Context: an optimization exercise on an open-source flow, tuned for small area. The choices shown serve that exercise and are no tape-out recipe. RTL that was checked went through simulation tests only; none was proved equivalent to the original. The series may have gaps, and a smaller design here may also do less where the tests do not look. For run 2, only the layout was checked, not whether the RTL still works.

===== config.mk =====
export PLATFORM = sky130hd
export DESIGN_NAME = frag_to_world_vector
export DESIGN_NICKNAME = frag_to_world_vector
export VERILOG_FILES = /design/flow/design.v
export SDC_FILE = /design/flow/constraint.sdc
export NUM_CORES = 4
export LEC_CHECK = 0
export CAP_MARGIN = 20
export CORE_MARGIN = 2
export CORE_UTILIZATION = 45
export SLEW_MARGIN = 20

===== constraint.sdc =====
create_clock -name core_clock -period 35.0 [get_ports {i_clk}]
set_input_delay 7.0000 -clock core_clock [delete_from_list [all_inputs] [get_ports {i_clk}]]
set_output_delay 7.0000 -clock core_clock [all_outputs]
set_load 0.01 [all_outputs]

===== design.v =====
/*verilator lint_off DECLFILENAME*/
/*verilator lint_off UNUSEDSIGNAL*/
module mul18x18 (input [17:0] a, input [17:0] b, output [35:0] p);
  wire n1;
  wire n2;
  wire n3;
  wire n4;
  wire n5;
  wire n6;
  wire n7;
  wire n8;
  wire n9;
  wire n10;
  wire n11;
  wire n12;
  wire n13;
  wire n14;
  wire n15;
  wire n16;
  wire n17;
  wire n18;
  wire n19;
  wire n20;
  wire n21;
  wire n22;
  wire n23;
  wire n24;
  wire n25;
  wire n26;
  wire n27;
  wire n28;
  wire n29;
  wire n30;
  wire n31;
  wire n32;
  wire n33;
  wire n34;
  wire n35;
  wire n36;
  wire n37;
  wire n38;
  wire n39;
  wire n40;
  wire n41;
  wire n42;
  wire n43;
  wire n44;
  wire n45;
  wire n46;
  wire n47;
  wire n48;
  wire n49;
  wire n50;
  wire n51;
  wire n52;
  wire n53;
  wire n54;
  wire n55;
  wire n56;
  wire n57;
  wire n58;
  wire n59;
  wire n60;
  wire n61;
  wire n62;
  wire n63;
  wire n64;
  wire n65;
  wire n66;
  wire n67;
  wire n68;
  wire n69;
  wire n70;
  wire n71;
  wire n72;
  wire n73;
  wire n74;
  wire n75;
  wire n76;
  wire n77;
  wire n78;
  wire n79;
  wire n80;
  wire n81;
  wire n82;
  wire n83;
  wire n84;
  wire n85;
  wire n86;
  wire n87;
  wire n88;
  wire n89;
  wire n90;
  wire n91;
  wire n92;
  wire n93;
  wire n94;
  wire n95;
  wire n96;
  wire n97;
  wire n98;
  wire n99;
  wire n100;
  wire n101;
  wire n102;
  wire n103;
  wire n104;
  wire n105;
  wire n106;
  wire n107;
  wire n108;
  wire n109;
  wire n110;
  wire n111;
  wire n112;
  wire n113;
  wire n114;
  wire n115;
  wire n116;
  wire n117;
  wire n118;
  wire n119;
  wire n120;
  wire n121;
  wire n122;
  wire n123;
  wire n124;
  wire n125;
  wire n126;
  wire n127;
  wire n128;
  wire n129;
  wire n130;
  wire n131;
  wire n132;
  wire n133;
  wire n134;
  wire n135;
  wire n136;
  wire n137;
  wire n138;
  wire n139;
  wire n140;
  wire n141;
  wire n142;
  wire n143;
  wire n144;
  wire n145;
  wire n146;
  wire n147;
  wire n148;
  wire n149;
  wire n150;
  wire n151;
  wire n152;
  wire n153;
  wire n154;
  wire n155;
  wire n156;
  wire n157;
  wire n158;
  wire n159;
  wire n160;
  wire n161;
  wire n162;
  wire n163;
  wire n164;
  wire n165;
  wire n166;
  wire n167;
  wire n168;
  wire n169;
  wire n170;
  wire n171;
  wire n172;
  wire n173;
  wire n174;
  wire n175;
  wire n176;
  wire n177;
  wire n178;
  wire n179;
  wire n180;
  wire n181;
  wire n182;
  wire n183;
  wire n184;
  wire n185;
  wire n186;
  wire n187;
  wire n188;
  wire n189;
  wire n190;
  wire n191;
  wire n192;
  wire n193;
  wire n194;
  wire n195;
  wire n196;
  wire n197;
  wire n198;
  wire n199;
  wire n200;
  wire n201;
  wire n202;
  wire n203;
  wire n204;
  wire n205;
  wire n206;
  wire n207;
  wire n208;
  wire n209;
  wire n210;
  wire n211;
  wire n212;
  wire n213;
  wire n214;
  wire n215;
  wire n216;
  wire n217;
  wire n218;
  wire n219;
  wire n220;
  wire n221;
  wire n222;
  wire n223;
  wire n224;
  wire n225;
  wire n226;
  wire n227;
  wire n228;
  wire n229;
  wire n230;
  wire n231;
  wire n232;
  wire n233;
  wire n234;
  wire n235;
  wire n236;
  wire n237;
  wire n238;
  wire n239;
  wire n240;
  wire n241;
  wire n242;
  wire n243;
  wire n244;
  wire n245;
  wire n246;
  wire n247;
  wire n248;
  wire n249;
  wire n250;
  wire n251;
  wire n252;
  wire n253;
  wire n254;
  wire n255;
  wire n256;
  wire n257;
  wire n258;
  wire n259;
  wire n260;
  wire n261;
  wire n262;
  wire n263;
  wire n264;
  wire n265;
  wire n266;
  wire n267;
  wire n268;
  wire n269;
  wire n270;
  wire n271;
  wire n272;
  wire n273;
  wire n274;
  wire n275;
  wire n276;
  wire n277;
  wire n278;
  wire n279;
  wire n280;
  wire n281;
  wire n282;
  wire n283;
  wire n284;
  wire n285;
  wire n286;
  wire n287;
  wire n288;
  wire n289;
  wire n290;
  wire n291;
  wire n292;
  wire n293;
  wire n294;
  wire n295;
  wire n296;
  wire n297;
  wire n298;
  wire n299;
  wire n300;
  wire n301;
  wire n302;
  wire n303;
  wire n304;
  wire n305;
  wire n306;
  wire n307;
  wire n308;
  wire n309;
  wire n310;
  wire n311;
  wire n312;
  wire n313;
  wire n314;
  wire n315;
  wire n316;
  wire n317;
  wire n318;
  wire n319;
  wire n320;
  wire n321;
  wire n322;
  wire n323;
  wire n324;
  wire n325;
  wire n326;
  wire n327;
  wire n328;
  wire n329;
  wire n330;
  wire n331;
  wire n332;
  wire n333;
  wire n334;
  wire n335;
  wire n336;
  wire n337;
  wire n338;
  wire n339;
  wire n340;
  wire n341;
  wire n342;
  wire n343;
  wire n344;
  wire n345;
  wire n346;
  wire n347;
  wire n348;
  wire n349;
  wire n350;
  wire n351;
  wire n352;
  wire n353;
  wire n354;
  wire n355;
  wire n356;
  wire n357;
  wire n358;
  wire n359;
  wire n360;
  wire n361;
  wire n362;
  wire n363;
  wire n364;
  wire n365;
  wire n366;
  wire n367;
  wire n368;
  wire n369;
  wire n370;
  wire n371;
  wire n372;
  wire n373;
  wire n374;
  wire n375;
  wire n376;
  wire n377;
  wire n378;
  wire n379;
  wire n380;
  wire n381;
  wire n382;
  wire n383;
  wire n384;
  wire n385;
  wire n386;
  wire n387;
  wire n388;
  wire n389;
  wire n390;
  wire n391;
  wire n392;
  wire n393;
  wire n394;
  wire n395;
  wire n396;
  wire n397;
  wire n398;
  wire n399;
  wire n400;
  wire n401;
  wire n402;
  wire n403;
  wire n404;
  wire n405;
  wire n406;
  wire n407;
  wire n408;
  wire n409;
  wire n410;
  wire n411;
  wire n412;
  wire n413;
  wire n414;
  wire n415;
  wire n416;
  wire n417;
  wire n418;
  wire n419;
  wire n420;
  wire n421;
  wire n422;
  wire n423;
  wire n424;
  wire n425;
  wire n426;
  wire n427;
  wire n428;
  wire n429;
  wire n430;
  wire n431;
  wire n432;
  wire n433;
  wire n434;
  wire n435;
  wire n436;
  wire n437;
  wire n438;
  wire n439;
  wire n440;
  wire n441;
  wire n442;
  wire n443;
  wire n444;
  wire n445;
  wire n446;
  wire n447;
  wire n448;
  wire n449;
  wire n450;
  wire n451;
  wire n452;
  wire n453;
  wire n454;
  wire n455;
  wire n456;
  wire n457;
  wire n458;
  wire n459;
  wire n460;
  wire n461;
  wire n462;
  wire n463;
  wire n464;
  wire n465;
  wire n466;
  wire n467;
  wire n468;
  wire n469;
  wire n470;
  wire n471;
  wire n472;
  wire n473;
  wire n474;
  wire n475;
  wire n476;
  wire n477;
  wire n478;
  wire n479;
  wire n480;
  wire n481;
  wire n482;
  wire n483;
  wire n484;
  wire n485;
  wire n486;
  wire n487;
  wire n488;
  wire n489;
  wire n490;
  wire n491;
  wire n492;
  wire n493;
  wire n494;
  wire n495;
  wire n496;
  wire n497;
  wire n498;
  wire n499;
  wire n500;
  wire n501;
  wire n502;
  wire n503;
  wire n504;
  wire n505;
  wire n506;
  wire n507;
  wire n508;
  wire n509;
  wire n510;
  wire n511;
  wire n512;
  wire n513;
  wire n514;
  wire n515;
  wire n516;
  wire n517;
  wire n518;
  wire n519;
  wire n520;
  wire n521;
  wire n522;
  wire n523;
  wire n524;
  wire n525;
  wire n526;
  wire n527;
  wire n528;
  wire n529;
  wire n530;
  wire n531;
  wire n532;
  wire n533;
  wire n534;
  wire n535;
  wire n536;
  wire n537;
  wire n538;
  wire n539;
  wire n540;
  wire n541;
  wire n542;
  wire n543;
  wire n544;
  wire n545;
  wire n546;
  wire n547;
  wire n548;
  wire n549;
  wire n550;
  wire n551;
  wire n552;
  wire n553;
  wire n554;
  wire n555;
  wire n556;
  wire n557;
  wire n558;
  wire n559;
  wire n560;
  wire n561;
  wire n562;
  wire n563;
  wire n564;
  wire n565;
  wire n566;
  wire n567;
  wire n568;
  wire n569;
  wire n570;
  wire n571;
  wire n572;
  wire n573;
  wire n574;
  wire n575;
  wire n576;
  wire n577;
  wire n578;
  wire n579;
  wire n580;
  wire n581;
  wire n582;
  wire n583;
  wire n584;
  wire n585;
  wire n586;
  wire n587;
  wire n588;
  wire n589;
  wire n590;
  wire n591;
  wire n592;
  wire n593;
  wire n594;
  wire n595;
  wire n596;
  wire n597;
  wire n598;
  wire n599;
  wire n600;
  wire n601;
  wire n602;
  wire n603;
  wire n604;
  wire n605;
  wire n606;
  wire n607;
  wire n608;
  wire n609;
  wire n610;
  wire n611;
  wire n612;
  wire n613;
  wire n614;
  wire n615;
  wire n616;
  wire n617;
  wire n618;
  wire n619;
  wire n620;
  wire n621;
  wire n622;
  wire n623;
  wire n624;
  wire n625;
  wire n626;
  wire n627;
  wire n628;
  wire n629;
  wire n630;
  wire n631;
  wire n632;
  wire n633;
  wire n634;
  wire n635;
  wire n636;
  wire n637;
  wire n638;
  wire n639;
  wire n640;
  wire n641;
  wire n642;
  wire n643;
  wire n644;
  wire n645;
  wire n646;
  wire n647;
  wire n648;
  wire n649;
  wire n650;
  wire n651;
  wire n652;
  wire n653;
  wire n654;
  wire n655;
  wire n656;
  wire n657;
  wire n658;
  wire n659;
  wire n660;
  wire n661;
  wire n662;
  wire n663;
  wire n664;
  wire n665;
  wire n666;
  wire n667;
  wire n668;
  wire n669;
  wire n670;
  wire n671;
  wire n672;
  wire n673;
  wire n674;
  wire n675;
  wire n676;
  wire n677;
  wire n678;
  wire n679;
  wire n680;
  wire n681;
  wire n682;
  wire n683;
  wire n684;
  wire n685;
  wire n686;
  wire n687;
  wire n688;
  wire n689;
  wire n690;
  wire n691;
  wire n692;
  wire n693;
  wire n694;
  wire n695;
  wire n696;
  wire n697;
  wire n698;
  wire n699;
  wire n700;
  wire n701;
  wire n702;
  wire n703;
  wire n704;
  wire n705;
  wire n706;
  wire n707;
  wire n708;
  wire n709;
  wire n710;
  wire n711;
  wire n712;
  wire n713;
  wire n714;
  wire n715;
  wire n716;
  wire n717;
  wire n718;
  wire n719;
  wire n720;
  wire n721;
  wire n722;
  wire n723;
  wire n724;
  wire n725;
  wire n726;
  wire n727;
  wire n728;
  wire n729;
  wire n730;
  wire n731;
  wire n732;
  wire n733;
  wire n734;
  wire n735;
  wire n736;
  wire n737;
  wire n738;
  wire n739;
  wire n740;
  wire n741;
  wire n742;
  wire n743;
  wire n744;
  wire n745;
  wire n746;
  wire n747;
  wire n748;
  wire n749;
  wire n750;
  wire n751;
  wire n752;
  wire n753;
  wire n754;
  wire n755;
  wire n756;
  wire n757;
  wire n758;
  wire n759;
  wire n760;
  wire n761;
  wire n762;
  wire n763;
  wire n764;
  wire n765;
  wire n766;
  wire n767;
  wire n768;
  wire n769;
  wire n770;
  wire n771;
  wire n772;
  wire n773;
  wire n774;
  wire n775;
  wire n776;
  wire n777;
  wire n778;
  wire n779;
  wire n780;
  wire n781;
  wire n782;
  wire n783;
  wire n784;
  wire n785;
  wire n786;
  wire n787;
  wire n788;
  wire n789;
  wire n790;
  wire n791;
  wire n792;
  wire n793;
  wire n794;
  wire n795;
  wire n796;
  wire n797;
  wire n798;
  wire n799;
  wire n800;
  wire n801;
  wire n802;
  wire n803;
  wire n804;
  wire n805;
  wire n806;
  wire n807;
  wire n808;
  wire n809;
  wire n810;
  wire n811;
  wire n812;
  wire n813;
  wire n814;
  wire n815;
  wire n816;
  wire n817;
  wire n818;
  wire n819;
  wire n820;
  wire n821;
  wire n822;
  wire n823;
  wire n824;
  wire n825;
  wire n826;
  wire n827;
  wire n828;
  wire n829;
  wire n830;
  wire n831;
  wire n832;
  wire n833;
  wire n834;
  wire n835;
  wire n836;
  wire n837;
  wire n838;
  wire n839;
  wire n840;
  wire n841;
  wire n842;
  wire n843;
  wire n844;
  wire n845;
  wire n846;
  wire n847;
  wire n848;
  wire n849;
  wire n850;
  wire n851;
  wire n852;
  wire n853;
  wire n854;
  wire n855;
  wire n856;
  wire n857;
  wire n858;
  wire n859;
  wire n860;
  wire n861;
  wire n862;
  wire n863;
  wire n864;
  wire n865;
  wire n866;
  wire n867;
  wire n868;
  wire n869;
  wire n870;
  wire n871;
  wire n872;
  wire n873;
  wire n874;
  wire n875;
  wire n876;
  wire n877;
  wire n878;
  wire n879;
  wire n880;
  wire n881;
  wire n882;
  wire n883;
  wire n884;
  wire n885;
  wire n886;
  wire n887;
  wire n888;
  wire n889;
  wire n890;
  wire n891;
  wire n892;
  wire n893;
  wire n894;
  wire n895;
  wire n896;
  wire n897;
  wire n898;
  wire n899;
  wire n900;
  wire n901;
  wire n902;
  wire n903;
  wire n904;
  wire n905;
  wire n906;
  wire n907;
  wire n908;
  wire n909;
  wire n910;
  wire n911;
  wire n912;
  wire n913;
  wire n914;
  wire n915;
  wire n916;
  wire n917;
  wire n918;
  wire n919;
  wire n920;
  wire n921;
  wire n922;
  wire n923;
  wire n924;
  wire n925;
  wire n926;
  wire n927;
  wire n928;
  wire n929;
  wire n930;
  wire n931;
  wire n932;
  wire n933;
  wire n934;
  wire n935;
  wire n936;
  assign n1 = (a[0] & b[0]);
  assign n2 = (a[0] & b[1]);
  assign n3 = (a[0] & b[2]);
  assign n4 = (a[0] & b[3]);
  assign n5 = (a[0] & b[4]);
  assign n6 = (a[0] & b[5]);
  assign n7 = (a[0] & b[6]);
  assign n8 = (a[0] & b[7]);
  assign n9 = (a[0] & b[8]);
  assign n10 = (a[0] & b[9]);
  assign n11 = (a[0] & b[10]);
  assign n12 = (a[0] & b[11]);
  assign n13 = (a[0] & b[12]);
  assign n14 = (a[0] & b[13]);
  assign n15 = (a[0] & b[14]);
  assign n16 = (a[0] & b[15]);
  assign n17 = (a[0] & b[16]);
  assign n18 = (a[0] & b[17]);
  assign n19 = (a[1] & b[0]);
  assign n20 = (a[1] & b[1]);
  assign n21 = (a[1] & b[2]);
  assign n22 = (a[1] & b[3]);
  assign n23 = (a[1] & b[4]);
  assign n24 = (a[1] & b[5]);
  assign n25 = (a[1] & b[6]);
  assign n26 = (a[1] & b[7]);
  assign n27 = (a[1] & b[8]);
  assign n28 = (a[1] & b[9]);
  assign n29 = (a[1] & b[10]);
  assign n30 = (a[1] & b[11]);
  assign n31 = (a[1] & b[12]);
  assign n32 = (a[1] & b[13]);
  assign n33 = (a[1] & b[14]);
  assign n34 = (a[1] & b[15]);
  assign n35 = (a[1] & b[16]);
  assign n36 = (a[1] & b[17]);
  assign n37 = (a[2] & b[0]);
  assign n38 = (a[2] & b[1]);
  assign n39 = (a[2] & b[2]);
  assign n40 = (a[2] & b[3]);
  assign n41 = (a[2] & b[4]);
  assign n42 = (a[2] & b[5]);
  assign n43 = (a[2] & b[6]);
  assign n44 = (a[2] & b[7]);
  assign n45 = (a[2] & b[8]);
  assign n46 = (a[2] & b[9]);
  assign n47 = (a[2] & b[10]);
  assign n48 = (a[2] & b[11]);
  assign n49 = (a[2] & b[12]);
  assign n50 = (a[2] & b[13]);
  assign n51 = (a[2] & b[14]);
  assign n52 = (a[2] & b[15]);
  assign n53 = (a[2] & b[16]);
  assign n54 = (a[2] & b[17]);
  assign n55 = (a[3] & b[0]);
  assign n56 = (a[3] & b[1]);
  assign n57 = (a[3] & b[2]);
  assign n58 = (a[3] & b[3]);
  assign n59 = (a[3] & b[4]);
  assign n60 = (a[3] & b[5]);
  assign n61 = (a[3] & b[6]);
  assign n62 = (a[3] & b[7]);
  assign n63 = (a[3] & b[8]);
  assign n64 = (a[3] & b[9]);
  assign n65 = (a[3] & b[10]);
  assign n66 = (a[3] & b[11]);
  assign n67 = (a[3] & b[12]);
  assign n68 = (a[3] & b[13]);
  assign n69 = (a[3] & b[14]);
  assign n70 = (a[3] & b[15]);
  assign n71 = (a[3] & b[16]);
  assign n72 = (a[3] & b[17]);
  assign n73 = (a[4] & b[0]);
  assign n74 = (a[4] & b[1]);
  assign n75 = (a[4] & b[2]);
  assign n76 = (a[4] & b[3]);
  assign n77 = (a[4] & b[4]);
  assign n78 = (a[4] & b[5]);
  assign n79 = (a[4] & b[6]);
  assign n80 = (a[4] & b[7]);
  assign n81 = (a[4] & b[8]);
  assign n82 = (a[4] & b[9]);
  assign n83 = (a[4] & b[10]);
  assign n84 = (a[4] & b[11]);
  assign n85 = (a[4] & b[12]);
  assign n86 = (a[4] & b[13]);
  assign n87 = (a[4] & b[14]);
  assign n88 = (a[4] & b[15]);
  assign n89 = (a[4] & b[16]);
  assign n90 = (a[4] & b[17]);
  assign n91 = (a[5] & b[0]);
  assign n92 = (a[5] & b[1]);
  assign n93 = (a[5] & b[2]);
  assign n94 = (a[5] & b[3]);
  assign n95 = (a[5] & b[4]);
  assign n96 = (a[5] & b[5]);
  assign n97 = (a[5] & b[6]);
  assign n98 = (a[5] & b[7]);
  assign n99 = (a[5] & b[8]);
  assign n100 = (a[5] & b[9]);
  assign n101 = (a[5] & b[10]);
  assign n102 = (a[5] & b[11]);
  assign n103 = (a[5] & b[12]);
  assign n104 = (a[5] & b[13]);
  assign n105 = (a[5] & b[14]);
  assign n106 = (a[5] & b[15]);
  assign n107 = (a[5] & b[16]);
  assign n108 = (a[5] & b[17]);
  assign n109 = (a[6] & b[0]);
  assign n110 = (a[6] & b[1]);
  assign n111 = (a[6] & b[2]);
  assign n112 = (a[6] & b[3]);
  assign n113 = (a[6] & b[4]);
  assign n114 = (a[6] & b[5]);
  assign n115 = (a[6] & b[6]);
  assign n116 = (a[6] & b[7]);
  assign n117 = (a[6] & b[8]);
  assign n118 = (a[6] & b[9]);
  assign n119 = (a[6] & b[10]);
  assign n120 = (a[6] & b[11]);
  assign n121 = (a[6] & b[12]);
  assign n122 = (a[6] & b[13]);
  assign n123 = (a[6] & b[14]);
  assign n124 = (a[6] & b[15]);
  assign n125 = (a[6] & b[16]);
  assign n126 = (a[6] & b[17]);
  assign n127 = (a[7] & b[0]);
  assign n128 = (a[7] & b[1]);
  assign n129 = (a[7] & b[2]);
  assign n130 = (a[7] & b[3]);
  assign n131 = (a[7] & b[4]);
  assign n132 = (a[7] & b[5]);
  assign n133 = (a[7] & b[6]);
  assign n134 = (a[7] & b[7]);
  assign n135 = (a[7] & b[8]);
  assign n136 = (a[7] & b[9]);
  assign n137 = (a[7] & b[10]);
  assign n138 = (a[7] & b[11]);
  assign n139 = (a[7] & b[12]);
  assign n140 = (a[7] & b[13]);
  assign n141 = (a[7] & b[14]);
  assign n142 = (a[7] & b[15]);
  assign n143 = (a[7] & b[16]);
  assign n144 = (a[7] & b[17]);
  assign n145 = (a[8] & b[0]);
  assign n146 = (a[8] & b[1]);
  assign n147 = (a[8] & b[2]);
  assign n148 = (a[8] & b[3]);
  assign n149 = (a[8] & b[4]);
  assign n150 = (a[8] & b[5]);
  assign n151 = (a[8] & b[6]);
  assign n152 = (a[8] & b[7]);
  assign n153 = (a[8] & b[8]);
  assign n154 = (a[8] & b[9]);
  assign n155 = (a[8] & b[10]);
  assign n156 = (a[8] & b[11]);
  assign n157 = (a[8] & b[12]);
  assign n158 = (a[8] & b[13]);
  assign n159 = (a[8] & b[14]);
  assign n160 = (a[8] & b[15]);
  assign n161 = (a[8] & b[16]);
  assign n162 = (a[8] & b[17]);
  assign n163 = (a[9] & b[0]);
  assign n164 = (a[9] & b[1]);
  assign n165 = (a[9] & b[2]);
  assign n166 = (a[9] & b[3]);
  assign n167 = (a[9] & b[4]);
  assign n168 = (a[9] & b[5]);
  assign n169 = (a[9] & b[6]);
  assign n170 = (a[9] & b[7]);
  assign n171 = (a[9] & b[8]);
  assign n172 = (a[9] & b[9]);
  assign n173 = (a[9] & b[10]);
  assign n174 = (a[9] & b[11]);
  assign n175 = (a[9] & b[12]);
  assign n176 = (a[9] & b[13]);
  assign n177 = (a[9] & b[14]);
  assign n178 = (a[9] & b[15]);
  assign n179 = (a[9] & b[16]);
  assign n180 = (a[9] & b[17]);
  assign n181 = (a[10] & b[0]);
  assign n182 = (a[10] & b[1]);
  assign n183 = (a[10] & b[2]);
  assign n184 = (a[10] & b[3]);
  assign n185 = (a[10] & b[4]);
  assign n186 = (a[10] & b[5]);
  assign n187 = (a[10] & b[6]);
  assign n188 = (a[10] & b[7]);
  assign n189 = (a[10] & b[8]);
  assign n190 = (a[10] & b[9]);
  assign n191 = (a[10] & b[10]);
  assign n192 = (a[10] & b[11]);
  assign n193 = (a[10] & b[12]);
  assign n194 = (a[10] & b[13]);
  assign n195 = (a[10] & b[14]);
  assign n196 = (a[10] & b[15]);
  assign n197 = (a[10] & b[16]);
  assign n198 = (a[10] & b[17]);
  assign n199 = (a[11] & b[0]);
  assign n200 = (a[11] & b[1]);
  assign n201 = (a[11] & b[2]);
  assign n202 = (a[11] & b[3]);
  assign n203 = (a[11] & b[4]);
  assign n204 = (a[11] & b[5]);
  assign n205 = (a[11] & b[6]);
  assign n206 = (a[11] & b[7]);
  assign n207 = (a[11] & b[8]);
  assign n208 = (a[11] & b[9]);
  assign n209 = (a[11] & b[10]);
  assign n210 = (a[11] & b[11]);
  assign n211 = (a[11] & b[12]);
  assign n212 = (a[11] & b[13]);
  assign n213 = (a[11] & b[14]);
  assign n214 = (a[11] & b[15]);
  assign n215 = (a[11] & b[16]);
  assign n216 = (a[11] & b[17]);
  assign n217 = (a[12] & b[0]);
  assign n218 = (a[12] & b[1]);
  assign n219 = (a[12] & b[2]);
  assign n220 = (a[12] & b[3]);
  assign n221 = (a[12] & b[4]);
  assign n222 = (a[12] & b[5]);
  assign n223 = (a[12] & b[6]);
  assign n224 = (a[12] & b[7]);
  assign n225 = (a[12] & b[8]);
  assign n226 = (a[12] & b[9]);
  assign n227 = (a[12] & b[10]);
  assign n228 = (a[12] & b[11]);
  assign n229 = (a[12] & b[12]);
  assign n230 = (a[12] & b[13]);
  assign n231 = (a[12] & b[14]);
  assign n232 = (a[12] & b[15]);
  assign n233 = (a[12] & b[16]);
  assign n234 = (a[12] & b[17]);
  assign n235 = (a[13] & b[0]);
  assign n236 = (a[13] & b[1]);
  assign n237 = (a[13] & b[2]);
  assign n238 = (a[13] & b[3]);
  assign n239 = (a[13] & b[4]);
  assign n240 = (a[13] & b[5]);
  assign n241 = (a[13] & b[6]);
  assign n242 = (a[13] & b[7]);
  assign n243 = (a[13] & b[8]);
  assign n244 = (a[13] & b[9]);
  assign n245 = (a[13] & b[10]);
  assign n246 = (a[13] & b[11]);
  assign n247 = (a[13] & b[12]);
  assign n248 = (a[13] & b[13]);
  assign n249 = (a[13] & b[14]);
  assign n250 = (a[13] & b[15]);
  assign n251 = (a[13] & b[16]);
  assign n252 = (a[13] & b[17]);
  assign n253 = (a[14] & b[0]);
  assign n254 = (a[14] & b[1]);
  assign n255 = (a[14] & b[2]);
  assign n256 = (a[14] & b[3]);
  assign n257 = (a[14] & b[4]);
  assign n258 = (a[14] & b[5]);
  assign n259 = (a[14] & b[6]);
  assign n260 = (a[14] & b[7]);
  assign n261 = (a[14] & b[8]);
  assign n262 = (a[14] & b[9]);
  assign n263 = (a[14] & b[10]);
  assign n264 = (a[14] & b[11]);
  assign n265 = (a[14] & b[12]);
  assign n266 = (a[14] & b[13]);
  assign n267 = (a[14] & b[14]);
  assign n268 = (a[14] & b[15]);
  assign n269 = (a[14] & b[16]);
  assign n270 = (a[14] & b[17]);
  assign n271 = (a[15] & b[0]);
  assign n272 = (a[15] & b[1]);
  assign n273 = (a[15] & b[2]);
  assign n274 = (a[15] & b[3]);
  assign n275 = (a[15] & b[4]);
  assign n276 = (a[15] & b[5]);
  assign n277 = (a[15] & b[6]);
  assign n278 = (a[15] & b[7]);
  assign n279 = (a[15] & b[8]);
  assign n280 = (a[15] & b[9]);
  assign n281 = (a[15] & b[10]);
  assign n282 = (a[15] & b[11]);
  assign n283 = (a[15] & b[12]);
  assign n284 = (a[15] & b[13]);
  assign n285 = (a[15] & b[14]);
  assign n286 = (a[15] & b[15]);
  assign n287 = (a[15] & b[16]);
  assign n288 = (a[15] & b[17]);
  assign n289 = (a[16] & b[0]);
  assign n290 = (a[16] & b[1]);
  assign n291 = (a[16] & b[2]);
  assign n292 = (a[16] & b[3]);
  assign n293 = (a[16] & b[4]);
  assign n294 = (a[16] & b[5]);
  assign n295 = (a[16] & b[6]);
  assign n296 = (a[16] & b[7]);
  assign n297 = (a[16] & b[8]);
  assign n298 = (a[16] & b[9]);
  assign n299 = (a[16] & b[10]);
  assign n300 = (a[16] & b[11]);
  assign n301 = (a[16] & b[12]);
  assign n302 = (a[16] & b[13]);
  assign n303 = (a[16] & b[14]);
  assign n304 = (a[16] & b[15]);
  assign n305 = (a[16] & b[16]);
  assign n306 = (a[16] & b[17]);
  assign n307 = (a[17] & b[0]);
  assign n308 = (a[17] & b[1]);
  assign n309 = (a[17] & b[2]);
  assign n310 = (a[17] & b[3]);
  assign n311 = (a[17] & b[4]);
  assign n312 = (a[17] & b[5]);
  assign n313 = (a[17] & b[6]);
  assign n314 = (a[17] & b[7]);
  assign n315 = (a[17] & b[8]);
  assign n316 = (a[17] & b[9]);
  assign n317 = (a[17] & b[10]);
  assign n318 = (a[17] & b[11]);
  assign n319 = (a[17] & b[12]);
  assign n320 = (a[17] & b[13]);
  assign n321 = (a[17] & b[14]);
  assign n322 = (a[17] & b[15]);
  assign n323 = (a[17] & b[16]);
  assign n324 = (a[17] & b[17]);
  assign n325 = n14 ^ n31;
  assign n326 = n14 & n31;
  assign n327 = n15 ^ n32 ^ n49;
  assign n328 = (n15 & n32) | (n15 & n49) | (n32 & n49);
  assign n329 = n66 ^ n83;
  assign n330 = n66 & n83;
  assign n331 = n16 ^ n33 ^ n50;
  assign n332 = (n16 & n33) | (n16 & n50) | (n33 & n50);
  assign n333 = n67 ^ n84 ^ n101;
  assign n334 = (n67 & n84) | (n67 & n101) | (n84 & n101);
  assign n335 = n118 ^ n135;
  assign n336 = n118 & n135;
  assign n337 = n17 ^ n34 ^ n51;
  assign n338 = (n17 & n34) | (n17 & n51) | (n34 & n51);
  assign n339 = n68 ^ n85 ^ n102;
  assign n340 = (n68 & n85) | (n68 & n102) | (n85 & n102);
  assign n341 = n119 ^ n136 ^ n153;
  assign n342 = (n119 & n136) | (n119 & n153) | (n136 & n153);
  assign n343 = n170 ^ n187;
  assign n344 = n170 & n187;
  assign n345 = n18 ^ n35 ^ n52;
  assign n346 = (n18 & n35) | (n18 & n52) | (n35 & n52);
  assign n347 = n69 ^ n86 ^ n103;
  assign n348 = (n69 & n86) | (n69 & n103) | (n86 & n103);
  assign n349 = n120 ^ n137 ^ n154;
  assign n350 = (n120 & n137) | (n120 & n154) | (n137 & n154);
  assign n351 = n171 ^ n188 ^ n205;
  assign n352 = (n171 & n188) | (n171 & n205) | (n188 & n205);
  assign n353 = n222 ^ n239;
  assign n354 = n222 & n239;
  assign n355 = n36 ^ n53 ^ n70;
  assign n356 = (n36 & n53) | (n36 & n70) | (n53 & n70);
  assign n357 = n87 ^ n104 ^ n121;
  assign n358 = (n87 & n104) | (n87 & n121) | (n104 & n121);
  assign n359 = n138 ^ n155 ^ n172;
  assign n360 = (n138 & n155) | (n138 & n172) | (n155 & n172);
  assign n361 = n189 ^ n206 ^ n223;
  assign n362 = (n189 & n206) | (n189 & n223) | (n206 & n223);
  assign n363 = n240 ^ n257;
  assign n364 = n240 & n257;
  assign n365 = n54 ^ n71 ^ n88;
  assign n366 = (n54 & n71) | (n54 & n88) | (n71 & n88);
  assign n367 = n105 ^ n122 ^ n139;
  assign n368 = (n105 & n122) | (n105 & n139) | (n122 & n139);
  assign n369 = n156 ^ n173 ^ n190;
  assign n370 = (n156 & n173) | (n156 & n190) | (n173 & n190);
  assign n371 = n207 ^ n224 ^ n241;
  assign n372 = (n207 & n224) | (n207 & n241) | (n224 & n241);
  assign n373 = n72 ^ n89 ^ n106;
  assign n374 = (n72 & n89) | (n72 & n106) | (n89 & n106);
  assign n375 = n123 ^ n140 ^ n157;
  assign n376 = (n123 & n140) | (n123 & n157) | (n140 & n157);
  assign n377 = n174 ^ n191 ^ n208;
  assign n378 = (n174 & n191) | (n174 & n208) | (n191 & n208);
  assign n379 = n90 ^ n107 ^ n124;
  assign n380 = (n90 & n107) | (n90 & n124) | (n107 & n124);
  assign n381 = n141 ^ n158 ^ n175;
  assign n382 = (n141 & n158) | (n141 & n175) | (n158 & n175);
  assign n383 = n108 ^ n125 ^ n142;
  assign n384 = (n108 & n125) | (n108 & n142) | (n125 & n142);
  assign n385 = n10 ^ n27;
  assign n386 = n10 & n27;
  assign n387 = n11 ^ n28 ^ n45;
  assign n388 = (n11 & n28) | (n11 & n45) | (n28 & n45);
  assign n389 = n62 ^ n79;
  assign n390 = n62 & n79;
  assign n391 = n12 ^ n29 ^ n46;
  assign n392 = (n12 & n29) | (n12 & n46) | (n29 & n46);
  assign n393 = n63 ^ n80 ^ n97;
  assign n394 = (n63 & n80) | (n63 & n97) | (n80 & n97);
  assign n395 = n114 ^ n131;
  assign n396 = n114 & n131;
  assign n397 = n13 ^ n30 ^ n47;
  assign n398 = (n13 & n30) | (n13 & n47) | (n30 & n47);
  assign n399 = n64 ^ n81 ^ n98;
  assign n400 = (n64 & n81) | (n64 & n98) | (n81 & n98);
  assign n401 = n115 ^ n132 ^ n149;
  assign n402 = (n115 & n132) | (n115 & n149) | (n132 & n149);
  assign n403 = n166 ^ n183;
  assign n404 = n166 & n183;
  assign n405 = n325 ^ n48 ^ n65;
  assign n406 = (n325 & n48) | (n325 & n65) | (n48 & n65);
  assign n407 = n82 ^ n99 ^ n116;
  assign n408 = (n82 & n99) | (n82 & n116) | (n99 & n116);
  assign n409 = n133 ^ n150 ^ n167;
  assign n410 = (n133 & n150) | (n133 & n167) | (n150 & n167);
  assign n411 = n184 ^ n201 ^ n218;
  assign n412 = (n184 & n201) | (n184 & n218) | (n201 & n218);
  assign n413 = n326 ^ n327 ^ n329;
  assign n414 = (n326 & n327) | (n326 & n329) | (n327 & n329);
  assign n415 = n100 ^ n117 ^ n134;
  assign n416 = (n100 & n117) | (n100 & n134) | (n117 & n134);
  assign n417 = n151 ^ n168 ^ n185;
  assign n418 = (n151 & n168) | (n151 & n185) | (n168 & n185);
  assign n419 = n202 ^ n219 ^ n236;
  assign n420 = (n202 & n219) | (n202 & n236) | (n219 & n236);
  assign n421 = n328 ^ n330 ^ n331;
  assign n422 = (n328 & n330) | (n328 & n331) | (n330 & n331);
  assign n423 = n333 ^ n335 ^ n152;
  assign n424 = (n333 & n335) | (n333 & n152) | (n335 & n152);
  assign n425 = n169 ^ n186 ^ n203;
  assign n426 = (n169 & n186) | (n169 & n203) | (n186 & n203);
  assign n427 = n220 ^ n237 ^ n254;
  assign n428 = (n220 & n237) | (n220 & n254) | (n237 & n254);
  assign n429 = n332 ^ n334 ^ n336;
  assign n430 = (n332 & n334) | (n332 & n336) | (n334 & n336);
  assign n431 = n337 ^ n339 ^ n341;
  assign n432 = (n337 & n339) | (n337 & n341) | (n339 & n341);
  assign n433 = n343 ^ n204 ^ n221;
  assign n434 = (n343 & n204) | (n343 & n221) | (n204 & n221);
  assign n435 = n238 ^ n255 ^ n272;
  assign n436 = (n238 & n255) | (n238 & n272) | (n255 & n272);
  assign n437 = n338 ^ n340 ^ n342;
  assign n438 = (n338 & n340) | (n338 & n342) | (n340 & n342);
  assign n439 = n344 ^ n345 ^ n347;
  assign n440 = (n344 & n345) | (n344 & n347) | (n345 & n347);
  assign n441 = n349 ^ n351 ^ n353;
  assign n442 = (n349 & n351) | (n349 & n353) | (n351 & n353);
  assign n443 = n256 ^ n273 ^ n290;
  assign n444 = (n256 & n273) | (n256 & n290) | (n273 & n290);
  assign n445 = n346 ^ n348 ^ n350;
  assign n446 = (n346 & n348) | (n346 & n350) | (n348 & n350);
  assign n447 = n352 ^ n354 ^ n355;
  assign n448 = (n352 & n354) | (n352 & n355) | (n354 & n355);
  assign n449 = n357 ^ n359 ^ n361;
  assign n450 = (n357 & n359) | (n357 & n361) | (n359 & n361);
  assign n451 = n363 ^ n274 ^ n291;
  assign n452 = (n363 & n274) | (n363 & n291) | (n274 & n291);
  assign n453 = n356 ^ n358 ^ n360;
  assign n454 = (n356 & n358) | (n356 & n360) | (n358 & n360);
  assign n455 = n362 ^ n364 ^ n365;
  assign n456 = (n362 & n364) | (n362 & n365) | (n364 & n365);
  assign n457 = n367 ^ n369 ^ n371;
  assign n458 = (n367 & n369) | (n367 & n371) | (n369 & n371);
  assign n459 = n258 ^ n275 ^ n292;
  assign n460 = (n258 & n275) | (n258 & n292) | (n275 & n292);
  assign n461 = n366 ^ n368 ^ n370;
  assign n462 = (n366 & n368) | (n366 & n370) | (n368 & n370);
  assign n463 = n372 ^ n373 ^ n375;
  assign n464 = (n372 & n373) | (n372 & n375) | (n373 & n375);
  assign n465 = n377 ^ n225 ^ n242;
  assign n466 = (n377 & n225) | (n377 & n242) | (n225 & n242);
  assign n467 = n259 ^ n276 ^ n293;
  assign n468 = (n259 & n276) | (n259 & n293) | (n276 & n293);
  assign n469 = n374 ^ n376 ^ n378;
  assign n470 = (n374 & n376) | (n374 & n378) | (n376 & n378);
  assign n471 = n379 ^ n381 ^ n192;
  assign n472 = (n379 & n381) | (n379 & n192) | (n381 & n192);
  assign n473 = n209 ^ n226 ^ n243;
  assign n474 = (n209 & n226) | (n209 & n243) | (n226 & n243);
  assign n475 = n260 ^ n277 ^ n294;
  assign n476 = (n260 & n277) | (n260 & n294) | (n277 & n294);
  assign n477 = n380 ^ n382 ^ n383;
  assign n478 = (n380 & n382) | (n380 & n383) | (n382 & n383);
  assign n479 = n159 ^ n176 ^ n193;
  assign n480 = (n159 & n176) | (n159 & n193) | (n176 & n193);
  assign n481 = n210 ^ n227 ^ n244;
  assign n482 = (n210 & n227) | (n210 & n244) | (n227 & n244);
  assign n483 = n261 ^ n278 ^ n295;
  assign n484 = (n261 & n278) | (n261 & n295) | (n278 & n295);
  assign n485 = n384 ^ n126 ^ n143;
  assign n486 = (n384 & n126) | (n384 & n143) | (n126 & n143);
  assign n487 = n160 ^ n177 ^ n194;
  assign n488 = (n160 & n177) | (n160 & n194) | (n177 & n194);
  assign n489 = n211 ^ n228 ^ n245;
  assign n490 = (n211 & n228) | (n211 & n245) | (n228 & n245);
  assign n491 = n262 ^ n279 ^ n296;
  assign n492 = (n262 & n279) | (n262 & n296) | (n279 & n296);
  assign n493 = n144 ^ n161 ^ n178;
  assign n494 = (n144 & n161) | (n144 & n178) | (n161 & n178);
  assign n495 = n195 ^ n212 ^ n229;
  assign n496 = (n195 & n212) | (n195 & n229) | (n212 & n229);
  assign n497 = n246 ^ n263 ^ n280;
  assign n498 = (n246 & n263) | (n246 & n280) | (n263 & n280);
  assign n499 = n162 ^ n179 ^ n196;
  assign n500 = (n162 & n179) | (n162 & n196) | (n179 & n196);
  assign n501 = n213 ^ n230 ^ n247;
  assign n502 = (n213 & n230) | (n213 & n247) | (n230 & n247);
  assign n503 = n180 ^ n197 ^ n214;
  assign n504 = (n180 & n197) | (n180 & n214) | (n197 & n214);
  assign n505 = n7 ^ n24;
  assign n506 = n7 & n24;
  assign n507 = n8 ^ n25 ^ n42;
  assign n508 = (n8 & n25) | (n8 & n42) | (n25 & n42);
  assign n509 = n59 ^ n76;
  assign n510 = n59 & n76;
  assign n511 = n9 ^ n26 ^ n43;
  assign n512 = (n9 & n26) | (n9 & n43) | (n26 & n43);
  assign n513 = n60 ^ n77 ^ n94;
  assign n514 = (n60 & n77) | (n60 & n94) | (n77 & n94);
  assign n515 = n111 ^ n128;
  assign n516 = n111 & n128;
  assign n517 = n385 ^ n44 ^ n61;
  assign n518 = (n385 & n44) | (n385 & n61) | (n44 & n61);
  assign n519 = n78 ^ n95 ^ n112;
  assign n520 = (n78 & n95) | (n78 & n112) | (n95 & n112);
  assign n521 = n129 ^ n146 ^ n163;
  assign n522 = (n129 & n146) | (n129 & n163) | (n146 & n163);
  assign n523 = n386 ^ n387 ^ n389;
  assign n524 = (n386 & n387) | (n386 & n389) | (n387 & n389);
  assign n525 = n96 ^ n113 ^ n130;
  assign n526 = (n96 & n113) | (n96 & n130) | (n113 & n130);
  assign n527 = n147 ^ n164 ^ n181;
  assign n528 = (n147 & n164) | (n147 & n181) | (n164 & n181);
  assign n529 = n388 ^ n390 ^ n391;
  assign n530 = (n388 & n390) | (n388 & n391) | (n390 & n391);
  assign n531 = n393 ^ n395 ^ n148;
  assign n532 = (n393 & n395) | (n393 & n148) | (n395 & n148);
  assign n533 = n165 ^ n182 ^ n199;
  assign n534 = (n165 & n182) | (n165 & n199) | (n182 & n199);
  assign n535 = n392 ^ n394 ^ n396;
  assign n536 = (n392 & n394) | (n392 & n396) | (n394 & n396);
  assign n537 = n397 ^ n399 ^ n401;
  assign n538 = (n397 & n399) | (n397 & n401) | (n399 & n401);
  assign n539 = n403 ^ n200 ^ n217;
  assign n540 = (n403 & n200) | (n403 & n217) | (n200 & n217);
  assign n541 = n398 ^ n400 ^ n402;
  assign n542 = (n398 & n400) | (n398 & n402) | (n400 & n402);
  assign n543 = n404 ^ n405 ^ n407;
  assign n544 = (n404 & n405) | (n404 & n407) | (n405 & n407);
  assign n545 = n409 ^ n411 ^ n235;
  assign n546 = (n409 & n411) | (n409 & n235) | (n411 & n235);
  assign n547 = n406 ^ n408 ^ n410;
  assign n548 = (n406 & n408) | (n406 & n410) | (n408 & n410);
  assign n549 = n412 ^ n413 ^ n415;
  assign n550 = (n412 & n413) | (n412 & n415) | (n413 & n415);
  assign n551 = n417 ^ n419 ^ n253;
  assign n552 = (n417 & n419) | (n417 & n253) | (n419 & n253);
  assign n553 = n414 ^ n416 ^ n418;
  assign n554 = (n414 & n416) | (n414 & n418) | (n416 & n418);
  assign n555 = n420 ^ n421 ^ n423;
  assign n556 = (n420 & n421) | (n420 & n423) | (n421 & n423);
  assign n557 = n425 ^ n427 ^ n271;
  assign n558 = (n425 & n427) | (n425 & n271) | (n427 & n271);
  assign n559 = n422 ^ n424 ^ n426;
  assign n560 = (n422 & n424) | (n422 & n426) | (n424 & n426);
  assign n561 = n428 ^ n429 ^ n431;
  assign n562 = (n428 & n429) | (n428 & n431) | (n429 & n431);
  assign n563 = n433 ^ n435 ^ n289;
  assign n564 = (n433 & n435) | (n433 & n289) | (n435 & n289);
  assign n565 = n430 ^ n432 ^ n434;
  assign n566 = (n430 & n432) | (n430 & n434) | (n432 & n434);
  assign n567 = n436 ^ n437 ^ n439;
  assign n568 = (n436 & n437) | (n436 & n439) | (n437 & n439);
  assign n569 = n441 ^ n443 ^ n307;
  assign n570 = (n441 & n443) | (n441 & n307) | (n443 & n307);
  assign n571 = n438 ^ n440 ^ n442;
  assign n572 = (n438 & n440) | (n438 & n442) | (n440 & n442);
  assign n573 = n444 ^ n445 ^ n447;
  assign n574 = (n444 & n445) | (n444 & n447) | (n445 & n447);
  assign n575 = n449 ^ n451 ^ n308;
  assign n576 = (n449 & n451) | (n449 & n308) | (n451 & n308);
  assign n577 = n446 ^ n448 ^ n450;
  assign n578 = (n446 & n448) | (n446 & n450) | (n448 & n450);
  assign n579 = n452 ^ n453 ^ n455;
  assign n580 = (n452 & n453) | (n452 & n455) | (n453 & n455);
  assign n581 = n457 ^ n459 ^ n309;
  assign n582 = (n457 & n459) | (n457 & n309) | (n459 & n309);
  assign n583 = n454 ^ n456 ^ n458;
  assign n584 = (n454 & n456) | (n454 & n458) | (n456 & n458);
  assign n585 = n460 ^ n461 ^ n463;
  assign n586 = (n460 & n461) | (n460 & n463) | (n461 & n463);
  assign n587 = n465 ^ n467 ^ n310;
  assign n588 = (n465 & n467) | (n465 & n310) | (n467 & n310);
  assign n589 = n462 ^ n464 ^ n466;
  assign n590 = (n462 & n464) | (n462 & n466) | (n464 & n466);
  assign n591 = n468 ^ n469 ^ n471;
  assign n592 = (n468 & n469) | (n468 & n471) | (n469 & n471);
  assign n593 = n473 ^ n475 ^ n311;
  assign n594 = (n473 & n475) | (n473 & n311) | (n475 & n311);
  assign n595 = n470 ^ n472 ^ n474;
  assign n596 = (n470 & n472) | (n470 & n474) | (n472 & n474);
  assign n597 = n476 ^ n477 ^ n479;
  assign n598 = (n476 & n477) | (n476 & n479) | (n477 & n479);
  assign n599 = n481 ^ n483 ^ n312;
  assign n600 = (n481 & n483) | (n481 & n312) | (n483 & n312);
  assign n601 = n478 ^ n480 ^ n482;
  assign n602 = (n478 & n480) | (n478 & n482) | (n480 & n482);
  assign n603 = n484 ^ n485 ^ n487;
  assign n604 = (n484 & n485) | (n484 & n487) | (n485 & n487);
  assign n605 = n489 ^ n491 ^ n313;
  assign n606 = (n489 & n491) | (n489 & n313) | (n491 & n313);
  assign n607 = n486 ^ n488 ^ n490;
  assign n608 = (n486 & n488) | (n486 & n490) | (n488 & n490);
  assign n609 = n492 ^ n493 ^ n495;
  assign n610 = (n492 & n493) | (n492 & n495) | (n493 & n495);
  assign n611 = n497 ^ n297 ^ n314;
  assign n612 = (n497 & n297) | (n497 & n314) | (n297 & n314);
  assign n613 = n494 ^ n496 ^ n498;
  assign n614 = (n494 & n496) | (n494 & n498) | (n496 & n498);
  assign n615 = n499 ^ n501 ^ n264;
  assign n616 = (n499 & n501) | (n499 & n264) | (n501 & n264);
  assign n617 = n281 ^ n298 ^ n315;
  assign n618 = (n281 & n298) | (n281 & n315) | (n298 & n315);
  assign n619 = n500 ^ n502 ^ n503;
  assign n620 = (n500 & n502) | (n500 & n503) | (n502 & n503);
  assign n621 = n231 ^ n248 ^ n265;
  assign n622 = (n231 & n248) | (n231 & n265) | (n248 & n265);
  assign n623 = n282 ^ n299 ^ n316;
  assign n624 = (n282 & n299) | (n282 & n316) | (n299 & n316);
  assign n625 = n504 ^ n198 ^ n215;
  assign n626 = (n504 & n198) | (n504 & n215) | (n198 & n215);
  assign n627 = n232 ^ n249 ^ n266;
  assign n628 = (n232 & n249) | (n232 & n266) | (n249 & n266);
  assign n629 = n283 ^ n300 ^ n317;
  assign n630 = (n283 & n300) | (n283 & n317) | (n300 & n317);
  assign n631 = n216 ^ n233 ^ n250;
  assign n632 = (n216 & n233) | (n216 & n250) | (n233 & n250);
  assign n633 = n267 ^ n284 ^ n301;
  assign n634 = (n267 & n284) | (n267 & n301) | (n284 & n301);
  assign n635 = n234 ^ n251 ^ n268;
  assign n636 = (n234 & n251) | (n234 & n268) | (n251 & n268);
  assign n637 = n5 ^ n22;
  assign n638 = n5 & n22;
  assign n639 = n6 ^ n23 ^ n40;
  assign n640 = (n6 & n23) | (n6 & n40) | (n23 & n40);
  assign n641 = n57 ^ n74;
  assign n642 = n57 & n74;
  assign n643 = n505 ^ n41 ^ n58;
  assign n644 = (n505 & n41) | (n505 & n58) | (n41 & n58);
  assign n645 = n75 ^ n92 ^ n109;
  assign n646 = (n75 & n92) | (n75 & n109) | (n92 & n109);
  assign n647 = n506 ^ n507 ^ n509;
  assign n648 = (n506 & n507) | (n506 & n509) | (n507 & n509);
  assign n649 = n93 ^ n110 ^ n127;
  assign n650 = (n93 & n110) | (n93 & n127) | (n110 & n127);
  assign n651 = n508 ^ n510 ^ n511;
  assign n652 = (n508 & n510) | (n508 & n511) | (n510 & n511);
  assign n653 = n513 ^ n515 ^ n145;
  assign n654 = (n513 & n515) | (n513 & n145) | (n515 & n145);
  assign n655 = n512 ^ n514 ^ n516;
  assign n656 = (n512 & n514) | (n512 & n516) | (n514 & n516);
  assign n657 = n517 ^ n519 ^ n521;
  assign n658 = (n517 & n519) | (n517 & n521) | (n519 & n521);
  assign n659 = n518 ^ n520 ^ n522;
  assign n660 = (n518 & n520) | (n518 & n522) | (n520 & n522);
  assign n661 = n523 ^ n525 ^ n527;
  assign n662 = (n523 & n525) | (n523 & n527) | (n525 & n527);
  assign n663 = n524 ^ n526 ^ n528;
  assign n664 = (n524 & n526) | (n524 & n528) | (n526 & n528);
  assign n665 = n529 ^ n531 ^ n533;
  assign n666 = (n529 & n531) | (n529 & n533) | (n531 & n533);
  assign n667 = n530 ^ n532 ^ n534;
  assign n668 = (n530 & n532) | (n530 & n534) | (n532 & n534);
  assign n669 = n535 ^ n537 ^ n539;
  assign n670 = (n535 & n537) | (n535 & n539) | (n537 & n539);
  assign n671 = n536 ^ n538 ^ n540;
  assign n672 = (n536 & n538) | (n536 & n540) | (n538 & n540);
  assign n673 = n541 ^ n543 ^ n545;
  assign n674 = (n541 & n543) | (n541 & n545) | (n543 & n545);
  assign n675 = n542 ^ n544 ^ n546;
  assign n676 = (n542 & n544) | (n542 & n546) | (n544 & n546);
  assign n677 = n547 ^ n549 ^ n551;
  assign n678 = (n547 & n549) | (n547 & n551) | (n549 & n551);
  assign n679 = n548 ^ n550 ^ n552;
  assign n680 = (n548 & n550) | (n548 & n552) | (n550 & n552);
  assign n681 = n553 ^ n555 ^ n557;
  assign n682 = (n553 & n555) | (n553 & n557) | (n555 & n557);
  assign n683 = n554 ^ n556 ^ n558;
  assign n684 = (n554 & n556) | (n554 & n558) | (n556 & n558);
  assign n685 = n559 ^ n561 ^ n563;
  assign n686 = (n559 & n561) | (n559 & n563) | (n561 & n563);
  assign n687 = n560 ^ n562 ^ n564;
  assign n688 = (n560 & n562) | (n560 & n564) | (n562 & n564);
  assign n689 = n565 ^ n567 ^ n569;
  assign n690 = (n565 & n567) | (n565 & n569) | (n567 & n569);
  assign n691 = n566 ^ n568 ^ n570;
  assign n692 = (n566 & n568) | (n566 & n570) | (n568 & n570);
  assign n693 = n571 ^ n573 ^ n575;
  assign n694 = (n571 & n573) | (n571 & n575) | (n573 & n575);
  assign n695 = n572 ^ n574 ^ n576;
  assign n696 = (n572 & n574) | (n572 & n576) | (n574 & n576);
  assign n697 = n577 ^ n579 ^ n581;
  assign n698 = (n577 & n579) | (n577 & n581) | (n579 & n581);
  assign n699 = n578 ^ n580 ^ n582;
  assign n700 = (n578 & n580) | (n578 & n582) | (n580 & n582);
  assign n701 = n583 ^ n585 ^ n587;
  assign n702 = (n583 & n585) | (n583 & n587) | (n585 & n587);
  assign n703 = n584 ^ n586 ^ n588;
  assign n704 = (n584 & n586) | (n584 & n588) | (n586 & n588);
  assign n705 = n589 ^ n591 ^ n593;
  assign n706 = (n589 & n591) | (n589 & n593) | (n591 & n593);
  assign n707 = n590 ^ n592 ^ n594;
  assign n708 = (n590 & n592) | (n590 & n594) | (n592 & n594);
  assign n709 = n595 ^ n597 ^ n599;
  assign n710 = (n595 & n597) | (n595 & n599) | (n597 & n599);
  assign n711 = n596 ^ n598 ^ n600;
  assign n712 = (n596 & n598) | (n596 & n600) | (n598 & n600);
  assign n713 = n601 ^ n603 ^ n605;
  assign n714 = (n601 & n603) | (n601 & n605) | (n603 & n605);
  assign n715 = n602 ^ n604 ^ n606;
  assign n716 = (n602 & n604) | (n602 & n606) | (n604 & n606);
  assign n717 = n607 ^ n609 ^ n611;
  assign n718 = (n607 & n609) | (n607 & n611) | (n609 & n611);
  assign n719 = n608 ^ n610 ^ n612;
  assign n720 = (n608 & n610) | (n608 & n612) | (n610 & n612);
  assign n721 = n613 ^ n615 ^ n617;
  assign n722 = (n613 & n615) | (n613 & n617) | (n615 & n617);
  assign n723 = n614 ^ n616 ^ n618;
  assign n724 = (n614 & n616) | (n614 & n618) | (n616 & n618);
  assign n725 = n619 ^ n621 ^ n623;
  assign n726 = (n619 & n621) | (n619 & n623) | (n621 & n623);
  assign n727 = n620 ^ n622 ^ n624;
  assign n728 = (n620 & n622) | (n620 & n624) | (n622 & n624);
  assign n729 = n625 ^ n627 ^ n629;
  assign n730 = (n625 & n627) | (n625 & n629) | (n627 & n629);
  assign n731 = n626 ^ n628 ^ n630;
  assign n732 = (n626 & n628) | (n626 & n630) | (n628 & n630);
  assign n733 = n631 ^ n633 ^ n318;
  assign n734 = (n631 & n633) | (n631 & n318) | (n633 & n318);
  assign n735 = n632 ^ n634 ^ n635;
  assign n736 = (n632 & n634) | (n632 & n635) | (n634 & n635);
  assign n737 = n285 ^ n302 ^ n319;
  assign n738 = (n285 & n302) | (n285 & n319) | (n302 & n319);
  assign n739 = n636 ^ n252 ^ n269;
  assign n740 = (n636 & n252) | (n636 & n269) | (n252 & n269);
  assign n741 = n286 ^ n303 ^ n320;
  assign n742 = (n286 & n303) | (n286 & n320) | (n303 & n320);
  assign n743 = n270 ^ n287 ^ n304;
  assign n744 = (n270 & n287) | (n270 & n304) | (n287 & n304);
  assign n745 = n4 ^ n21;
  assign n746 = n4 & n21;
  assign n747 = n637 ^ n39 ^ n56;
  assign n748 = (n637 & n39) | (n637 & n56) | (n39 & n56);
  assign n749 = n638 ^ n639 ^ n641;
  assign n750 = (n638 & n639) | (n638 & n641) | (n639 & n641);
  assign n751 = n640 ^ n642 ^ n643;
  assign n752 = (n640 & n642) | (n640 & n643) | (n642 & n643);
  assign n753 = n644 ^ n646 ^ n647;
  assign n754 = (n644 & n646) | (n644 & n647) | (n646 & n647);
  assign n755 = n648 ^ n650 ^ n651;
  assign n756 = (n648 & n650) | (n648 & n651) | (n650 & n651);
  assign n757 = n652 ^ n654 ^ n655;
  assign n758 = (n652 & n654) | (n652 & n655) | (n654 & n655);
  assign n759 = n656 ^ n658 ^ n659;
  assign n760 = (n656 & n658) | (n656 & n659) | (n658 & n659);
  assign n761 = n660 ^ n662 ^ n663;
  assign n762 = (n660 & n662) | (n660 & n663) | (n662 & n663);
  assign n763 = n664 ^ n666 ^ n667;
  assign n764 = (n664 & n666) | (n664 & n667) | (n666 & n667);
  assign n765 = n668 ^ n670 ^ n671;
  assign n766 = (n668 & n670) | (n668 & n671) | (n670 & n671);
  assign n767 = n672 ^ n674 ^ n675;
  assign n768 = (n672 & n674) | (n672 & n675) | (n674 & n675);
  assign n769 = n676 ^ n678 ^ n679;
  assign n770 = (n676 & n678) | (n676 & n679) | (n678 & n679);
  assign n771 = n680 ^ n682 ^ n683;
  assign n772 = (n680 & n682) | (n680 & n683) | (n682 & n683);
  assign n773 = n684 ^ n686 ^ n687;
  assign n774 = (n684 & n686) | (n684 & n687) | (n686 & n687);
  assign n775 = n688 ^ n690 ^ n691;
  assign n776 = (n688 & n690) | (n688 & n691) | (n690 & n691);
  assign n777 = n692 ^ n694 ^ n695;
  assign n778 = (n692 & n694) | (n692 & n695) | (n694 & n695);
  assign n779 = n696 ^ n698 ^ n699;
  assign n780 = (n696 & n698) | (n696 & n699) | (n698 & n699);
  assign n781 = n700 ^ n702 ^ n703;
  assign n782 = (n700 & n702) | (n700 & n703) | (n702 & n703);
  assign n783 = n704 ^ n706 ^ n707;
  assign n784 = (n704 & n706) | (n704 & n707) | (n706 & n707);
  assign n785 = n708 ^ n710 ^ n711;
  assign n786 = (n708 & n710) | (n708 & n711) | (n710 & n711);
  assign n787 = n712 ^ n714 ^ n715;
  assign n788 = (n712 & n714) | (n712 & n715) | (n714 & n715);
  assign n789 = n716 ^ n718 ^ n719;
  assign n790 = (n716 & n718) | (n716 & n719) | (n718 & n719);
  assign n791 = n720 ^ n722 ^ n723;
  assign n792 = (n720 & n722) | (n720 & n723) | (n722 & n723);
  assign n793 = n724 ^ n726 ^ n727;
  assign n794 = (n724 & n726) | (n724 & n727) | (n726 & n727);
  assign n795 = n728 ^ n730 ^ n731;
  assign n796 = (n728 & n730) | (n728 & n731) | (n730 & n731);
  assign n797 = n732 ^ n734 ^ n735;
  assign n798 = (n732 & n734) | (n732 & n735) | (n734 & n735);
  assign n799 = n736 ^ n738 ^ n739;
  assign n800 = (n736 & n738) | (n736 & n739) | (n738 & n739);
  assign n801 = n740 ^ n742 ^ n743;
  assign n802 = (n740 & n742) | (n740 & n743) | (n742 & n743);
  assign n803 = n744 ^ n288 ^ n305;
  assign n804 = (n744 & n288) | (n744 & n305) | (n288 & n305);
  assign n805 = n3 ^ n20;
  assign n806 = n3 & n20;
  assign n807 = n745 ^ n38 ^ n55;
  assign n808 = (n745 & n38) | (n745 & n55) | (n38 & n55);
  assign n809 = n746 ^ n747 ^ n73;
  assign n810 = (n746 & n747) | (n746 & n73) | (n747 & n73);
  assign n811 = n748 ^ n749 ^ n91;
  assign n812 = (n748 & n749) | (n748 & n91) | (n749 & n91);
  assign n813 = n750 ^ n751 ^ n645;
  assign n814 = (n750 & n751) | (n750 & n645) | (n751 & n645);
  assign n815 = n752 ^ n753 ^ n649;
  assign n816 = (n752 & n753) | (n752 & n649) | (n753 & n649);
  assign n817 = n754 ^ n755 ^ n653;
  assign n818 = (n754 & n755) | (n754 & n653) | (n755 & n653);
  assign n819 = n756 ^ n757 ^ n657;
  assign n820 = (n756 & n757) | (n756 & n657) | (n757 & n657);
  assign n821 = n758 ^ n759 ^ n661;
  assign n822 = (n758 & n759) | (n758 & n661) | (n759 & n661);
  assign n823 = n760 ^ n761 ^ n665;
  assign n824 = (n760 & n761) | (n760 & n665) | (n761 & n665);
  assign n825 = n762 ^ n763 ^ n669;
  assign n826 = (n762 & n763) | (n762 & n669) | (n763 & n669);
  assign n827 = n764 ^ n765 ^ n673;
  assign n828 = (n764 & n765) | (n764 & n673) | (n765 & n673);
  assign n829 = n766 ^ n767 ^ n677;
  assign n830 = (n766 & n767) | (n766 & n677) | (n767 & n677);
  assign n831 = n768 ^ n769 ^ n681;
  assign n832 = (n768 & n769) | (n768 & n681) | (n769 & n681);
  assign n833 = n770 ^ n771 ^ n685;
  assign n834 = (n770 & n771) | (n770 & n685) | (n771 & n685);
  assign n835 = n772 ^ n773 ^ n689;
  assign n836 = (n772 & n773) | (n772 & n689) | (n773 & n689);
  assign n837 = n774 ^ n775 ^ n693;
  assign n838 = (n774 & n775) | (n774 & n693) | (n775 & n693);
  assign n839 = n776 ^ n777 ^ n697;
  assign n840 = (n776 & n777) | (n776 & n697) | (n777 & n697);
  assign n841 = n778 ^ n779 ^ n701;
  assign n842 = (n778 & n779) | (n778 & n701) | (n779 & n701);
  assign n843 = n780 ^ n781 ^ n705;
  assign n844 = (n780 & n781) | (n780 & n705) | (n781 & n705);
  assign n845 = n782 ^ n783 ^ n709;
  assign n846 = (n782 & n783) | (n782 & n709) | (n783 & n709);
  assign n847 = n784 ^ n785 ^ n713;
  assign n848 = (n784 & n785) | (n784 & n713) | (n785 & n713);
  assign n849 = n786 ^ n787 ^ n717;
  assign n850 = (n786 & n787) | (n786 & n717) | (n787 & n717);
  assign n851 = n788 ^ n789 ^ n721;
  assign n852 = (n788 & n789) | (n788 & n721) | (n789 & n721);
  assign n853 = n790 ^ n791 ^ n725;
  assign n854 = (n790 & n791) | (n790 & n725) | (n791 & n725);
  assign n855 = n792 ^ n793 ^ n729;
  assign n856 = (n792 & n793) | (n792 & n729) | (n793 & n729);
  assign n857 = n794 ^ n795 ^ n733;
  assign n858 = (n794 & n795) | (n794 & n733) | (n795 & n733);
  assign n859 = n796 ^ n797 ^ n737;
  assign n860 = (n796 & n797) | (n796 & n737) | (n797 & n737);
  assign n861 = n798 ^ n799 ^ n741;
  assign n862 = (n798 & n799) | (n798 & n741) | (n799 & n741);
  assign n863 = n800 ^ n801 ^ n321;
  assign n864 = (n800 & n801) | (n800 & n321) | (n801 & n321);
  assign n865 = n802 ^ n803 ^ n322;
  assign n866 = (n802 & n803) | (n802 & n322) | (n803 & n322);
  assign n867 = n804 ^ n306 ^ n323;
  assign n868 = (n804 & n306) | (n804 & n323) | (n306 & n323);
  assign n869 = n2 ^ n19;
  assign n870 = n2 & n19;
  assign n871 = n805 ^ n37 ^ n870;
  assign n872 = (n805 & n37) | (n805 & n870) | (n37 & n870);
  assign n873 = n806 ^ n807 ^ n872;
  assign n874 = (n806 & n807) | (n806 & n872) | (n807 & n872);
  assign n875 = n808 ^ n809 ^ n874;
  assign n876 = (n808 & n809) | (n808 & n874) | (n809 & n874);
  assign n877 = n810 ^ n811 ^ n876;
  assign n878 = (n810 & n811) | (n810 & n876) | (n811 & n876);
  assign n879 = n812 ^ n813 ^ n878;
  assign n880 = (n812 & n813) | (n812 & n878) | (n813 & n878);
  assign n881 = n814 ^ n815 ^ n880;
  assign n882 = (n814 & n815) | (n814 & n880) | (n815 & n880);
  assign n883 = n816 ^ n817 ^ n882;
  assign n884 = (n816 & n817) | (n816 & n882) | (n817 & n882);
  assign n885 = n818 ^ n819 ^ n884;
  assign n886 = (n818 & n819) | (n818 & n884) | (n819 & n884);
  assign n887 = n820 ^ n821 ^ n886;
  assign n888 = (n820 & n821) | (n820 & n886) | (n821 & n886);
  assign n889 = n822 ^ n823 ^ n888;
  assign n890 = (n822 & n823) | (n822 & n888) | (n823 & n888);
  assign n891 = n824 ^ n825 ^ n890;
  assign n892 = (n824 & n825) | (n824 & n890) | (n825 & n890);
  assign n893 = n826 ^ n827 ^ n892;
  assign n894 = (n826 & n827) | (n826 & n892) | (n827 & n892);
  assign n895 = n828 ^ n829 ^ n894;
  assign n896 = (n828 & n829) | (n828 & n894) | (n829 & n894);
  assign n897 = n830 ^ n831 ^ n896;
  assign n898 = (n830 & n831) | (n830 & n896) | (n831 & n896);
  assign n899 = n832 ^ n833 ^ n898;
  assign n900 = (n832 & n833) | (n832 & n898) | (n833 & n898);
  assign n901 = n834 ^ n835 ^ n900;
  assign n902 = (n834 & n835) | (n834 & n900) | (n835 & n900);
  assign n903 = n836 ^ n837 ^ n902;
  assign n904 = (n836 & n837) | (n836 & n902) | (n837 & n902);
  assign n905 = n838 ^ n839 ^ n904;
  assign n906 = (n838 & n839) | (n838 & n904) | (n839 & n904);
  assign n907 = n840 ^ n841 ^ n906;
  assign n908 = (n840 & n841) | (n840 & n906) | (n841 & n906);
  assign n909 = n842 ^ n843 ^ n908;
  assign n910 = (n842 & n843) | (n842 & n908) | (n843 & n908);
  assign n911 = n844 ^ n845 ^ n910;
  assign n912 = (n844 & n845) | (n844 & n910) | (n845 & n910);
  assign n913 = n846 ^ n847 ^ n912;
  assign n914 = (n846 & n847) | (n846 & n912) | (n847 & n912);
  assign n915 = n848 ^ n849 ^ n914;
  assign n916 = (n848 & n849) | (n848 & n914) | (n849 & n914);
  assign n917 = n850 ^ n851 ^ n916;
  assign n918 = (n850 & n851) | (n850 & n916) | (n851 & n916);
  assign n919 = n852 ^ n853 ^ n918;
  assign n920 = (n852 & n853) | (n852 & n918) | (n853 & n918);
  assign n921 = n854 ^ n855 ^ n920;
  assign n922 = (n854 & n855) | (n854 & n920) | (n855 & n920);
  assign n923 = n856 ^ n857 ^ n922;
  assign n924 = (n856 & n857) | (n856 & n922) | (n857 & n922);
  assign n925 = n858 ^ n859 ^ n924;
  assign n926 = (n858 & n859) | (n858 & n924) | (n859 & n924);
  assign n927 = n860 ^ n861 ^ n926;
  assign n928 = (n860 & n861) | (n860 & n926) | (n861 & n926);
  assign n929 = n862 ^ n863 ^ n928;
  assign n930 = (n862 & n863) | (n862 & n928) | (n863 & n928);
  assign n931 = n864 ^ n865 ^ n930;
  assign n932 = (n864 & n865) | (n864 & n930) | (n865 & n930);
  assign n933 = n866 ^ n867 ^ n932;
  assign n934 = (n866 & n867) | (n866 & n932) | (n867 & n932);
  assign n935 = n868 ^ n324 ^ n934;
  assign n936 = (n868 & n324) | (n868 & n934) | (n324 & n934);
  assign p[0] = n1;
  assign p[1] = n869;
  assign p[2] = n871;
  assign p[3] = n873;
  assign p[4] = n875;
  assign p[5] = n877;
  assign p[6] = n879;
  assign p[7] = n881;
  assign p[8] = n883;
  assign p[9] = n885;
  assign p[10] = n887;
  assign p[11] = n889;
  assign p[12] = n891;
  assign p[13] = n893;
  assign p[14] = n895;
  assign p[15] = n897;
  assign p[16] = n899;
  assign p[17] = n901;
  assign p[18] = n903;
  assign p[19] = n905;
  assign p[20] = n907;
  assign p[21] = n909;
  assign p[22] = n911;
  assign p[23] = n913;
  assign p[24] = n915;
  assign p[25] = n917;
  assign p[26] = n919;
  assign p[27] = n921;
  assign p[28] = n923;
  assign p[29] = n925;
  assign p[30] = n927;
  assign p[31] = n929;
  assign p[32] = n931;
  assign p[33] = n933;
  assign p[34] = n935;
  assign p[35] = n936;
endmodule
module mul10x18 (input [9:0] a, input [17:0] b, output [27:0] p);
  wire n1;
  wire n2;
  wire n3;
  wire n4;
  wire n5;
  wire n6;
  wire n7;
  wire n8;
  wire n9;
  wire n10;
  wire n11;
  wire n12;
  wire n13;
  wire n14;
  wire n15;
  wire n16;
  wire n17;
  wire n18;
  wire n19;
  wire n20;
  wire n21;
  wire n22;
  wire n23;
  wire n24;
  wire n25;
  wire n26;
  wire n27;
  wire n28;
  wire n29;
  wire n30;
  wire n31;
  wire n32;
  wire n33;
  wire n34;
  wire n35;
  wire n36;
  wire n37;
  wire n38;
  wire n39;
  wire n40;
  wire n41;
  wire n42;
  wire n43;
  wire n44;
  wire n45;
  wire n46;
  wire n47;
  wire n48;
  wire n49;
  wire n50;
  wire n51;
  wire n52;
  wire n53;
  wire n54;
  wire n55;
  wire n56;
  wire n57;
  wire n58;
  wire n59;
  wire n60;
  wire n61;
  wire n62;
  wire n63;
  wire n64;
  wire n65;
  wire n66;
  wire n67;
  wire n68;
  wire n69;
  wire n70;
  wire n71;
  wire n72;
  wire n73;
  wire n74;
  wire n75;
  wire n76;
  wire n77;
  wire n78;
  wire n79;
  wire n80;
  wire n81;
  wire n82;
  wire n83;
  wire n84;
  wire n85;
  wire n86;
  wire n87;
  wire n88;
  wire n89;
  wire n90;
  wire n91;
  wire n92;
  wire n93;
  wire n94;
  wire n95;
  wire n96;
  wire n97;
  wire n98;
  wire n99;
  wire n100;
  wire n101;
  wire n102;
  wire n103;
  wire n104;
  wire n105;
  wire n106;
  wire n107;
  wire n108;
  wire n109;
  wire n110;
  wire n111;
  wire n112;
  wire n113;
  wire n114;
  wire n115;
  wire n116;
  wire n117;
  wire n118;
  wire n119;
  wire n120;
  wire n121;
  wire n122;
  wire n123;
  wire n124;
  wire n125;
  wire n126;
  wire n127;
  wire n128;
  wire n129;
  wire n130;
  wire n131;
  wire n132;
  wire n133;
  wire n134;
  wire n135;
  wire n136;
  wire n137;
  wire n138;
  wire n139;
  wire n140;
  wire n141;
  wire n142;
  wire n143;
  wire n144;
  wire n145;
  wire n146;
  wire n147;
  wire n148;
  wire n149;
  wire n150;
  wire n151;
  wire n152;
  wire n153;
  wire n154;
  wire n155;
  wire n156;
  wire n157;
  wire n158;
  wire n159;
  wire n160;
  wire n161;
  wire n162;
  wire n163;
  wire n164;
  wire n165;
  wire n166;
  wire n167;
  wire n168;
  wire n169;
  wire n170;
  wire n171;
  wire n172;
  wire n173;
  wire n174;
  wire n175;
  wire n176;
  wire n177;
  wire n178;
  wire n179;
  wire n180;
  wire n181;
  wire n182;
  wire n183;
  wire n184;
  wire n185;
  wire n186;
  wire n187;
  wire n188;
  wire n189;
  wire n190;
  wire n191;
  wire n192;
  wire n193;
  wire n194;
  wire n195;
  wire n196;
  wire n197;
  wire n198;
  wire n199;
  wire n200;
  wire n201;
  wire n202;
  wire n203;
  wire n204;
  wire n205;
  wire n206;
  wire n207;
  wire n208;
  wire n209;
  wire n210;
  wire n211;
  wire n212;
  wire n213;
  wire n214;
  wire n215;
  wire n216;
  wire n217;
  wire n218;
  wire n219;
  wire n220;
  wire n221;
  wire n222;
  wire n223;
  wire n224;
  wire n225;
  wire n226;
  wire n227;
  wire n228;
  wire n229;
  wire n230;
  wire n231;
  wire n232;
  wire n233;
  wire n234;
  wire n235;
  wire n236;
  wire n237;
  wire n238;
  wire n239;
  wire n240;
  wire n241;
  wire n242;
  wire n243;
  wire n244;
  wire n245;
  wire n246;
  wire n247;
  wire n248;
  wire n249;
  wire n250;
  wire n251;
  wire n252;
  wire n253;
  wire n254;
  wire n255;
  wire n256;
  wire n257;
  wire n258;
  wire n259;
  wire n260;
  wire n261;
  wire n262;
  wire n263;
  wire n264;
  wire n265;
  wire n266;
  wire n267;
  wire n268;
  wire n269;
  wire n270;
  wire n271;
  wire n272;
  wire n273;
  wire n274;
  wire n275;
  wire n276;
  wire n277;
  wire n278;
  wire n279;
  wire n280;
  wire n281;
  wire n282;
  wire n283;
  wire n284;
  wire n285;
  wire n286;
  wire n287;
  wire n288;
  wire n289;
  wire n290;
  wire n291;
  wire n292;
  wire n293;
  wire n294;
  wire n295;
  wire n296;
  wire n297;
  wire n298;
  wire n299;
  wire n300;
  wire n301;
  wire n302;
  wire n303;
  wire n304;
  wire n305;
  wire n306;
  wire n307;
  wire n308;
  wire n309;
  wire n310;
  wire n311;
  wire n312;
  wire n313;
  wire n314;
  wire n315;
  wire n316;
  wire n317;
  wire n318;
  wire n319;
  wire n320;
  wire n321;
  wire n322;
  wire n323;
  wire n324;
  wire n325;
  wire n326;
  wire n327;
  wire n328;
  wire n329;
  wire n330;
  wire n331;
  wire n332;
  wire n333;
  wire n334;
  wire n335;
  wire n336;
  wire n337;
  wire n338;
  wire n339;
  wire n340;
  wire n341;
  wire n342;
  wire n343;
  wire n344;
  wire n345;
  wire n346;
  wire n347;
  wire n348;
  wire n349;
  wire n350;
  wire n351;
  wire n352;
  wire n353;
  wire n354;
  wire n355;
  wire n356;
  wire n357;
  wire n358;
  wire n359;
  wire n360;
  wire n361;
  wire n362;
  wire n363;
  wire n364;
  wire n365;
  wire n366;
  wire n367;
  wire n368;
  wire n369;
  wire n370;
  wire n371;
  wire n372;
  wire n373;
  wire n374;
  wire n375;
  wire n376;
  wire n377;
  wire n378;
  wire n379;
  wire n380;
  wire n381;
  wire n382;
  wire n383;
  wire n384;
  wire n385;
  wire n386;
  wire n387;
  wire n388;
  wire n389;
  wire n390;
  wire n391;
  wire n392;
  wire n393;
  wire n394;
  wire n395;
  wire n396;
  wire n397;
  wire n398;
  wire n399;
  wire n400;
  wire n401;
  wire n402;
  wire n403;
  wire n404;
  wire n405;
  wire n406;
  wire n407;
  wire n408;
  wire n409;
  wire n410;
  wire n411;
  wire n412;
  wire n413;
  wire n414;
  wire n415;
  wire n416;
  wire n417;
  wire n418;
  wire n419;
  wire n420;
  wire n421;
  wire n422;
  wire n423;
  wire n424;
  wire n425;
  wire n426;
  wire n427;
  wire n428;
  wire n429;
  wire n430;
  wire n431;
  wire n432;
  wire n433;
  wire n434;
  wire n435;
  wire n436;
  wire n437;
  wire n438;
  wire n439;
  wire n440;
  wire n441;
  wire n442;
  wire n443;
  wire n444;
  wire n445;
  wire n446;
  wire n447;
  wire n448;
  wire n449;
  wire n450;
  wire n451;
  wire n452;
  wire n453;
  wire n454;
  wire n455;
  wire n456;
  wire n457;
  wire n458;
  wire n459;
  wire n460;
  wire n461;
  wire n462;
  wire n463;
  wire n464;
  wire n465;
  wire n466;
  wire n467;
  wire n468;
  wire n469;
  wire n470;
  wire n471;
  wire n472;
  wire n473;
  wire n474;
  wire n475;
  wire n476;
  wire n477;
  wire n478;
  wire n479;
  wire n480;
  wire n481;
  wire n482;
  wire n483;
  wire n484;
  wire n485;
  wire n486;
  wire n487;
  wire n488;
  wire n489;
  wire n490;
  wire n491;
  wire n492;
  wire n493;
  wire n494;
  wire n495;
  wire n496;
  wire n497;
  wire n498;
  wire n499;
  wire n500;
  wire n501;
  wire n502;
  wire n503;
  wire n504;
  assign n1 = (a[0] & b[0]);
  assign n2 = (a[0] & b[1]);
  assign n3 = (a[0] & b[2]);
  assign n4 = (a[0] & b[3]);
  assign n5 = (a[0] & b[4]);
  assign n6 = (a[0] & b[5]);
  assign n7 = (a[0] & b[6]);
  assign n8 = (a[0] & b[7]);
  assign n9 = (a[0] & b[8]);
  assign n10 = (a[0] & b[9]);
  assign n11 = (a[0] & b[10]);
  assign n12 = (a[0] & b[11]);
  assign n13 = (a[0] & b[12]);
  assign n14 = (a[0] & b[13]);
  assign n15 = (a[0] & b[14]);
  assign n16 = (a[0] & b[15]);
  assign n17 = (a[0] & b[16]);
  assign n18 = (a[0] & b[17]);
  assign n19 = (a[1] & b[0]);
  assign n20 = (a[1] & b[1]);
  assign n21 = (a[1] & b[2]);
  assign n22 = (a[1] & b[3]);
  assign n23 = (a[1] & b[4]);
  assign n24 = (a[1] & b[5]);
  assign n25 = (a[1] & b[6]);
  assign n26 = (a[1] & b[7]);
  assign n27 = (a[1] & b[8]);
  assign n28 = (a[1] & b[9]);
  assign n29 = (a[1] & b[10]);
  assign n30 = (a[1] & b[11]);
  assign n31 = (a[1] & b[12]);
  assign n32 = (a[1] & b[13]);
  assign n33 = (a[1] & b[14]);
  assign n34 = (a[1] & b[15]);
  assign n35 = (a[1] & b[16]);
  assign n36 = (a[1] & b[17]);
  assign n37 = (a[2] & b[0]);
  assign n38 = (a[2] & b[1]);
  assign n39 = (a[2] & b[2]);
  assign n40 = (a[2] & b[3]);
  assign n41 = (a[2] & b[4]);
  assign n42 = (a[2] & b[5]);
  assign n43 = (a[2] & b[6]);
  assign n44 = (a[2] & b[7]);
  assign n45 = (a[2] & b[8]);
  assign n46 = (a[2] & b[9]);
  assign n47 = (a[2] & b[10]);
  assign n48 = (a[2] & b[11]);
  assign n49 = (a[2] & b[12]);
  assign n50 = (a[2] & b[13]);
  assign n51 = (a[2] & b[14]);
  assign n52 = (a[2] & b[15]);
  assign n53 = (a[2] & b[16]);
  assign n54 = (a[2] & b[17]);
  assign n55 = (a[3] & b[0]);
  assign n56 = (a[3] & b[1]);
  assign n57 = (a[3] & b[2]);
  assign n58 = (a[3] & b[3]);
  assign n59 = (a[3] & b[4]);
  assign n60 = (a[3] & b[5]);
  assign n61 = (a[3] & b[6]);
  assign n62 = (a[3] & b[7]);
  assign n63 = (a[3] & b[8]);
  assign n64 = (a[3] & b[9]);
  assign n65 = (a[3] & b[10]);
  assign n66 = (a[3] & b[11]);
  assign n67 = (a[3] & b[12]);
  assign n68 = (a[3] & b[13]);
  assign n69 = (a[3] & b[14]);
  assign n70 = (a[3] & b[15]);
  assign n71 = (a[3] & b[16]);
  assign n72 = (a[3] & b[17]);
  assign n73 = (a[4] & b[0]);
  assign n74 = (a[4] & b[1]);
  assign n75 = (a[4] & b[2]);
  assign n76 = (a[4] & b[3]);
  assign n77 = (a[4] & b[4]);
  assign n78 = (a[4] & b[5]);
  assign n79 = (a[4] & b[6]);
  assign n80 = (a[4] & b[7]);
  assign n81 = (a[4] & b[8]);
  assign n82 = (a[4] & b[9]);
  assign n83 = (a[4] & b[10]);
  assign n84 = (a[4] & b[11]);
  assign n85 = (a[4] & b[12]);
  assign n86 = (a[4] & b[13]);
  assign n87 = (a[4] & b[14]);
  assign n88 = (a[4] & b[15]);
  assign n89 = (a[4] & b[16]);
  assign n90 = (a[4] & b[17]);
  assign n91 = (a[5] & b[0]);
  assign n92 = (a[5] & b[1]);
  assign n93 = (a[5] & b[2]);
  assign n94 = (a[5] & b[3]);
  assign n95 = (a[5] & b[4]);
  assign n96 = (a[5] & b[5]);
  assign n97 = (a[5] & b[6]);
  assign n98 = (a[5] & b[7]);
  assign n99 = (a[5] & b[8]);
  assign n100 = (a[5] & b[9]);
  assign n101 = (a[5] & b[10]);
  assign n102 = (a[5] & b[11]);
  assign n103 = (a[5] & b[12]);
  assign n104 = (a[5] & b[13]);
  assign n105 = (a[5] & b[14]);
  assign n106 = (a[5] & b[15]);
  assign n107 = (a[5] & b[16]);
  assign n108 = (a[5] & b[17]);
  assign n109 = (a[6] & b[0]);
  assign n110 = (a[6] & b[1]);
  assign n111 = (a[6] & b[2]);
  assign n112 = (a[6] & b[3]);
  assign n113 = (a[6] & b[4]);
  assign n114 = (a[6] & b[5]);
  assign n115 = (a[6] & b[6]);
  assign n116 = (a[6] & b[7]);
  assign n117 = (a[6] & b[8]);
  assign n118 = (a[6] & b[9]);
  assign n119 = (a[6] & b[10]);
  assign n120 = (a[6] & b[11]);
  assign n121 = (a[6] & b[12]);
  assign n122 = (a[6] & b[13]);
  assign n123 = (a[6] & b[14]);
  assign n124 = (a[6] & b[15]);
  assign n125 = (a[6] & b[16]);
  assign n126 = (a[6] & b[17]);
  assign n127 = (a[7] & b[0]);
  assign n128 = (a[7] & b[1]);
  assign n129 = (a[7] & b[2]);
  assign n130 = (a[7] & b[3]);
  assign n131 = (a[7] & b[4]);
  assign n132 = (a[7] & b[5]);
  assign n133 = (a[7] & b[6]);
  assign n134 = (a[7] & b[7]);
  assign n135 = (a[7] & b[8]);
  assign n136 = (a[7] & b[9]);
  assign n137 = (a[7] & b[10]);
  assign n138 = (a[7] & b[11]);
  assign n139 = (a[7] & b[12]);
  assign n140 = (a[7] & b[13]);
  assign n141 = (a[7] & b[14]);
  assign n142 = (a[7] & b[15]);
  assign n143 = (a[7] & b[16]);
  assign n144 = (a[7] & b[17]);
  assign n145 = (a[8] & b[0]);
  assign n146 = (a[8] & b[1]);
  assign n147 = (a[8] & b[2]);
  assign n148 = (a[8] & b[3]);
  assign n149 = (a[8] & b[4]);
  assign n150 = (a[8] & b[5]);
  assign n151 = (a[8] & b[6]);
  assign n152 = (a[8] & b[7]);
  assign n153 = (a[8] & b[8]);
  assign n154 = (a[8] & b[9]);
  assign n155 = (a[8] & b[10]);
  assign n156 = (a[8] & b[11]);
  assign n157 = (a[8] & b[12]);
  assign n158 = (a[8] & b[13]);
  assign n159 = (a[8] & b[14]);
  assign n160 = (a[8] & b[15]);
  assign n161 = (a[8] & b[16]);
  assign n162 = (a[8] & b[17]);
  assign n163 = (a[9] & b[0]);
  assign n164 = (a[9] & b[1]);
  assign n165 = (a[9] & b[2]);
  assign n166 = (a[9] & b[3]);
  assign n167 = (a[9] & b[4]);
  assign n168 = (a[9] & b[5]);
  assign n169 = (a[9] & b[6]);
  assign n170 = (a[9] & b[7]);
  assign n171 = (a[9] & b[8]);
  assign n172 = (a[9] & b[9]);
  assign n173 = (a[9] & b[10]);
  assign n174 = (a[9] & b[11]);
  assign n175 = (a[9] & b[12]);
  assign n176 = (a[9] & b[13]);
  assign n177 = (a[9] & b[14]);
  assign n178 = (a[9] & b[15]);
  assign n179 = (a[9] & b[16]);
  assign n180 = (a[9] & b[17]);
  assign n181 = n10 ^ n27;
  assign n182 = n10 & n27;
  assign n183 = n11 ^ n28 ^ n45;
  assign n184 = (n11 & n28) | (n11 & n45) | (n28 & n45);
  assign n185 = n12 ^ n29 ^ n46;
  assign n186 = (n12 & n29) | (n12 & n46) | (n29 & n46);
  assign n187 = n13 ^ n30 ^ n47;
  assign n188 = (n13 & n30) | (n13 & n47) | (n30 & n47);
  assign n189 = n14 ^ n31 ^ n48;
  assign n190 = (n14 & n31) | (n14 & n48) | (n31 & n48);
  assign n191 = n15 ^ n32 ^ n49;
  assign n192 = (n15 & n32) | (n15 & n49) | (n32 & n49);
  assign n193 = n16 ^ n33 ^ n50;
  assign n194 = (n16 & n33) | (n16 & n50) | (n33 & n50);
  assign n195 = n17 ^ n34 ^ n51;
  assign n196 = (n17 & n34) | (n17 & n51) | (n34 & n51);
  assign n197 = n18 ^ n35 ^ n52;
  assign n198 = (n18 & n35) | (n18 & n52) | (n35 & n52);
  assign n199 = n36 ^ n53;
  assign n200 = n36 & n53;
  assign n201 = n7 ^ n24;
  assign n202 = n7 & n24;
  assign n203 = n8 ^ n25 ^ n42;
  assign n204 = (n8 & n25) | (n8 & n42) | (n25 & n42);
  assign n205 = n59 ^ n76;
  assign n206 = n59 & n76;
  assign n207 = n9 ^ n26 ^ n43;
  assign n208 = (n9 & n26) | (n9 & n43) | (n26 & n43);
  assign n209 = n60 ^ n77 ^ n94;
  assign n210 = (n60 & n77) | (n60 & n94) | (n77 & n94);
  assign n211 = n111 ^ n128;
  assign n212 = n111 & n128;
  assign n213 = n181 ^ n44 ^ n61;
  assign n214 = (n181 & n44) | (n181 & n61) | (n44 & n61);
  assign n215 = n78 ^ n95 ^ n112;
  assign n216 = (n78 & n95) | (n78 & n112) | (n95 & n112);
  assign n217 = n129 ^ n146 ^ n163;
  assign n218 = (n129 & n146) | (n129 & n163) | (n146 & n163);
  assign n219 = n182 ^ n183 ^ n62;
  assign n220 = (n182 & n183) | (n182 & n62) | (n183 & n62);
  assign n221 = n79 ^ n96 ^ n113;
  assign n222 = (n79 & n96) | (n79 & n113) | (n96 & n113);
  assign n223 = n130 ^ n147 ^ n164;
  assign n224 = (n130 & n147) | (n130 & n164) | (n147 & n164);
  assign n225 = n184 ^ n185 ^ n63;
  assign n226 = (n184 & n185) | (n184 & n63) | (n185 & n63);
  assign n227 = n80 ^ n97 ^ n114;
  assign n228 = (n80 & n97) | (n80 & n114) | (n97 & n114);
  assign n229 = n131 ^ n148 ^ n165;
  assign n230 = (n131 & n148) | (n131 & n165) | (n148 & n165);
  assign n231 = n186 ^ n187 ^ n64;
  assign n232 = (n186 & n187) | (n186 & n64) | (n187 & n64);
  assign n233 = n81 ^ n98 ^ n115;
  assign n234 = (n81 & n98) | (n81 & n115) | (n98 & n115);
  assign n235 = n132 ^ n149 ^ n166;
  assign n236 = (n132 & n149) | (n132 & n166) | (n149 & n166);
  assign n237 = n188 ^ n189 ^ n65;
  assign n238 = (n188 & n189) | (n188 & n65) | (n189 & n65);
  assign n239 = n82 ^ n99 ^ n116;
  assign n240 = (n82 & n99) | (n82 & n116) | (n99 & n116);
  assign n241 = n133 ^ n150 ^ n167;
  assign n242 = (n133 & n150) | (n133 & n167) | (n150 & n167);
  assign n243 = n190 ^ n191 ^ n66;
  assign n244 = (n190 & n191) | (n190 & n66) | (n191 & n66);
  assign n245 = n83 ^ n100 ^ n117;
  assign n246 = (n83 & n100) | (n83 & n117) | (n100 & n117);
  assign n247 = n134 ^ n151 ^ n168;
  assign n248 = (n134 & n151) | (n134 & n168) | (n151 & n168);
  assign n249 = n192 ^ n193 ^ n67;
  assign n250 = (n192 & n193) | (n192 & n67) | (n193 & n67);
  assign n251 = n84 ^ n101 ^ n118;
  assign n252 = (n84 & n101) | (n84 & n118) | (n101 & n118);
  assign n253 = n135 ^ n152 ^ n169;
  assign n254 = (n135 & n152) | (n135 & n169) | (n152 & n169);
  assign n255 = n194 ^ n195 ^ n68;
  assign n256 = (n194 & n195) | (n194 & n68) | (n195 & n68);
  assign n257 = n85 ^ n102 ^ n119;
  assign n258 = (n85 & n102) | (n85 & n119) | (n102 & n119);
  assign n259 = n136 ^ n153 ^ n170;
  assign n260 = (n136 & n153) | (n136 & n170) | (n153 & n170);
  assign n261 = n196 ^ n197 ^ n69;
  assign n262 = (n196 & n197) | (n196 & n69) | (n197 & n69);
  assign n263 = n86 ^ n103 ^ n120;
  assign n264 = (n86 & n103) | (n86 & n120) | (n103 & n120);
  assign n265 = n137 ^ n154 ^ n171;
  assign n266 = (n137 & n154) | (n137 & n171) | (n154 & n171);
  assign n267 = n198 ^ n199 ^ n70;
  assign n268 = (n198 & n199) | (n198 & n70) | (n199 & n70);
  assign n269 = n87 ^ n104 ^ n121;
  assign n270 = (n87 & n104) | (n87 & n121) | (n104 & n121);
  assign n271 = n138 ^ n155 ^ n172;
  assign n272 = (n138 & n155) | (n138 & n172) | (n155 & n172);
  assign n273 = n200 ^ n54 ^ n71;
  assign n274 = (n200 & n54) | (n200 & n71) | (n54 & n71);
  assign n275 = n88 ^ n105 ^ n122;
  assign n276 = (n88 & n105) | (n88 & n122) | (n105 & n122);
  assign n277 = n139 ^ n156 ^ n173;
  assign n278 = (n139 & n156) | (n139 & n173) | (n156 & n173);
  assign n279 = n72 ^ n89 ^ n106;
  assign n280 = (n72 & n89) | (n72 & n106) | (n89 & n106);
  assign n281 = n123 ^ n140 ^ n157;
  assign n282 = (n123 & n140) | (n123 & n157) | (n140 & n157);
  assign n283 = n90 ^ n107 ^ n124;
  assign n284 = (n90 & n107) | (n90 & n124) | (n107 & n124);
  assign n285 = n5 ^ n22;
  assign n286 = n5 & n22;
  assign n287 = n6 ^ n23 ^ n40;
  assign n288 = (n6 & n23) | (n6 & n40) | (n23 & n40);
  assign n289 = n57 ^ n74;
  assign n290 = n57 & n74;
  assign n291 = n201 ^ n41 ^ n58;
  assign n292 = (n201 & n41) | (n201 & n58) | (n41 & n58);
  assign n293 = n75 ^ n92 ^ n109;
  assign n294 = (n75 & n92) | (n75 & n109) | (n92 & n109);
  assign n295 = n202 ^ n203 ^ n205;
  assign n296 = (n202 & n203) | (n202 & n205) | (n203 & n205);
  assign n297 = n93 ^ n110 ^ n127;
  assign n298 = (n93 & n110) | (n93 & n127) | (n110 & n127);
  assign n299 = n204 ^ n206 ^ n207;
  assign n300 = (n204 & n206) | (n204 & n207) | (n206 & n207);
  assign n301 = n209 ^ n211 ^ n145;
  assign n302 = (n209 & n211) | (n209 & n145) | (n211 & n145);
  assign n303 = n208 ^ n210 ^ n212;
  assign n304 = (n208 & n210) | (n208 & n212) | (n210 & n212);
  assign n305 = n213 ^ n215 ^ n217;
  assign n306 = (n213 & n215) | (n213 & n217) | (n215 & n217);
  assign n307 = n214 ^ n216 ^ n218;
  assign n308 = (n214 & n216) | (n214 & n218) | (n216 & n218);
  assign n309 = n219 ^ n221 ^ n223;
  assign n310 = (n219 & n221) | (n219 & n223) | (n221 & n223);
  assign n311 = n220 ^ n222 ^ n224;
  assign n312 = (n220 & n222) | (n220 & n224) | (n222 & n224);
  assign n313 = n225 ^ n227 ^ n229;
  assign n314 = (n225 & n227) | (n225 & n229) | (n227 & n229);
  assign n315 = n226 ^ n228 ^ n230;
  assign n316 = (n226 & n228) | (n226 & n230) | (n228 & n230);
  assign n317 = n231 ^ n233 ^ n235;
  assign n318 = (n231 & n233) | (n231 & n235) | (n233 & n235);
  assign n319 = n232 ^ n234 ^ n236;
  assign n320 = (n232 & n234) | (n232 & n236) | (n234 & n236);
  assign n321 = n237 ^ n239 ^ n241;
  assign n322 = (n237 & n239) | (n237 & n241) | (n239 & n241);
  assign n323 = n238 ^ n240 ^ n242;
  assign n324 = (n238 & n240) | (n238 & n242) | (n240 & n242);
  assign n325 = n243 ^ n245 ^ n247;
  assign n326 = (n243 & n245) | (n243 & n247) | (n245 & n247);
  assign n327 = n244 ^ n246 ^ n248;
  assign n328 = (n244 & n246) | (n244 & n248) | (n246 & n248);
  assign n329 = n249 ^ n251 ^ n253;
  assign n330 = (n249 & n251) | (n249 & n253) | (n251 & n253);
  assign n331 = n250 ^ n252 ^ n254;
  assign n332 = (n250 & n252) | (n250 & n254) | (n252 & n254);
  assign n333 = n255 ^ n257 ^ n259;
  assign n334 = (n255 & n257) | (n255 & n259) | (n257 & n259);
  assign n335 = n256 ^ n258 ^ n260;
  assign n336 = (n256 & n258) | (n256 & n260) | (n258 & n260);
  assign n337 = n261 ^ n263 ^ n265;
  assign n338 = (n261 & n263) | (n261 & n265) | (n263 & n265);
  assign n339 = n262 ^ n264 ^ n266;
  assign n340 = (n262 & n264) | (n262 & n266) | (n264 & n266);
  assign n341 = n267 ^ n269 ^ n271;
  assign n342 = (n267 & n269) | (n267 & n271) | (n269 & n271);
  assign n343 = n268 ^ n270 ^ n272;
  assign n344 = (n268 & n270) | (n268 & n272) | (n270 & n272);
  assign n345 = n273 ^ n275 ^ n277;
  assign n346 = (n273 & n275) | (n273 & n277) | (n275 & n277);
  assign n347 = n274 ^ n276 ^ n278;
  assign n348 = (n274 & n276) | (n274 & n278) | (n276 & n278);
  assign n349 = n279 ^ n281 ^ n174;
  assign n350 = (n279 & n281) | (n279 & n174) | (n281 & n174);
  assign n351 = n280 ^ n282 ^ n283;
  assign n352 = (n280 & n282) | (n280 & n283) | (n282 & n283);
  assign n353 = n141 ^ n158 ^ n175;
  assign n354 = (n141 & n158) | (n141 & n175) | (n158 & n175);
  assign n355 = n284 ^ n108 ^ n125;
  assign n356 = (n284 & n108) | (n284 & n125) | (n108 & n125);
  assign n357 = n142 ^ n159 ^ n176;
  assign n358 = (n142 & n159) | (n142 & n176) | (n159 & n176);
  assign n359 = n126 ^ n143 ^ n160;
  assign n360 = (n126 & n143) | (n126 & n160) | (n143 & n160);
  assign n361 = n4 ^ n21;
  assign n362 = n4 & n21;
  assign n363 = n285 ^ n39 ^ n56;
  assign n364 = (n285 & n39) | (n285 & n56) | (n39 & n56);
  assign n365 = n286 ^ n287 ^ n289;
  assign n366 = (n286 & n287) | (n286 & n289) | (n287 & n289);
  assign n367 = n288 ^ n290 ^ n291;
  assign n368 = (n288 & n290) | (n288 & n291) | (n290 & n291);
  assign n369 = n292 ^ n294 ^ n295;
  assign n370 = (n292 & n294) | (n292 & n295) | (n294 & n295);
  assign n371 = n296 ^ n298 ^ n299;
  assign n372 = (n296 & n298) | (n296 & n299) | (n298 & n299);
  assign n373 = n300 ^ n302 ^ n303;
  assign n374 = (n300 & n302) | (n300 & n303) | (n302 & n303);
  assign n375 = n304 ^ n306 ^ n307;
  assign n376 = (n304 & n306) | (n304 & n307) | (n306 & n307);
  assign n377 = n308 ^ n310 ^ n311;
  assign n378 = (n308 & n310) | (n308 & n311) | (n310 & n311);
  assign n379 = n312 ^ n314 ^ n315;
  assign n380 = (n312 & n314) | (n312 & n315) | (n314 & n315);
  assign n381 = n316 ^ n318 ^ n319;
  assign n382 = (n316 & n318) | (n316 & n319) | (n318 & n319);
  assign n383 = n320 ^ n322 ^ n323;
  assign n384 = (n320 & n322) | (n320 & n323) | (n322 & n323);
  assign n385 = n324 ^ n326 ^ n327;
  assign n386 = (n324 & n326) | (n324 & n327) | (n326 & n327);
  assign n387 = n328 ^ n330 ^ n331;
  assign n388 = (n328 & n330) | (n328 & n331) | (n330 & n331);
  assign n389 = n332 ^ n334 ^ n335;
  assign n390 = (n332 & n334) | (n332 & n335) | (n334 & n335);
  assign n391 = n336 ^ n338 ^ n339;
  assign n392 = (n336 & n338) | (n336 & n339) | (n338 & n339);
  assign n393 = n340 ^ n342 ^ n343;
  assign n394 = (n340 & n342) | (n340 & n343) | (n342 & n343);
  assign n395 = n344 ^ n346 ^ n347;
  assign n396 = (n344 & n346) | (n344 & n347) | (n346 & n347);
  assign n397 = n348 ^ n350 ^ n351;
  assign n398 = (n348 & n350) | (n348 & n351) | (n350 & n351);
  assign n399 = n352 ^ n354 ^ n355;
  assign n400 = (n352 & n354) | (n352 & n355) | (n354 & n355);
  assign n401 = n356 ^ n358 ^ n359;
  assign n402 = (n356 & n358) | (n356 & n359) | (n358 & n359);
  assign n403 = n360 ^ n144 ^ n161;
  assign n404 = (n360 & n144) | (n360 & n161) | (n144 & n161);
  assign n405 = n3 ^ n20;
  assign n406 = n3 & n20;
  assign n407 = n361 ^ n38 ^ n55;
  assign n408 = (n361 & n38) | (n361 & n55) | (n38 & n55);
  assign n409 = n362 ^ n363 ^ n73;
  assign n410 = (n362 & n363) | (n362 & n73) | (n363 & n73);
  assign n411 = n364 ^ n365 ^ n91;
  assign n412 = (n364 & n365) | (n364 & n91) | (n365 & n91);
  assign n413 = n366 ^ n367 ^ n293;
  assign n414 = (n366 & n367) | (n366 & n293) | (n367 & n293);
  assign n415 = n368 ^ n369 ^ n297;
  assign n416 = (n368 & n369) | (n368 & n297) | (n369 & n297);
  assign n417 = n370 ^ n371 ^ n301;
  assign n418 = (n370 & n371) | (n370 & n301) | (n371 & n301);
  assign n419 = n372 ^ n373 ^ n305;
  assign n420 = (n372 & n373) | (n372 & n305) | (n373 & n305);
  assign n421 = n374 ^ n375 ^ n309;
  assign n422 = (n374 & n375) | (n374 & n309) | (n375 & n309);
  assign n423 = n376 ^ n377 ^ n313;
  assign n424 = (n376 & n377) | (n376 & n313) | (n377 & n313);
  assign n425 = n378 ^ n379 ^ n317;
  assign n426 = (n378 & n379) | (n378 & n317) | (n379 & n317);
  assign n427 = n380 ^ n381 ^ n321;
  assign n428 = (n380 & n381) | (n380 & n321) | (n381 & n321);
  assign n429 = n382 ^ n383 ^ n325;
  assign n430 = (n382 & n383) | (n382 & n325) | (n383 & n325);
  assign n431 = n384 ^ n385 ^ n329;
  assign n432 = (n384 & n385) | (n384 & n329) | (n385 & n329);
  assign n433 = n386 ^ n387 ^ n333;
  assign n434 = (n386 & n387) | (n386 & n333) | (n387 & n333);
  assign n435 = n388 ^ n389 ^ n337;
  assign n436 = (n388 & n389) | (n388 & n337) | (n389 & n337);
  assign n437 = n390 ^ n391 ^ n341;
  assign n438 = (n390 & n391) | (n390 & n341) | (n391 & n341);
  assign n439 = n392 ^ n393 ^ n345;
  assign n440 = (n392 & n393) | (n392 & n345) | (n393 & n345);
  assign n441 = n394 ^ n395 ^ n349;
  assign n442 = (n394 & n395) | (n394 & n349) | (n395 & n349);
  assign n443 = n396 ^ n397 ^ n353;
  assign n444 = (n396 & n397) | (n396 & n353) | (n397 & n353);
  assign n445 = n398 ^ n399 ^ n357;
  assign n446 = (n398 & n399) | (n398 & n357) | (n399 & n357);
  assign n447 = n400 ^ n401 ^ n177;
  assign n448 = (n400 & n401) | (n400 & n177) | (n401 & n177);
  assign n449 = n402 ^ n403 ^ n178;
  assign n450 = (n402 & n403) | (n402 & n178) | (n403 & n178);
  assign n451 = n404 ^ n162 ^ n179;
  assign n452 = (n404 & n162) | (n404 & n179) | (n162 & n179);
  assign n453 = n2 ^ n19;
  assign n454 = n2 & n19;
  assign n455 = n405 ^ n37 ^ n454;
  assign n456 = (n405 & n37) | (n405 & n454) | (n37 & n454);
  assign n457 = n406 ^ n407 ^ n456;
  assign n458 = (n406 & n407) | (n406 & n456) | (n407 & n456);
  assign n459 = n408 ^ n409 ^ n458;
  assign n460 = (n408 & n409) | (n408 & n458) | (n409 & n458);
  assign n461 = n410 ^ n411 ^ n460;
  assign n462 = (n410 & n411) | (n410 & n460) | (n411 & n460);
  assign n463 = n412 ^ n413 ^ n462;
  assign n464 = (n412 & n413) | (n412 & n462) | (n413 & n462);
  assign n465 = n414 ^ n415 ^ n464;
  assign n466 = (n414 & n415) | (n414 & n464) | (n415 & n464);
  assign n467 = n416 ^ n417 ^ n466;
  assign n468 = (n416 & n417) | (n416 & n466) | (n417 & n466);
  assign n469 = n418 ^ n419 ^ n468;
  assign n470 = (n418 & n419) | (n418 & n468) | (n419 & n468);
  assign n471 = n420 ^ n421 ^ n470;
  assign n472 = (n420 & n421) | (n420 & n470) | (n421 & n470);
  assign n473 = n422 ^ n423 ^ n472;
  assign n474 = (n422 & n423) | (n422 & n472) | (n423 & n472);
  assign n475 = n424 ^ n425 ^ n474;
  assign n476 = (n424 & n425) | (n424 & n474) | (n425 & n474);
  assign n477 = n426 ^ n427 ^ n476;
  assign n478 = (n426 & n427) | (n426 & n476) | (n427 & n476);
  assign n479 = n428 ^ n429 ^ n478;
  assign n480 = (n428 & n429) | (n428 & n478) | (n429 & n478);
  assign n481 = n430 ^ n431 ^ n480;
  assign n482 = (n430 & n431) | (n430 & n480) | (n431 & n480);
  assign n483 = n432 ^ n433 ^ n482;
  assign n484 = (n432 & n433) | (n432 & n482) | (n433 & n482);
  assign n485 = n434 ^ n435 ^ n484;
  assign n486 = (n434 & n435) | (n434 & n484) | (n435 & n484);
  assign n487 = n436 ^ n437 ^ n486;
  assign n488 = (n436 & n437) | (n436 & n486) | (n437 & n486);
  assign n489 = n438 ^ n439 ^ n488;
  assign n490 = (n438 & n439) | (n438 & n488) | (n439 & n488);
  assign n491 = n440 ^ n441 ^ n490;
  assign n492 = (n440 & n441) | (n440 & n490) | (n441 & n490);
  assign n493 = n442 ^ n443 ^ n492;
  assign n494 = (n442 & n443) | (n442 & n492) | (n443 & n492);
  assign n495 = n444 ^ n445 ^ n494;
  assign n496 = (n444 & n445) | (n444 & n494) | (n445 & n494);
  assign n497 = n446 ^ n447 ^ n496;
  assign n498 = (n446 & n447) | (n446 & n496) | (n447 & n496);
  assign n499 = n448 ^ n449 ^ n498;
  assign n500 = (n448 & n449) | (n448 & n498) | (n449 & n498);
  assign n501 = n450 ^ n451 ^ n500;
  assign n502 = (n450 & n451) | (n450 & n500) | (n451 & n500);
  assign n503 = n452 ^ n180 ^ n502;
  assign n504 = (n452 & n180) | (n452 & n502) | (n180 & n502);
  assign p[0] = n1;
  assign p[1] = n453;
  assign p[2] = n455;
  assign p[3] = n457;
  assign p[4] = n459;
  assign p[5] = n461;
  assign p[6] = n463;
  assign p[7] = n465;
  assign p[8] = n467;
  assign p[9] = n469;
  assign p[10] = n471;
  assign p[11] = n473;
  assign p[12] = n475;
  assign p[13] = n477;
  assign p[14] = n479;
  assign p[15] = n481;
  assign p[16] = n483;
  assign p[17] = n485;
  assign p[18] = n487;
  assign p[19] = n489;
  assign p[20] = n491;
  assign p[21] = n493;
  assign p[22] = n495;
  assign p[23] = n497;
  assign p[24] = n499;
  assign p[25] = n501;
  assign p[26] = n503;
  assign p[27] = n504;
endmodule
module sq18 (input [17:0] a, output [35:0] p);
  wire n1;
  wire n2;
  wire n3;
  wire n4;
  wire n5;
  wire n6;
  wire n7;
  wire n8;
  wire n9;
  wire n10;
  wire n11;
  wire n12;
  wire n13;
  wire n14;
  wire n15;
  wire n16;
  wire n17;
  wire n18;
  wire n19;
  wire n20;
  wire n21;
  wire n22;
  wire n23;
  wire n24;
  wire n25;
  wire n26;
  wire n27;
  wire n28;
  wire n29;
  wire n30;
  wire n31;
  wire n32;
  wire n33;
  wire n34;
  wire n35;
  wire n36;
  wire n37;
  wire n38;
  wire n39;
  wire n40;
  wire n41;
  wire n42;
  wire n43;
  wire n44;
  wire n45;
  wire n46;
  wire n47;
  wire n48;
  wire n49;
  wire n50;
  wire n51;
  wire n52;
  wire n53;
  wire n54;
  wire n55;
  wire n56;
  wire n57;
  wire n58;
  wire n59;
  wire n60;
  wire n61;
  wire n62;
  wire n63;
  wire n64;
  wire n65;
  wire n66;
  wire n67;
  wire n68;
  wire n69;
  wire n70;
  wire n71;
  wire n72;
  wire n73;
  wire n74;
  wire n75;
  wire n76;
  wire n77;
  wire n78;
  wire n79;
  wire n80;
  wire n81;
  wire n82;
  wire n83;
  wire n84;
  wire n85;
  wire n86;
  wire n87;
  wire n88;
  wire n89;
  wire n90;
  wire n91;
  wire n92;
  wire n93;
  wire n94;
  wire n95;
  wire n96;
  wire n97;
  wire n98;
  wire n99;
  wire n100;
  wire n101;
  wire n102;
  wire n103;
  wire n104;
  wire n105;
  wire n106;
  wire n107;
  wire n108;
  wire n109;
  wire n110;
  wire n111;
  wire n112;
  wire n113;
  wire n114;
  wire n115;
  wire n116;
  wire n117;
  wire n118;
  wire n119;
  wire n120;
  wire n121;
  wire n122;
  wire n123;
  wire n124;
  wire n125;
  wire n126;
  wire n127;
  wire n128;
  wire n129;
  wire n130;
  wire n131;
  wire n132;
  wire n133;
  wire n134;
  wire n135;
  wire n136;
  wire n137;
  wire n138;
  wire n139;
  wire n140;
  wire n141;
  wire n142;
  wire n143;
  wire n144;
  wire n145;
  wire n146;
  wire n147;
  wire n148;
  wire n149;
  wire n150;
  wire n151;
  wire n152;
  wire n153;
  wire n154;
  wire n155;
  wire n156;
  wire n157;
  wire n158;
  wire n159;
  wire n160;
  wire n161;
  wire n162;
  wire n163;
  wire n164;
  wire n165;
  wire n166;
  wire n167;
  wire n168;
  wire n169;
  wire n170;
  wire n171;
  wire n172;
  wire n173;
  wire n174;
  wire n175;
  wire n176;
  wire n177;
  wire n178;
  wire n179;
  wire n180;
  wire n181;
  wire n182;
  wire n183;
  wire n184;
  wire n185;
  wire n186;
  wire n187;
  wire n188;
  wire n189;
  wire n190;
  wire n191;
  wire n192;
  wire n193;
  wire n194;
  wire n195;
  wire n196;
  wire n197;
  wire n198;
  wire n199;
  wire n200;
  wire n201;
  wire n202;
  wire n203;
  wire n204;
  wire n205;
  wire n206;
  wire n207;
  wire n208;
  wire n209;
  wire n210;
  wire n211;
  wire n212;
  wire n213;
  wire n214;
  wire n215;
  wire n216;
  wire n217;
  wire n218;
  wire n219;
  wire n220;
  wire n221;
  wire n222;
  wire n223;
  wire n224;
  wire n225;
  wire n226;
  wire n227;
  wire n228;
  wire n229;
  wire n230;
  wire n231;
  wire n232;
  wire n233;
  wire n234;
  wire n235;
  wire n236;
  wire n237;
  wire n238;
  wire n239;
  wire n240;
  wire n241;
  wire n242;
  wire n243;
  wire n244;
  wire n245;
  wire n246;
  wire n247;
  wire n248;
  wire n249;
  wire n250;
  wire n251;
  wire n252;
  wire n253;
  wire n254;
  wire n255;
  wire n256;
  wire n257;
  wire n258;
  wire n259;
  wire n260;
  wire n261;
  wire n262;
  wire n263;
  wire n264;
  wire n265;
  wire n266;
  wire n267;
  wire n268;
  wire n269;
  wire n270;
  wire n271;
  wire n272;
  wire n273;
  wire n274;
  wire n275;
  wire n276;
  wire n277;
  wire n278;
  wire n279;
  wire n280;
  wire n281;
  wire n282;
  wire n283;
  wire n284;
  wire n285;
  wire n286;
  wire n287;
  wire n288;
  wire n289;
  wire n290;
  wire n291;
  wire n292;
  wire n293;
  wire n294;
  wire n295;
  wire n296;
  wire n297;
  wire n298;
  wire n299;
  wire n300;
  wire n301;
  wire n302;
  wire n303;
  wire n304;
  wire n305;
  wire n306;
  wire n307;
  wire n308;
  wire n309;
  wire n310;
  wire n311;
  wire n312;
  wire n313;
  wire n314;
  wire n315;
  wire n316;
  wire n317;
  wire n318;
  wire n319;
  wire n320;
  wire n321;
  wire n322;
  wire n323;
  wire n324;
  wire n325;
  wire n326;
  wire n327;
  wire n328;
  wire n329;
  wire n330;
  wire n331;
  wire n332;
  wire n333;
  wire n334;
  wire n335;
  wire n336;
  wire n337;
  wire n338;
  wire n339;
  wire n340;
  wire n341;
  wire n342;
  wire n343;
  wire n344;
  wire n345;
  wire n346;
  wire n347;
  wire n348;
  wire n349;
  wire n350;
  wire n351;
  wire n352;
  wire n353;
  wire n354;
  wire n355;
  wire n356;
  wire n357;
  wire n358;
  wire n359;
  wire n360;
  wire n361;
  wire n362;
  wire n363;
  wire n364;
  wire n365;
  wire n366;
  wire n367;
  wire n368;
  wire n369;
  wire n370;
  wire n371;
  wire n372;
  wire n373;
  wire n374;
  wire n375;
  wire n376;
  wire n377;
  wire n378;
  wire n379;
  wire n380;
  wire n381;
  wire n382;
  wire n383;
  wire n384;
  wire n385;
  wire n386;
  wire n387;
  wire n388;
  wire n389;
  wire n390;
  wire n391;
  wire n392;
  wire n393;
  wire n394;
  wire n395;
  wire n396;
  wire n397;
  wire n398;
  wire n399;
  wire n400;
  wire n401;
  wire n402;
  wire n403;
  wire n404;
  wire n405;
  wire n406;
  wire n407;
  wire n408;
  wire n409;
  wire n410;
  wire n411;
  wire n412;
  wire n413;
  wire n414;
  wire n415;
  wire n416;
  wire n417;
  wire n418;
  wire n419;
  wire n420;
  wire n421;
  wire n422;
  wire n423;
  wire n424;
  wire n425;
  wire n426;
  wire n427;
  wire n428;
  wire n429;
  wire n430;
  wire n431;
  wire n432;
  wire n433;
  wire n434;
  wire n435;
  wire n436;
  wire n437;
  wire n438;
  wire n439;
  wire n440;
  wire n441;
  wire n442;
  wire n443;
  wire n444;
  wire n445;
  wire n446;
  wire n447;
  wire n448;
  wire n449;
  wire n450;
  wire n451;
  wire n452;
  wire n453;
  wire n454;
  wire n455;
  wire n456;
  wire n457;
  wire n458;
  wire n459;
  assign n1 = (a[0] & a[1]);
  assign n2 = (a[0] & a[2]);
  assign n3 = (a[0] & a[3]);
  assign n4 = (a[0] & a[4]);
  assign n5 = (a[0] & a[5]);
  assign n6 = (a[0] & a[6]);
  assign n7 = (a[0] & a[7]);
  assign n8 = (a[0] & a[8]);
  assign n9 = (a[0] & a[9]);
  assign n10 = (a[0] & a[10]);
  assign n11 = (a[0] & a[11]);
  assign n12 = (a[0] & a[12]);
  assign n13 = (a[0] & a[13]);
  assign n14 = (a[0] & a[14]);
  assign n15 = (a[0] & a[15]);
  assign n16 = (a[0] & a[16]);
  assign n17 = (a[0] & a[17]);
  assign n18 = (a[1] & a[2]);
  assign n19 = (a[1] & a[3]);
  assign n20 = (a[1] & a[4]);
  assign n21 = (a[1] & a[5]);
  assign n22 = (a[1] & a[6]);
  assign n23 = (a[1] & a[7]);
  assign n24 = (a[1] & a[8]);
  assign n25 = (a[1] & a[9]);
  assign n26 = (a[1] & a[10]);
  assign n27 = (a[1] & a[11]);
  assign n28 = (a[1] & a[12]);
  assign n29 = (a[1] & a[13]);
  assign n30 = (a[1] & a[14]);
  assign n31 = (a[1] & a[15]);
  assign n32 = (a[1] & a[16]);
  assign n33 = (a[1] & a[17]);
  assign n34 = (a[2] & a[3]);
  assign n35 = (a[2] & a[4]);
  assign n36 = (a[2] & a[5]);
  assign n37 = (a[2] & a[6]);
  assign n38 = (a[2] & a[7]);
  assign n39 = (a[2] & a[8]);
  assign n40 = (a[2] & a[9]);
  assign n41 = (a[2] & a[10]);
  assign n42 = (a[2] & a[11]);
  assign n43 = (a[2] & a[12]);
  assign n44 = (a[2] & a[13]);
  assign n45 = (a[2] & a[14]);
  assign n46 = (a[2] & a[15]);
  assign n47 = (a[2] & a[16]);
  assign n48 = (a[2] & a[17]);
  assign n49 = (a[3] & a[4]);
  assign n50 = (a[3] & a[5]);
  assign n51 = (a[3] & a[6]);
  assign n52 = (a[3] & a[7]);
  assign n53 = (a[3] & a[8]);
  assign n54 = (a[3] & a[9]);
  assign n55 = (a[3] & a[10]);
  assign n56 = (a[3] & a[11]);
  assign n57 = (a[3] & a[12]);
  assign n58 = (a[3] & a[13]);
  assign n59 = (a[3] & a[14]);
  assign n60 = (a[3] & a[15]);
  assign n61 = (a[3] & a[16]);
  assign n62 = (a[3] & a[17]);
  assign n63 = (a[4] & a[5]);
  assign n64 = (a[4] & a[6]);
  assign n65 = (a[4] & a[7]);
  assign n66 = (a[4] & a[8]);
  assign n67 = (a[4] & a[9]);
  assign n68 = (a[4] & a[10]);
  assign n69 = (a[4] & a[11]);
  assign n70 = (a[4] & a[12]);
  assign n71 = (a[4] & a[13]);
  assign n72 = (a[4] & a[14]);
  assign n73 = (a[4] & a[15]);
  assign n74 = (a[4] & a[16]);
  assign n75 = (a[4] & a[17]);
  assign n76 = (a[5] & a[6]);
  assign n77 = (a[5] & a[7]);
  assign n78 = (a[5] & a[8]);
  assign n79 = (a[5] & a[9]);
  assign n80 = (a[5] & a[10]);
  assign n81 = (a[5] & a[11]);
  assign n82 = (a[5] & a[12]);
  assign n83 = (a[5] & a[13]);
  assign n84 = (a[5] & a[14]);
  assign n85 = (a[5] & a[15]);
  assign n86 = (a[5] & a[16]);
  assign n87 = (a[5] & a[17]);
  assign n88 = (a[6] & a[7]);
  assign n89 = (a[6] & a[8]);
  assign n90 = (a[6] & a[9]);
  assign n91 = (a[6] & a[10]);
  assign n92 = (a[6] & a[11]);
  assign n93 = (a[6] & a[12]);
  assign n94 = (a[6] & a[13]);
  assign n95 = (a[6] & a[14]);
  assign n96 = (a[6] & a[15]);
  assign n97 = (a[6] & a[16]);
  assign n98 = (a[6] & a[17]);
  assign n99 = (a[7] & a[8]);
  assign n100 = (a[7] & a[9]);
  assign n101 = (a[7] & a[10]);
  assign n102 = (a[7] & a[11]);
  assign n103 = (a[7] & a[12]);
  assign n104 = (a[7] & a[13]);
  assign n105 = (a[7] & a[14]);
  assign n106 = (a[7] & a[15]);
  assign n107 = (a[7] & a[16]);
  assign n108 = (a[7] & a[17]);
  assign n109 = (a[8] & a[9]);
  assign n110 = (a[8] & a[10]);
  assign n111 = (a[8] & a[11]);
  assign n112 = (a[8] & a[12]);
  assign n113 = (a[8] & a[13]);
  assign n114 = (a[8] & a[14]);
  assign n115 = (a[8] & a[15]);
  assign n116 = (a[8] & a[16]);
  assign n117 = (a[8] & a[17]);
  assign n118 = (a[9] & a[10]);
  assign n119 = (a[9] & a[11]);
  assign n120 = (a[9] & a[12]);
  assign n121 = (a[9] & a[13]);
  assign n122 = (a[9] & a[14]);
  assign n123 = (a[9] & a[15]);
  assign n124 = (a[9] & a[16]);
  assign n125 = (a[9] & a[17]);
  assign n126 = (a[10] & a[11]);
  assign n127 = (a[10] & a[12]);
  assign n128 = (a[10] & a[13]);
  assign n129 = (a[10] & a[14]);
  assign n130 = (a[10] & a[15]);
  assign n131 = (a[10] & a[16]);
  assign n132 = (a[10] & a[17]);
  assign n133 = (a[11] & a[12]);
  assign n134 = (a[11] & a[13]);
  assign n135 = (a[11] & a[14]);
  assign n136 = (a[11] & a[15]);
  assign n137 = (a[11] & a[16]);
  assign n138 = (a[11] & a[17]);
  assign n139 = (a[12] & a[13]);
  assign n140 = (a[12] & a[14]);
  assign n141 = (a[12] & a[15]);
  assign n142 = (a[12] & a[16]);
  assign n143 = (a[12] & a[17]);
  assign n144 = (a[13] & a[14]);
  assign n145 = (a[13] & a[15]);
  assign n146 = (a[13] & a[16]);
  assign n147 = (a[13] & a[17]);
  assign n148 = (a[14] & a[15]);
  assign n149 = (a[14] & a[16]);
  assign n150 = (a[14] & a[17]);
  assign n151 = (a[15] & a[16]);
  assign n152 = (a[15] & a[17]);
  assign n153 = (a[16] & a[17]);
  assign n154 = n17 ^ n32;
  assign n155 = n17 & n32;
  assign n156 = n11 ^ n26;
  assign n157 = n11 & n26;
  assign n158 = n12 ^ n27;
  assign n159 = n12 & n27;
  assign n160 = n13 ^ n28 ^ n42;
  assign n161 = (n13 & n28) | (n13 & n42) | (n28 & n42);
  assign n162 = n55 ^ n67;
  assign n163 = n55 & n67;
  assign n164 = n14 ^ n29 ^ n43;
  assign n165 = (n14 & n29) | (n14 & n43) | (n29 & n43);
  assign n166 = n56 ^ n68;
  assign n167 = n56 & n68;
  assign n168 = n15 ^ n30 ^ n44;
  assign n169 = (n15 & n30) | (n15 & n44) | (n30 & n44);
  assign n170 = n57 ^ n69 ^ n80;
  assign n171 = (n57 & n69) | (n57 & n80) | (n69 & n80);
  assign n172 = n90 ^ n99;
  assign n173 = n90 & n99;
  assign n174 = n16 ^ n31 ^ n45;
  assign n175 = (n16 & n31) | (n16 & n45) | (n31 & n45);
  assign n176 = n58 ^ n70 ^ n81;
  assign n177 = (n58 & n70) | (n58 & n81) | (n70 & n81);
  assign n178 = n91 ^ n100;
  assign n179 = n91 & n100;
  assign n180 = n154 ^ n46 ^ n59;
  assign n181 = (n154 & n46) | (n154 & n59) | (n46 & n59);
  assign n182 = n71 ^ n82 ^ n92;
  assign n183 = (n71 & n82) | (n71 & n92) | (n82 & n92);
  assign n184 = n101 ^ n109 ^ a[9];
  assign n185 = (n101 & n109) | (n101 & a[9]) | (n109 & a[9]);
  assign n186 = n155 ^ n33 ^ n47;
  assign n187 = (n155 & n33) | (n155 & n47) | (n33 & n47);
  assign n188 = n60 ^ n72 ^ n83;
  assign n189 = (n60 & n72) | (n60 & n83) | (n72 & n83);
  assign n190 = n93 ^ n102 ^ n110;
  assign n191 = (n93 & n102) | (n93 & n110) | (n102 & n110);
  assign n192 = n48 ^ n61 ^ n73;
  assign n193 = (n48 & n61) | (n48 & n73) | (n61 & n73);
  assign n194 = n84 ^ n94 ^ n103;
  assign n195 = (n84 & n94) | (n84 & n103) | (n94 & n103);
  assign n196 = n111 ^ n118 ^ a[10];
  assign n197 = (n111 & n118) | (n111 & a[10]) | (n118 & a[10]);
  assign n198 = n62 ^ n74 ^ n85;
  assign n199 = (n62 & n74) | (n62 & n85) | (n74 & n85);
  assign n200 = n95 ^ n104 ^ n112;
  assign n201 = (n95 & n104) | (n95 & n112) | (n104 & n112);
  assign n202 = n75 ^ n86 ^ n96;
  assign n203 = (n75 & n86) | (n75 & n96) | (n86 & n96);
  assign n204 = n105 ^ n113 ^ n120;
  assign n205 = (n105 & n113) | (n105 & n120) | (n113 & n120);
  assign n206 = n87 ^ n97 ^ n106;
  assign n207 = (n87 & n97) | (n87 & n106) | (n97 & n106);
  assign n208 = n98 ^ n107 ^ n115;
  assign n209 = (n98 & n107) | (n98 & n115) | (n107 & n115);
  assign n210 = n7 ^ n22;
  assign n211 = n7 & n22;
  assign n212 = n8 ^ n23;
  assign n213 = n8 & n23;
  assign n214 = n9 ^ n24 ^ n38;
  assign n215 = (n9 & n24) | (n9 & n38) | (n24 & n38);
  assign n216 = n51 ^ n63;
  assign n217 = n51 & n63;
  assign n218 = n10 ^ n25 ^ n39;
  assign n219 = (n10 & n25) | (n10 & n39) | (n25 & n39);
  assign n220 = n52 ^ n64;
  assign n221 = n52 & n64;
  assign n222 = n156 ^ n40 ^ n53;
  assign n223 = (n156 & n40) | (n156 & n53) | (n40 & n53);
  assign n224 = n65 ^ n76 ^ a[6];
  assign n225 = (n65 & n76) | (n65 & a[6]) | (n76 & a[6]);
  assign n226 = n157 ^ n158 ^ n41;
  assign n227 = (n157 & n158) | (n157 & n41) | (n158 & n41);
  assign n228 = n54 ^ n66 ^ n77;
  assign n229 = (n54 & n66) | (n54 & n77) | (n66 & n77);
  assign n230 = n159 ^ n160 ^ n162;
  assign n231 = (n159 & n160) | (n159 & n162) | (n160 & n162);
  assign n232 = n78 ^ n88 ^ a[7];
  assign n233 = (n78 & n88) | (n78 & a[7]) | (n88 & a[7]);
  assign n234 = n161 ^ n163 ^ n164;
  assign n235 = (n161 & n163) | (n161 & n164) | (n163 & n164);
  assign n236 = n166 ^ n79 ^ n89;
  assign n237 = (n166 & n79) | (n166 & n89) | (n79 & n89);
  assign n238 = n165 ^ n167 ^ n168;
  assign n239 = (n165 & n167) | (n165 & n168) | (n167 & n168);
  assign n240 = n170 ^ n172 ^ a[8];
  assign n241 = (n170 & n172) | (n170 & a[8]) | (n172 & a[8]);
  assign n242 = n169 ^ n171 ^ n173;
  assign n243 = (n169 & n171) | (n169 & n173) | (n171 & n173);
  assign n244 = n174 ^ n176 ^ n178;
  assign n245 = (n174 & n176) | (n174 & n178) | (n176 & n178);
  assign n246 = n175 ^ n177 ^ n179;
  assign n247 = (n175 & n177) | (n175 & n179) | (n177 & n179);
  assign n248 = n180 ^ n182 ^ n184;
  assign n249 = (n180 & n182) | (n180 & n184) | (n182 & n184);
  assign n250 = n181 ^ n183 ^ n185;
  assign n251 = (n181 & n183) | (n181 & n185) | (n183 & n185);
  assign n252 = n186 ^ n188 ^ n190;
  assign n253 = (n186 & n188) | (n186 & n190) | (n188 & n190);
  assign n254 = n187 ^ n189 ^ n191;
  assign n255 = (n187 & n189) | (n187 & n191) | (n189 & n191);
  assign n256 = n192 ^ n194 ^ n196;
  assign n257 = (n192 & n194) | (n192 & n196) | (n194 & n196);
  assign n258 = n193 ^ n195 ^ n197;
  assign n259 = (n193 & n195) | (n193 & n197) | (n195 & n197);
  assign n260 = n198 ^ n200 ^ n119;
  assign n261 = (n198 & n200) | (n198 & n119) | (n200 & n119);
  assign n262 = n199 ^ n201 ^ n202;
  assign n263 = (n199 & n201) | (n199 & n202) | (n201 & n202);
  assign n264 = n204 ^ n126 ^ a[11];
  assign n265 = (n204 & n126) | (n204 & a[11]) | (n126 & a[11]);
  assign n266 = n203 ^ n205 ^ n206;
  assign n267 = (n203 & n205) | (n203 & n206) | (n205 & n206);
  assign n268 = n114 ^ n121 ^ n127;
  assign n269 = (n114 & n121) | (n114 & n127) | (n121 & n127);
  assign n270 = n207 ^ n208 ^ n122;
  assign n271 = (n207 & n208) | (n207 & n122) | (n208 & n122);
  assign n272 = n128 ^ n133 ^ a[12];
  assign n273 = (n128 & n133) | (n128 & a[12]) | (n133 & a[12]);
  assign n274 = n209 ^ n108 ^ n116;
  assign n275 = (n209 & n108) | (n209 & n116) | (n108 & n116);
  assign n276 = n123 ^ n129 ^ n134;
  assign n277 = (n123 & n129) | (n123 & n134) | (n129 & n134);
  assign n278 = n117 ^ n124 ^ n130;
  assign n279 = (n117 & n124) | (n117 & n130) | (n124 & n130);
  assign n280 = n135 ^ n139 ^ a[13];
  assign n281 = (n135 & n139) | (n135 & a[13]) | (n139 & a[13]);
  assign n282 = n125 ^ n131 ^ n136;
  assign n283 = (n125 & n131) | (n125 & n136) | (n131 & n136);
  assign n284 = n132 ^ n137 ^ n141;
  assign n285 = (n132 & n137) | (n132 & n141) | (n137 & n141);
  assign n286 = n5 ^ n20;
  assign n287 = n5 & n20;
  assign n288 = n6 ^ n21;
  assign n289 = n6 & n21;
  assign n290 = n210 ^ n36 ^ n49;
  assign n291 = (n210 & n36) | (n210 & n49) | (n36 & n49);
  assign n292 = n211 ^ n212 ^ n37;
  assign n293 = (n211 & n212) | (n211 & n37) | (n212 & n37);
  assign n294 = n213 ^ n214 ^ n216;
  assign n295 = (n213 & n214) | (n213 & n216) | (n214 & n216);
  assign n296 = n215 ^ n217 ^ n218;
  assign n297 = (n215 & n217) | (n215 & n218) | (n217 & n218);
  assign n298 = n219 ^ n221 ^ n222;
  assign n299 = (n219 & n221) | (n219 & n222) | (n221 & n222);
  assign n300 = n223 ^ n225 ^ n226;
  assign n301 = (n223 & n225) | (n223 & n226) | (n225 & n226);
  assign n302 = n227 ^ n229 ^ n230;
  assign n303 = (n227 & n229) | (n227 & n230) | (n229 & n230);
  assign n304 = n231 ^ n233 ^ n234;
  assign n305 = (n231 & n233) | (n231 & n234) | (n233 & n234);
  assign n306 = n235 ^ n237 ^ n238;
  assign n307 = (n235 & n237) | (n235 & n238) | (n237 & n238);
  assign n308 = n239 ^ n241 ^ n242;
  assign n309 = (n239 & n241) | (n239 & n242) | (n241 & n242);
  assign n310 = n243 ^ n245 ^ n246;
  assign n311 = (n243 & n245) | (n243 & n246) | (n245 & n246);
  assign n312 = n247 ^ n249 ^ n250;
  assign n313 = (n247 & n249) | (n247 & n250) | (n249 & n250);
  assign n314 = n251 ^ n253 ^ n254;
  assign n315 = (n251 & n253) | (n251 & n254) | (n253 & n254);
  assign n316 = n255 ^ n257 ^ n258;
  assign n317 = (n255 & n257) | (n255 & n258) | (n257 & n258);
  assign n318 = n259 ^ n261 ^ n262;
  assign n319 = (n259 & n261) | (n259 & n262) | (n261 & n262);
  assign n320 = n263 ^ n265 ^ n266;
  assign n321 = (n263 & n265) | (n263 & n266) | (n265 & n266);
  assign n322 = n267 ^ n269 ^ n270;
  assign n323 = (n267 & n269) | (n267 & n270) | (n269 & n270);
  assign n324 = n271 ^ n273 ^ n274;
  assign n325 = (n271 & n273) | (n271 & n274) | (n273 & n274);
  assign n326 = n275 ^ n277 ^ n278;
  assign n327 = (n275 & n277) | (n275 & n278) | (n277 & n278);
  assign n328 = n279 ^ n281 ^ n282;
  assign n329 = (n279 & n281) | (n279 & n282) | (n281 & n282);
  assign n330 = n283 ^ n284 ^ n144;
  assign n331 = (n283 & n284) | (n283 & n144) | (n284 & n144);
  assign n332 = n285 ^ n138 ^ n142;
  assign n333 = (n285 & n138) | (n285 & n142) | (n138 & n142);
  assign n334 = n143 ^ n146 ^ n148;
  assign n335 = (n143 & n146) | (n143 & n148) | (n146 & n148);
  assign n336 = n3 ^ n18;
  assign n337 = n3 & n18;
  assign n338 = n4 ^ n19;
  assign n339 = n4 & n19;
  assign n340 = n286 ^ n34 ^ a[3];
  assign n341 = (n286 & n34) | (n286 & a[3]) | (n34 & a[3]);
  assign n342 = n287 ^ n288 ^ n35;
  assign n343 = (n287 & n288) | (n287 & n35) | (n288 & n35);
  assign n344 = n289 ^ n290 ^ a[4];
  assign n345 = (n289 & n290) | (n289 & a[4]) | (n290 & a[4]);
  assign n346 = n291 ^ n292 ^ n50;
  assign n347 = (n291 & n292) | (n291 & n50) | (n292 & n50);
  assign n348 = n293 ^ n294 ^ a[5];
  assign n349 = (n293 & n294) | (n293 & a[5]) | (n294 & a[5]);
  assign n350 = n295 ^ n296 ^ n220;
  assign n351 = (n295 & n296) | (n295 & n220) | (n296 & n220);
  assign n352 = n297 ^ n298 ^ n224;
  assign n353 = (n297 & n298) | (n297 & n224) | (n298 & n224);
  assign n354 = n299 ^ n300 ^ n228;
  assign n355 = (n299 & n300) | (n299 & n228) | (n300 & n228);
  assign n356 = n301 ^ n302 ^ n232;
  assign n357 = (n301 & n302) | (n301 & n232) | (n302 & n232);
  assign n358 = n303 ^ n304 ^ n236;
  assign n359 = (n303 & n304) | (n303 & n236) | (n304 & n236);
  assign n360 = n305 ^ n306 ^ n240;
  assign n361 = (n305 & n306) | (n305 & n240) | (n306 & n240);
  assign n362 = n307 ^ n308 ^ n244;
  assign n363 = (n307 & n308) | (n307 & n244) | (n308 & n244);
  assign n364 = n309 ^ n310 ^ n248;
  assign n365 = (n309 & n310) | (n309 & n248) | (n310 & n248);
  assign n366 = n311 ^ n312 ^ n252;
  assign n367 = (n311 & n312) | (n311 & n252) | (n312 & n252);
  assign n368 = n313 ^ n314 ^ n256;
  assign n369 = (n313 & n314) | (n313 & n256) | (n314 & n256);
  assign n370 = n315 ^ n316 ^ n260;
  assign n371 = (n315 & n316) | (n315 & n260) | (n316 & n260);
  assign n372 = n317 ^ n318 ^ n264;
  assign n373 = (n317 & n318) | (n317 & n264) | (n318 & n264);
  assign n374 = n319 ^ n320 ^ n268;
  assign n375 = (n319 & n320) | (n319 & n268) | (n320 & n268);
  assign n376 = n321 ^ n322 ^ n272;
  assign n377 = (n321 & n322) | (n321 & n272) | (n322 & n272);
  assign n378 = n323 ^ n324 ^ n276;
  assign n379 = (n323 & n324) | (n323 & n276) | (n324 & n276);
  assign n380 = n325 ^ n326 ^ n280;
  assign n381 = (n325 & n326) | (n325 & n280) | (n326 & n280);
  assign n382 = n327 ^ n328 ^ n140;
  assign n383 = (n327 & n328) | (n327 & n140) | (n328 & n140);
  assign n384 = n329 ^ n330 ^ a[14];
  assign n385 = (n329 & n330) | (n329 & a[14]) | (n330 & a[14]);
  assign n386 = n331 ^ n332 ^ n145;
  assign n387 = (n331 & n332) | (n331 & n145) | (n332 & n145);
  assign n388 = n333 ^ n334 ^ a[15];
  assign n389 = (n333 & n334) | (n333 & a[15]) | (n334 & a[15]);
  assign n390 = n335 ^ n147 ^ n149;
  assign n391 = (n335 & n147) | (n335 & n149) | (n147 & n149);
  assign n392 = n150 ^ n151 ^ a[16];
  assign n393 = (n150 & n151) | (n150 & a[16]) | (n151 & a[16]);
  assign n394 = n1 ^ a[1];
  assign n395 = n1 & a[1];
  assign n396 = n2 ^ n395;
  assign n397 = n2 & n395;
  assign n398 = n336 ^ a[2] ^ n397;
  assign n399 = (n336 & a[2]) | (n336 & n397) | (a[2] & n397);
  assign n400 = n337 ^ n338 ^ n399;
  assign n401 = (n337 & n338) | (n337 & n399) | (n338 & n399);
  assign n402 = n339 ^ n340 ^ n401;
  assign n403 = (n339 & n340) | (n339 & n401) | (n340 & n401);
  assign n404 = n341 ^ n342 ^ n403;
  assign n405 = (n341 & n342) | (n341 & n403) | (n342 & n403);
  assign n406 = n343 ^ n344 ^ n405;
  assign n407 = (n343 & n344) | (n343 & n405) | (n344 & n405);
  assign n408 = n345 ^ n346 ^ n407;
  assign n409 = (n345 & n346) | (n345 & n407) | (n346 & n407);
  assign n410 = n347 ^ n348 ^ n409;
  assign n411 = (n347 & n348) | (n347 & n409) | (n348 & n409);
  assign n412 = n349 ^ n350 ^ n411;
  assign n413 = (n349 & n350) | (n349 & n411) | (n350 & n411);
  assign n414 = n351 ^ n352 ^ n413;
  assign n415 = (n351 & n352) | (n351 & n413) | (n352 & n413);
  assign n416 = n353 ^ n354 ^ n415;
  assign n417 = (n353 & n354) | (n353 & n415) | (n354 & n415);
  assign n418 = n355 ^ n356 ^ n417;
  assign n419 = (n355 & n356) | (n355 & n417) | (n356 & n417);
  assign n420 = n357 ^ n358 ^ n419;
  assign n421 = (n357 & n358) | (n357 & n419) | (n358 & n419);
  assign n422 = n359 ^ n360 ^ n421;
  assign n423 = (n359 & n360) | (n359 & n421) | (n360 & n421);
  assign n424 = n361 ^ n362 ^ n423;
  assign n425 = (n361 & n362) | (n361 & n423) | (n362 & n423);
  assign n426 = n363 ^ n364 ^ n425;
  assign n427 = (n363 & n364) | (n363 & n425) | (n364 & n425);
  assign n428 = n365 ^ n366 ^ n427;
  assign n429 = (n365 & n366) | (n365 & n427) | (n366 & n427);
  assign n430 = n367 ^ n368 ^ n429;
  assign n431 = (n367 & n368) | (n367 & n429) | (n368 & n429);
  assign n432 = n369 ^ n370 ^ n431;
  assign n433 = (n369 & n370) | (n369 & n431) | (n370 & n431);
  assign n434 = n371 ^ n372 ^ n433;
  assign n435 = (n371 & n372) | (n371 & n433) | (n372 & n433);
  assign n436 = n373 ^ n374 ^ n435;
  assign n437 = (n373 & n374) | (n373 & n435) | (n374 & n435);
  assign n438 = n375 ^ n376 ^ n437;
  assign n439 = (n375 & n376) | (n375 & n437) | (n376 & n437);
  assign n440 = n377 ^ n378 ^ n439;
  assign n441 = (n377 & n378) | (n377 & n439) | (n378 & n439);
  assign n442 = n379 ^ n380 ^ n441;
  assign n443 = (n379 & n380) | (n379 & n441) | (n380 & n441);
  assign n444 = n381 ^ n382 ^ n443;
  assign n445 = (n381 & n382) | (n381 & n443) | (n382 & n443);
  assign n446 = n383 ^ n384 ^ n445;
  assign n447 = (n383 & n384) | (n383 & n445) | (n384 & n445);
  assign n448 = n385 ^ n386 ^ n447;
  assign n449 = (n385 & n386) | (n385 & n447) | (n386 & n447);
  assign n450 = n387 ^ n388 ^ n449;
  assign n451 = (n387 & n388) | (n387 & n449) | (n388 & n449);
  assign n452 = n389 ^ n390 ^ n451;
  assign n453 = (n389 & n390) | (n389 & n451) | (n390 & n451);
  assign n454 = n391 ^ n392 ^ n453;
  assign n455 = (n391 & n392) | (n391 & n453) | (n392 & n453);
  assign n456 = n393 ^ n152 ^ n455;
  assign n457 = (n393 & n152) | (n393 & n455) | (n152 & n455);
  assign n458 = n153 ^ a[17] ^ n457;
  assign n459 = (n153 & a[17]) | (n153 & n457) | (a[17] & n457);
  assign p[0] = a[0];
  assign p[1] = 1'b0;
  assign p[2] = n394;
  assign p[3] = n396;
  assign p[4] = n398;
  assign p[5] = n400;
  assign p[6] = n402;
  assign p[7] = n404;
  assign p[8] = n406;
  assign p[9] = n408;
  assign p[10] = n410;
  assign p[11] = n412;
  assign p[12] = n414;
  assign p[13] = n416;
  assign p[14] = n418;
  assign p[15] = n420;
  assign p[16] = n422;
  assign p[17] = n424;
  assign p[18] = n426;
  assign p[19] = n428;
  assign p[20] = n430;
  assign p[21] = n432;
  assign p[22] = n434;
  assign p[23] = n436;
  assign p[24] = n438;
  assign p[25] = n440;
  assign p[26] = n442;
  assign p[27] = n444;
  assign p[28] = n446;
  assign p[29] = n448;
  assign p[30] = n450;
  assign p[31] = n452;
  assign p[32] = n454;
  assign p[33] = n456;
  assign p[34] = n458;
  assign p[35] = n459;
endmodule
module sq10 (input [9:0] a, output [19:0] p);
  wire n1;
  wire n2;
  wire n3;
  wire n4;
  wire n5;
  wire n6;
  wire n7;
  wire n8;
  wire n9;
  wire n10;
  wire n11;
  wire n12;
  wire n13;
  wire n14;
  wire n15;
  wire n16;
  wire n17;
  wire n18;
  wire n19;
  wire n20;
  wire n21;
  wire n22;
  wire n23;
  wire n24;
  wire n25;
  wire n26;
  wire n27;
  wire n28;
  wire n29;
  wire n30;
  wire n31;
  wire n32;
  wire n33;
  wire n34;
  wire n35;
  wire n36;
  wire n37;
  wire n38;
  wire n39;
  wire n40;
  wire n41;
  wire n42;
  wire n43;
  wire n44;
  wire n45;
  wire n46;
  wire n47;
  wire n48;
  wire n49;
  wire n50;
  wire n51;
  wire n52;
  wire n53;
  wire n54;
  wire n55;
  wire n56;
  wire n57;
  wire n58;
  wire n59;
  wire n60;
  wire n61;
  wire n62;
  wire n63;
  wire n64;
  wire n65;
  wire n66;
  wire n67;
  wire n68;
  wire n69;
  wire n70;
  wire n71;
  wire n72;
  wire n73;
  wire n74;
  wire n75;
  wire n76;
  wire n77;
  wire n78;
  wire n79;
  wire n80;
  wire n81;
  wire n82;
  wire n83;
  wire n84;
  wire n85;
  wire n86;
  wire n87;
  wire n88;
  wire n89;
  wire n90;
  wire n91;
  wire n92;
  wire n93;
  wire n94;
  wire n95;
  wire n96;
  wire n97;
  wire n98;
  wire n99;
  wire n100;
  wire n101;
  wire n102;
  wire n103;
  wire n104;
  wire n105;
  wire n106;
  wire n107;
  wire n108;
  wire n109;
  wire n110;
  wire n111;
  wire n112;
  wire n113;
  wire n114;
  wire n115;
  wire n116;
  wire n117;
  wire n118;
  wire n119;
  wire n120;
  wire n121;
  wire n122;
  wire n123;
  wire n124;
  wire n125;
  wire n126;
  wire n127;
  wire n128;
  wire n129;
  wire n130;
  wire n131;
  wire n132;
  wire n133;
  wire n134;
  wire n135;
  assign n1 = (a[0] & a[1]);
  assign n2 = (a[0] & a[2]);
  assign n3 = (a[0] & a[3]);
  assign n4 = (a[0] & a[4]);
  assign n5 = (a[0] & a[5]);
  assign n6 = (a[0] & a[6]);
  assign n7 = (a[0] & a[7]);
  assign n8 = (a[0] & a[8]);
  assign n9 = (a[0] & a[9]);
  assign n10 = (a[1] & a[2]);
  assign n11 = (a[1] & a[3]);
  assign n12 = (a[1] & a[4]);
  assign n13 = (a[1] & a[5]);
  assign n14 = (a[1] & a[6]);
  assign n15 = (a[1] & a[7]);
  assign n16 = (a[1] & a[8]);
  assign n17 = (a[1] & a[9]);
  assign n18 = (a[2] & a[3]);
  assign n19 = (a[2] & a[4]);
  assign n20 = (a[2] & a[5]);
  assign n21 = (a[2] & a[6]);
  assign n22 = (a[2] & a[7]);
  assign n23 = (a[2] & a[8]);
  assign n24 = (a[2] & a[9]);
  assign n25 = (a[3] & a[4]);
  assign n26 = (a[3] & a[5]);
  assign n27 = (a[3] & a[6]);
  assign n28 = (a[3] & a[7]);
  assign n29 = (a[3] & a[8]);
  assign n30 = (a[3] & a[9]);
  assign n31 = (a[4] & a[5]);
  assign n32 = (a[4] & a[6]);
  assign n33 = (a[4] & a[7]);
  assign n34 = (a[4] & a[8]);
  assign n35 = (a[4] & a[9]);
  assign n36 = (a[5] & a[6]);
  assign n37 = (a[5] & a[7]);
  assign n38 = (a[5] & a[8]);
  assign n39 = (a[5] & a[9]);
  assign n40 = (a[6] & a[7]);
  assign n41 = (a[6] & a[8]);
  assign n42 = (a[6] & a[9]);
  assign n43 = (a[7] & a[8]);
  assign n44 = (a[7] & a[9]);
  assign n45 = (a[8] & a[9]);
  assign n46 = n7 ^ n14;
  assign n47 = n7 & n14;
  assign n48 = n8 ^ n15;
  assign n49 = n8 & n15;
  assign n50 = n9 ^ n16 ^ n22;
  assign n51 = (n9 & n16) | (n9 & n22) | (n16 & n22);
  assign n52 = n27 ^ n31;
  assign n53 = n27 & n31;
  assign n54 = n17 ^ n23 ^ n28;
  assign n55 = (n17 & n23) | (n17 & n28) | (n23 & n28);
  assign n56 = n24 ^ n29 ^ n33;
  assign n57 = (n24 & n29) | (n24 & n33) | (n29 & n33);
  assign n58 = n5 ^ n12;
  assign n59 = n5 & n12;
  assign n60 = n6 ^ n13;
  assign n61 = n6 & n13;
  assign n62 = n46 ^ n20 ^ n25;
  assign n63 = (n46 & n20) | (n46 & n25) | (n20 & n25);
  assign n64 = n47 ^ n48 ^ n21;
  assign n65 = (n47 & n48) | (n47 & n21) | (n48 & n21);
  assign n66 = n49 ^ n50 ^ n52;
  assign n67 = (n49 & n50) | (n49 & n52) | (n50 & n52);
  assign n68 = n51 ^ n53 ^ n54;
  assign n69 = (n51 & n53) | (n51 & n54) | (n53 & n54);
  assign n70 = n55 ^ n56 ^ n36;
  assign n71 = (n55 & n56) | (n55 & n36) | (n56 & n36);
  assign n72 = n57 ^ n30 ^ n34;
  assign n73 = (n57 & n30) | (n57 & n34) | (n30 & n34);
  assign n74 = n35 ^ n38 ^ n40;
  assign n75 = (n35 & n38) | (n35 & n40) | (n38 & n40);
  assign n76 = n3 ^ n10;
  assign n77 = n3 & n10;
  assign n78 = n4 ^ n11;
  assign n79 = n4 & n11;
  assign n80 = n58 ^ n18 ^ a[3];
  assign n81 = (n58 & n18) | (n58 & a[3]) | (n18 & a[3]);
  assign n82 = n59 ^ n60 ^ n19;
  assign n83 = (n59 & n60) | (n59 & n19) | (n60 & n19);
  assign n84 = n61 ^ n62 ^ a[4];
  assign n85 = (n61 & n62) | (n61 & a[4]) | (n62 & a[4]);
  assign n86 = n63 ^ n64 ^ n26;
  assign n87 = (n63 & n64) | (n63 & n26) | (n64 & n26);
  assign n88 = n65 ^ n66 ^ a[5];
  assign n89 = (n65 & n66) | (n65 & a[5]) | (n66 & a[5]);
  assign n90 = n67 ^ n68 ^ n32;
  assign n91 = (n67 & n68) | (n67 & n32) | (n68 & n32);
  assign n92 = n69 ^ n70 ^ a[6];
  assign n93 = (n69 & n70) | (n69 & a[6]) | (n70 & a[6]);
  assign n94 = n71 ^ n72 ^ n37;
  assign n95 = (n71 & n72) | (n71 & n37) | (n72 & n37);
  assign n96 = n73 ^ n74 ^ a[7];
  assign n97 = (n73 & n74) | (n73 & a[7]) | (n74 & a[7]);
  assign n98 = n75 ^ n39 ^ n41;
  assign n99 = (n75 & n39) | (n75 & n41) | (n39 & n41);
  assign n100 = n42 ^ n43 ^ a[8];
  assign n101 = (n42 & n43) | (n42 & a[8]) | (n43 & a[8]);
  assign n102 = n1 ^ a[1];
  assign n103 = n1 & a[1];
  assign n104 = n2 ^ n103;
  assign n105 = n2 & n103;
  assign n106 = n76 ^ a[2] ^ n105;
  assign n107 = (n76 & a[2]) | (n76 & n105) | (a[2] & n105);
  assign n108 = n77 ^ n78 ^ n107;
  assign n109 = (n77 & n78) | (n77 & n107) | (n78 & n107);
  assign n110 = n79 ^ n80 ^ n109;
  assign n111 = (n79 & n80) | (n79 & n109) | (n80 & n109);
  assign n112 = n81 ^ n82 ^ n111;
  assign n113 = (n81 & n82) | (n81 & n111) | (n82 & n111);
  assign n114 = n83 ^ n84 ^ n113;
  assign n115 = (n83 & n84) | (n83 & n113) | (n84 & n113);
  assign n116 = n85 ^ n86 ^ n115;
  assign n117 = (n85 & n86) | (n85 & n115) | (n86 & n115);
  assign n118 = n87 ^ n88 ^ n117;
  assign n119 = (n87 & n88) | (n87 & n117) | (n88 & n117);
  assign n120 = n89 ^ n90 ^ n119;
  assign n121 = (n89 & n90) | (n89 & n119) | (n90 & n119);
  assign n122 = n91 ^ n92 ^ n121;
  assign n123 = (n91 & n92) | (n91 & n121) | (n92 & n121);
  assign n124 = n93 ^ n94 ^ n123;
  assign n125 = (n93 & n94) | (n93 & n123) | (n94 & n123);
  assign n126 = n95 ^ n96 ^ n125;
  assign n127 = (n95 & n96) | (n95 & n125) | (n96 & n125);
  assign n128 = n97 ^ n98 ^ n127;
  assign n129 = (n97 & n98) | (n97 & n127) | (n98 & n127);
  assign n130 = n99 ^ n100 ^ n129;
  assign n131 = (n99 & n100) | (n99 & n129) | (n100 & n129);
  assign n132 = n101 ^ n44 ^ n131;
  assign n133 = (n101 & n44) | (n101 & n131) | (n44 & n131);
  assign n134 = n45 ^ a[9] ^ n133;
  assign n135 = (n45 & a[9]) | (n45 & n133) | (a[9] & n133);
  assign p[0] = a[0];
  assign p[1] = 1'b0;
  assign p[2] = n102;
  assign p[3] = n104;
  assign p[4] = n106;
  assign p[5] = n108;
  assign p[6] = n110;
  assign p[7] = n112;
  assign p[8] = n114;
  assign p[9] = n116;
  assign p[10] = n118;
  assign p[11] = n120;
  assign p[12] = n122;
  assign p[13] = n124;
  assign p[14] = n126;
  assign p[15] = n128;
  assign p[16] = n130;
  assign p[17] = n132;
  assign p[18] = n134;
  assign p[19] = n135;
endmodule
/*verilator lint_on UNUSEDSIGNAL*/
/*verilator lint_on DECLFILENAME*/
/*verilator lint_off DECLFILENAME*/
/*verilator lint_off UNUSEDSIGNAL*/
module rca #(
    parameter N = 8
) (
    input  [N-1:0] a,
    input  [N-1:0] b,
    input          ci,
    output [N-1:0] s,
    output         co
);
    wire [N:0] c;
    assign c[0] = ci;
    genvar i;
    generate
        for (i = 0; i < N; i = i + 1) begin : g_bit
            assign s[i]   = a[i] ^ b[i] ^ c[i];
            assign c[i+1] = (a[i] & b[i]) | (a[i] & c[i]) | (b[i] & c[i]);
        end
    endgenerate
    assign co = c[N];
endmodule
module cmpgt #(
    parameter N = 8
) (
    input  [N-1:0] a,
    input  [N-1:0] b,
    output         gt
);
    wire [N:0] c;
    assign c[0] = 1'b0;
    genvar i;
    generate
        for (i = 0; i < N; i = i + 1) begin : g_bit
            assign c[i+1] = (a[i] & ~b[i]) | (a[i] & c[i]) | (~b[i] & c[i]);
        end
    endgenerate
    assign gt = c[N];
endmodule
module fmul_post (
    input  [7:0]  ae,
    input  [7:0]  be,
    input         s,
    input         m35,
    input  [17:0] mf,
    output [26:0] y
);
    wire [7:0] esum;
    wire       e8;
    rca #(8) u_es (.a(ae), .b(be), .ci(1'b0), .s(esum), .co(e8));
    wire [7:0] eo;
    wire       unused_c;
    rca #(8) u_eo (.a(esum), .b(8'd129), .ci(m35), .s(eo), .co(unused_c));
    wire underflow = ~e8 & ~esum[7];
    wire zero = underflow | (ae == 8'd0) | (be == 8'd0);
    assign y = zero ? 27'd0 : {s, eo, mf};
endmodule
module fmul (
    input  [26:0] a,
    input  [26:0] b,
    output [26:0] y
);
    wire [35:0] m;
    mul18x18 u_m (.a({1'b1, a[17:1]}), .b({1'b1, b[17:1]}), .p(m));
    fmul_post u_post (
        .ae(a[25:18]), .be(b[25:18]), .s(a[26] ^ b[26]), .m35(m[35]),
        .mf(m[35] ? m[34:17] : m[33:16]), .y(y)
    );
endmodule
module fmul10 (
    input         as,
    input  [7:0]  ae,
    input  [8:0]  af,
    input  [26:0] b,
    output [26:0] y
);
    wire [27:0] m;
    mul10x18 u_m (.a({1'b1, af}), .b({1'b1, b[17:1]}), .p(m));
    fmul_post u_post (
        .ae(ae), .be(b[25:18]), .s(as ^ b[26]), .m35(m[27]),
        .mf(m[27] ? m[26:9] : m[25:8]), .y(y)
    );
endmodule
module fadd (
    input  [26:0] a,
    input  [26:0] b,
    output [26:0] y
);
    wire        as = a[26];
    wire        bs = b[26];
    wire [7:0]  ae = a[25:18];
    wire [7:0]  be = b[25:18];
    wire [16:0] af = a[17:1];   
    wire [16:0] bf = b[17:1];
    wire [7:0] dab;
    wire       a_ge;   
    rca #(8) u_dab (.a(ae), .b(~be), .ci(1'b1), .s(dab), .co(a_ge));
    wire b_gt = ~a_ge;
    wire e_eq = (dab == 8'd0);
    wire f_gt;
    cmpgt #(17) u_fgt (.a(af), .b(bf), .gt(f_gt));
    wire a_larger = e_eq ? f_gt : a_ge;
    wire [7:0] d;
    wire       unused_c0;
    rca #(8) u_neg (.a(dab ^ {8{b_gt}}), .b(8'd0), .ci(b_gt), .s(d), .co(unused_c0));
    wire [7:0]  lexp = b_gt ? be : ae;
    wire [16:0] lf = a_larger ? af : bf;
    wire [16:0] sf = a_larger ? bf : af;
    wire        sgn = a_larger ? as : bs;
    wire        sub = as ^ bs;
    wire [19:0] s0 = {1'b1, sf, 2'b00};
    wire [19:0] s1 = d[0] ? {1'b0, s0[19:1]} : s0;
    wire [19:0] s2 = d[1] ? {2'b0, s1[19:2]} : s1;
    wire [19:0] s3 = d[2] ? {4'b0, s2[19:4]} : s2;
    wire [19:0] s4 = d[3] ? {8'b0, s3[19:8]} : s3;
    wire [19:0] s5 = d[4] ? {16'b0, s4[19:16]} : s4;
    wire        dbig = (d[7:5] != 3'd0);
    wire [19:0] sw = dbig ? 20'd0 : s5;
    reg [16:0] smask;
    integer k;
    always @(*) begin
        for (k = 0; k < 17; k = k + 1) smask[k] = (d >= k + 3) && (d <= k + 18);
    end
    wire sticky = ((d >= 8'd20) && (d <= 8'd35)) | (|(sf & smask));
    wire [20:0] lw = {2'b01, lf, 2'b00};
    wire [20:0] r;
    wire        unused_c1;
    rca #(21) u_add (
        .a(lw), .b({1'b0, sw} ^ {21{sub}}), .ci(sub & ~sticky), .s(r), .co(unused_c1)
    );
    wire        z16 = (r[20:5] == 16'd0);
    wire [20:0] v1 = z16 ? {r[4:0], 16'd0} : r;
    wire        z8 = (v1[20:13] == 8'd0);
    wire [20:0] v2 = z8 ? {v1[12:0], 8'd0} : v1;
    wire        z4 = (v2[20:17] == 4'd0);
    wire [20:0] v3 = z4 ? {v2[16:0], 4'd0} : v2;
    wire        z2 = (v3[20:19] == 2'd0);
    wire [20:0] v4 = z2 ? {v3[18:0], 2'd0} : v3;
    wire        z1 = ~v4[20];
    wire [20:0] v5 = z1 ? {v4[19:0], 1'b0} : v4;
    wire [4:0]  lz = {z16, z8, z4, z2, z1};
    wire [7:0] lexp1;
    wire       unused_c2;
    rca #(8) u_inc (.a(lexp), .b(8'd0), .ci(1'b1), .s(lexp1), .co(unused_c2));
    wire [7:0] eo;
    wire       unused_c3;
    rca #(8) u_eo (.a(lexp1), .b(~{3'd0, lz}), .ci(1'b1), .s(eo), .co(unused_c3));
    wire ae0 = (ae == 8'd0);
    wire be0 = (be == 8'd0);
    wire rz = (r == 21'd0);
    assign y = (ae0 & be0) ? 27'd0 :
               ae0         ? b :
               be0         ? a :
               rz          ? 27'd0 :
               {sgn, eo, v5[19:2]};
endmodule
/*verilator lint_on UNUSEDSIGNAL*/
/*verilator lint_on DECLFILENAME*/
/*verilator lint_off DECLFILENAME*/
/*verilator lint_off UNUSEDSIGNAL*/
module frag_to_world_vector (
    input i_clk,
    input [10-1:0] i_x,   
    input [10-1:0] i_y,
    input [26:0] look_at_1_1,   
    input [26:0] look_at_1_2,   
    input [26:0] look_at_1_3,
    input [26:0] look_at_2_1,
    input [26:0] look_at_2_2,
    input [26:0] look_at_2_3,
    input [26:0] look_at_3_1,
    input [26:0] look_at_3_2,
    input [26:0] look_at_3_3,
    output [26:0] o_x,   
    output [26:0] o_y,
    output [26:0] o_z
);
    reg [9:0] px0, py0, px1, py1, px2, py2;
    always @(posedge i_clk) begin
        px0 <= i_x;
        py0 <= i_y;
        px1 <= px0;
        py1 <= py0;
        px2 <= px1;
        py2 <= py1;
    end
    wire [10:0] tx, ty;
    wire        unused_tx, unused_ty;
    rca #(11) u_tx (.a({1'b0, px2}), .b(~11'd320), .ci(1'b1), .s(tx), .co(unused_tx));
    rca #(11) u_ty (.a({1'b0, py2}), .b(~11'd240), .ci(1'b1), .s(ty), .co(unused_ty));
    wire [9:0] mx_n, my_n;
    wire       unused_mx, unused_my;
    rca #(10) u_mx (.a(tx[9:0] ^ {10{tx[10]}}), .b(10'd0), .ci(tx[10]), .s(mx_n), .co(unused_mx));
    rca #(10) u_my (.a(ty[9:0] ^ {10{ty[10]}}), .b(10'd0), .ci(ty[10]), .s(my_n), .co(unused_my));
    reg       sx3, sy3;
    reg [9:0] mx3, my3;
    always @(posedge i_clk) begin
        sx3 <= tx[10];
        sy3 <= ty[10];
        mx3 <= mx_n;
        my3 <= my_n;
    end
    wire [19:0] x2, y2;
    sq10 u_x2 (.a(mx3), .p(x2));
    sq10 u_y2 (.a(my3), .p(y2));
    wire [19:0] x2t = x2[19] ? {x2[19:2], 2'b00} : x2[18] ? {x2[19:1], 1'b0} : x2;
    wire [19:0] y2t = y2[19] ? {y2[19:2], 2'b00} : y2[18] ? {y2[19:1], 1'b0} : y2;
    wire [19:0] s1l;
    wire        s1h;
    rca #(20) u_s1 (.a(x2t), .b(y2t), .ci(1'b0), .s(s1l), .co(s1h));
    wire [20:0] s1 = {s1h, s1l};
    wire [20:0] s1t = s1[20] ? {s1[20:3], 3'b000} :
                      s1[19] ? {s1[20:2], 2'b00} :
                      s1[18] ? {s1[20:1], 1'b0} : s1;
    wire [20:0] dsum;
    wire        unused_ds;
    rca #(21) u_dz (.a(s1t), .b(21'd230400), .ci(1'b0), .s(dsum), .co(unused_ds));
    wire [1:0]  dc = dsum[20] ? 2'd3 : dsum[19] ? 2'd2 : dsum[18] ? 2'd1 : 2'd0;
    wire [16:0] df = dsum[20] ? dsum[19:3] : dsum[19] ? dsum[18:2] :
                     dsum[18] ? dsum[17:1] : dsum[16:0];
    reg [1:0]  dc4, dc5, dc6;
    reg [16:0] df4, df5, df6;
    always @(posedge i_clk) begin
        dc4 <= dc;
        df4 <= df;
        dc5 <= dc4;
        df5 <= df4;
        dc6 <= dc5;
        df6 <= df5;
    end
    wire [26:0] y1_4, y1sq;
    wire        unused_y4;
    rca #(27) u_y1a (.a(27'd49920718), .b(~{2'b00, 6'b100100, dc4, df4}), .ci(1'b1),
                     .s(y1_4), .co(unused_y4));
    wire [35:0] y1m;
    sq18 u_sq (.a({1'b1, y1_4[17:1]}), .p(y1m));
    fmul_post u_sqp (
        .ae(y1_4[25:18]), .be(y1_4[25:18]), .s(1'b0), .m35(y1m[35]),
        .mf(y1m[35] ? y1m[34:17] : y1m[33:16]), .y(y1sq)
    );
    reg [26:0] sq5;
    always @(posedge i_clk) sq5 <= y1sq;
    wire [26:0] hp;
    wire [7:0] he5 = (dc5 == 2'd0) ? 8'd143 : {6'b100100, dc5 - 2'd1};
    fmul u_hp (.a({1'b0, he5, df5, 1'b0}), .b(sq5), .y(hp));
    reg [26:0] hp6;
    always @(posedge i_clk) hp6 <= hp;
    wire [26:0] tb;
    fadd u_tb (.a({~hp6[26], hp6[25:0]}), .b(27'd33423360), .y(tb));
    reg [26:0] tb7;
    always @(posedge i_clk) tb7 <= tb;
    wire [26:0] y1_6, inv;
    wire        unused_y6;
    rca #(27) u_y1b (.a(27'd49920718), .b(~{2'b00, 6'b100100, dc6, df6}), .ci(1'b1),
                     .s(y1_6), .co(unused_y6));
    fmul u_inv (.a(y1_6), .b(tb7), .y(inv));
    reg [26:0] inv_r;
    always @(posedge i_clk) inv_r <= inv;
    wire [7:0] ex, ey;
    wire [8:0] fx, fy;
    int2fp10 u_cx (.m(mx3), .e(ex), .f(fx));
    int2fp10 u_cy (.m(my3), .e(ey), .f(fy));
    wire [26:0] nx, ny, nz, nzn;
    fmul10 u_nx (.as(sx3), .ae(ex), .af(fx), .b(inv_r), .y(nx));
    fmul10 u_ny (.as(sy3), .ae(ey), .af(fy), .b(inv_r), .y(ny));
    wire [21:0] q15;
    wire        unused_q;
    rca #(22) u_q15 (.a({1'b1, inv_r[17:1], 4'b0000}), .b(~{4'b0000, 1'b1, inv_r[17:1]}), .ci(1'b1),
                     .s(q15), .co(unused_q));
    fmul_post u_nz (
        .ae(8'd135), .be(inv_r[25:18]), .s(inv_r[26]), .m35(q15[21]),
        .mf(q15[21] ? q15[20:3] : q15[19:2]), .y(nz)
    );
    assign nzn = {~nz[26], nz[25:0]};
    wire [26:0] p11, p12, p13, p21, p22, p23, p31, p32, p33;
    fmul u_p11 (.a(look_at_1_1), .b(nx), .y(p11));
    fmul u_p12 (.a(look_at_1_2), .b(ny), .y(p12));
    fmul u_p13 (.a(look_at_1_3), .b(nzn), .y(p13));
    fmul u_p21 (.a(look_at_2_1), .b(nx), .y(p21));
    fmul u_p22 (.a(look_at_2_2), .b(ny), .y(p22));
    fmul u_p23 (.a(look_at_2_3), .b(nzn), .y(p23));
    fmul u_p31 (.a(look_at_3_1), .b(nx), .y(p31));
    fmul u_p32 (.a(look_at_3_2), .b(ny), .y(p32));
    fmul u_p33 (.a(look_at_3_3), .b(nzn), .y(p33));
    reg [26:0] r11, r12, r13, r21, r22, r23, r31, r32, r33;
    always @(posedge i_clk) begin
        r11 <= p11;
        r12 <= p12;
        r13 <= p13;
        r21 <= p21;
        r22 <= p22;
        r23 <= p23;
        r31 <= p31;
        r32 <= p32;
        r33 <= p33;
    end
    wire [26:0] s1x, s1y, s1z;
    fadd u_s1x (.a(r11), .b(r12), .y(s1x));
    fadd u_s1y (.a(r21), .b(r22), .y(s1y));
    fadd u_s1z (.a(r31), .b(r32), .y(s1z));
    reg [26:0] xy_x, xy_y, xy_z, z_x, z_y, z_z;
    always @(posedge i_clk) begin
        xy_x <= s1x;
        xy_y <= s1y;
        xy_z <= s1z;
        z_x  <= r13;
        z_y  <= r23;
        z_z  <= r33;
    end
    wire [26:0] s2x, s2y, s2z;
    fadd u_s2x (.a(xy_x), .b(z_x), .y(s2x));
    fadd u_s2y (.a(xy_y), .b(z_y), .y(s2y));
    fadd u_s2z (.a(xy_z), .b(z_z), .y(s2z));
    reg [26:0] o1x, o1y, o1z, o0x, o0y, o0z;
    always @(posedge i_clk) begin
        o1x <= s2x;
        o1y <= s2y;
        o1z <= s2z;
        o0x <= o1x;
        o0y <= o1y;
        o0z <= o1z;
    end
    assign o_x = o0x;
    assign o_y = o0y;
    assign o_z = o0z;
endmodule
module int2fp10 (
    input  [9:0] m,
    output [7:0] e,
    output [8:0] f
);
    wire       z8 = (m[9:2] == 8'd0);
    wire [9:0] v1 = z8 ? {m[1:0], 8'd0} : m;
    wire       z4 = (v1[9:6] == 4'd0);
    wire [9:0] v2 = z4 ? {v1[5:0], 4'd0} : v1;
    wire       z2 = (v2[9:8] == 2'd0);
    wire [9:0] v3 = z2 ? {v2[7:0], 2'd0} : v2;
    wire       z1 = ~v3[9];
    wire [9:0] v4 = z1 ? {v3[8:0], 1'b0} : v3;
    wire [3:0] lz = {z8, z4, z2, z1};
    reg  [7:0] et;
    always @(*) begin
        case (lz)
            4'd0: et = 8'd136;
            4'd1: et = 8'd135;
            4'd2: et = 8'd134;
            4'd3: et = 8'd133;
            4'd4: et = 8'd132;
            4'd5: et = 8'd131;
            4'd6: et = 8'd130;
            4'd7: et = 8'd129;
            4'd8: et = 8'd128;
            default: et = 8'd127;
        endcase
    end
    assign e = (m == 10'd0) ? 8'd0 : et;
    assign f = v4[8:0];
endmodule
/*verilator lint_on UNUSEDSIGNAL*/

===== run.sh =====
#!/bin/bash
# synth_recipe.tcl (not shown) runs the flow's synth.tcl, then flattens the netlist and writes it again
# the make line also repeats each setting of config.mk as NAME=value (left out here)
make -C /OpenROAD-flow-scripts/flow DESIGN_CONFIG=/design/flow/config.mk WORK_HOME=/design/flow/orfs CLKGATE_MAP_FILE= SYNTH_SCRIPT=/design/flow/synth_recipe.tcl finish

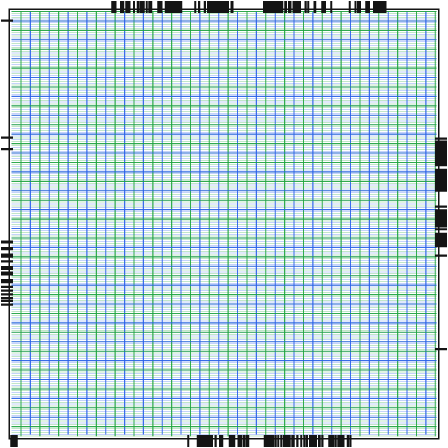
*Floorplan with the power grid, run 1*
Pins as bars on the die edge.
colour	net
green	VSS
blue	VDD
rows	225
met5 straps	45
CORE AREA: 0.375 sq mm

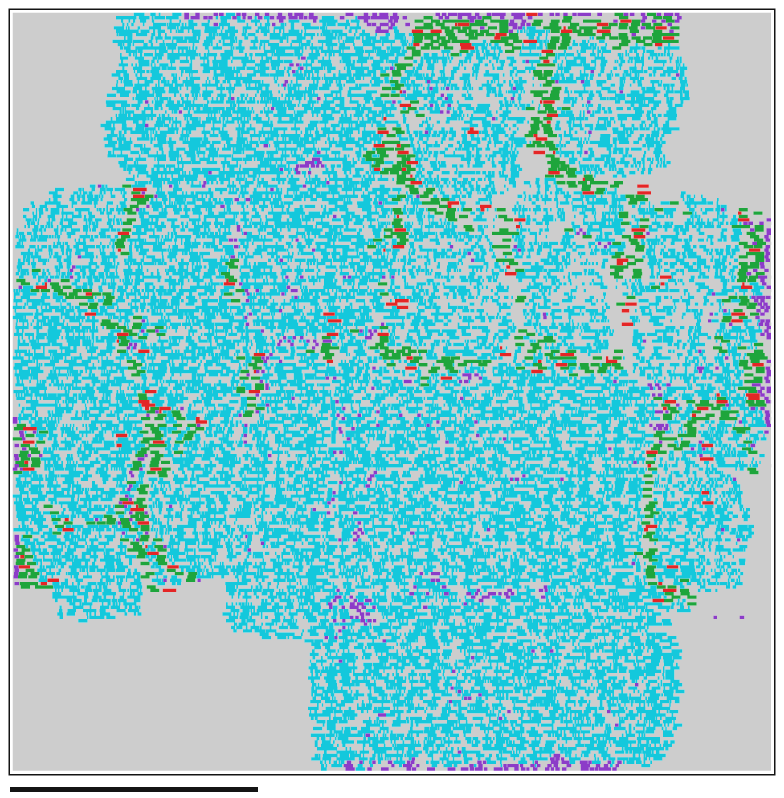
*Cells coloured by class, run 1*
The bar under the picture is 200 um long. Fill, decap, tap and diode cells in grey.
colour	class	cells	share of their area
green	registers	805	9.2%
cyan	remaining logic cells	17037	85%
red	clock drivers and dummy loads	162	1.8%
purple	remaining buffers and delay cells	704	3.5%

==> summary.txt, run 1 <==
Status
  – Status: no timing/DRC/antenna violations

Routing
  – Met1 WL: 220000 um
  – WL/cell: 23.4 um
  – Post-Route WL: 556000 um
  – Drt pass-1 iters: 12
  – Post-route DRC: 0
  – Routed wl met3: 46300 um
  – Initial drt markers: 11.3k
  – Highest routing layer actually used: met5
  – DR WL met2: 256000 um
  – Via count: 132k
  – Via density: 5.54
  – Routed Antenna Nets: 0

Clocking
  – Reg clk slew, reported paths: 0.07 ns
  – TritonCTS Sinks: 805
  – Post-CTS Setup Repair Bufs: 0
  – TritonCTS Buffers: 88
  – CTS tree: done
  – Clock Latency Late Sink: 0.74 ns
  – H-tree Lvls: 3
  – Post_cts resized: 0
  – Hold_buf cts: 0
  – Clock Path Buffers: 3
  – Root Driver: clkbuf_16

Critical path
  – CP max stage cell: o211ai_1
  – WP data required: 35.61 ns
  – Worst Path Arrival: 29.73 ns
  – R2r startpoint: mx3[3]
  – FF-to-FF path depth: 85
  – CP startpoint: mx3[3]
  – CP Max Fanout: 29
  – Setup crit end: r31[24]
  – Reg2Reg Setup Slack: 5.88 ns
  – Slowest stage delay, CP: 0.70 ns
  – Most used cell, CP: fa_1
  – FF-to-FF End: r31[24]
  – Endpoint class of the critical path: flop
  – CP Class: reg2reg
  – Critical Path Start Type: flop

Placed design
  – Port buffer count: 335
  – RePlAce Congestion: 0.977
  – Pre-CTS WS: 5.62 ns
  – Final HPWL DP: 424000 um
  – DP Area: 0.178 sq mm

Final layout
  – Layout fillers: 36.0k
  – Final nets: 23.3k
  – Fin util: 48.4%
  – Layout cells sized above 1: 5.12%
  – Final Instance Area: 0.182 sq mm
  – Area Overhead vs Synth: 7.39%

STA
  – Final Max Tran Viols: 0
  – Setup TNS: 0 ns
  – Highest clock rate: 34.3 MHz
  – RSZ-0062 raised after global routing: false
  – Tcrit/Tclk final: 83.2%
  – Final setup margin: 5.88 ns
  – Final setup fails: 0
  – Worst slew margin: 17.3%
  – Tmin final: 29.12 ns
  – Setup Skew: 0.0735 ns
  – Worst-margin pin slew: 1.24 ns
  – Total count of hold-check failures in the final report: 0

Min path
  – Hold Crit Class: reg2reg
  – Hold_sp: r13[13]

Die
  – Die Ht: 617 um
  – Die X: 617 um
  – Die footprint: 0.381 sq mm
  – Ports: 345
  – # rows: 225
  – Initial core utilization: 45.1%

Logic synthesis
  – Cell taking the most area after synthesis: fa_1
  – Mean Syn Cell Area: 8.97 sq um
  – Post-synthesis sequential area ratio: 9.53%
  – Main synth FF type: dfxtp_1
  – Unique masters post-synth: 108
  – Largest cells by area after synthesis: fa_1 (45%), dfxtp_1 (9.5%), inv_1 (8.4%), nand2_1 (4.8%), ha_1 (4.5%)
  – Gate Count Post-Synth: 18.8k
  – Number of flops mapped to enable cells by yosys: 0
  – Count leader, synth: inv_1
  – Seq cells post-synth: 805
  – Synthesized area: 0.169 sq mm
  – Synth warn: 3
  – Top cell type's share of synthesized area: 44.6%
  – Synth cell count leaders: inv_1 (3797), fa_1 (3770), nand2_1 (2176)
  – Post-synthesis async set-or-reset flop share: 0%

GRT
  – GRT overflow: 0
  – Largest net degree at the start of global routing: 132
  – First-pass GRT wire length: 855000 um
  – Gr usage total: 29.6%
  – Antenna violations before repair: 74
  – Vias in the first global route: 138k

Run
  – Max-Cap Viols: 0
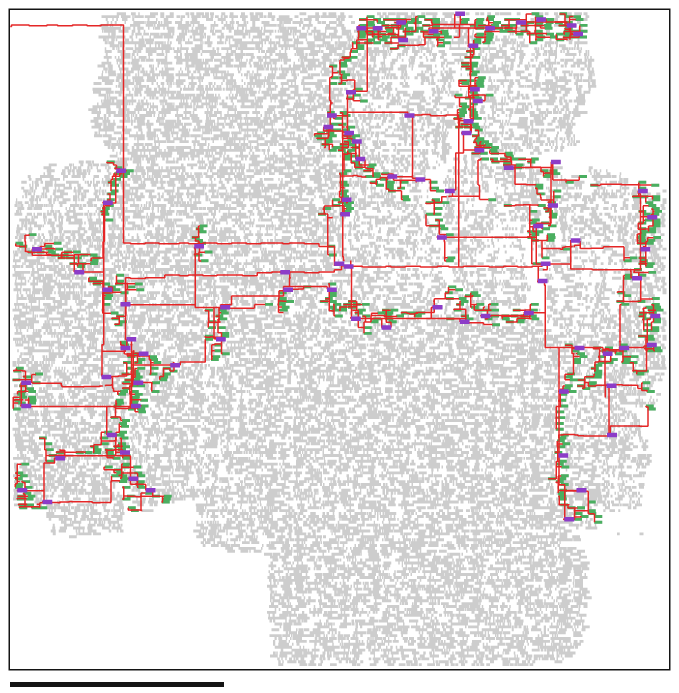
*Routed clock nets over the placement, run 1*
The bar under the picture is 200 um long.
[red] clock wires | length: 11400 um
[purple] clock-net drivers | count: 88
[green] flip-flops | count: 805
routed clock nets	89
flops lie	widely spread

[run 1: placed cells by master (no fill, tap or decap), types with 137 or more instances in the layout]
cell type           n
a21oi_1           415
dfxtp_1           805
clkdlybuf4s50_1   335
nand2_1          2174
nor2_1           1272
o21ai_0           447
nor2b_1           249
fa_1             3770
inv_1            3797
and2_1           1151
nor3_1            442
xnor2_1           177
mux2_2            147
mux2i_1           417
ha_1              608
buf_4             367
a211oi_1          137
[run 1: layout make-up]
class | instances | area (sq um) | share of cell area, %
Antenna cell | 56 | 140 | 0.0772
Clock buffer | 105 | 2360 | 1.30
Clock inverter | 57 | 836 | 0.460
Inverter | 3850 | 14500 | 7.96
Multi-Input combinational cell | 13200 | 135000 | 74.5
Sequential cell | 805 | 16100 | 8.88
Tap cell | 4994 | 6250 | 3.44
Timing Repair Buffer | 704 | 6130 | 3.38
[run 1: layer usage]
metal	global-route usage, %	up-vias
met1	38.2	67300
met3	5.44	1175
met5	0.543	-
li1	-	57400
met2	47.3	5626
met4	15.6	12
[run 1: worst min-delay path by stage]
stage / to / slack [ns] / cells past startpoint
4_1_cts: z_x[13] / 0.31 / 0
5_1_grt: o0z[13] / 0.33 / 0
3_3_place_gp: z_x[23] / 0.31 / 0
2_1_floorplan: o0x[0] / 0.31 / 0
6_report: z_x[13] / 0.31 / 0
3_5_place_dp: o0y[22] / 0.31 / 0
[run 1: cell families after synthesis]
logic type	count (synthesis)	share of synthesized area (%)
compound gates	1893	7.39
xor+xnor	277	1.50
fa+ha+maj	4472	49.7
simple gates	5879	16.3
flops	805	9.53
mux	666	4.74
buf+inv	4842	10.8
[run 1: through the flow]
stage	instances	hold slack (ns)
finish	23800	0.315
global route	23700	0.325
CTS	23700	0.308
detailed placement	23500	0.312
global placement	23500	0.310
floorplan	18800	0.310
[run 1: critical path, delay by kind of cell (launching register included)]
family / cells / cell delay, ns
fa+ha+maj: 57 / 21.44
simple gates: 7 / 2.15
buf+inv: 13 / 2.28
compound gates: 6 / 1.94
mux: 2 / 0.62
flops: 1 / 0.49
--- run 2 (changed files replaced; the others as in run 1) ---
==> design.v <==
/*verilator lint_off DECLFILENAME*/
/*verilator lint_off WIDTHEXPAND*/
/*verilator lint_off WIDTHTRUNC*/
/*verilator lint_off UNUSEDSIGNAL*/
module Int2Fp (
    input signed [15:0] iInteger,
    output [26:0] oA
);
    wire        A_s;
    wire [ 7:0] A_e;
    wire [17:0] A_f;
    wire [15:0] abs_input;
    assign A_s = (iInteger < 0);
    assign abs_input = (iInteger < 0) ? -iInteger : iInteger;
    wire [7:0] shft_amt;
    assign shft_amt = abs_input[15] ? 8'd3 :
                      abs_input[14] ? 8'd4 : abs_input[13] ? 8'd5 :
                      abs_input[12] ? 8'd6 : abs_input[11] ? 8'd7 :
                      abs_input[10] ? 8'd8 : abs_input[9]  ? 8'd9 :
                      abs_input[8]  ? 8'd10 : abs_input[7]  ? 8'd11 :
                      abs_input[6]  ? 8'd12 : abs_input[5]  ? 8'd13 :
                      abs_input[4]  ? 8'd14 : abs_input[3]  ? 8'd15 :
                      abs_input[2]  ? 8'd16 : abs_input[1]  ? 8'd17 :
                      abs_input[0]  ? 8'd18 : 8'd19;
    assign A_e = 127 + 18 - shft_amt;
    wire [33:0] shift_buffer;
    assign shift_buffer = {16'b0, abs_input} << shft_amt;
    assign A_f = shift_buffer[17:0];
    assign oA = (iInteger == 0) ? 27'b0 : {A_s, A_e, A_f};
endmodule   
module Fp2Int (
    input [26:0] iA,
    output reg [15:0] oInteger
);
    wire        A_s;
    wire [ 7:0] A_e;
    wire [17:0] A_f;
    assign A_s = iA[26];
    assign A_e = iA[25:18];
    assign A_f = iA[17:0];
    wire [15:0] max_int = 16'h7fff;   
    wire [33:0] shift_buffer;
    assign shift_buffer = {15'b0, 1'b1, A_f} << (A_e - 127);
    always @(*) begin
        if (A_e < 127) oInteger = 16'b0;
        else if (A_e > 141) begin
            if (A_s) oInteger = -max_int;
            else oInteger = max_int;
        end else begin
            if (A_s) oInteger = -shift_buffer[33:18];
            else oInteger = shift_buffer[33:18];
        end
    end
endmodule   
module FpShift (
    input  [26:0] iA,
    input  [ 7:0] iShift,
    output [26:0] oShifted
);
    wire        A_s;
    wire [ 7:0] A_e;
    wire [17:0] A_f;
    assign A_s = iA[26];
    assign A_e = iA[25:18];
    assign A_f = iA[17:0];
    assign oShifted = {A_s, A_e + iShift, A_f};
endmodule   
module FpNegate (
    input  [26:0] iA,
    output [26:0] oNegative
);
    wire        A_s;
    wire [ 7:0] A_e;
    wire [17:0] A_f;
    assign A_s = iA[26];
    assign A_e = iA[25:18];
    assign A_f = iA[17:0];
    assign oNegative = {~A_s, A_e, A_f};
endmodule   
module FpAbs (
    input  [26:0] iA,
    output [26:0] oAbs
);
    wire        A_s;
    wire [ 7:0] A_e;
    wire [17:0] A_f;
    assign A_s  = iA[26];
    assign A_e  = iA[25:18];
    assign A_f  = iA[17:0];
    assign oAbs = {1'b0, A_e, A_f};
endmodule   
module FpCompare (
    input [26:0] iA,
    input [26:0] iB,
    output reg oA_larger
);
    wire        A_s;
    wire [ 7:0] A_e;
    wire [17:0] A_f;
    wire        B_s;
    wire [ 7:0] B_e;
    wire [17:0] B_f;
    assign A_s = iA[26];
    assign A_e = iA[25:18];
    assign A_f = iA[17:0];
    assign B_s = iB[26];
    assign B_e = iB[25:18];
    assign B_f = iB[17:0];
    wire A_mag_larger;
    assign A_mag_larger = (A_e > B_e) ? 1'b1 : ((A_e == B_e) && (A_f >= B_f)) ? 1'b1 : 1'b0;
    always @(*) begin
        if (A_s == 0 && B_s == 1) begin   
            oA_larger = 1'b1;
        end else if (A_s == 1 && B_s == 0) begin   
            oA_larger = 1'b0;
        end else if (A_s == 0 && B_s == 0) begin   
            oA_larger = A_mag_larger;
        end else if (A_s == 1 && B_s == 1) begin   
            oA_larger = ~A_mag_larger;
        end else begin
            oA_larger = 0;
        end
    end
endmodule   
module FpInvSqrt (
    input         iCLK,
    input  [26:0] iA,
    output [26:0] oInvSqrt
);
    wire        A_s;
    wire [ 7:0] A_e;
    wire [17:0] A_f;
    assign A_s = iA[26];
    assign A_e = iA[25:18];
    assign A_f = iA[17:0];
    wire [26:0] y_1, y_1_out, half_iA_1;
    assign y_1 = 27'd49920718 - (iA >> 1);
    assign half_iA_1 = {A_s, A_e - 8'd1, A_f};
    FpMul s1_mult (
        .iA(y_1),
        .iB(y_1),
        .oProd(y_1_out)
    );
    reg [26:0] y_2, mult_2_in, half_iA_2;
    wire [26:0] y_2_out;
    FpMul s2_mult (
        .iA(half_iA_2),
        .iB(mult_2_in),
        .oProd(y_2_out)
    );
    reg [26:0] y_3, add_3_in;
    wire [26:0] y_3_out;
    FpAdd s3_add (
        .iCLK(iCLK),
        .iA  ({~add_3_in[26], add_3_in[25:0]}),
        .iB  (27'd33423360),
        .oSum(y_3_out)
    );
    reg [26:0] y_4;
    reg [26:0] y_5, mult_5_in;
    FpMul s5_mult (
        .iA(y_5),
        .iB(mult_5_in),
        .oProd(oInvSqrt)
    );
    always @(posedge iCLK) begin
        y_2 <= y_1;
        mult_2_in <= y_1_out;
        half_iA_2 <= half_iA_1;
        y_3 <= y_2;
        add_3_in <= y_2_out;
        y_4 <= y_3;
        y_5 <= y_4;
        mult_5_in <= y_3_out;
    end
endmodule
module FpMul (
    input  [26:0] iA,     
    input  [26:0] iB,     
    output [26:0] oProd   
);
    wire        A_s;
    wire [ 7:0] A_e;
    wire [17:0] A_f;
    wire        B_s;
    wire [ 7:0] B_e;
    wire [17:0] B_f;
    assign A_s = iA[26];
    assign A_e = iA[25:18];
    assign A_f = {1'b1, iA[17:1]};
    assign B_s = iB[26];
    assign B_e = iB[25:18];
    assign B_f = {1'b1, iB[17:1]};
    wire oProd_s;
    assign oProd_s = A_s ^ B_s;
    wire [35:0] pre_prod_frac;
    assign pre_prod_frac = A_f * B_f;
    wire [8:0] pre_prod_exp;
    assign pre_prod_exp = A_e + B_e;
    wire [ 7:0] oProd_e;
    wire [17:0] oProd_f;
    assign oProd_e = pre_prod_frac[35] ? (pre_prod_exp - 9'd126) : (pre_prod_exp - 9'd127);
    assign oProd_f = pre_prod_frac[35] ? pre_prod_frac[34:17] : pre_prod_frac[33:16];
    wire underflow;
    assign underflow = pre_prod_exp < 9'h80;
    assign oProd = underflow        ? 27'b0 :
                   (B_e == 8'd0)    ? 27'b0 :
                   (A_e == 8'd0)    ? 27'b0 :
                   {oProd_s, oProd_e, oProd_f};
endmodule
module FpAdd (
    input             iCLK,
    input      [26:0] iA,
    input      [26:0] iB,
    output reg [26:0] oSum
);
    wire        A_s;
    wire [ 7:0] A_e;
    wire [17:0] A_f;
    wire        B_s;
    wire [ 7:0] B_e;
    wire [17:0] B_f;
    assign A_s = iA[26];
    assign A_e = iA[25:18];
    assign A_f = {1'b1, iA[17:1]};
    assign B_s = iB[26];
    assign B_e = iB[25:18];
    assign B_f = {1'b1, iB[17:1]};
    wire A_larger;
    wire [7:0] exp_diff_A;
    wire [7:0] exp_diff_B;
    wire [7:0] larger_exp;
    wire [36:0] A_f_shifted;
    wire [36:0] B_f_shifted;
    assign exp_diff_A = B_e - A_e;   
    assign exp_diff_B = A_e - B_e;   
    assign larger_exp = (B_e > A_e) ? B_e : A_e;
    assign A_f_shifted = A_larger             ? {1'b0,  A_f, 18'b0} :
                         (exp_diff_A > 9'd35) ? 37'b0 :
                         ({1'b0, A_f, 18'b0} >> exp_diff_A);
    assign B_f_shifted = ~A_larger            ? {1'b0,  B_f, 18'b0} :
                         (exp_diff_B > 9'd35) ? 37'b0 :
                         ({1'b0, B_f, 18'b0} >> exp_diff_B);
    assign A_larger = (A_e > B_e) ? 1'b1 : ((A_e == B_e) && (A_f > B_f)) ? 1'b1 : 1'b0;
    wire [36:0] pre_sum;
    assign pre_sum = ((A_s^B_s) &  A_larger) ? A_f_shifted - B_f_shifted :
                     ((A_s^B_s) & ~A_larger) ? B_f_shifted - A_f_shifted :
                     A_f_shifted + B_f_shifted;
    reg [36:0] buf_pre_sum;
    reg [ 7:0] buf_larger_exp;
    reg        buf_A_e_zero;
    reg        buf_B_e_zero;
    reg [26:0] buf_A;
    reg [26:0] buf_B;
    reg        buf_oSum_s;
    always @(posedge iCLK) begin
        buf_pre_sum    <= pre_sum;
        buf_larger_exp <= larger_exp;
        buf_A_e_zero   <= (A_e == 8'b0);
        buf_B_e_zero   <= (B_e == 8'b0);
        buf_A          <= iA;
        buf_B          <= iB;
        buf_oSum_s     <= A_larger ? A_s : B_s;
    end
    wire [36:0] pre_frac;
    assign pre_frac = buf_pre_sum;
    wire [17:0] oSum_f;
    wire [ 7:0] shft_amt;
    assign shft_amt = pre_frac[36] ? 8'd0  : pre_frac[35] ? 8'd1  :
                      pre_frac[34] ? 8'd2  : pre_frac[33] ? 8'd3  :
                      pre_frac[32] ? 8'd4  : pre_frac[31] ? 8'd5  :
                      pre_frac[30] ? 8'd6  : pre_frac[29] ? 8'd7  :
                      pre_frac[28] ? 8'd8  : pre_frac[27] ? 8'd9  :
                      pre_frac[26] ? 8'd10 : pre_frac[25] ? 8'd11 :
                      pre_frac[24] ? 8'd12 : pre_frac[23] ? 8'd13 :
                      pre_frac[22] ? 8'd14 : pre_frac[21] ? 8'd15 :
                      pre_frac[20] ? 8'd16 : pre_frac[19] ? 8'd17 :
                      pre_frac[18] ? 8'd18 : pre_frac[17] ? 8'd19 :
                      pre_frac[16] ? 8'd20 : pre_frac[15] ? 8'd21 :
                      pre_frac[14] ? 8'd22 : pre_frac[13] ? 8'd23 :
                      pre_frac[12] ? 8'd24 : pre_frac[11] ? 8'd25 :
                      pre_frac[10] ? 8'd26 : pre_frac[9]  ? 8'd27 :
                      pre_frac[8]  ? 8'd28 : pre_frac[7]  ? 8'd29 :
                      pre_frac[6]  ? 8'd30 : pre_frac[5]  ? 8'd31 :
                      pre_frac[4]  ? 8'd32 : pre_frac[3]  ? 8'd33 :
                      pre_frac[2]  ? 8'd34 : pre_frac[1]  ? 8'd35 :
                      pre_frac[0]  ? 8'd36 : 8'd37;
    wire [53:0] pre_frac_shft, uflow_shift;
    assign pre_frac_shft = {pre_frac, 17'b0} << (shft_amt + 1);   
    assign uflow_shift = {pre_frac, 17'b0} << (shft_amt);   
    assign oSum_f = pre_frac_shft[53:36];
    wire [7:0] oSum_e;
    assign oSum_e = buf_larger_exp - shft_amt + 8'd1;
    wire underflow;
    assign underflow = ~uflow_shift[53];
    always @(posedge iCLK) begin
        oSum <= (buf_A_e_zero && buf_B_e_zero)    ? 27'b0 :
                  buf_A_e_zero                     ? buf_B :
                  buf_B_e_zero                     ? buf_A :
                  underflow                        ? 27'b0 :
                  (pre_frac == 0)                  ? 27'b0 :
                  {buf_oSum_s, oSum_e, oSum_f};
    end   
endmodule
/*verilator lint_on DECLFILENAME*/
/*verilator lint_on WIDTHEXPAND*/
/*verilator lint_on WIDTHTRUNC*/
/*verilator lint_on UNUSEDSIGNAL*/
/*verilator lint_off DECLFILENAME*/
/*verilator lint_off UNUSEDSIGNAL*/
module FP_sqrt #(
    parameter PIPELINE_STAGES = 4
) (
    input i_clk,
    input [26:0] i_a,
    output [26:0] o_sqrt
);
    wire [26:0] inv_sqrt;
    reg  [26:0] i_a_pipe [PIPELINE_STAGES:0];
    FpInvSqrt inv_sq (
        .iCLK(i_clk),
        .iA(i_a),
        .oInvSqrt(inv_sqrt)
    );
    FpMul recip (
        .iA(inv_sqrt),
        .iB(i_a_pipe[PIPELINE_STAGES]),
        .oProd(o_sqrt)
    );
    genvar i;
    generate
        for (i = 0; i < PIPELINE_STAGES; i = i + 1) begin : g_ray_pipeline
            always @(posedge i_clk) begin
                i_a_pipe[i+1] <= (i == 0) ? i_a : i_a_pipe[i];
            end
        end
    endgenerate
endmodule
module VEC_add (
    input i_clk,
    input [26:0] i_a_x,
    input [26:0] i_a_y,
    input [26:0] i_a_z,
    input [26:0] i_b_x,
    input [26:0] i_b_y,
    input [26:0] i_b_z,
    output [26:0] o_add_x,
    output [26:0] o_add_y,
    output [26:0] o_add_z
);
    FpAdd x_add (
        .iCLK(i_clk),
        .iA  (i_a_x),
        .iB  (i_b_x),
        .oSum(o_add_x)
    );
    FpAdd y_add (
        .iCLK(i_clk),
        .iA  (i_a_y),
        .iB  (i_b_y),
        .oSum(o_add_y)
    );
    FpAdd z_add (
        .iCLK(i_clk),
        .iA  (i_a_z),
        .iB  (i_b_z),
        .oSum(o_add_z)
    );
endmodule
module VEC_el_mul (
    input i_clk,
    input [26:0] i_a_x,
    input [26:0] i_a_y,
    input [26:0] i_a_z,
    input [26:0] i_b_x,
    input [26:0] i_b_y,
    input [26:0] i_b_z,
    output [26:0] o_el_mul_x,
    output [26:0] o_el_mul_y,
    output [26:0] o_el_mul_z
);
    FpMul x_mul (
        .iA(i_a_x),
        .iB(i_b_x),
        .oProd(o_el_mul_x)
    );
    FpMul y_mul (
        .iA(i_a_y),
        .iB(i_b_y),
        .oProd(o_el_mul_y)
    );
    FpMul z_mul (
        .iA(i_a_z),
        .iB(i_b_z),
        .oProd(o_el_mul_z)
    );
endmodule
module VEC_dot (
    input i_clk,
    input [26:0] i_a_x,
    input [26:0] i_a_y,
    input [26:0] i_a_z,
    input [26:0] i_b_x,
    input [26:0] i_b_y,
    input [26:0] i_b_z,
    output [26:0] o_dot
);
    wire [26:0] x_prod, y_prod, xy_sum;
    wire [26:0] z_prod_0;
    reg [26:0] z_prod_pipe[2:1];
    FpMul x_prod_mul (
        .iA(i_a_x),
        .iB(i_b_x),
        .oProd(x_prod)
    );
    FpMul y_prod_mul (
        .iA(i_a_y),
        .iB(i_b_y),
        .oProd(y_prod)
    );
    FpMul z_prod_mul (
        .iA(i_a_z),
        .iB(i_b_z),
        .oProd(z_prod_0)
    );
    FpAdd xy_sum_add (
        .iCLK(i_clk),
        .iA  (x_prod),
        .iB  (y_prod),
        .oSum(xy_sum)
    );
    FpAdd xyz_sum (
        .iCLK(i_clk),
        .iA  (xy_sum),
        .iB  (z_prod_pipe[2]),
        .oSum(o_dot)
    );
    always @(posedge i_clk) begin
        z_prod_pipe[2] <= z_prod_pipe[1];
        z_prod_pipe[1] <= z_prod_0;
    end
endmodule
module VEC_norm (
    input i_clk,
    input [26:0] i_x,
    input [26:0] i_y,
    input [26:0] i_z,
    output [26:0] o_mag
);
    wire [26:0] x_squared, y_squared, z_squared, dot;
    VEC_dot sqr_dot (
        .i_clk(i_clk),
        .i_a_x(i_x),
        .i_a_y(i_y),
        .i_a_z(i_z),
        .i_b_x(i_x),
        .i_b_y(i_y),
        .i_b_z(i_z),
        .o_dot(dot)
    );
    FP_sqrt sqrt (
        .i_clk(i_clk),
        .i_a(dot),
        .o_sqrt(o_mag)
    );
endmodule
module VEC_normalize #(
    parameter PIPELINE_STAGES = 3
) (
    input i_clk,
    input [26:0] i_x,
    input [26:0] i_y,
    input [26:0] i_z,
    output [26:0] o_norm_x,
    output [26:0] o_norm_y,
    output [26:0] o_norm_z
);
    wire [26:0] dot, inv_sqrt;
    reg [26:0]
        point_x_pipe[PIPELINE_STAGES:0],
        point_y_pipe[PIPELINE_STAGES:0],
        point_z_pipe[PIPELINE_STAGES:0];
    VEC_dot sqr_dot (
        .i_clk(i_clk),
        .i_a_x(i_x),
        .i_a_y(i_y),
        .i_a_z(i_z),
        .i_b_x(i_x),
        .i_b_y(i_y),
        .i_b_z(i_z),
        .o_dot(dot)
    );
    FpInvSqrt inv_sq (
        .iCLK(i_clk),
        .iA(dot),
        .oInvSqrt(inv_sqrt)
    );
    FpMul x_scale_mul (
        .iA(point_x_pipe[PIPELINE_STAGES]),
        .iB(inv_sqrt),
        .oProd(o_norm_x)
    );
    FpMul y_scale_mul (
        .iA(point_y_pipe[PIPELINE_STAGES]),
        .iB(inv_sqrt),
        .oProd(o_norm_y)
    );
    FpMul z_scale_mul (
        .iA(point_z_pipe[PIPELINE_STAGES]),
        .iB(inv_sqrt),
        .oProd(o_norm_z)
    );
    always @(posedge i_clk) begin
        /*verilator lint_off BLKSEQ*/
        point_x_pipe[0] <= i_x;
        point_y_pipe[0] <= i_y;
        point_z_pipe[0] <= i_z;
    end
    genvar i;
    generate
        for (i = 0; i < PIPELINE_STAGES; i = i + 1) begin : g_ray_pipeline
            always @(posedge i_clk) begin
                point_x_pipe[i+1] <= point_x_pipe[i];
                point_y_pipe[i+1] <= point_y_pipe[i];
                point_z_pipe[i+1] <= point_z_pipe[i];
            end
        end
    endgenerate
endmodule
module VEC_3x3_mult (
    input i_clk,
    input [26:0] i_m_1_1,
    input [26:0] i_m_1_2,
    input [26:0] i_m_1_3,
    input [26:0] i_m_2_1,
    input [26:0] i_m_2_2,
    input [26:0] i_m_2_3,
    input [26:0] i_m_3_1,
    input [26:0] i_m_3_2,
    input [26:0] i_m_3_3,
    input [26:0] i_x,
    input [26:0] i_y,
    input [26:0] i_z,
    output [26:0] o_x,
    output [26:0] o_y,
    output [26:0] o_z
);
    VEC_dot x (
        .i_clk(i_clk),
        .i_a_x(i_m_1_1),
        .i_a_y(i_m_1_2),
        .i_a_z(i_m_1_3),
        .i_b_x(i_x),
        .i_b_y(i_y),
        .i_b_z(i_z),
        .o_dot(o_x)
    );
    VEC_dot y (
        .i_clk(i_clk),
        .i_a_x(i_m_2_1),
        .i_a_y(i_m_2_2),
        .i_a_z(i_m_2_3),
        .i_b_x(i_x),
        .i_b_y(i_y),
        .i_b_z(i_z),
        .o_dot(o_y)
    );
    VEC_dot z (
        .i_clk(i_clk),
        .i_a_x(i_m_3_1),
        .i_a_y(i_m_3_2),
        .i_a_z(i_m_3_3),
        .i_b_x(i_x),
        .i_b_y(i_y),
        .i_b_z(i_z),
        .o_dot(o_z)
    );
endmodule
/*verilator lint_on UNUSEDSIGNAL*/
/*verilator lint_on DECLFILENAME*/
/*verilator lint_off DECLFILENAME*/
/*verilator lint_off UNUSEDSIGNAL*/
module frag_to_world_vector (
    input i_clk,
    input [10-1:0] i_x,   
    input [10-1:0] i_y,
    input [26:0] look_at_1_1,   
    input [26:0] look_at_1_2,   
    input [26:0] look_at_1_3,
    input [26:0] look_at_2_1,
    input [26:0] look_at_2_2,
    input [26:0] look_at_2_3,
    input [26:0] look_at_3_1,
    input [26:0] look_at_3_2,
    input [26:0] look_at_3_3,
    output [26:0] o_x,   
    output [26:0] o_y,
    output [26:0] o_z
);
    wire signed [10:0] x_signed, y_signed, x_adj, y_adj;
    assign x_signed = {1'b0, i_x};
    assign y_signed = {1'b0, i_y};
    assign x_adj = x_signed - (640 >> 1);
    assign y_adj = y_signed - (480 >> 1);
    wire [26:0] x_fp, y_fp, z_fp, res_x_fp, res_y_fp;
    Int2Fp px_fp (
        .iInteger({{5{x_adj[10]}}, x_adj[10:0]}),
        .oA(x_fp)
    );
    Int2Fp py_fp (
        .iInteger({{5{y_adj[10]}}, y_adj[10:0]}),
        .oA(y_fp)
    );
    Int2Fp calc_res_x_fp (
        .iInteger(640),
        .oA(res_x_fp)
    );
    Int2Fp calc_res_y_fp (
        .iInteger(480),
        .oA(res_y_fp)
    );
    FpMul z_calc (
        .iA(res_y_fp),
        .iB(27'h1fc0000),
        .oProd(z_fp)
    );
    wire [26:0] x_norm_fp, y_norm_fp, z_norm_fp;
    VEC_normalize hi (
        .i_clk(i_clk),
        .i_x(x_fp),
        .i_y(y_fp),
        .i_z(z_fp),
        .o_norm_x(x_norm_fp),
        .o_norm_y(y_norm_fp),
        .o_norm_z(z_norm_fp)
    );
    wire [26:0] z_neg_fp;
    FpNegate negate_z (
        .iA(z_norm_fp),
        .oNegative(z_neg_fp)
    );
    VEC_3x3_mult oh_god (
        .i_clk(i_clk),
        .i_m_1_1(look_at_1_1),
        .i_m_1_2(look_at_1_2),
        .i_m_1_3(look_at_1_3),
        .i_m_2_1(look_at_2_1),
        .i_m_2_2(look_at_2_2),
        .i_m_2_3(look_at_2_3),
        .i_m_3_1(look_at_3_1),
        .i_m_3_2(look_at_3_2),
        .i_m_3_3(look_at_3_3),
        .i_x(x_norm_fp),
        .i_y(y_norm_fp),
        .i_z(z_neg_fp),
        .o_x(o_x),
        .o_y(o_y),
        .o_z(o_z)
    );
endmodule
/*verilator lint_on UNUSEDSIGNAL*/
/*verilator lint_on DECLFILENAME*/
==> summary.txt, run 2 <==
Logic synthesis
  – Cell taking the most area after synthesis: fa_1
  – Post-synthesis sequential area ratio: 10.8%
  – Post-synthesis mux area share: 5.45%
  – XOR/XNOR Fraction of Synth Area: 4.45%
  – Count leader, synth: inv_1
  – Largest cells by area after synthesis: fa_1 (27%), ha_1 (12%), dfxtp_1 (11%), inv_1 (7.7%), nand2_1 (5.5%)
  – Top cell type's share of synthesized area: 27.1%
  – Gate Count Post-Synth: 36.4k
  – Synthesized area: 0.298 sq mm
  – Synth warn: 14
  – Unique masters post-synth: 140
  – Synth cell count leaders: inv_1 (6142), nand2_1 (4346), fa_1 (4034)
  – Number of flops mapped to enable cells by yosys: 0
  – Mean Syn Cell Area: 8.20 sq um
  – Seq cells post-synth: 1611
  – Post-synthesis async set-or-reset flop share: 0%
  – Largest family of logic cells by synthesized area: adder cells
  – Compound-Gate Fraction of Synth Area: 13.5%
  – Adder-cell share of the synthesized area: 38.6%
  – Simple-gate share of the synthesized area: 17.4%
  – Main synth FF type: dfxtp_1

Critical path
  – Crit path max-delay family: compound AO/OA/AOI/OAI gates
  – FF-to-FF path depth: 139
  – Setup crit end: oh_god.x.xy_sum_add.buf_pre_sum[36]
  – Critical Path Start Type: flop
  – WP data required: 35.82 ns
  – Worst Path Arrival: 34.01 ns
  – CP Class: reg2reg
  – CP startpoint: hi.inv_sq.mult_5_in[7]
  – Endpoint class of the critical path: flop
  – CP Max Fanout: 22
  – CP max stage cell: a211oi_4
  – Cell depth of the worst setup path: 139
  – R2r startpoint: hi.inv_sq.mult_5_in[7]
  – Worst path bufs/invs: 20
  – Slowest stage delay, CP: 0.59 ns
  – FF-to-FF End: oh_god.x.xy_sum_add.buf_pre_sum[36]
  – Reg2Reg Setup Slack: 1.80 ns

Final layout
  – Area Overhead vs Synth: 8.24%
  – Area occupied by multi-input gates: 0.240 sq mm
  – Final nets: 43.7k
  – Layout cells sized above 1: 5.66%
  – Layout fillers: 64.7k
  – Most frequent cells in the layout: inv_1 (6140), nand2_1 (4345), fa_1 (4033)
  – Seq. cell area: 0.0323 sq mm
  – Top Registers: hi.point_x_pipe (104), hi.point_y_pipe (104)
  – Most common library cell in the layout ignoring fill and taps: inv_1

Routing
  – Initial drt markers: 21.8k
  – Post-route DRC: 0
  – Via count: 258k
  – WL/cell: 22.6 um
  – Routed Antenna Nets: 0
  – Post-Route WL: 1030000 um
  – Drt pass-1 iters: 8
  – Via density: 5.64

Clocking
  – Clock Path Buffers: 4
  – CTS tree: done
  – TritonCTS Sinks: 1611
  – Clock Latency Late Sink: 0.95 ns
  – TritonCTS Buffers: 170
  – Reg clk slew, reported paths: 0.07 ns
  – Hold_buf cts: 0
  – Root Driver: clkbuf_16
  – H-tree Lvls: 4

Min path
  – Hold Crit Class: reg2reg

Placed design
  – RePlAce Congestion: 0.990
  – Placed insts: 45.1k
  – Port buffer count: 335
  – Final HPWL DP: 842000 um
  – Pre-CTS WS: 1.29 ns

Die
  – CORE AREA: 0.662 sq mm
  – Die footprint: 0.669 sq mm
  – Initial core utilization: 45.1%
  – Ports: 345

STA
  – Worst slew margin: 4.67%
  – Tmin final: 33.20 ns
  – Worst-margin pin slew: 1.42 ns
  – Setup Skew: 0.0771 ns
  – Final setup fails: 0
  – Tcrit/Tclk final: 94.8%
  – Final setup margin: 1.80 ns
  – Highest clock rate: 30.1 MHz
  – Worst hold slack: 0.289 ns
  – Final Max Tran Viols: 0
  – Total count of hold-check failures in the final report: 0

GRT
  – Vias in the first global route: 258k
  – Gr usage total: 30.2%
  – GRT overflow: 0
  – First-pass GRT wire length: 1570000 um
  – Antenna violations before repair: 66
  – Largest net degree at the start of global routing: 77

Run
  – Max-Cap Viols: 0

Status
  – Status: no timing/DRC/antenna violations
==> run 2: cell count changes in the layout (fill, tap and decap cells not counted), sizes merged, moves of 527 or more <==
cell / previous run / this run
buf: 369 / 896
inv: 3825 / 6190
nor2: 1318 / 2563
xnor2: 182 / 971
dfxtp: 805 / 1611
a21oi: 419 / 1724
nand2: 2176 / 4352
ha: 609 / 2753
o21ai: 459 / 1383
==> run 2: per-stage QoR <==
step           util [%]  setup TNS [ns]  area, sq um
2_1_floorplan         -               0       300000
3_3_place_gp       47.7               0       316000
3_5_place_dp       47.7               0       316000
4_1_cts            48.7               0       322000
5_1_grt            48.8         -0.0312       323000
6_report           48.8               0       323000
==> run 2: cell type report <==
cell class	instances	share of cell area [%]
tap	8729	3.38
multi-input combinational	27400	74.2
timing repair buffer	1229	3.14
antenna	218	0.169
sequential	1611	10.0
clock inverter	100	0.455
clock buffer	208	1.42
inverter	6197	7.21
==> run 2: cells by family after synthesis <==
kind of cell	count (synthesis)
AO/OA/AOI/OAI	6214
XOR/XNOR	1501
buffers and inverters	7749
multiplexers	1301
adder cells (fa/ha/maj)	6790
flip-flops	1611
other	2
AND/OR/NAND/NOR	11200
==> run 2: how the worst min path moves through the flow <==
stage                         startpoint                      end  depth (start not counted)
2_1_floorplan  hi.inv_sq.s3_add.oSum[10]  hi.inv_sq.mult_5_in[10]                          0
6_report               hi.inv_sq.y_3[23]        hi.inv_sq.y_4[23]                          0
5_1_grt                hi.inv_sq.y_3[23]        hi.inv_sq.y_4[23]                          0
4_1_cts                hi.inv_sq.y_3[23]        hi.inv_sq.y_4[23]                          0
3_3_place_gp       hi.point_y_pipe[0][2]    hi.point_y_pipe[1][2]                          0
3_5_place_dp   hi.inv_sq.s3_add.oSum[24]  hi.inv_sq.mult_5_in[24]                          0
==> run 2: metal layers <==
layer  vias to the layer above  track usage [%]  wire, um
met5                         -                0       133
met4                        20             12.6     52400
met3                      1715             4.31     73900
met2                      9351             48.2    462000
met1                    128000             41.1    442000
li1                     119000                -         -
==> run 2: repair_timing <==
action                     CTS  global route
buffers inserted             0             9
setup endpoints to repair    0            22
gates resized for setup      0            32
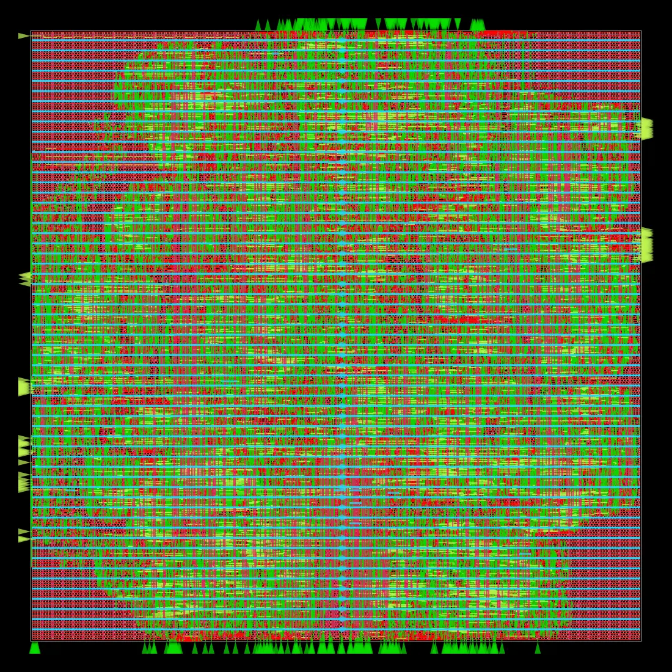
*Final layout, run 2*
fin util: 48.8%
Final Instance Area: 0.323 sq mm
Die X: 818 um
final cell count without fillers: 45.7k
# rows: 299

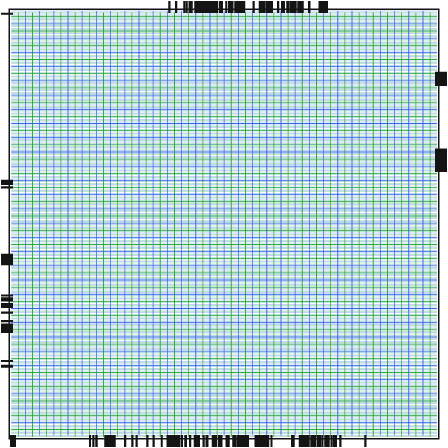
*Floorplan with the power grid, run 2*
Pins as bars on the die edge.
colour	net
blue	VDD
green	VSS
met4 straps	59
met5 straps	59
rows	299
met1 rails	300
signal pins	345

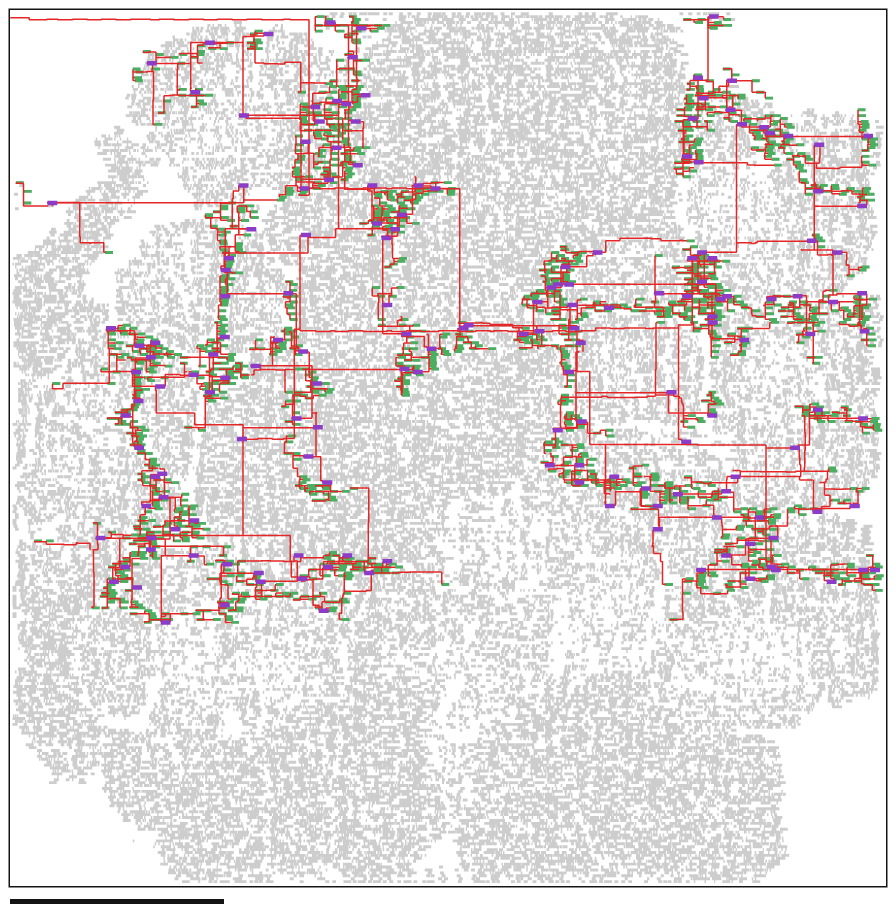
*Routed clock nets over the placement, run 2*
The bar under the picture is 200 um long.
[purple] clock-net drivers | count: 170
[green] flip-flops | count: 1611
[red] clock wires | length: 22.9 mm
routed clock nets	171

### Placed standard cells, run 2

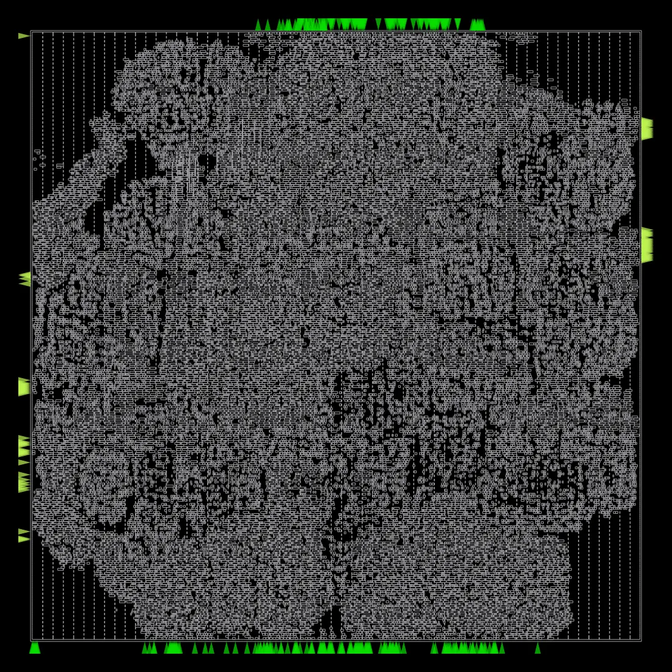

==> run 3: too many edits to list; what changed since run 2 <==
design.v: 662 -> 4491 lines; modules unchanged: 0
  mul18x18L_core: new, 1842 lines
  mul18x18L: new, 5 lines
  mul10x18L_core: new, 986 lines
  mul10x18L: new, 5 lines
  sq18L_core: new, 963 lines
  sq18L: new, 5 lines
  sq10_core: new, 313 lines
  sq10: new, 5 lines
  rca: new, 20 lines
  cmpgt: new, 17 lines
  fmul_post: new, 18 lines
  fmul: new, 12 lines
  fmul10: new, 14 lines
  fadd: new, 72 lines
  frag_to_world_vector: edited, 78 -> 171 lines
  int2fp10: new, 32 lines
  removed: Int2Fp, Fp2Int, FpShift, FpNegate, FpAbs, FpCompare, FpInvSqrt, FpMul, FpAdd, FP_sqrt, VEC_add, VEC_el_mul, VEC_dot, VEC_norm, VEC_normalize, VEC_3x3_mult
==> module sq10 as of run 3 <==
module sq10 (input [9:0] a, output [19:0] p);
  wire [19:0] pn;
  sq10_core u_c (.a(a), .pn(pn));
  assign p = ~pn;
endmodule
==> module int2fp10 as of run 3 <==
module int2fp10 (
    input  [9:0] m,
    output [7:0] e,
    output [8:0] f
);
    wire       z8 = (m[9:2] == 8'd0);
    wire [9:0] v1 = z8 ? {m[1:0], 8'd0} : m;
    wire       z4 = (v1[9:6] == 4'd0);
    wire [9:0] v2 = z4 ? {v1[5:0], 4'd0} : v1;
    wire       z2 = (v2[9:8] == 2'd0);
    wire [9:0] v3 = z2 ? {v2[7:0], 2'd0} : v2;
    wire       z1 = ~v3[9];
    wire [9:0] v4 = z1 ? {v3[8:0], 1'b0} : v3;
    wire [3:0] lz = {z8, z4, z2, z1};
    reg  [7:0] et;
    always @(*) begin
        case (lz)
            4'd0: et = 8'd136;
            4'd1: et = 8'd135;
            4'd2: et = 8'd134;
            4'd3: et = 8'd133;
            4'd4: et = 8'd132;
            4'd5: et = 8'd131;
            4'd6: et = 8'd130;
            4'd7: et = 8'd129;
            4'd8: et = 8'd128;
            default: et = 8'd127;
        endcase
    end
    assign e = (m == 10'd0) ? 8'd0 : et;
    assign f = v4[8:0];
endmodule
==> module sq10_core as of run 3 <==
module sq10_core (input [9:0] a, output [19:0] pn);
  wire [9:0] na_ = ~a;
  wire n1;
  wire n2;
  wire n3;
  wire n4;
  wire n5;
  wire n6;
  wire n7;
  wire n8;
  wire n9;
  wire n10;
  wire n11;
  wire n12;
  wire n13;
  wire n14;
  wire n15;
  wire n16;
  wire n17;
  wire n18;
  wire n19;
  wire n20;
  wire n21;
  wire n22;
  wire n23;
  wire n24;
  wire n25;
  wire n26;
  wire n27;
  wire n28;
  wire n29;
  wire n30;
  wire n31;
  wire n32;
  wire n33;
  wire n34;
  wire n35;
  wire n36;
  wire n37;
  wire n38;
  wire n39;
  wire n40;
  wire n41;
  wire n42;
  wire n43;
  wire n44;
  wire n45;
  wire n46;
  wire n47;
  wire n48;
  wire n49;
  wire n50;
  wire n51;
  wire n52;
  wire n53;
  wire n54;
  wire n55;
  wire n56;
  wire n57;
  wire n58;
  wire n59;
  wire n60;
  wire n61;
  wire n62;
  wire n63;
  wire n64;
  wire n65;
  wire n66;
  wire n67;
  wire n68;
  wire n69;
  wire n70;
  wire n71;
  wire n72;
  wire n73;
  wire n74;
  wire n75;
  wire n76;
  wire n77;
  wire n78;
  wire n79;
  wire n80;
  wire n81;
  wire n82;
  wire n83;
  wire n84;
  wire n85;
  wire n86;
  wire n87;
  wire n88;
  wire n89;
  wire n90;
  wire n91;
  wire n92;
  wire n93;
  wire n94;
  wire n95;
  wire n96;
  wire n97;
  wire n98;
  wire n99;
  wire n100;
  wire n101;
  wire n102;
  wire n103;
  wire n104;
  wire n105;
  wire n106;
  wire n107;
  wire n108;
  wire n109;
  wire n110;
  wire n111;
  wire n112;
  wire n113;
  wire n114;
  wire n115;
  wire n116;
  wire n117;
  wire n118;
  wire n119;
  wire n120;
  wire n121;
  wire n122;
  wire n123;
  wire n124;
  wire n125;
  wire n126;
  wire n127;
  wire n128;
  wire n129;
  wire n130;
  wire n131;
  wire n132;
  wire n133;
  wire n134;
  wire n135;
  wire n136;
  wire n137;
  wire n138;
  wire n139;
  wire n140;
  wire n141;
  wire n142;
  wire n143;
  wire n144;
  wire n145;
  assign n1 = na_[0] | na_[0];
  assign n2 = na_[0] | na_[1];
  assign n3 = na_[0] | na_[2];
  assign n4 = na_[0] | na_[3];
  assign n5 = na_[0] | na_[4];
  assign n6 = na_[0] | na_[5];
  assign n7 = na_[0] | na_[6];
  assign n8 = na_[0] | na_[7];
  assign n9 = na_[0] | na_[8];
  assign n10 = na_[0] | na_[9];
  assign n11 = na_[1] | na_[1];
  assign n12 = na_[1] | na_[2];
  assign n13 = na_[1] | na_[3];
  assign n14 = na_[1] | na_[4];
  assign n15 = na_[1] | na_[5];
  assign n16 = na_[1] | na_[6];
  assign n17 = na_[1] | na_[7];
  assign n18 = na_[1] | na_[8];
  assign n19 = na_[1] | na_[9];
  assign n20 = na_[2] | na_[2];
  assign n21 = na_[2] | na_[3];
  assign n22 = na_[2] | na_[4];
  assign n23 = na_[2] | na_[5];
  assign n24 = na_[2] | na_[6];
  assign n25 = na_[2] | na_[7];
  assign n26 = na_[2] | na_[8];
  assign n27 = na_[2] | na_[9];
  assign n28 = na_[3] | na_[3];
  assign n29 = na_[3] | na_[4];
  assign n30 = na_[3] | na_[5];
  assign n31 = na_[3] | na_[6];
  assign n32 = na_[3] | na_[7];
  assign n33 = na_[3] | na_[8];
  assign n34 = na_[3] | na_[9];
  assign n35 = na_[4] | na_[4];
  assign n36 = na_[4] | na_[5];
  assign n37 = na_[4] | na_[6];
  assign n38 = na_[4] | na_[7];
  assign n39 = na_[4] | na_[8];
  assign n40 = na_[4] | na_[9];
  assign n41 = na_[5] | na_[5];
  assign n42 = na_[5] | na_[6];
  assign n43 = na_[5] | na_[7];
  assign n44 = na_[5] | na_[8];
  assign n45 = na_[5] | na_[9];
  assign n46 = na_[6] | na_[6];
  assign n47 = na_[6] | na_[7];
  assign n48 = na_[6] | na_[8];
  assign n49 = na_[6] | na_[9];
  assign n50 = na_[7] | na_[7];
  assign n51 = na_[7] | na_[8];
  assign n52 = na_[7] | na_[9];
  assign n53 = na_[8] | na_[8];
  assign n54 = na_[8] | na_[9];
  assign n55 = na_[9] | na_[9];
  assign n56 = ~(n8 ^ n16);
  assign n57 = n8 | n16;
  assign n58 = ~(n9 ^ n17);
  assign n59 = n9 | n17;
  assign n60 = n10 ^ n18 ^ n25;
  assign n61 = (n10 & n18) | (n10 & n25) | (n18 & n25);
  assign n62 = ~(n31 ^ n36);
  assign n63 = n31 | n36;
  assign n64 = n19 ^ n26 ^ n32;
  assign n65 = (n19 & n26) | (n19 & n32) | (n26 & n32);
  assign n66 = n27 ^ n33 ^ n38;
  assign n67 = (n27 & n33) | (n27 & n38) | (n33 & n38);
  assign n68 = ~(n6 ^ n14);
  assign n69 = n6 | n14;
  assign n70 = ~(n7 ^ n15);
  assign n71 = n7 | n15;
  assign n72 = n56 ^ n23 ^ n29;
  assign n73 = (n56 & n23) | (n56 & n29) | (n23 & n29);
  assign n74 = n57 ^ n58 ^ n24;
  assign n75 = (n57 & n58) | (n57 & n24) | (n58 & n24);
  assign n76 = n59 ^ n60 ^ n62;
  assign n77 = (n59 & n60) | (n59 & n62) | (n60 & n62);
  assign n78 = n61 ^ n63 ^ n64;
  assign n79 = (n61 & n63) | (n61 & n64) | (n63 & n64);
  assign n80 = n65 ^ n66 ^ n42;
  assign n81 = (n65 & n66) | (n65 & n42) | (n66 & n42);
  assign n82 = n67 ^ n34 ^ n39;
  assign n83 = (n67 & n34) | (n67 & n39) | (n34 & n39);
  assign n84 = n40 ^ n44 ^ n47;
  assign n85 = (n40 & n44) | (n40 & n47) | (n44 & n47);
  assign n86 = ~(n4 ^ n12);
  assign n87 = n4 | n12;
  assign n88 = ~(n5 ^ n13);
  assign n89 = n5 | n13;
  assign n90 = n68 ^ n21 ^ n28;
  assign n91 = (n68 & n21) | (n68 & n28) | (n21 & n28);
  assign n92 = n69 ^ n70 ^ n22;
  assign n93 = (n69 & n70) | (n69 & n22) | (n70 & n22);
  assign n94 = n71 ^ n72 ^ n35;
  assign n95 = (n71 & n72) | (n71 & n35) | (n72 & n35);
  assign n96 = n73 ^ n74 ^ n30;
  assign n97 = (n73 & n74) | (n73 & n30) | (n74 & n30);
  assign n98 = n75 ^ n76 ^ n41;
  assign n99 = (n75 & n76) | (n75 & n41) | (n76 & n41);
  assign n100 = n77 ^ n78 ^ n37;
  assign n101 = (n77 & n78) | (n77 & n37) | (n78 & n37);
  assign n102 = n79 ^ n80 ^ n46;
  assign n103 = (n79 & n80) | (n79 & n46) | (n80 & n46);
  assign n104 = n81 ^ n82 ^ n43;
  assign n105 = (n81 & n82) | (n81 & n43) | (n82 & n43);
  assign n106 = n83 ^ n84 ^ n50;
  assign n107 = (n83 & n84) | (n83 & n50) | (n84 & n50);
  assign n108 = n85 ^ n45 ^ n48;
  assign n109 = (n85 & n45) | (n85 & n48) | (n45 & n48);
  assign n110 = n49 ^ n51 ^ n53;
  assign n111 = (n49 & n51) | (n49 & n53) | (n51 & n53);
  assign n112 = ~(n2 ^ n11);
  assign n113 = n2 | n11;
  assign n114 = ~(n3 ^ n113);
  assign n115 = n3 | n113;
  assign n116 = n86 ^ n20 ^ n115;
  assign n117 = (n86 & n20) | (n86 & n115) | (n20 & n115);
  assign n118 = n87 ^ n88 ^ n117;
  assign n119 = (n87 & n88) | (n87 & n117) | (n88 & n117);
  assign n120 = n89 ^ n90 ^ n119;
  assign n121 = (n89 & n90) | (n89 & n119) | (n90 & n119);
  assign n122 = n91 ^ n92 ^ n121;
  assign n123 = (n91 & n92) | (n91 & n121) | (n92 & n121);
  assign n124 = n93 ^ n94 ^ n123;
  assign n125 = (n93 & n94) | (n93 & n123) | (n94 & n123);
  assign n126 = n95 ^ n96 ^ n125;
  assign n127 = (n95 & n96) | (n95 & n125) | (n96 & n125);
  assign n128 = n97 ^ n98 ^ n127;
  assign n129 = (n97 & n98) | (n97 & n127) | (n98 & n127);
  assign n130 = n99 ^ n100 ^ n129;
  assign n131 = (n99 & n100) | (n99 & n129) | (n100 & n129);
  assign n132 = n101 ^ n102 ^ n131;
  assign n133 = (n101 & n102) | (n101 & n131) | (n102 & n131);
  assign n134 = n103 ^ n104 ^ n133;
  assign n135 = (n103 & n104) | (n103 & n133) | (n104 & n133);
  assign n136 = n105 ^ n106 ^ n135;
  assign n137 = (n105 & n106) | (n105 & n135) | (n106 & n135);
  assign n138 = n107 ^ n108 ^ n137;
  assign n139 = (n107 & n108) | (n107 & n137) | (n108 & n137);
  assign n140 = n109 ^ n110 ^ n139;
  assign n141 = (n109 & n110) | (n109 & n139) | (n110 & n139);
  assign n142 = n111 ^ n52 ^ n141;
  assign n143 = (n111 & n52) | (n111 & n141) | (n52 & n141);
  assign n144 = n54 ^ n55 ^ n143;
  assign n145 = (n54 & n55) | (n54 & n143) | (n55 & n143);
  assign pn[0] = n1;
  assign pn[1] = 1'b1;
  assign pn[2] = n112;
  assign pn[3] = n114;
  assign pn[4] = n116;
  assign pn[5] = n118;
  assign pn[6] = n120;
  assign pn[7] = n122;
  assign pn[8] = n124;
  assign pn[9] = n126;
  assign pn[10] = n128;
  assign pn[11] = n130;
  assign pn[12] = n132;
  assign pn[13] = n134;
  assign pn[14] = n136;
  assign pn[15] = n138;
  assign pn[16] = n140;
  assign pn[17] = n142;
  assign pn[18] = n144;
  assign pn[19] = n145;
endmodule
==> module fmul as of run 3 <==
module fmul (
    input  [26:0] a,
    input  [26:0] b,
    output [26:0] y
);
    wire [35:0] m;
    mul18x18L u_m (.a(a[17:1]), .b(b[17:1]), .p(m));
    fmul_post u_post (
        .ae(a[25:18]), .be(b[25:18]), .s(a[26] ^ b[26]), .m35(m[35]),
        .mf(m[35] ? m[34:17] : m[33:16]), .y(y)
    );
endmodule
==> module cmpgt as of run 3 <==
module cmpgt #(
    parameter N = 8
) (
    input  [N-1:0] a,
    input  [N-1:0] b,
    output         gt
);
    wire [N:0] c;
    assign c[0] = 1'b0;
    genvar i;
    generate
        for (i = 0; i < N; i = i + 1) begin : g_bit
            assign c[i+1] = (a[i] & ~b[i]) | (a[i] & c[i]) | (~b[i] & c[i]);
        end
    endgenerate
    assign gt = c[N];
endmodule
==> module fadd as of run 3 <==
module fadd (
    input  [26:0] a,
    input  [26:0] b,
    output [26:0] y
);
    wire        as = a[26];
    wire        bs = b[26];
    wire [7:0]  ae = a[25:18];
    wire [7:0]  be = b[25:18];
    wire [16:0] af = a[17:1];   
    wire [16:0] bf = b[17:1];
    wire [7:0] dab;
    wire       a_ge;   
    rca #(8) u_dab (.a(ae), .b(~be), .ci(1'b1), .s(dab), .co(a_ge));
    wire b_gt = ~a_ge;
    wire e_eq = (dab == 8'd0);
    wire f_gt;
    cmpgt #(17) u_fgt (.a(af), .b(bf), .gt(f_gt));
    wire a_larger = e_eq ? f_gt : a_ge;
    wire [7:0] d;
    wire       unused_c0;
    rca #(8) u_neg (.a(dab ^ {8{b_gt}}), .b(8'd0), .ci(b_gt), .s(d), .co(unused_c0));
    wire [7:0]  lexp = b_gt ? be : ae;
    wire [16:0] lf = a_larger ? af : bf;
    wire [16:0] sf = a_larger ? bf : af;
    wire        sgn = a_larger ? as : bs;
    wire        sub = as ^ bs;
    wire [19:0] s0 = {1'b1, sf, 2'b00};
    wire [19:0] s1 = d[0] ? {1'b0, s0[19:1]} : s0;
    wire [19:0] s2 = d[1] ? {2'b0, s1[19:2]} : s1;
    wire [19:0] s3 = d[2] ? {4'b0, s2[19:4]} : s2;
    wire [19:0] s4 = d[3] ? {8'b0, s3[19:8]} : s3;
    wire [19:0] s5 = d[4] ? {16'b0, s4[19:16]} : s4;
    wire        dbig = (d[7:5] != 3'd0);
    wire [19:0] sw = dbig ? 20'd0 : s5;
    reg [16:0] smask;
    integer k;
    always @(*) begin
        for (k = 0; k < 17; k = k + 1) smask[k] = (d >= k + 3) && (d <= k + 18);
    end
    wire sticky = ((d >= 8'd20) && (d <= 8'd35)) | (|(sf & smask));
    wire [20:0] lw = {2'b01, lf, 2'b00};
    wire [20:0] r;
    wire        unused_c1;
    rca #(21) u_add (
        .a(lw), .b({1'b0, sw} ^ {21{sub}}), .ci(sub & ~sticky), .s(r), .co(unused_c1)
    );
    wire        z16 = (r[20:5] == 16'd0);
    wire [20:0] v1 = z16 ? {r[4:0], 16'd0} : r;
    wire        z8 = (v1[20:13] == 8'd0);
    wire [20:0] v2 = z8 ? {v1[12:0], 8'd0} : v1;
    wire        z4 = (v2[20:17] == 4'd0);
    wire [20:0] v3 = z4 ? {v2[16:0], 4'd0} : v2;
    wire        z2 = (v3[20:19] == 2'd0);
    wire [20:0] v4 = z2 ? {v3[18:0], 2'd0} : v3;
    wire        z1 = ~v4[20];
    wire [20:0] v5 = z1 ? {v4[19:0], 1'b0} : v4;
    wire [4:0]  lz = {z16, z8, z4, z2, z1};
    wire [7:0] lexp1;
    wire       unused_c2;
    rca #(8) u_inc (.a(lexp), .b(8'd0), .ci(1'b1), .s(lexp1), .co(unused_c2));
    wire [7:0] eo;
    wire       unused_c3;
    rca #(8) u_eo (.a(lexp1), .b(~{3'd0, lz}), .ci(1'b1), .s(eo), .co(unused_c3));
    wire ae0 = (ae == 8'd0);
    wire be0 = (be == 8'd0);
    wire rz = (r == 21'd0);
    wire sel_b = ae0 & ~be0;
    wire sel_a = be0 & ~ae0;
    wire sel_n = ~ae0 & ~be0 & ~rz;
    assign y = (b & {27{sel_b}}) | (a & {27{sel_a}}) | ({sgn, eo, v5[19:2]} & {27{sel_n}});
endmodule
==> module mul10x18L as of run 3 <==
module mul10x18L (input [8:0] a, input [16:0] b, output [27:0] p);
  wire [27:0] pn;
  mul10x18L_core u_c (.a(a), .b(b), .pn(pn));
  assign p = ~pn;
endmodule
==> module sq18L as of run 3 <==
module sq18L (input [16:0] a, output [35:0] p);
  wire [35:0] pn;
  sq18L_core u_c (.a(a), .pn(pn));
  assign p = ~pn;
endmodule
==> module fmul10 as of run 3 <==
module fmul10 (
    input         as,
    input  [7:0]  ae,
    input  [8:0]  af,
    input  [26:0] b,
    output [26:0] y
);
    wire [27:0] m;
    mul10x18L u_m (.a(af), .b(b[17:1]), .p(m));
    fmul_post u_post (
        .ae(ae), .be(b[25:18]), .s(as ^ b[26]), .m35(m[27]),
        .mf(m[27] ? m[26:9] : m[25:8]), .y(y)
    );
endmodule
==> module mul18x18L as of run 3 <==
module mul18x18L (input [16:0] a, input [16:0] b, output [35:0] p);
  wire [35:0] pn;
  mul18x18L_core u_c (.a(a), .b(b), .pn(pn));
  assign p = ~pn;
endmodule
==> flow/run.sh (new file) <==
#!/bin/bash
# Own flow: the standard layout (standard synthesis unchanged), with the
# port buffers that global placement inserts on every input and output made
# with buf_1 cells. Logs: standard.log (and ORFS's own logs under orfs/logs).
set -euo pipefail
bash standard.sh "BUFFER_PORTS_ARGS=-buffer_cell sky130_fd_sc_hd__buf_1" finish > standard.log 2>&1
==> standard.sh (new file) <==
#!/bin/bash
# synth_recipe.tcl (not shown) runs the flow's synth.tcl, then flattens the netlist and writes it again
# the make line also repeats each setting of config.mk as NAME=value (left out here)
make -C /OpenROAD-flow-scripts/flow DESIGN_CONFIG=/design/flow/config.mk WORK_HOME=/design/flow/orfs CLKGATE_MAP_FILE= SYNTH_SCRIPT=/design/flow/synth_recipe.tcl "${@:-finish}"
--- a/config.mk
+++ b/config.mk
@@ -8,4 +8,6 @@
 export CAP_MARGIN = 20
 export CORE_MARGIN = 2
-export CORE_UTILIZATION = 45
+export CORE_UTILIZATION = 65
+export CTS_CLUSTER_DIAMETER = 120
+export CTS_CLUSTER_SIZE = 25
 export SLEW_MARGIN = 20
removed: run.sh
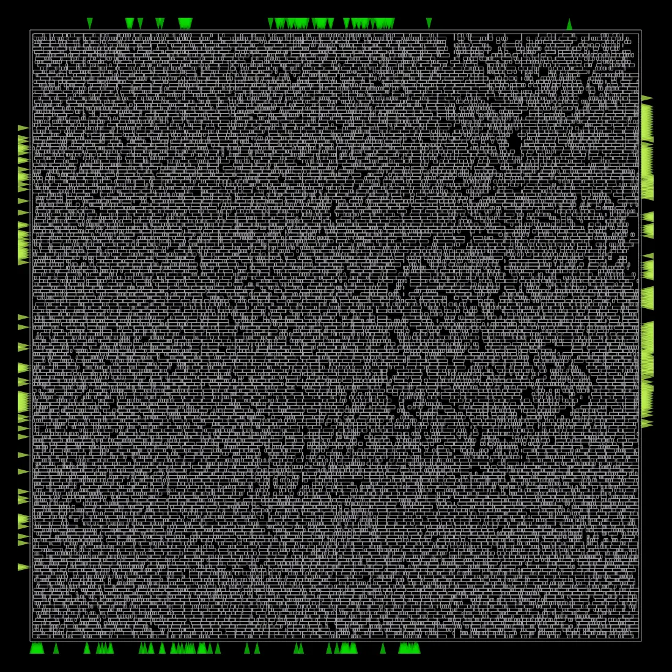
*Placed standard cells, run 3*
fraction of area in registers: 8.89%
fin util: 68.1%
CORE AREA: 0.246 sq mm
final cell count without fillers: 21.1k

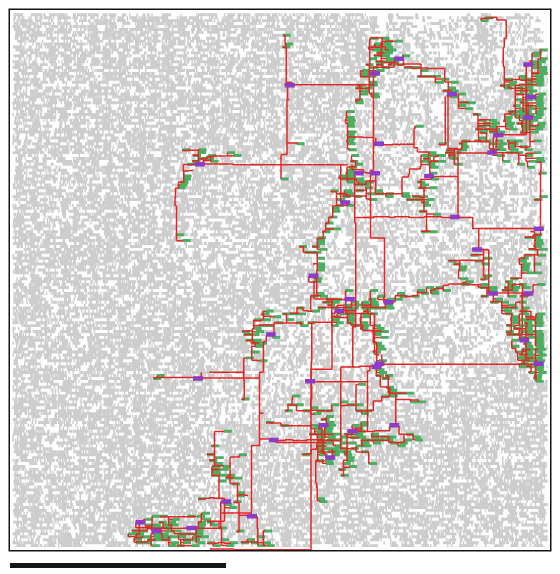
*Routed clock nets over the placement, run 3*
The bar under the picture is 200 um long.
[red] clock wires | length: 8970 um
[green] flip-flops | count: 743
[purple] clock-net drivers | count: 41
routed clock nets	42

==> summary.txt, run 3 <==
Status
  – Status: no timing/DRC/antenna violations

Final layout
  – Layout fillers: 20.5k
  – Most common library cell in the layout ignoring fill and taps: inv_1
  – Area occupied by multi-input gates: 0.129 sq mm
  – Area Overhead vs Synth: 4.34%
  – Final nets: 22.4k
  – Seq. cell area: 0.0149 sq mm
  – Layout cells sized above 1: 4.77%
  – Most frequent cells in the layout: inv_1 (3760), fa_1 (3747), nor2_1 (2237)

Placed design
  – Final HPWL DP: 390000 um
  – RePlAce Congestion: 1.03
  – Port buffer count: 335

STA
  – Total count of hold-check failures in the final report: 0
  – Highest clock rate: 33.6 MHz
  – Final setup fails: 0
  – Worst-margin pin slew: 1.22 ns
  – Tmin final: 29.79 ns
  – Tcrit/Tclk final: 85.1%
  – Setup TNS: 0 ns
  – Worst slew margin: 16.1%
  – RSZ-0062 raised after global routing: false
  – Setup Skew: 0.0366 ns
  – Final Max Tran Viols: 0

Logic synthesis
  – Synthesized area: 0.160 sq mm
  – Largest cells by area after synthesis: fa_1 (47%), dfxtp_1 (9.3%), inv_1 (8.8%), nor2_1 (5.2%), nand2_1 (4.4%)
  – Synth cell count leaders: inv_1 (3760), fa_1 (3747), nor2_1 (2243)
  – Post-synthesis async set-or-reset flop share: 0%
  – Post-synthesis sequential area ratio: 9.27%
  – Number of flops mapped to enable cells by yosys: 0
  – Count leader, synth: inv_1
  – Gate Count Post-Synth: 17.9k
  – Synth warn: 3
  – Top cell type's share of synthesized area: 46.8%
  – Cell taking the most area after synthesis: fa_1
  – Seq cells post-synth: 743
  – Main synth FF type: dfxtp_1
  – Unique masters post-synth: 102
  – Mean Syn Cell Area: 8.95 sq um

Critical path
  – Most used cell, CP: fa_1
  – WP data required: 35.57 ns
  – Worst Path Arrival: 30.35 ns
  – CP max stage cell: mux2i_1
  – Critical Path Start Type: flop
  – Slowest stage delay, CP: 0.99 ns
  – Endpoint class of the critical path: flop
  – CP Class: reg2reg
  – CP Max Fanout: 33
  – FF-to-FF path depth: 87

Clocking
  – Root Driver: clkbuf_16
  – Clock Latency Late Sink: 0.70 ns
  – Clock Path Buffers: 3
  – H-tree Lvls: 2
  – Reg clk slew, reported paths: 0.10 ns
  – Post-CTS Setup Repair Bufs: 0
  – Post_cts resized: 0
  – Hold_buf cts: 0
  – TritonCTS Sinks: 743
  – CTS tree: done
  – TritonCTS Buffers: 41

Run
  – Max-Cap Viols: 0

Routing
  – Routed Antenna Nets: 0
  – Post-Route WL: 505000 um
  – Initial drt markers: 13.0k
  – Post-route DRC: 0
  – WL/cell: 24.0 um
  – Drt pass-1 iters: 10
  – Via density: 6.00
  – Via count: 127k

Die
  – # rows: 182
  – Die footprint: 0.251 sq mm
  – Die X: 501 um
  – Ports: 345
  – Die Ht: 501 um
  – Initial core utilization: 65.3%

GRT
  – GRT overflow: 0
  – Largest net degree at the start of global routing: 55
  – Vias in the first global route: 130k
  – Gr usage total: 41.1%
  – Antenna violations before repair: 61
  – First-pass GRT wire length: 780000 um

Min path
  – Hold Crit Depth: 0
  – Hold Crit Class: reg2reg
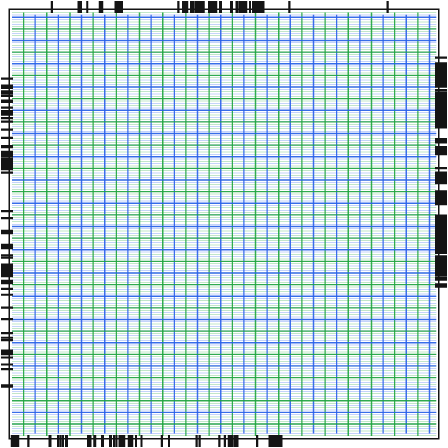
*Floorplan with the power grid, run 3*
Pins as bars on the die edge.
colour	net
green	VSS
blue	VDD
met5 straps	36
signal pins	345
met4 straps	36
met1 rails	183
rows	182

==> run 3: worst max-delay path, delay by kind of cell, from the launching register on <==
| family | cells | cell delay [ns] |
|---|---|---|
| xor+xnor | 1 | 0.13 |
| simple gates | 8 | 2.19 |
| mux | 2 | 1.22 |
| buf+inv | 9 | 1.51 |
| fa+ha+maj | 57 | 21.47 |
| flops | 1 | 0.52 |
| compound gates | 10 | 2.56 |
==> run 3: layout make-up <==
class / instances / area share [%]
flip-flops and latches: 743 / 8.89
clock inverters: 16 / 0.154
multi-input cells: 12500 / 76.8
inverters: 3853 / 8.65
clock buffers: 42 / 0.621
repair buffers: 699 / 2.39
well taps: 3220 / 2.41
diodes: 38 / 0.0568
==> run 3: cells by family after synthesis <==
family	share of synthesized area, %
fa+ha+maj	51.5
buf+inv	11.1
flops	9.27
xor+xnor	1.37
compound gates	7.05
simple gates	15.2
mux	4.46
==> run 3: worst paths after layout <==
path	start	to	slack [ns]
min reg2reg	px1[7]	px2[7]	0.31
max	my3[4]	r32[25]	5.21
min	px1[7]	px2[7]	0.31
max reg2reg	my3[4]	r32[25]	5.21
==> run 3: per-stage QoR <==
| stage | hold WS [ns] | area [sq um] | std cells | util (%) | setup WS [ns] |
|---|---|---|---|---|---|
| after floorplan | 0.310 | 160000 | 17900 | - | 7.83 |
| after global placement | 0.310 | 166000 | 21000 | 67.5 | 5.71 |
| after detailed placement | 0.312 | 166000 | 21000 | 67.5 | 5.47 |
| after CTS | 0.313 | 167000 | 21000 | 68.1 | 5.35 |
| after global routing | 0.309 | 167000 | 21100 | 68.1 | 3.90 |
| final | 0.313 | 167000 | 21100 | 68.1 | 5.21 |
==> run 3: metal layers <==
layer | track usage, % | part of all wire [%]
met1 | 57.4 | 39
met2 | 60.6 | 43
met3 | 12.0 | 13
met4 | 16.6 | 4.7
met5 | 0 | 0.059
--- run 4 (diff from run 3) ---
==> run.sh (new file) <==
#!/bin/bash
# synth_recipe.tcl (not shown) runs the flow's synth.tcl, then flattens the netlist and writes it again
# the make line also repeats each setting of config.mk as NAME=value (left out here)
make -C /OpenROAD-flow-scripts/flow DESIGN_CONFIG=/design/flow/config.mk WORK_HOME=/design/flow/orfs CLKGATE_MAP_FILE= SYNTH_SCRIPT=/design/flow/synth_recipe.tcl finish
removed: flow/run.sh
removed: standard.sh
==> summary.txt, run 4 <==
Status
  – Status: no timing/DRC/antenna violations

Placed design
  – RePlAce Congestion: 1.02
  – Port buffer count: 335
  – Final HPWL DP: 390000 um
  – Pre-CTS WS: 5.52 ns

Critical path
  – Crit path max-delay family: adder cells
  – Critical Path Start Type: flop
  – CP max stage cell: mux2i_1
  – Worst Path Arrival: 30.40 ns
  – CP Class: reg2reg
  – Endpoint class of the critical path: flop
  – Most used cell, CP: fa_1
  – WP data required: 35.53 ns
  – Reg2Reg Setup Slack: 5.13 ns
  – Worst path bufs/invs: 9
  – Slowest stage delay, CP: 1.01 ns
  – CP Max Fanout: 30

GRT
  – First-pass GRT wire length: 786000 um
  – M3 GR Usage: 12.4%
  – Gr usage total: 41.4%
  – Met1 usage: 57.4%
  – GRT overflow: 0
  – Largest net degree at the start of global routing: 55
  – Antenna violations before repair: 58
  – Gr busiest metal: met2
  – Vias in the first global route: 131k
  – GR Util met2: 60.8%

Logic synthesis
  – Mean Syn Cell Area: 8.95 sq um
  – Main synth FF type: dfxtp_1
  – Post-synthesis async set-or-reset flop share: 0%
  – Largest cells by area after synthesis: fa_1 (47%), dfxtp_1 (9.3%), inv_1 (8.8%), nor2_1 (5.2%), nand2_1 (4.4%)
  – Count leader, synth: inv_1
  – Synth warn: 3
  – Synthesized area: 0.160 sq mm
  – Cell taking the most area after synthesis: fa_1
  – Post-synthesis sequential area ratio: 9.27%
  – Seq cells post-synth: 743
  – Top cell type's share of synthesized area: 46.8%
  – Number of flops mapped to enable cells by yosys: 0
  – Unique masters post-synth: 102
  – Synth cell count leaders: inv_1 (3760), fa_1 (3747), nor2_1 (2243)
  – Gate Count Post-Synth: 17.9k

Routing
  – Via density: 6.03
  – Post-Route WL: 507000 um
  – Via count: 127k
  – Post-route DRC: 0
  – Routed Antenna Nets: 0
  – Drt pass-1 iters: 12
  – WL/cell: 24.1 um
  – Initial drt markers: 13.2k

Min path
  – Hold Crit Class: reg2reg

STA
  – Final setup fails: 0
  – Tmin final: 29.87 ns
  – Final setup margin: 5.13 ns
  – Total count of hold-check failures in the final report: 0
  – Setup Skew: 0.0720 ns
  – Tcrit/Tclk final: 85.3%
  – Setup TNS: 0 ns
  – RSZ-0062 raised after global routing: false
  – Highest clock rate: 33.5 MHz
  – Final Max Tran Viols: 0
  – Worst-margin pin slew: 1.30 ns
  – Worst slew margin: 10.7%

Clocking
  – Post_cts resized: 0
  – CTS tree: done
  – Root Driver: clkbuf_16
  – TritonCTS Buffers: 40
  – Hold_buf cts: 0
  – Clock Latency Late Sink: 0.70 ns
  – H-tree Lvls: 2
  – Clock Path Buffers: 3
  – Reg clk slew, reported paths: 0.10 ns
  – TritonCTS Sinks: 743
  – Post-CTS Setup Repair Bufs: 0

Die
  – # rows: 182
  – Die Ht: 501 um
  – Initial core utilization: 65.3%
  – Ports: 345
  – CORE AREA: 0.246 sq mm
  – Die X: 501 um
  – Die footprint: 0.251 sq mm

Final layout
  – Final nets: 22.3k
  – Most frequent cells in the layout: inv_1 (3760), fa_1 (3747), nor2_1 (2237)
  – Most common library cell in the layout ignoring fill and taps: inv_1
  – Layout cells sized above 1: 4.55%
  – Area Overhead vs Synth: 5.43%

Run
  – Max-Cap Viols: 0
==> run 4: area by class of cell <==
type,count,area [sq um]
Tap cell,3220,4030
Clock inverter,14,231
Clock buffer,42,1030
Multi-Input combinational cell,12500,129000
Fill cell,20000,76600
Antenna cell,33,82.6
Inverter,3853,14500
Timing Repair Buffer,663,5820
Sequential cell,743,14900
==> run 4: logic make-up (layout without fill, tap and decap cells) <==
kind of cell	Yosys count	after routing	synth area share [%]
buffers and inverters	4730	4572	11.1
other	0	33	0
and+or+nand+nor	5557	5557	15.2
AOI/OAI and AO/OA	1675	1675	7.05
DFF	743	743	9.27
adders and majority gates	4379	4379	51.5
muxes	608	608	4.46
xor gates and xnor gates	242	242	1.37
==> run 4: path summary, 6_finish.rpt <==
path,from,end,cells after the start
max reg2reg,my3[4],r32[25],87
min reg2reg,o1z[3],o0z[3],0
min,o1z[3],o0z[3],0
max,my3[4],r32[25],87
==> run 4: routing by layer <==
layer  share of wire (%)  wire length (um)  vias up
met5               0.053               268        -
met4                 5.2             26100       42
met3                  14             69900     1402
met2                  43            217000     7941
met1                  38            194000    63600
li1                    -                 -    53900
==> run 4: stage by stage <==
stage          hold slack [ns]  utilization (%)  area (sq um)  instances
2_1_floorplan            0.310                -        160000      17900
3_3_place_gp             0.310             68.3        168000      20900
3_5_place_dp             0.312             68.3        168000      20900
4_1_cts                  0.264             68.8        169000      21000
5_1_grt                  0.279             68.8        169000      21000
6_report                 0.270             68.8        169000      21000
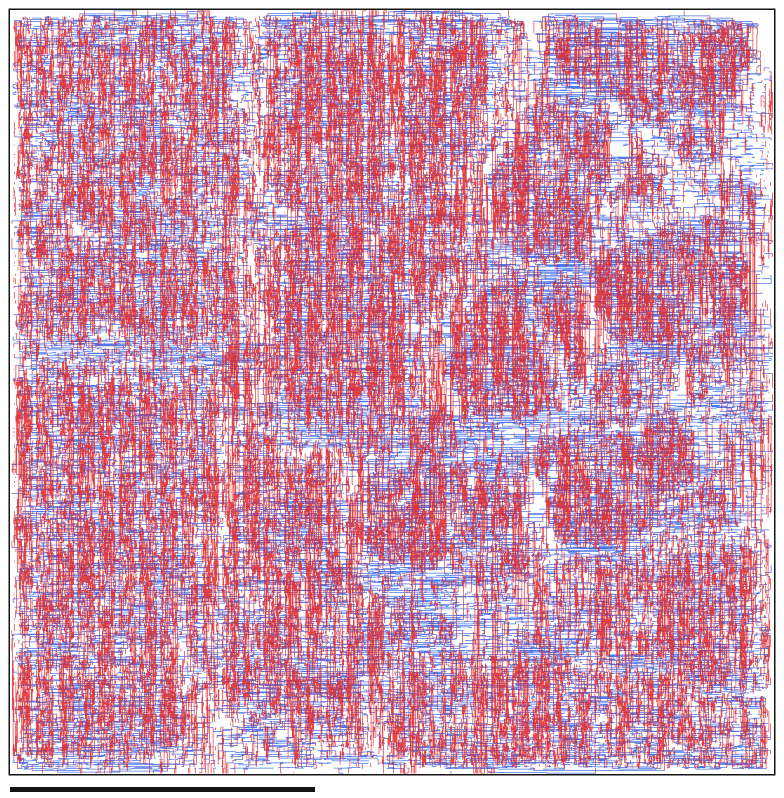
*Routed metal, one colour a layer, run 4*
The bar under the picture is 200 um long. Only two layers are drawn.
colour	layer	wire length
blue	M1	194 mm
red	M2	217 mm

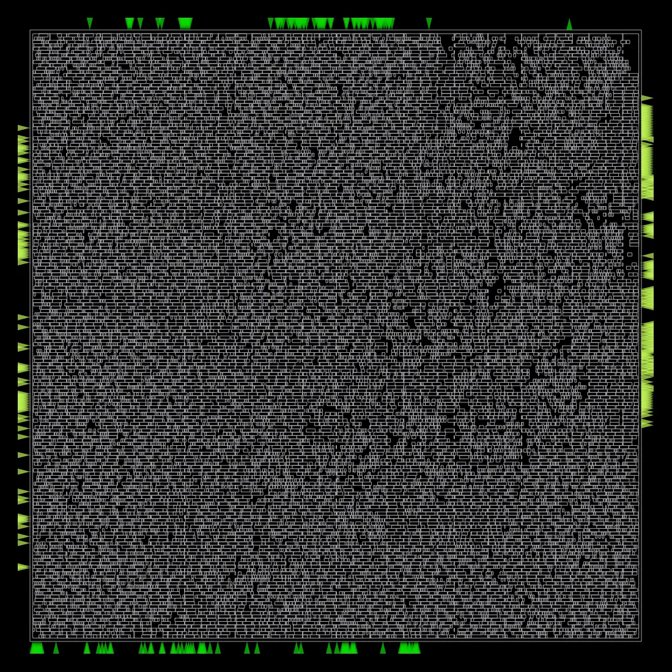
*Placed standard cells, run 4*
fin util: 68.8%
Seq cells: 743

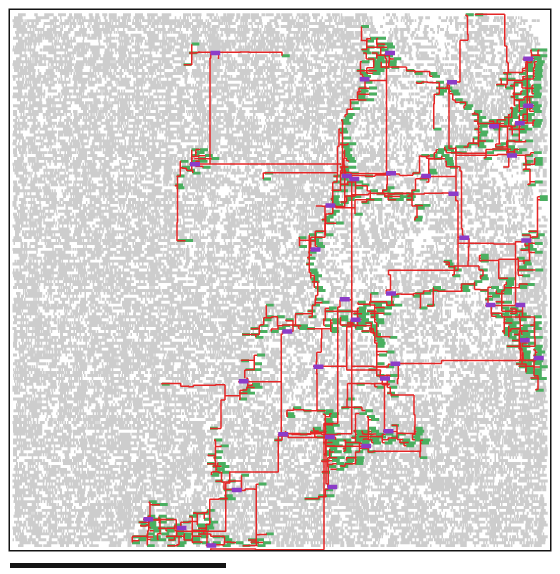
*Routed clock nets over the placement, run 4*
The bar under the picture is 200 um long.
[green] flip-flops | count: 743
[purple] clock-net drivers | count: 40
[red] clock wires | length: 9280 um
routed clock nets	41


## Gallery

Final layout.
panel A
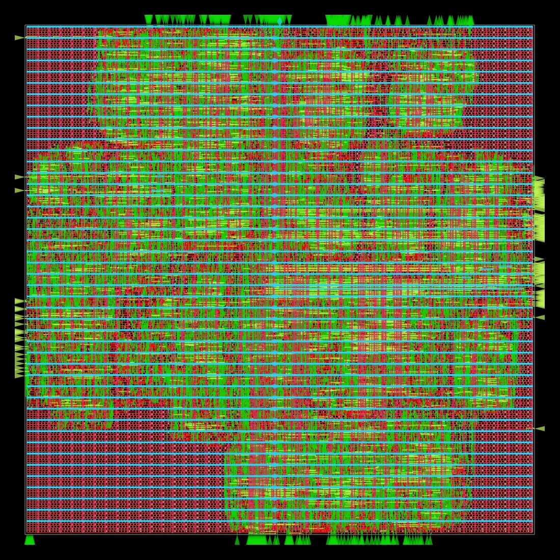
panel B
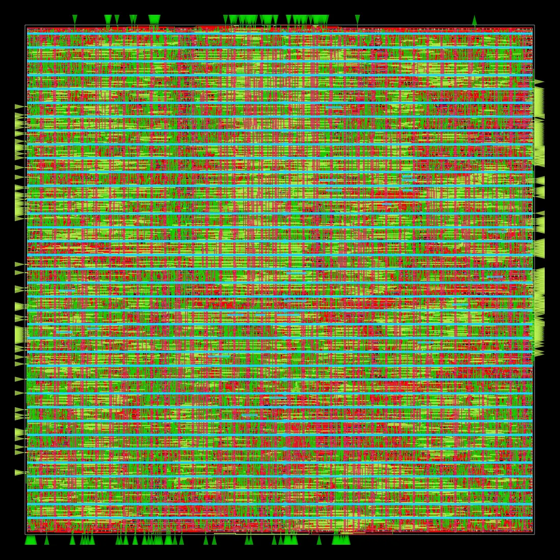
Panel B is run 3.
Panel A is run 1.


==> gallery <==
Cells coloured by class.
The bar under the picture is 200 um long. Fill, decap, tap and diode cells in grey.
image #1
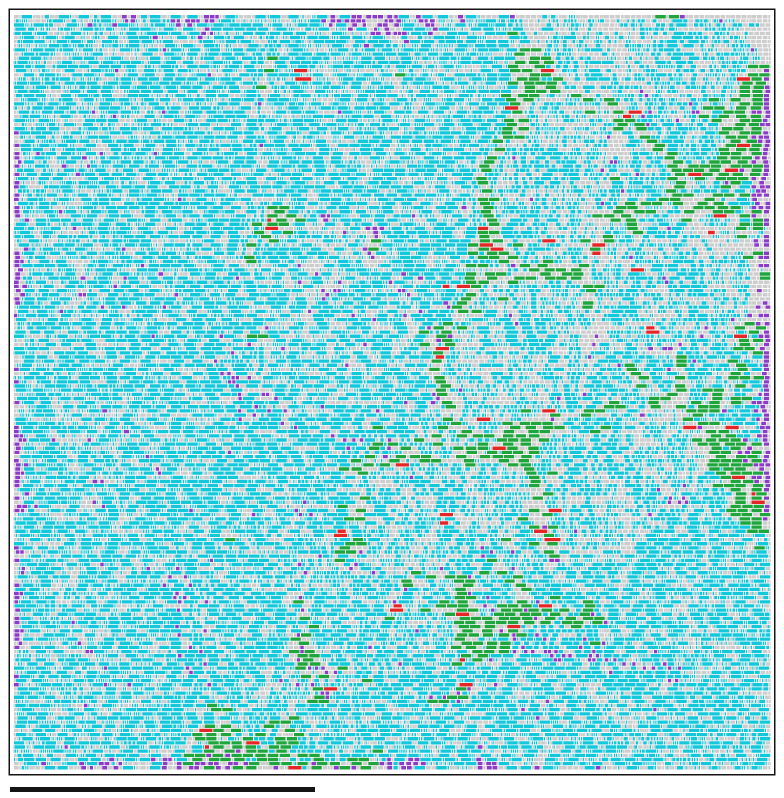
image #2
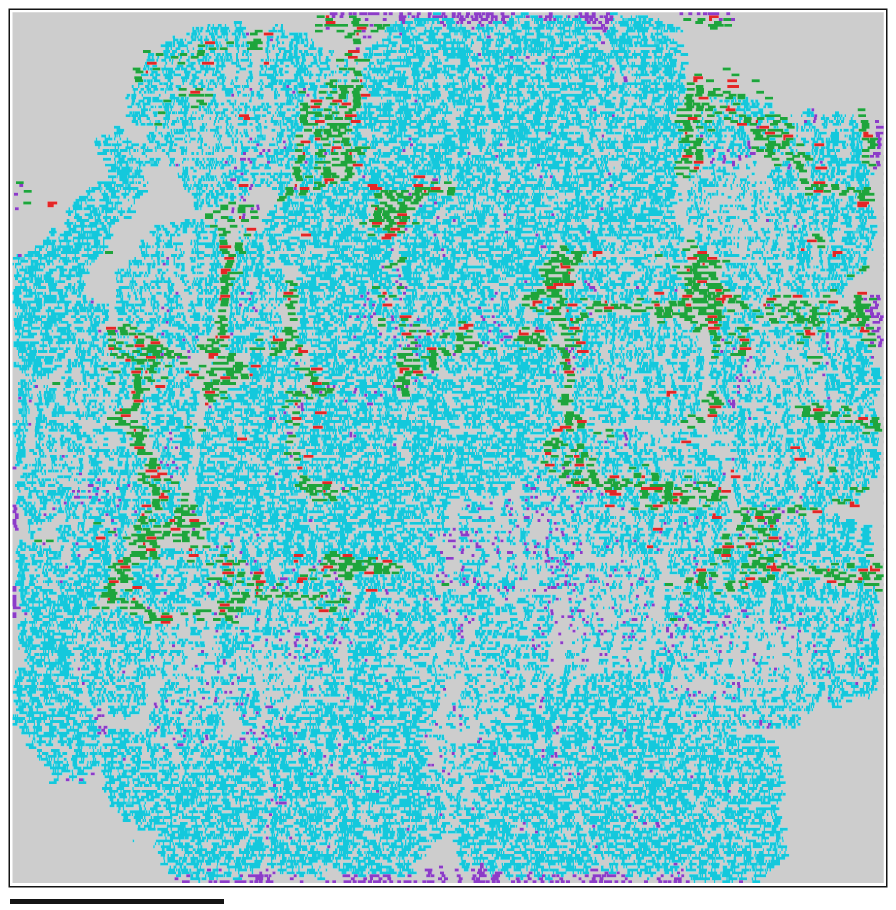
Run 2 is image #2.
Run 4 is image #1.

==> afterwards: timing with drivers on the ports <==
The results above use ideal ports. As a check the final layouts listed here were re-extracted and re-timed, cells and wires unchanged.
Step 1: set_driving_cell puts a clkbuf_16 on i_clk and a buf_2 on each other input, an assumption about the parent block.
Step 2 times the ports against the registers' clock, not the clock port: input delays grow and output delays shrink by t, the midpoint of the rising clock arrivals with the driver on.
a / b / c = no drivers / after step 1 / after step 2; a / b = the first two.
run | shift t [ns] | setup WS [ns] | pins driven straight from the clock port
run 1 | 0.819 | 5.881 / 5.881 / 5.881 | 1
run 2 | 1.036 | 1.804 / 1.804 / 1.804 | 1
run 3 | 0.757 | 5.213 / 5.213 / 5.213 | 1
run 4 | 0.748 | 5.131 / 5.131 / 5.131 | 1
After both steps setup and hold are still met in every run listed.
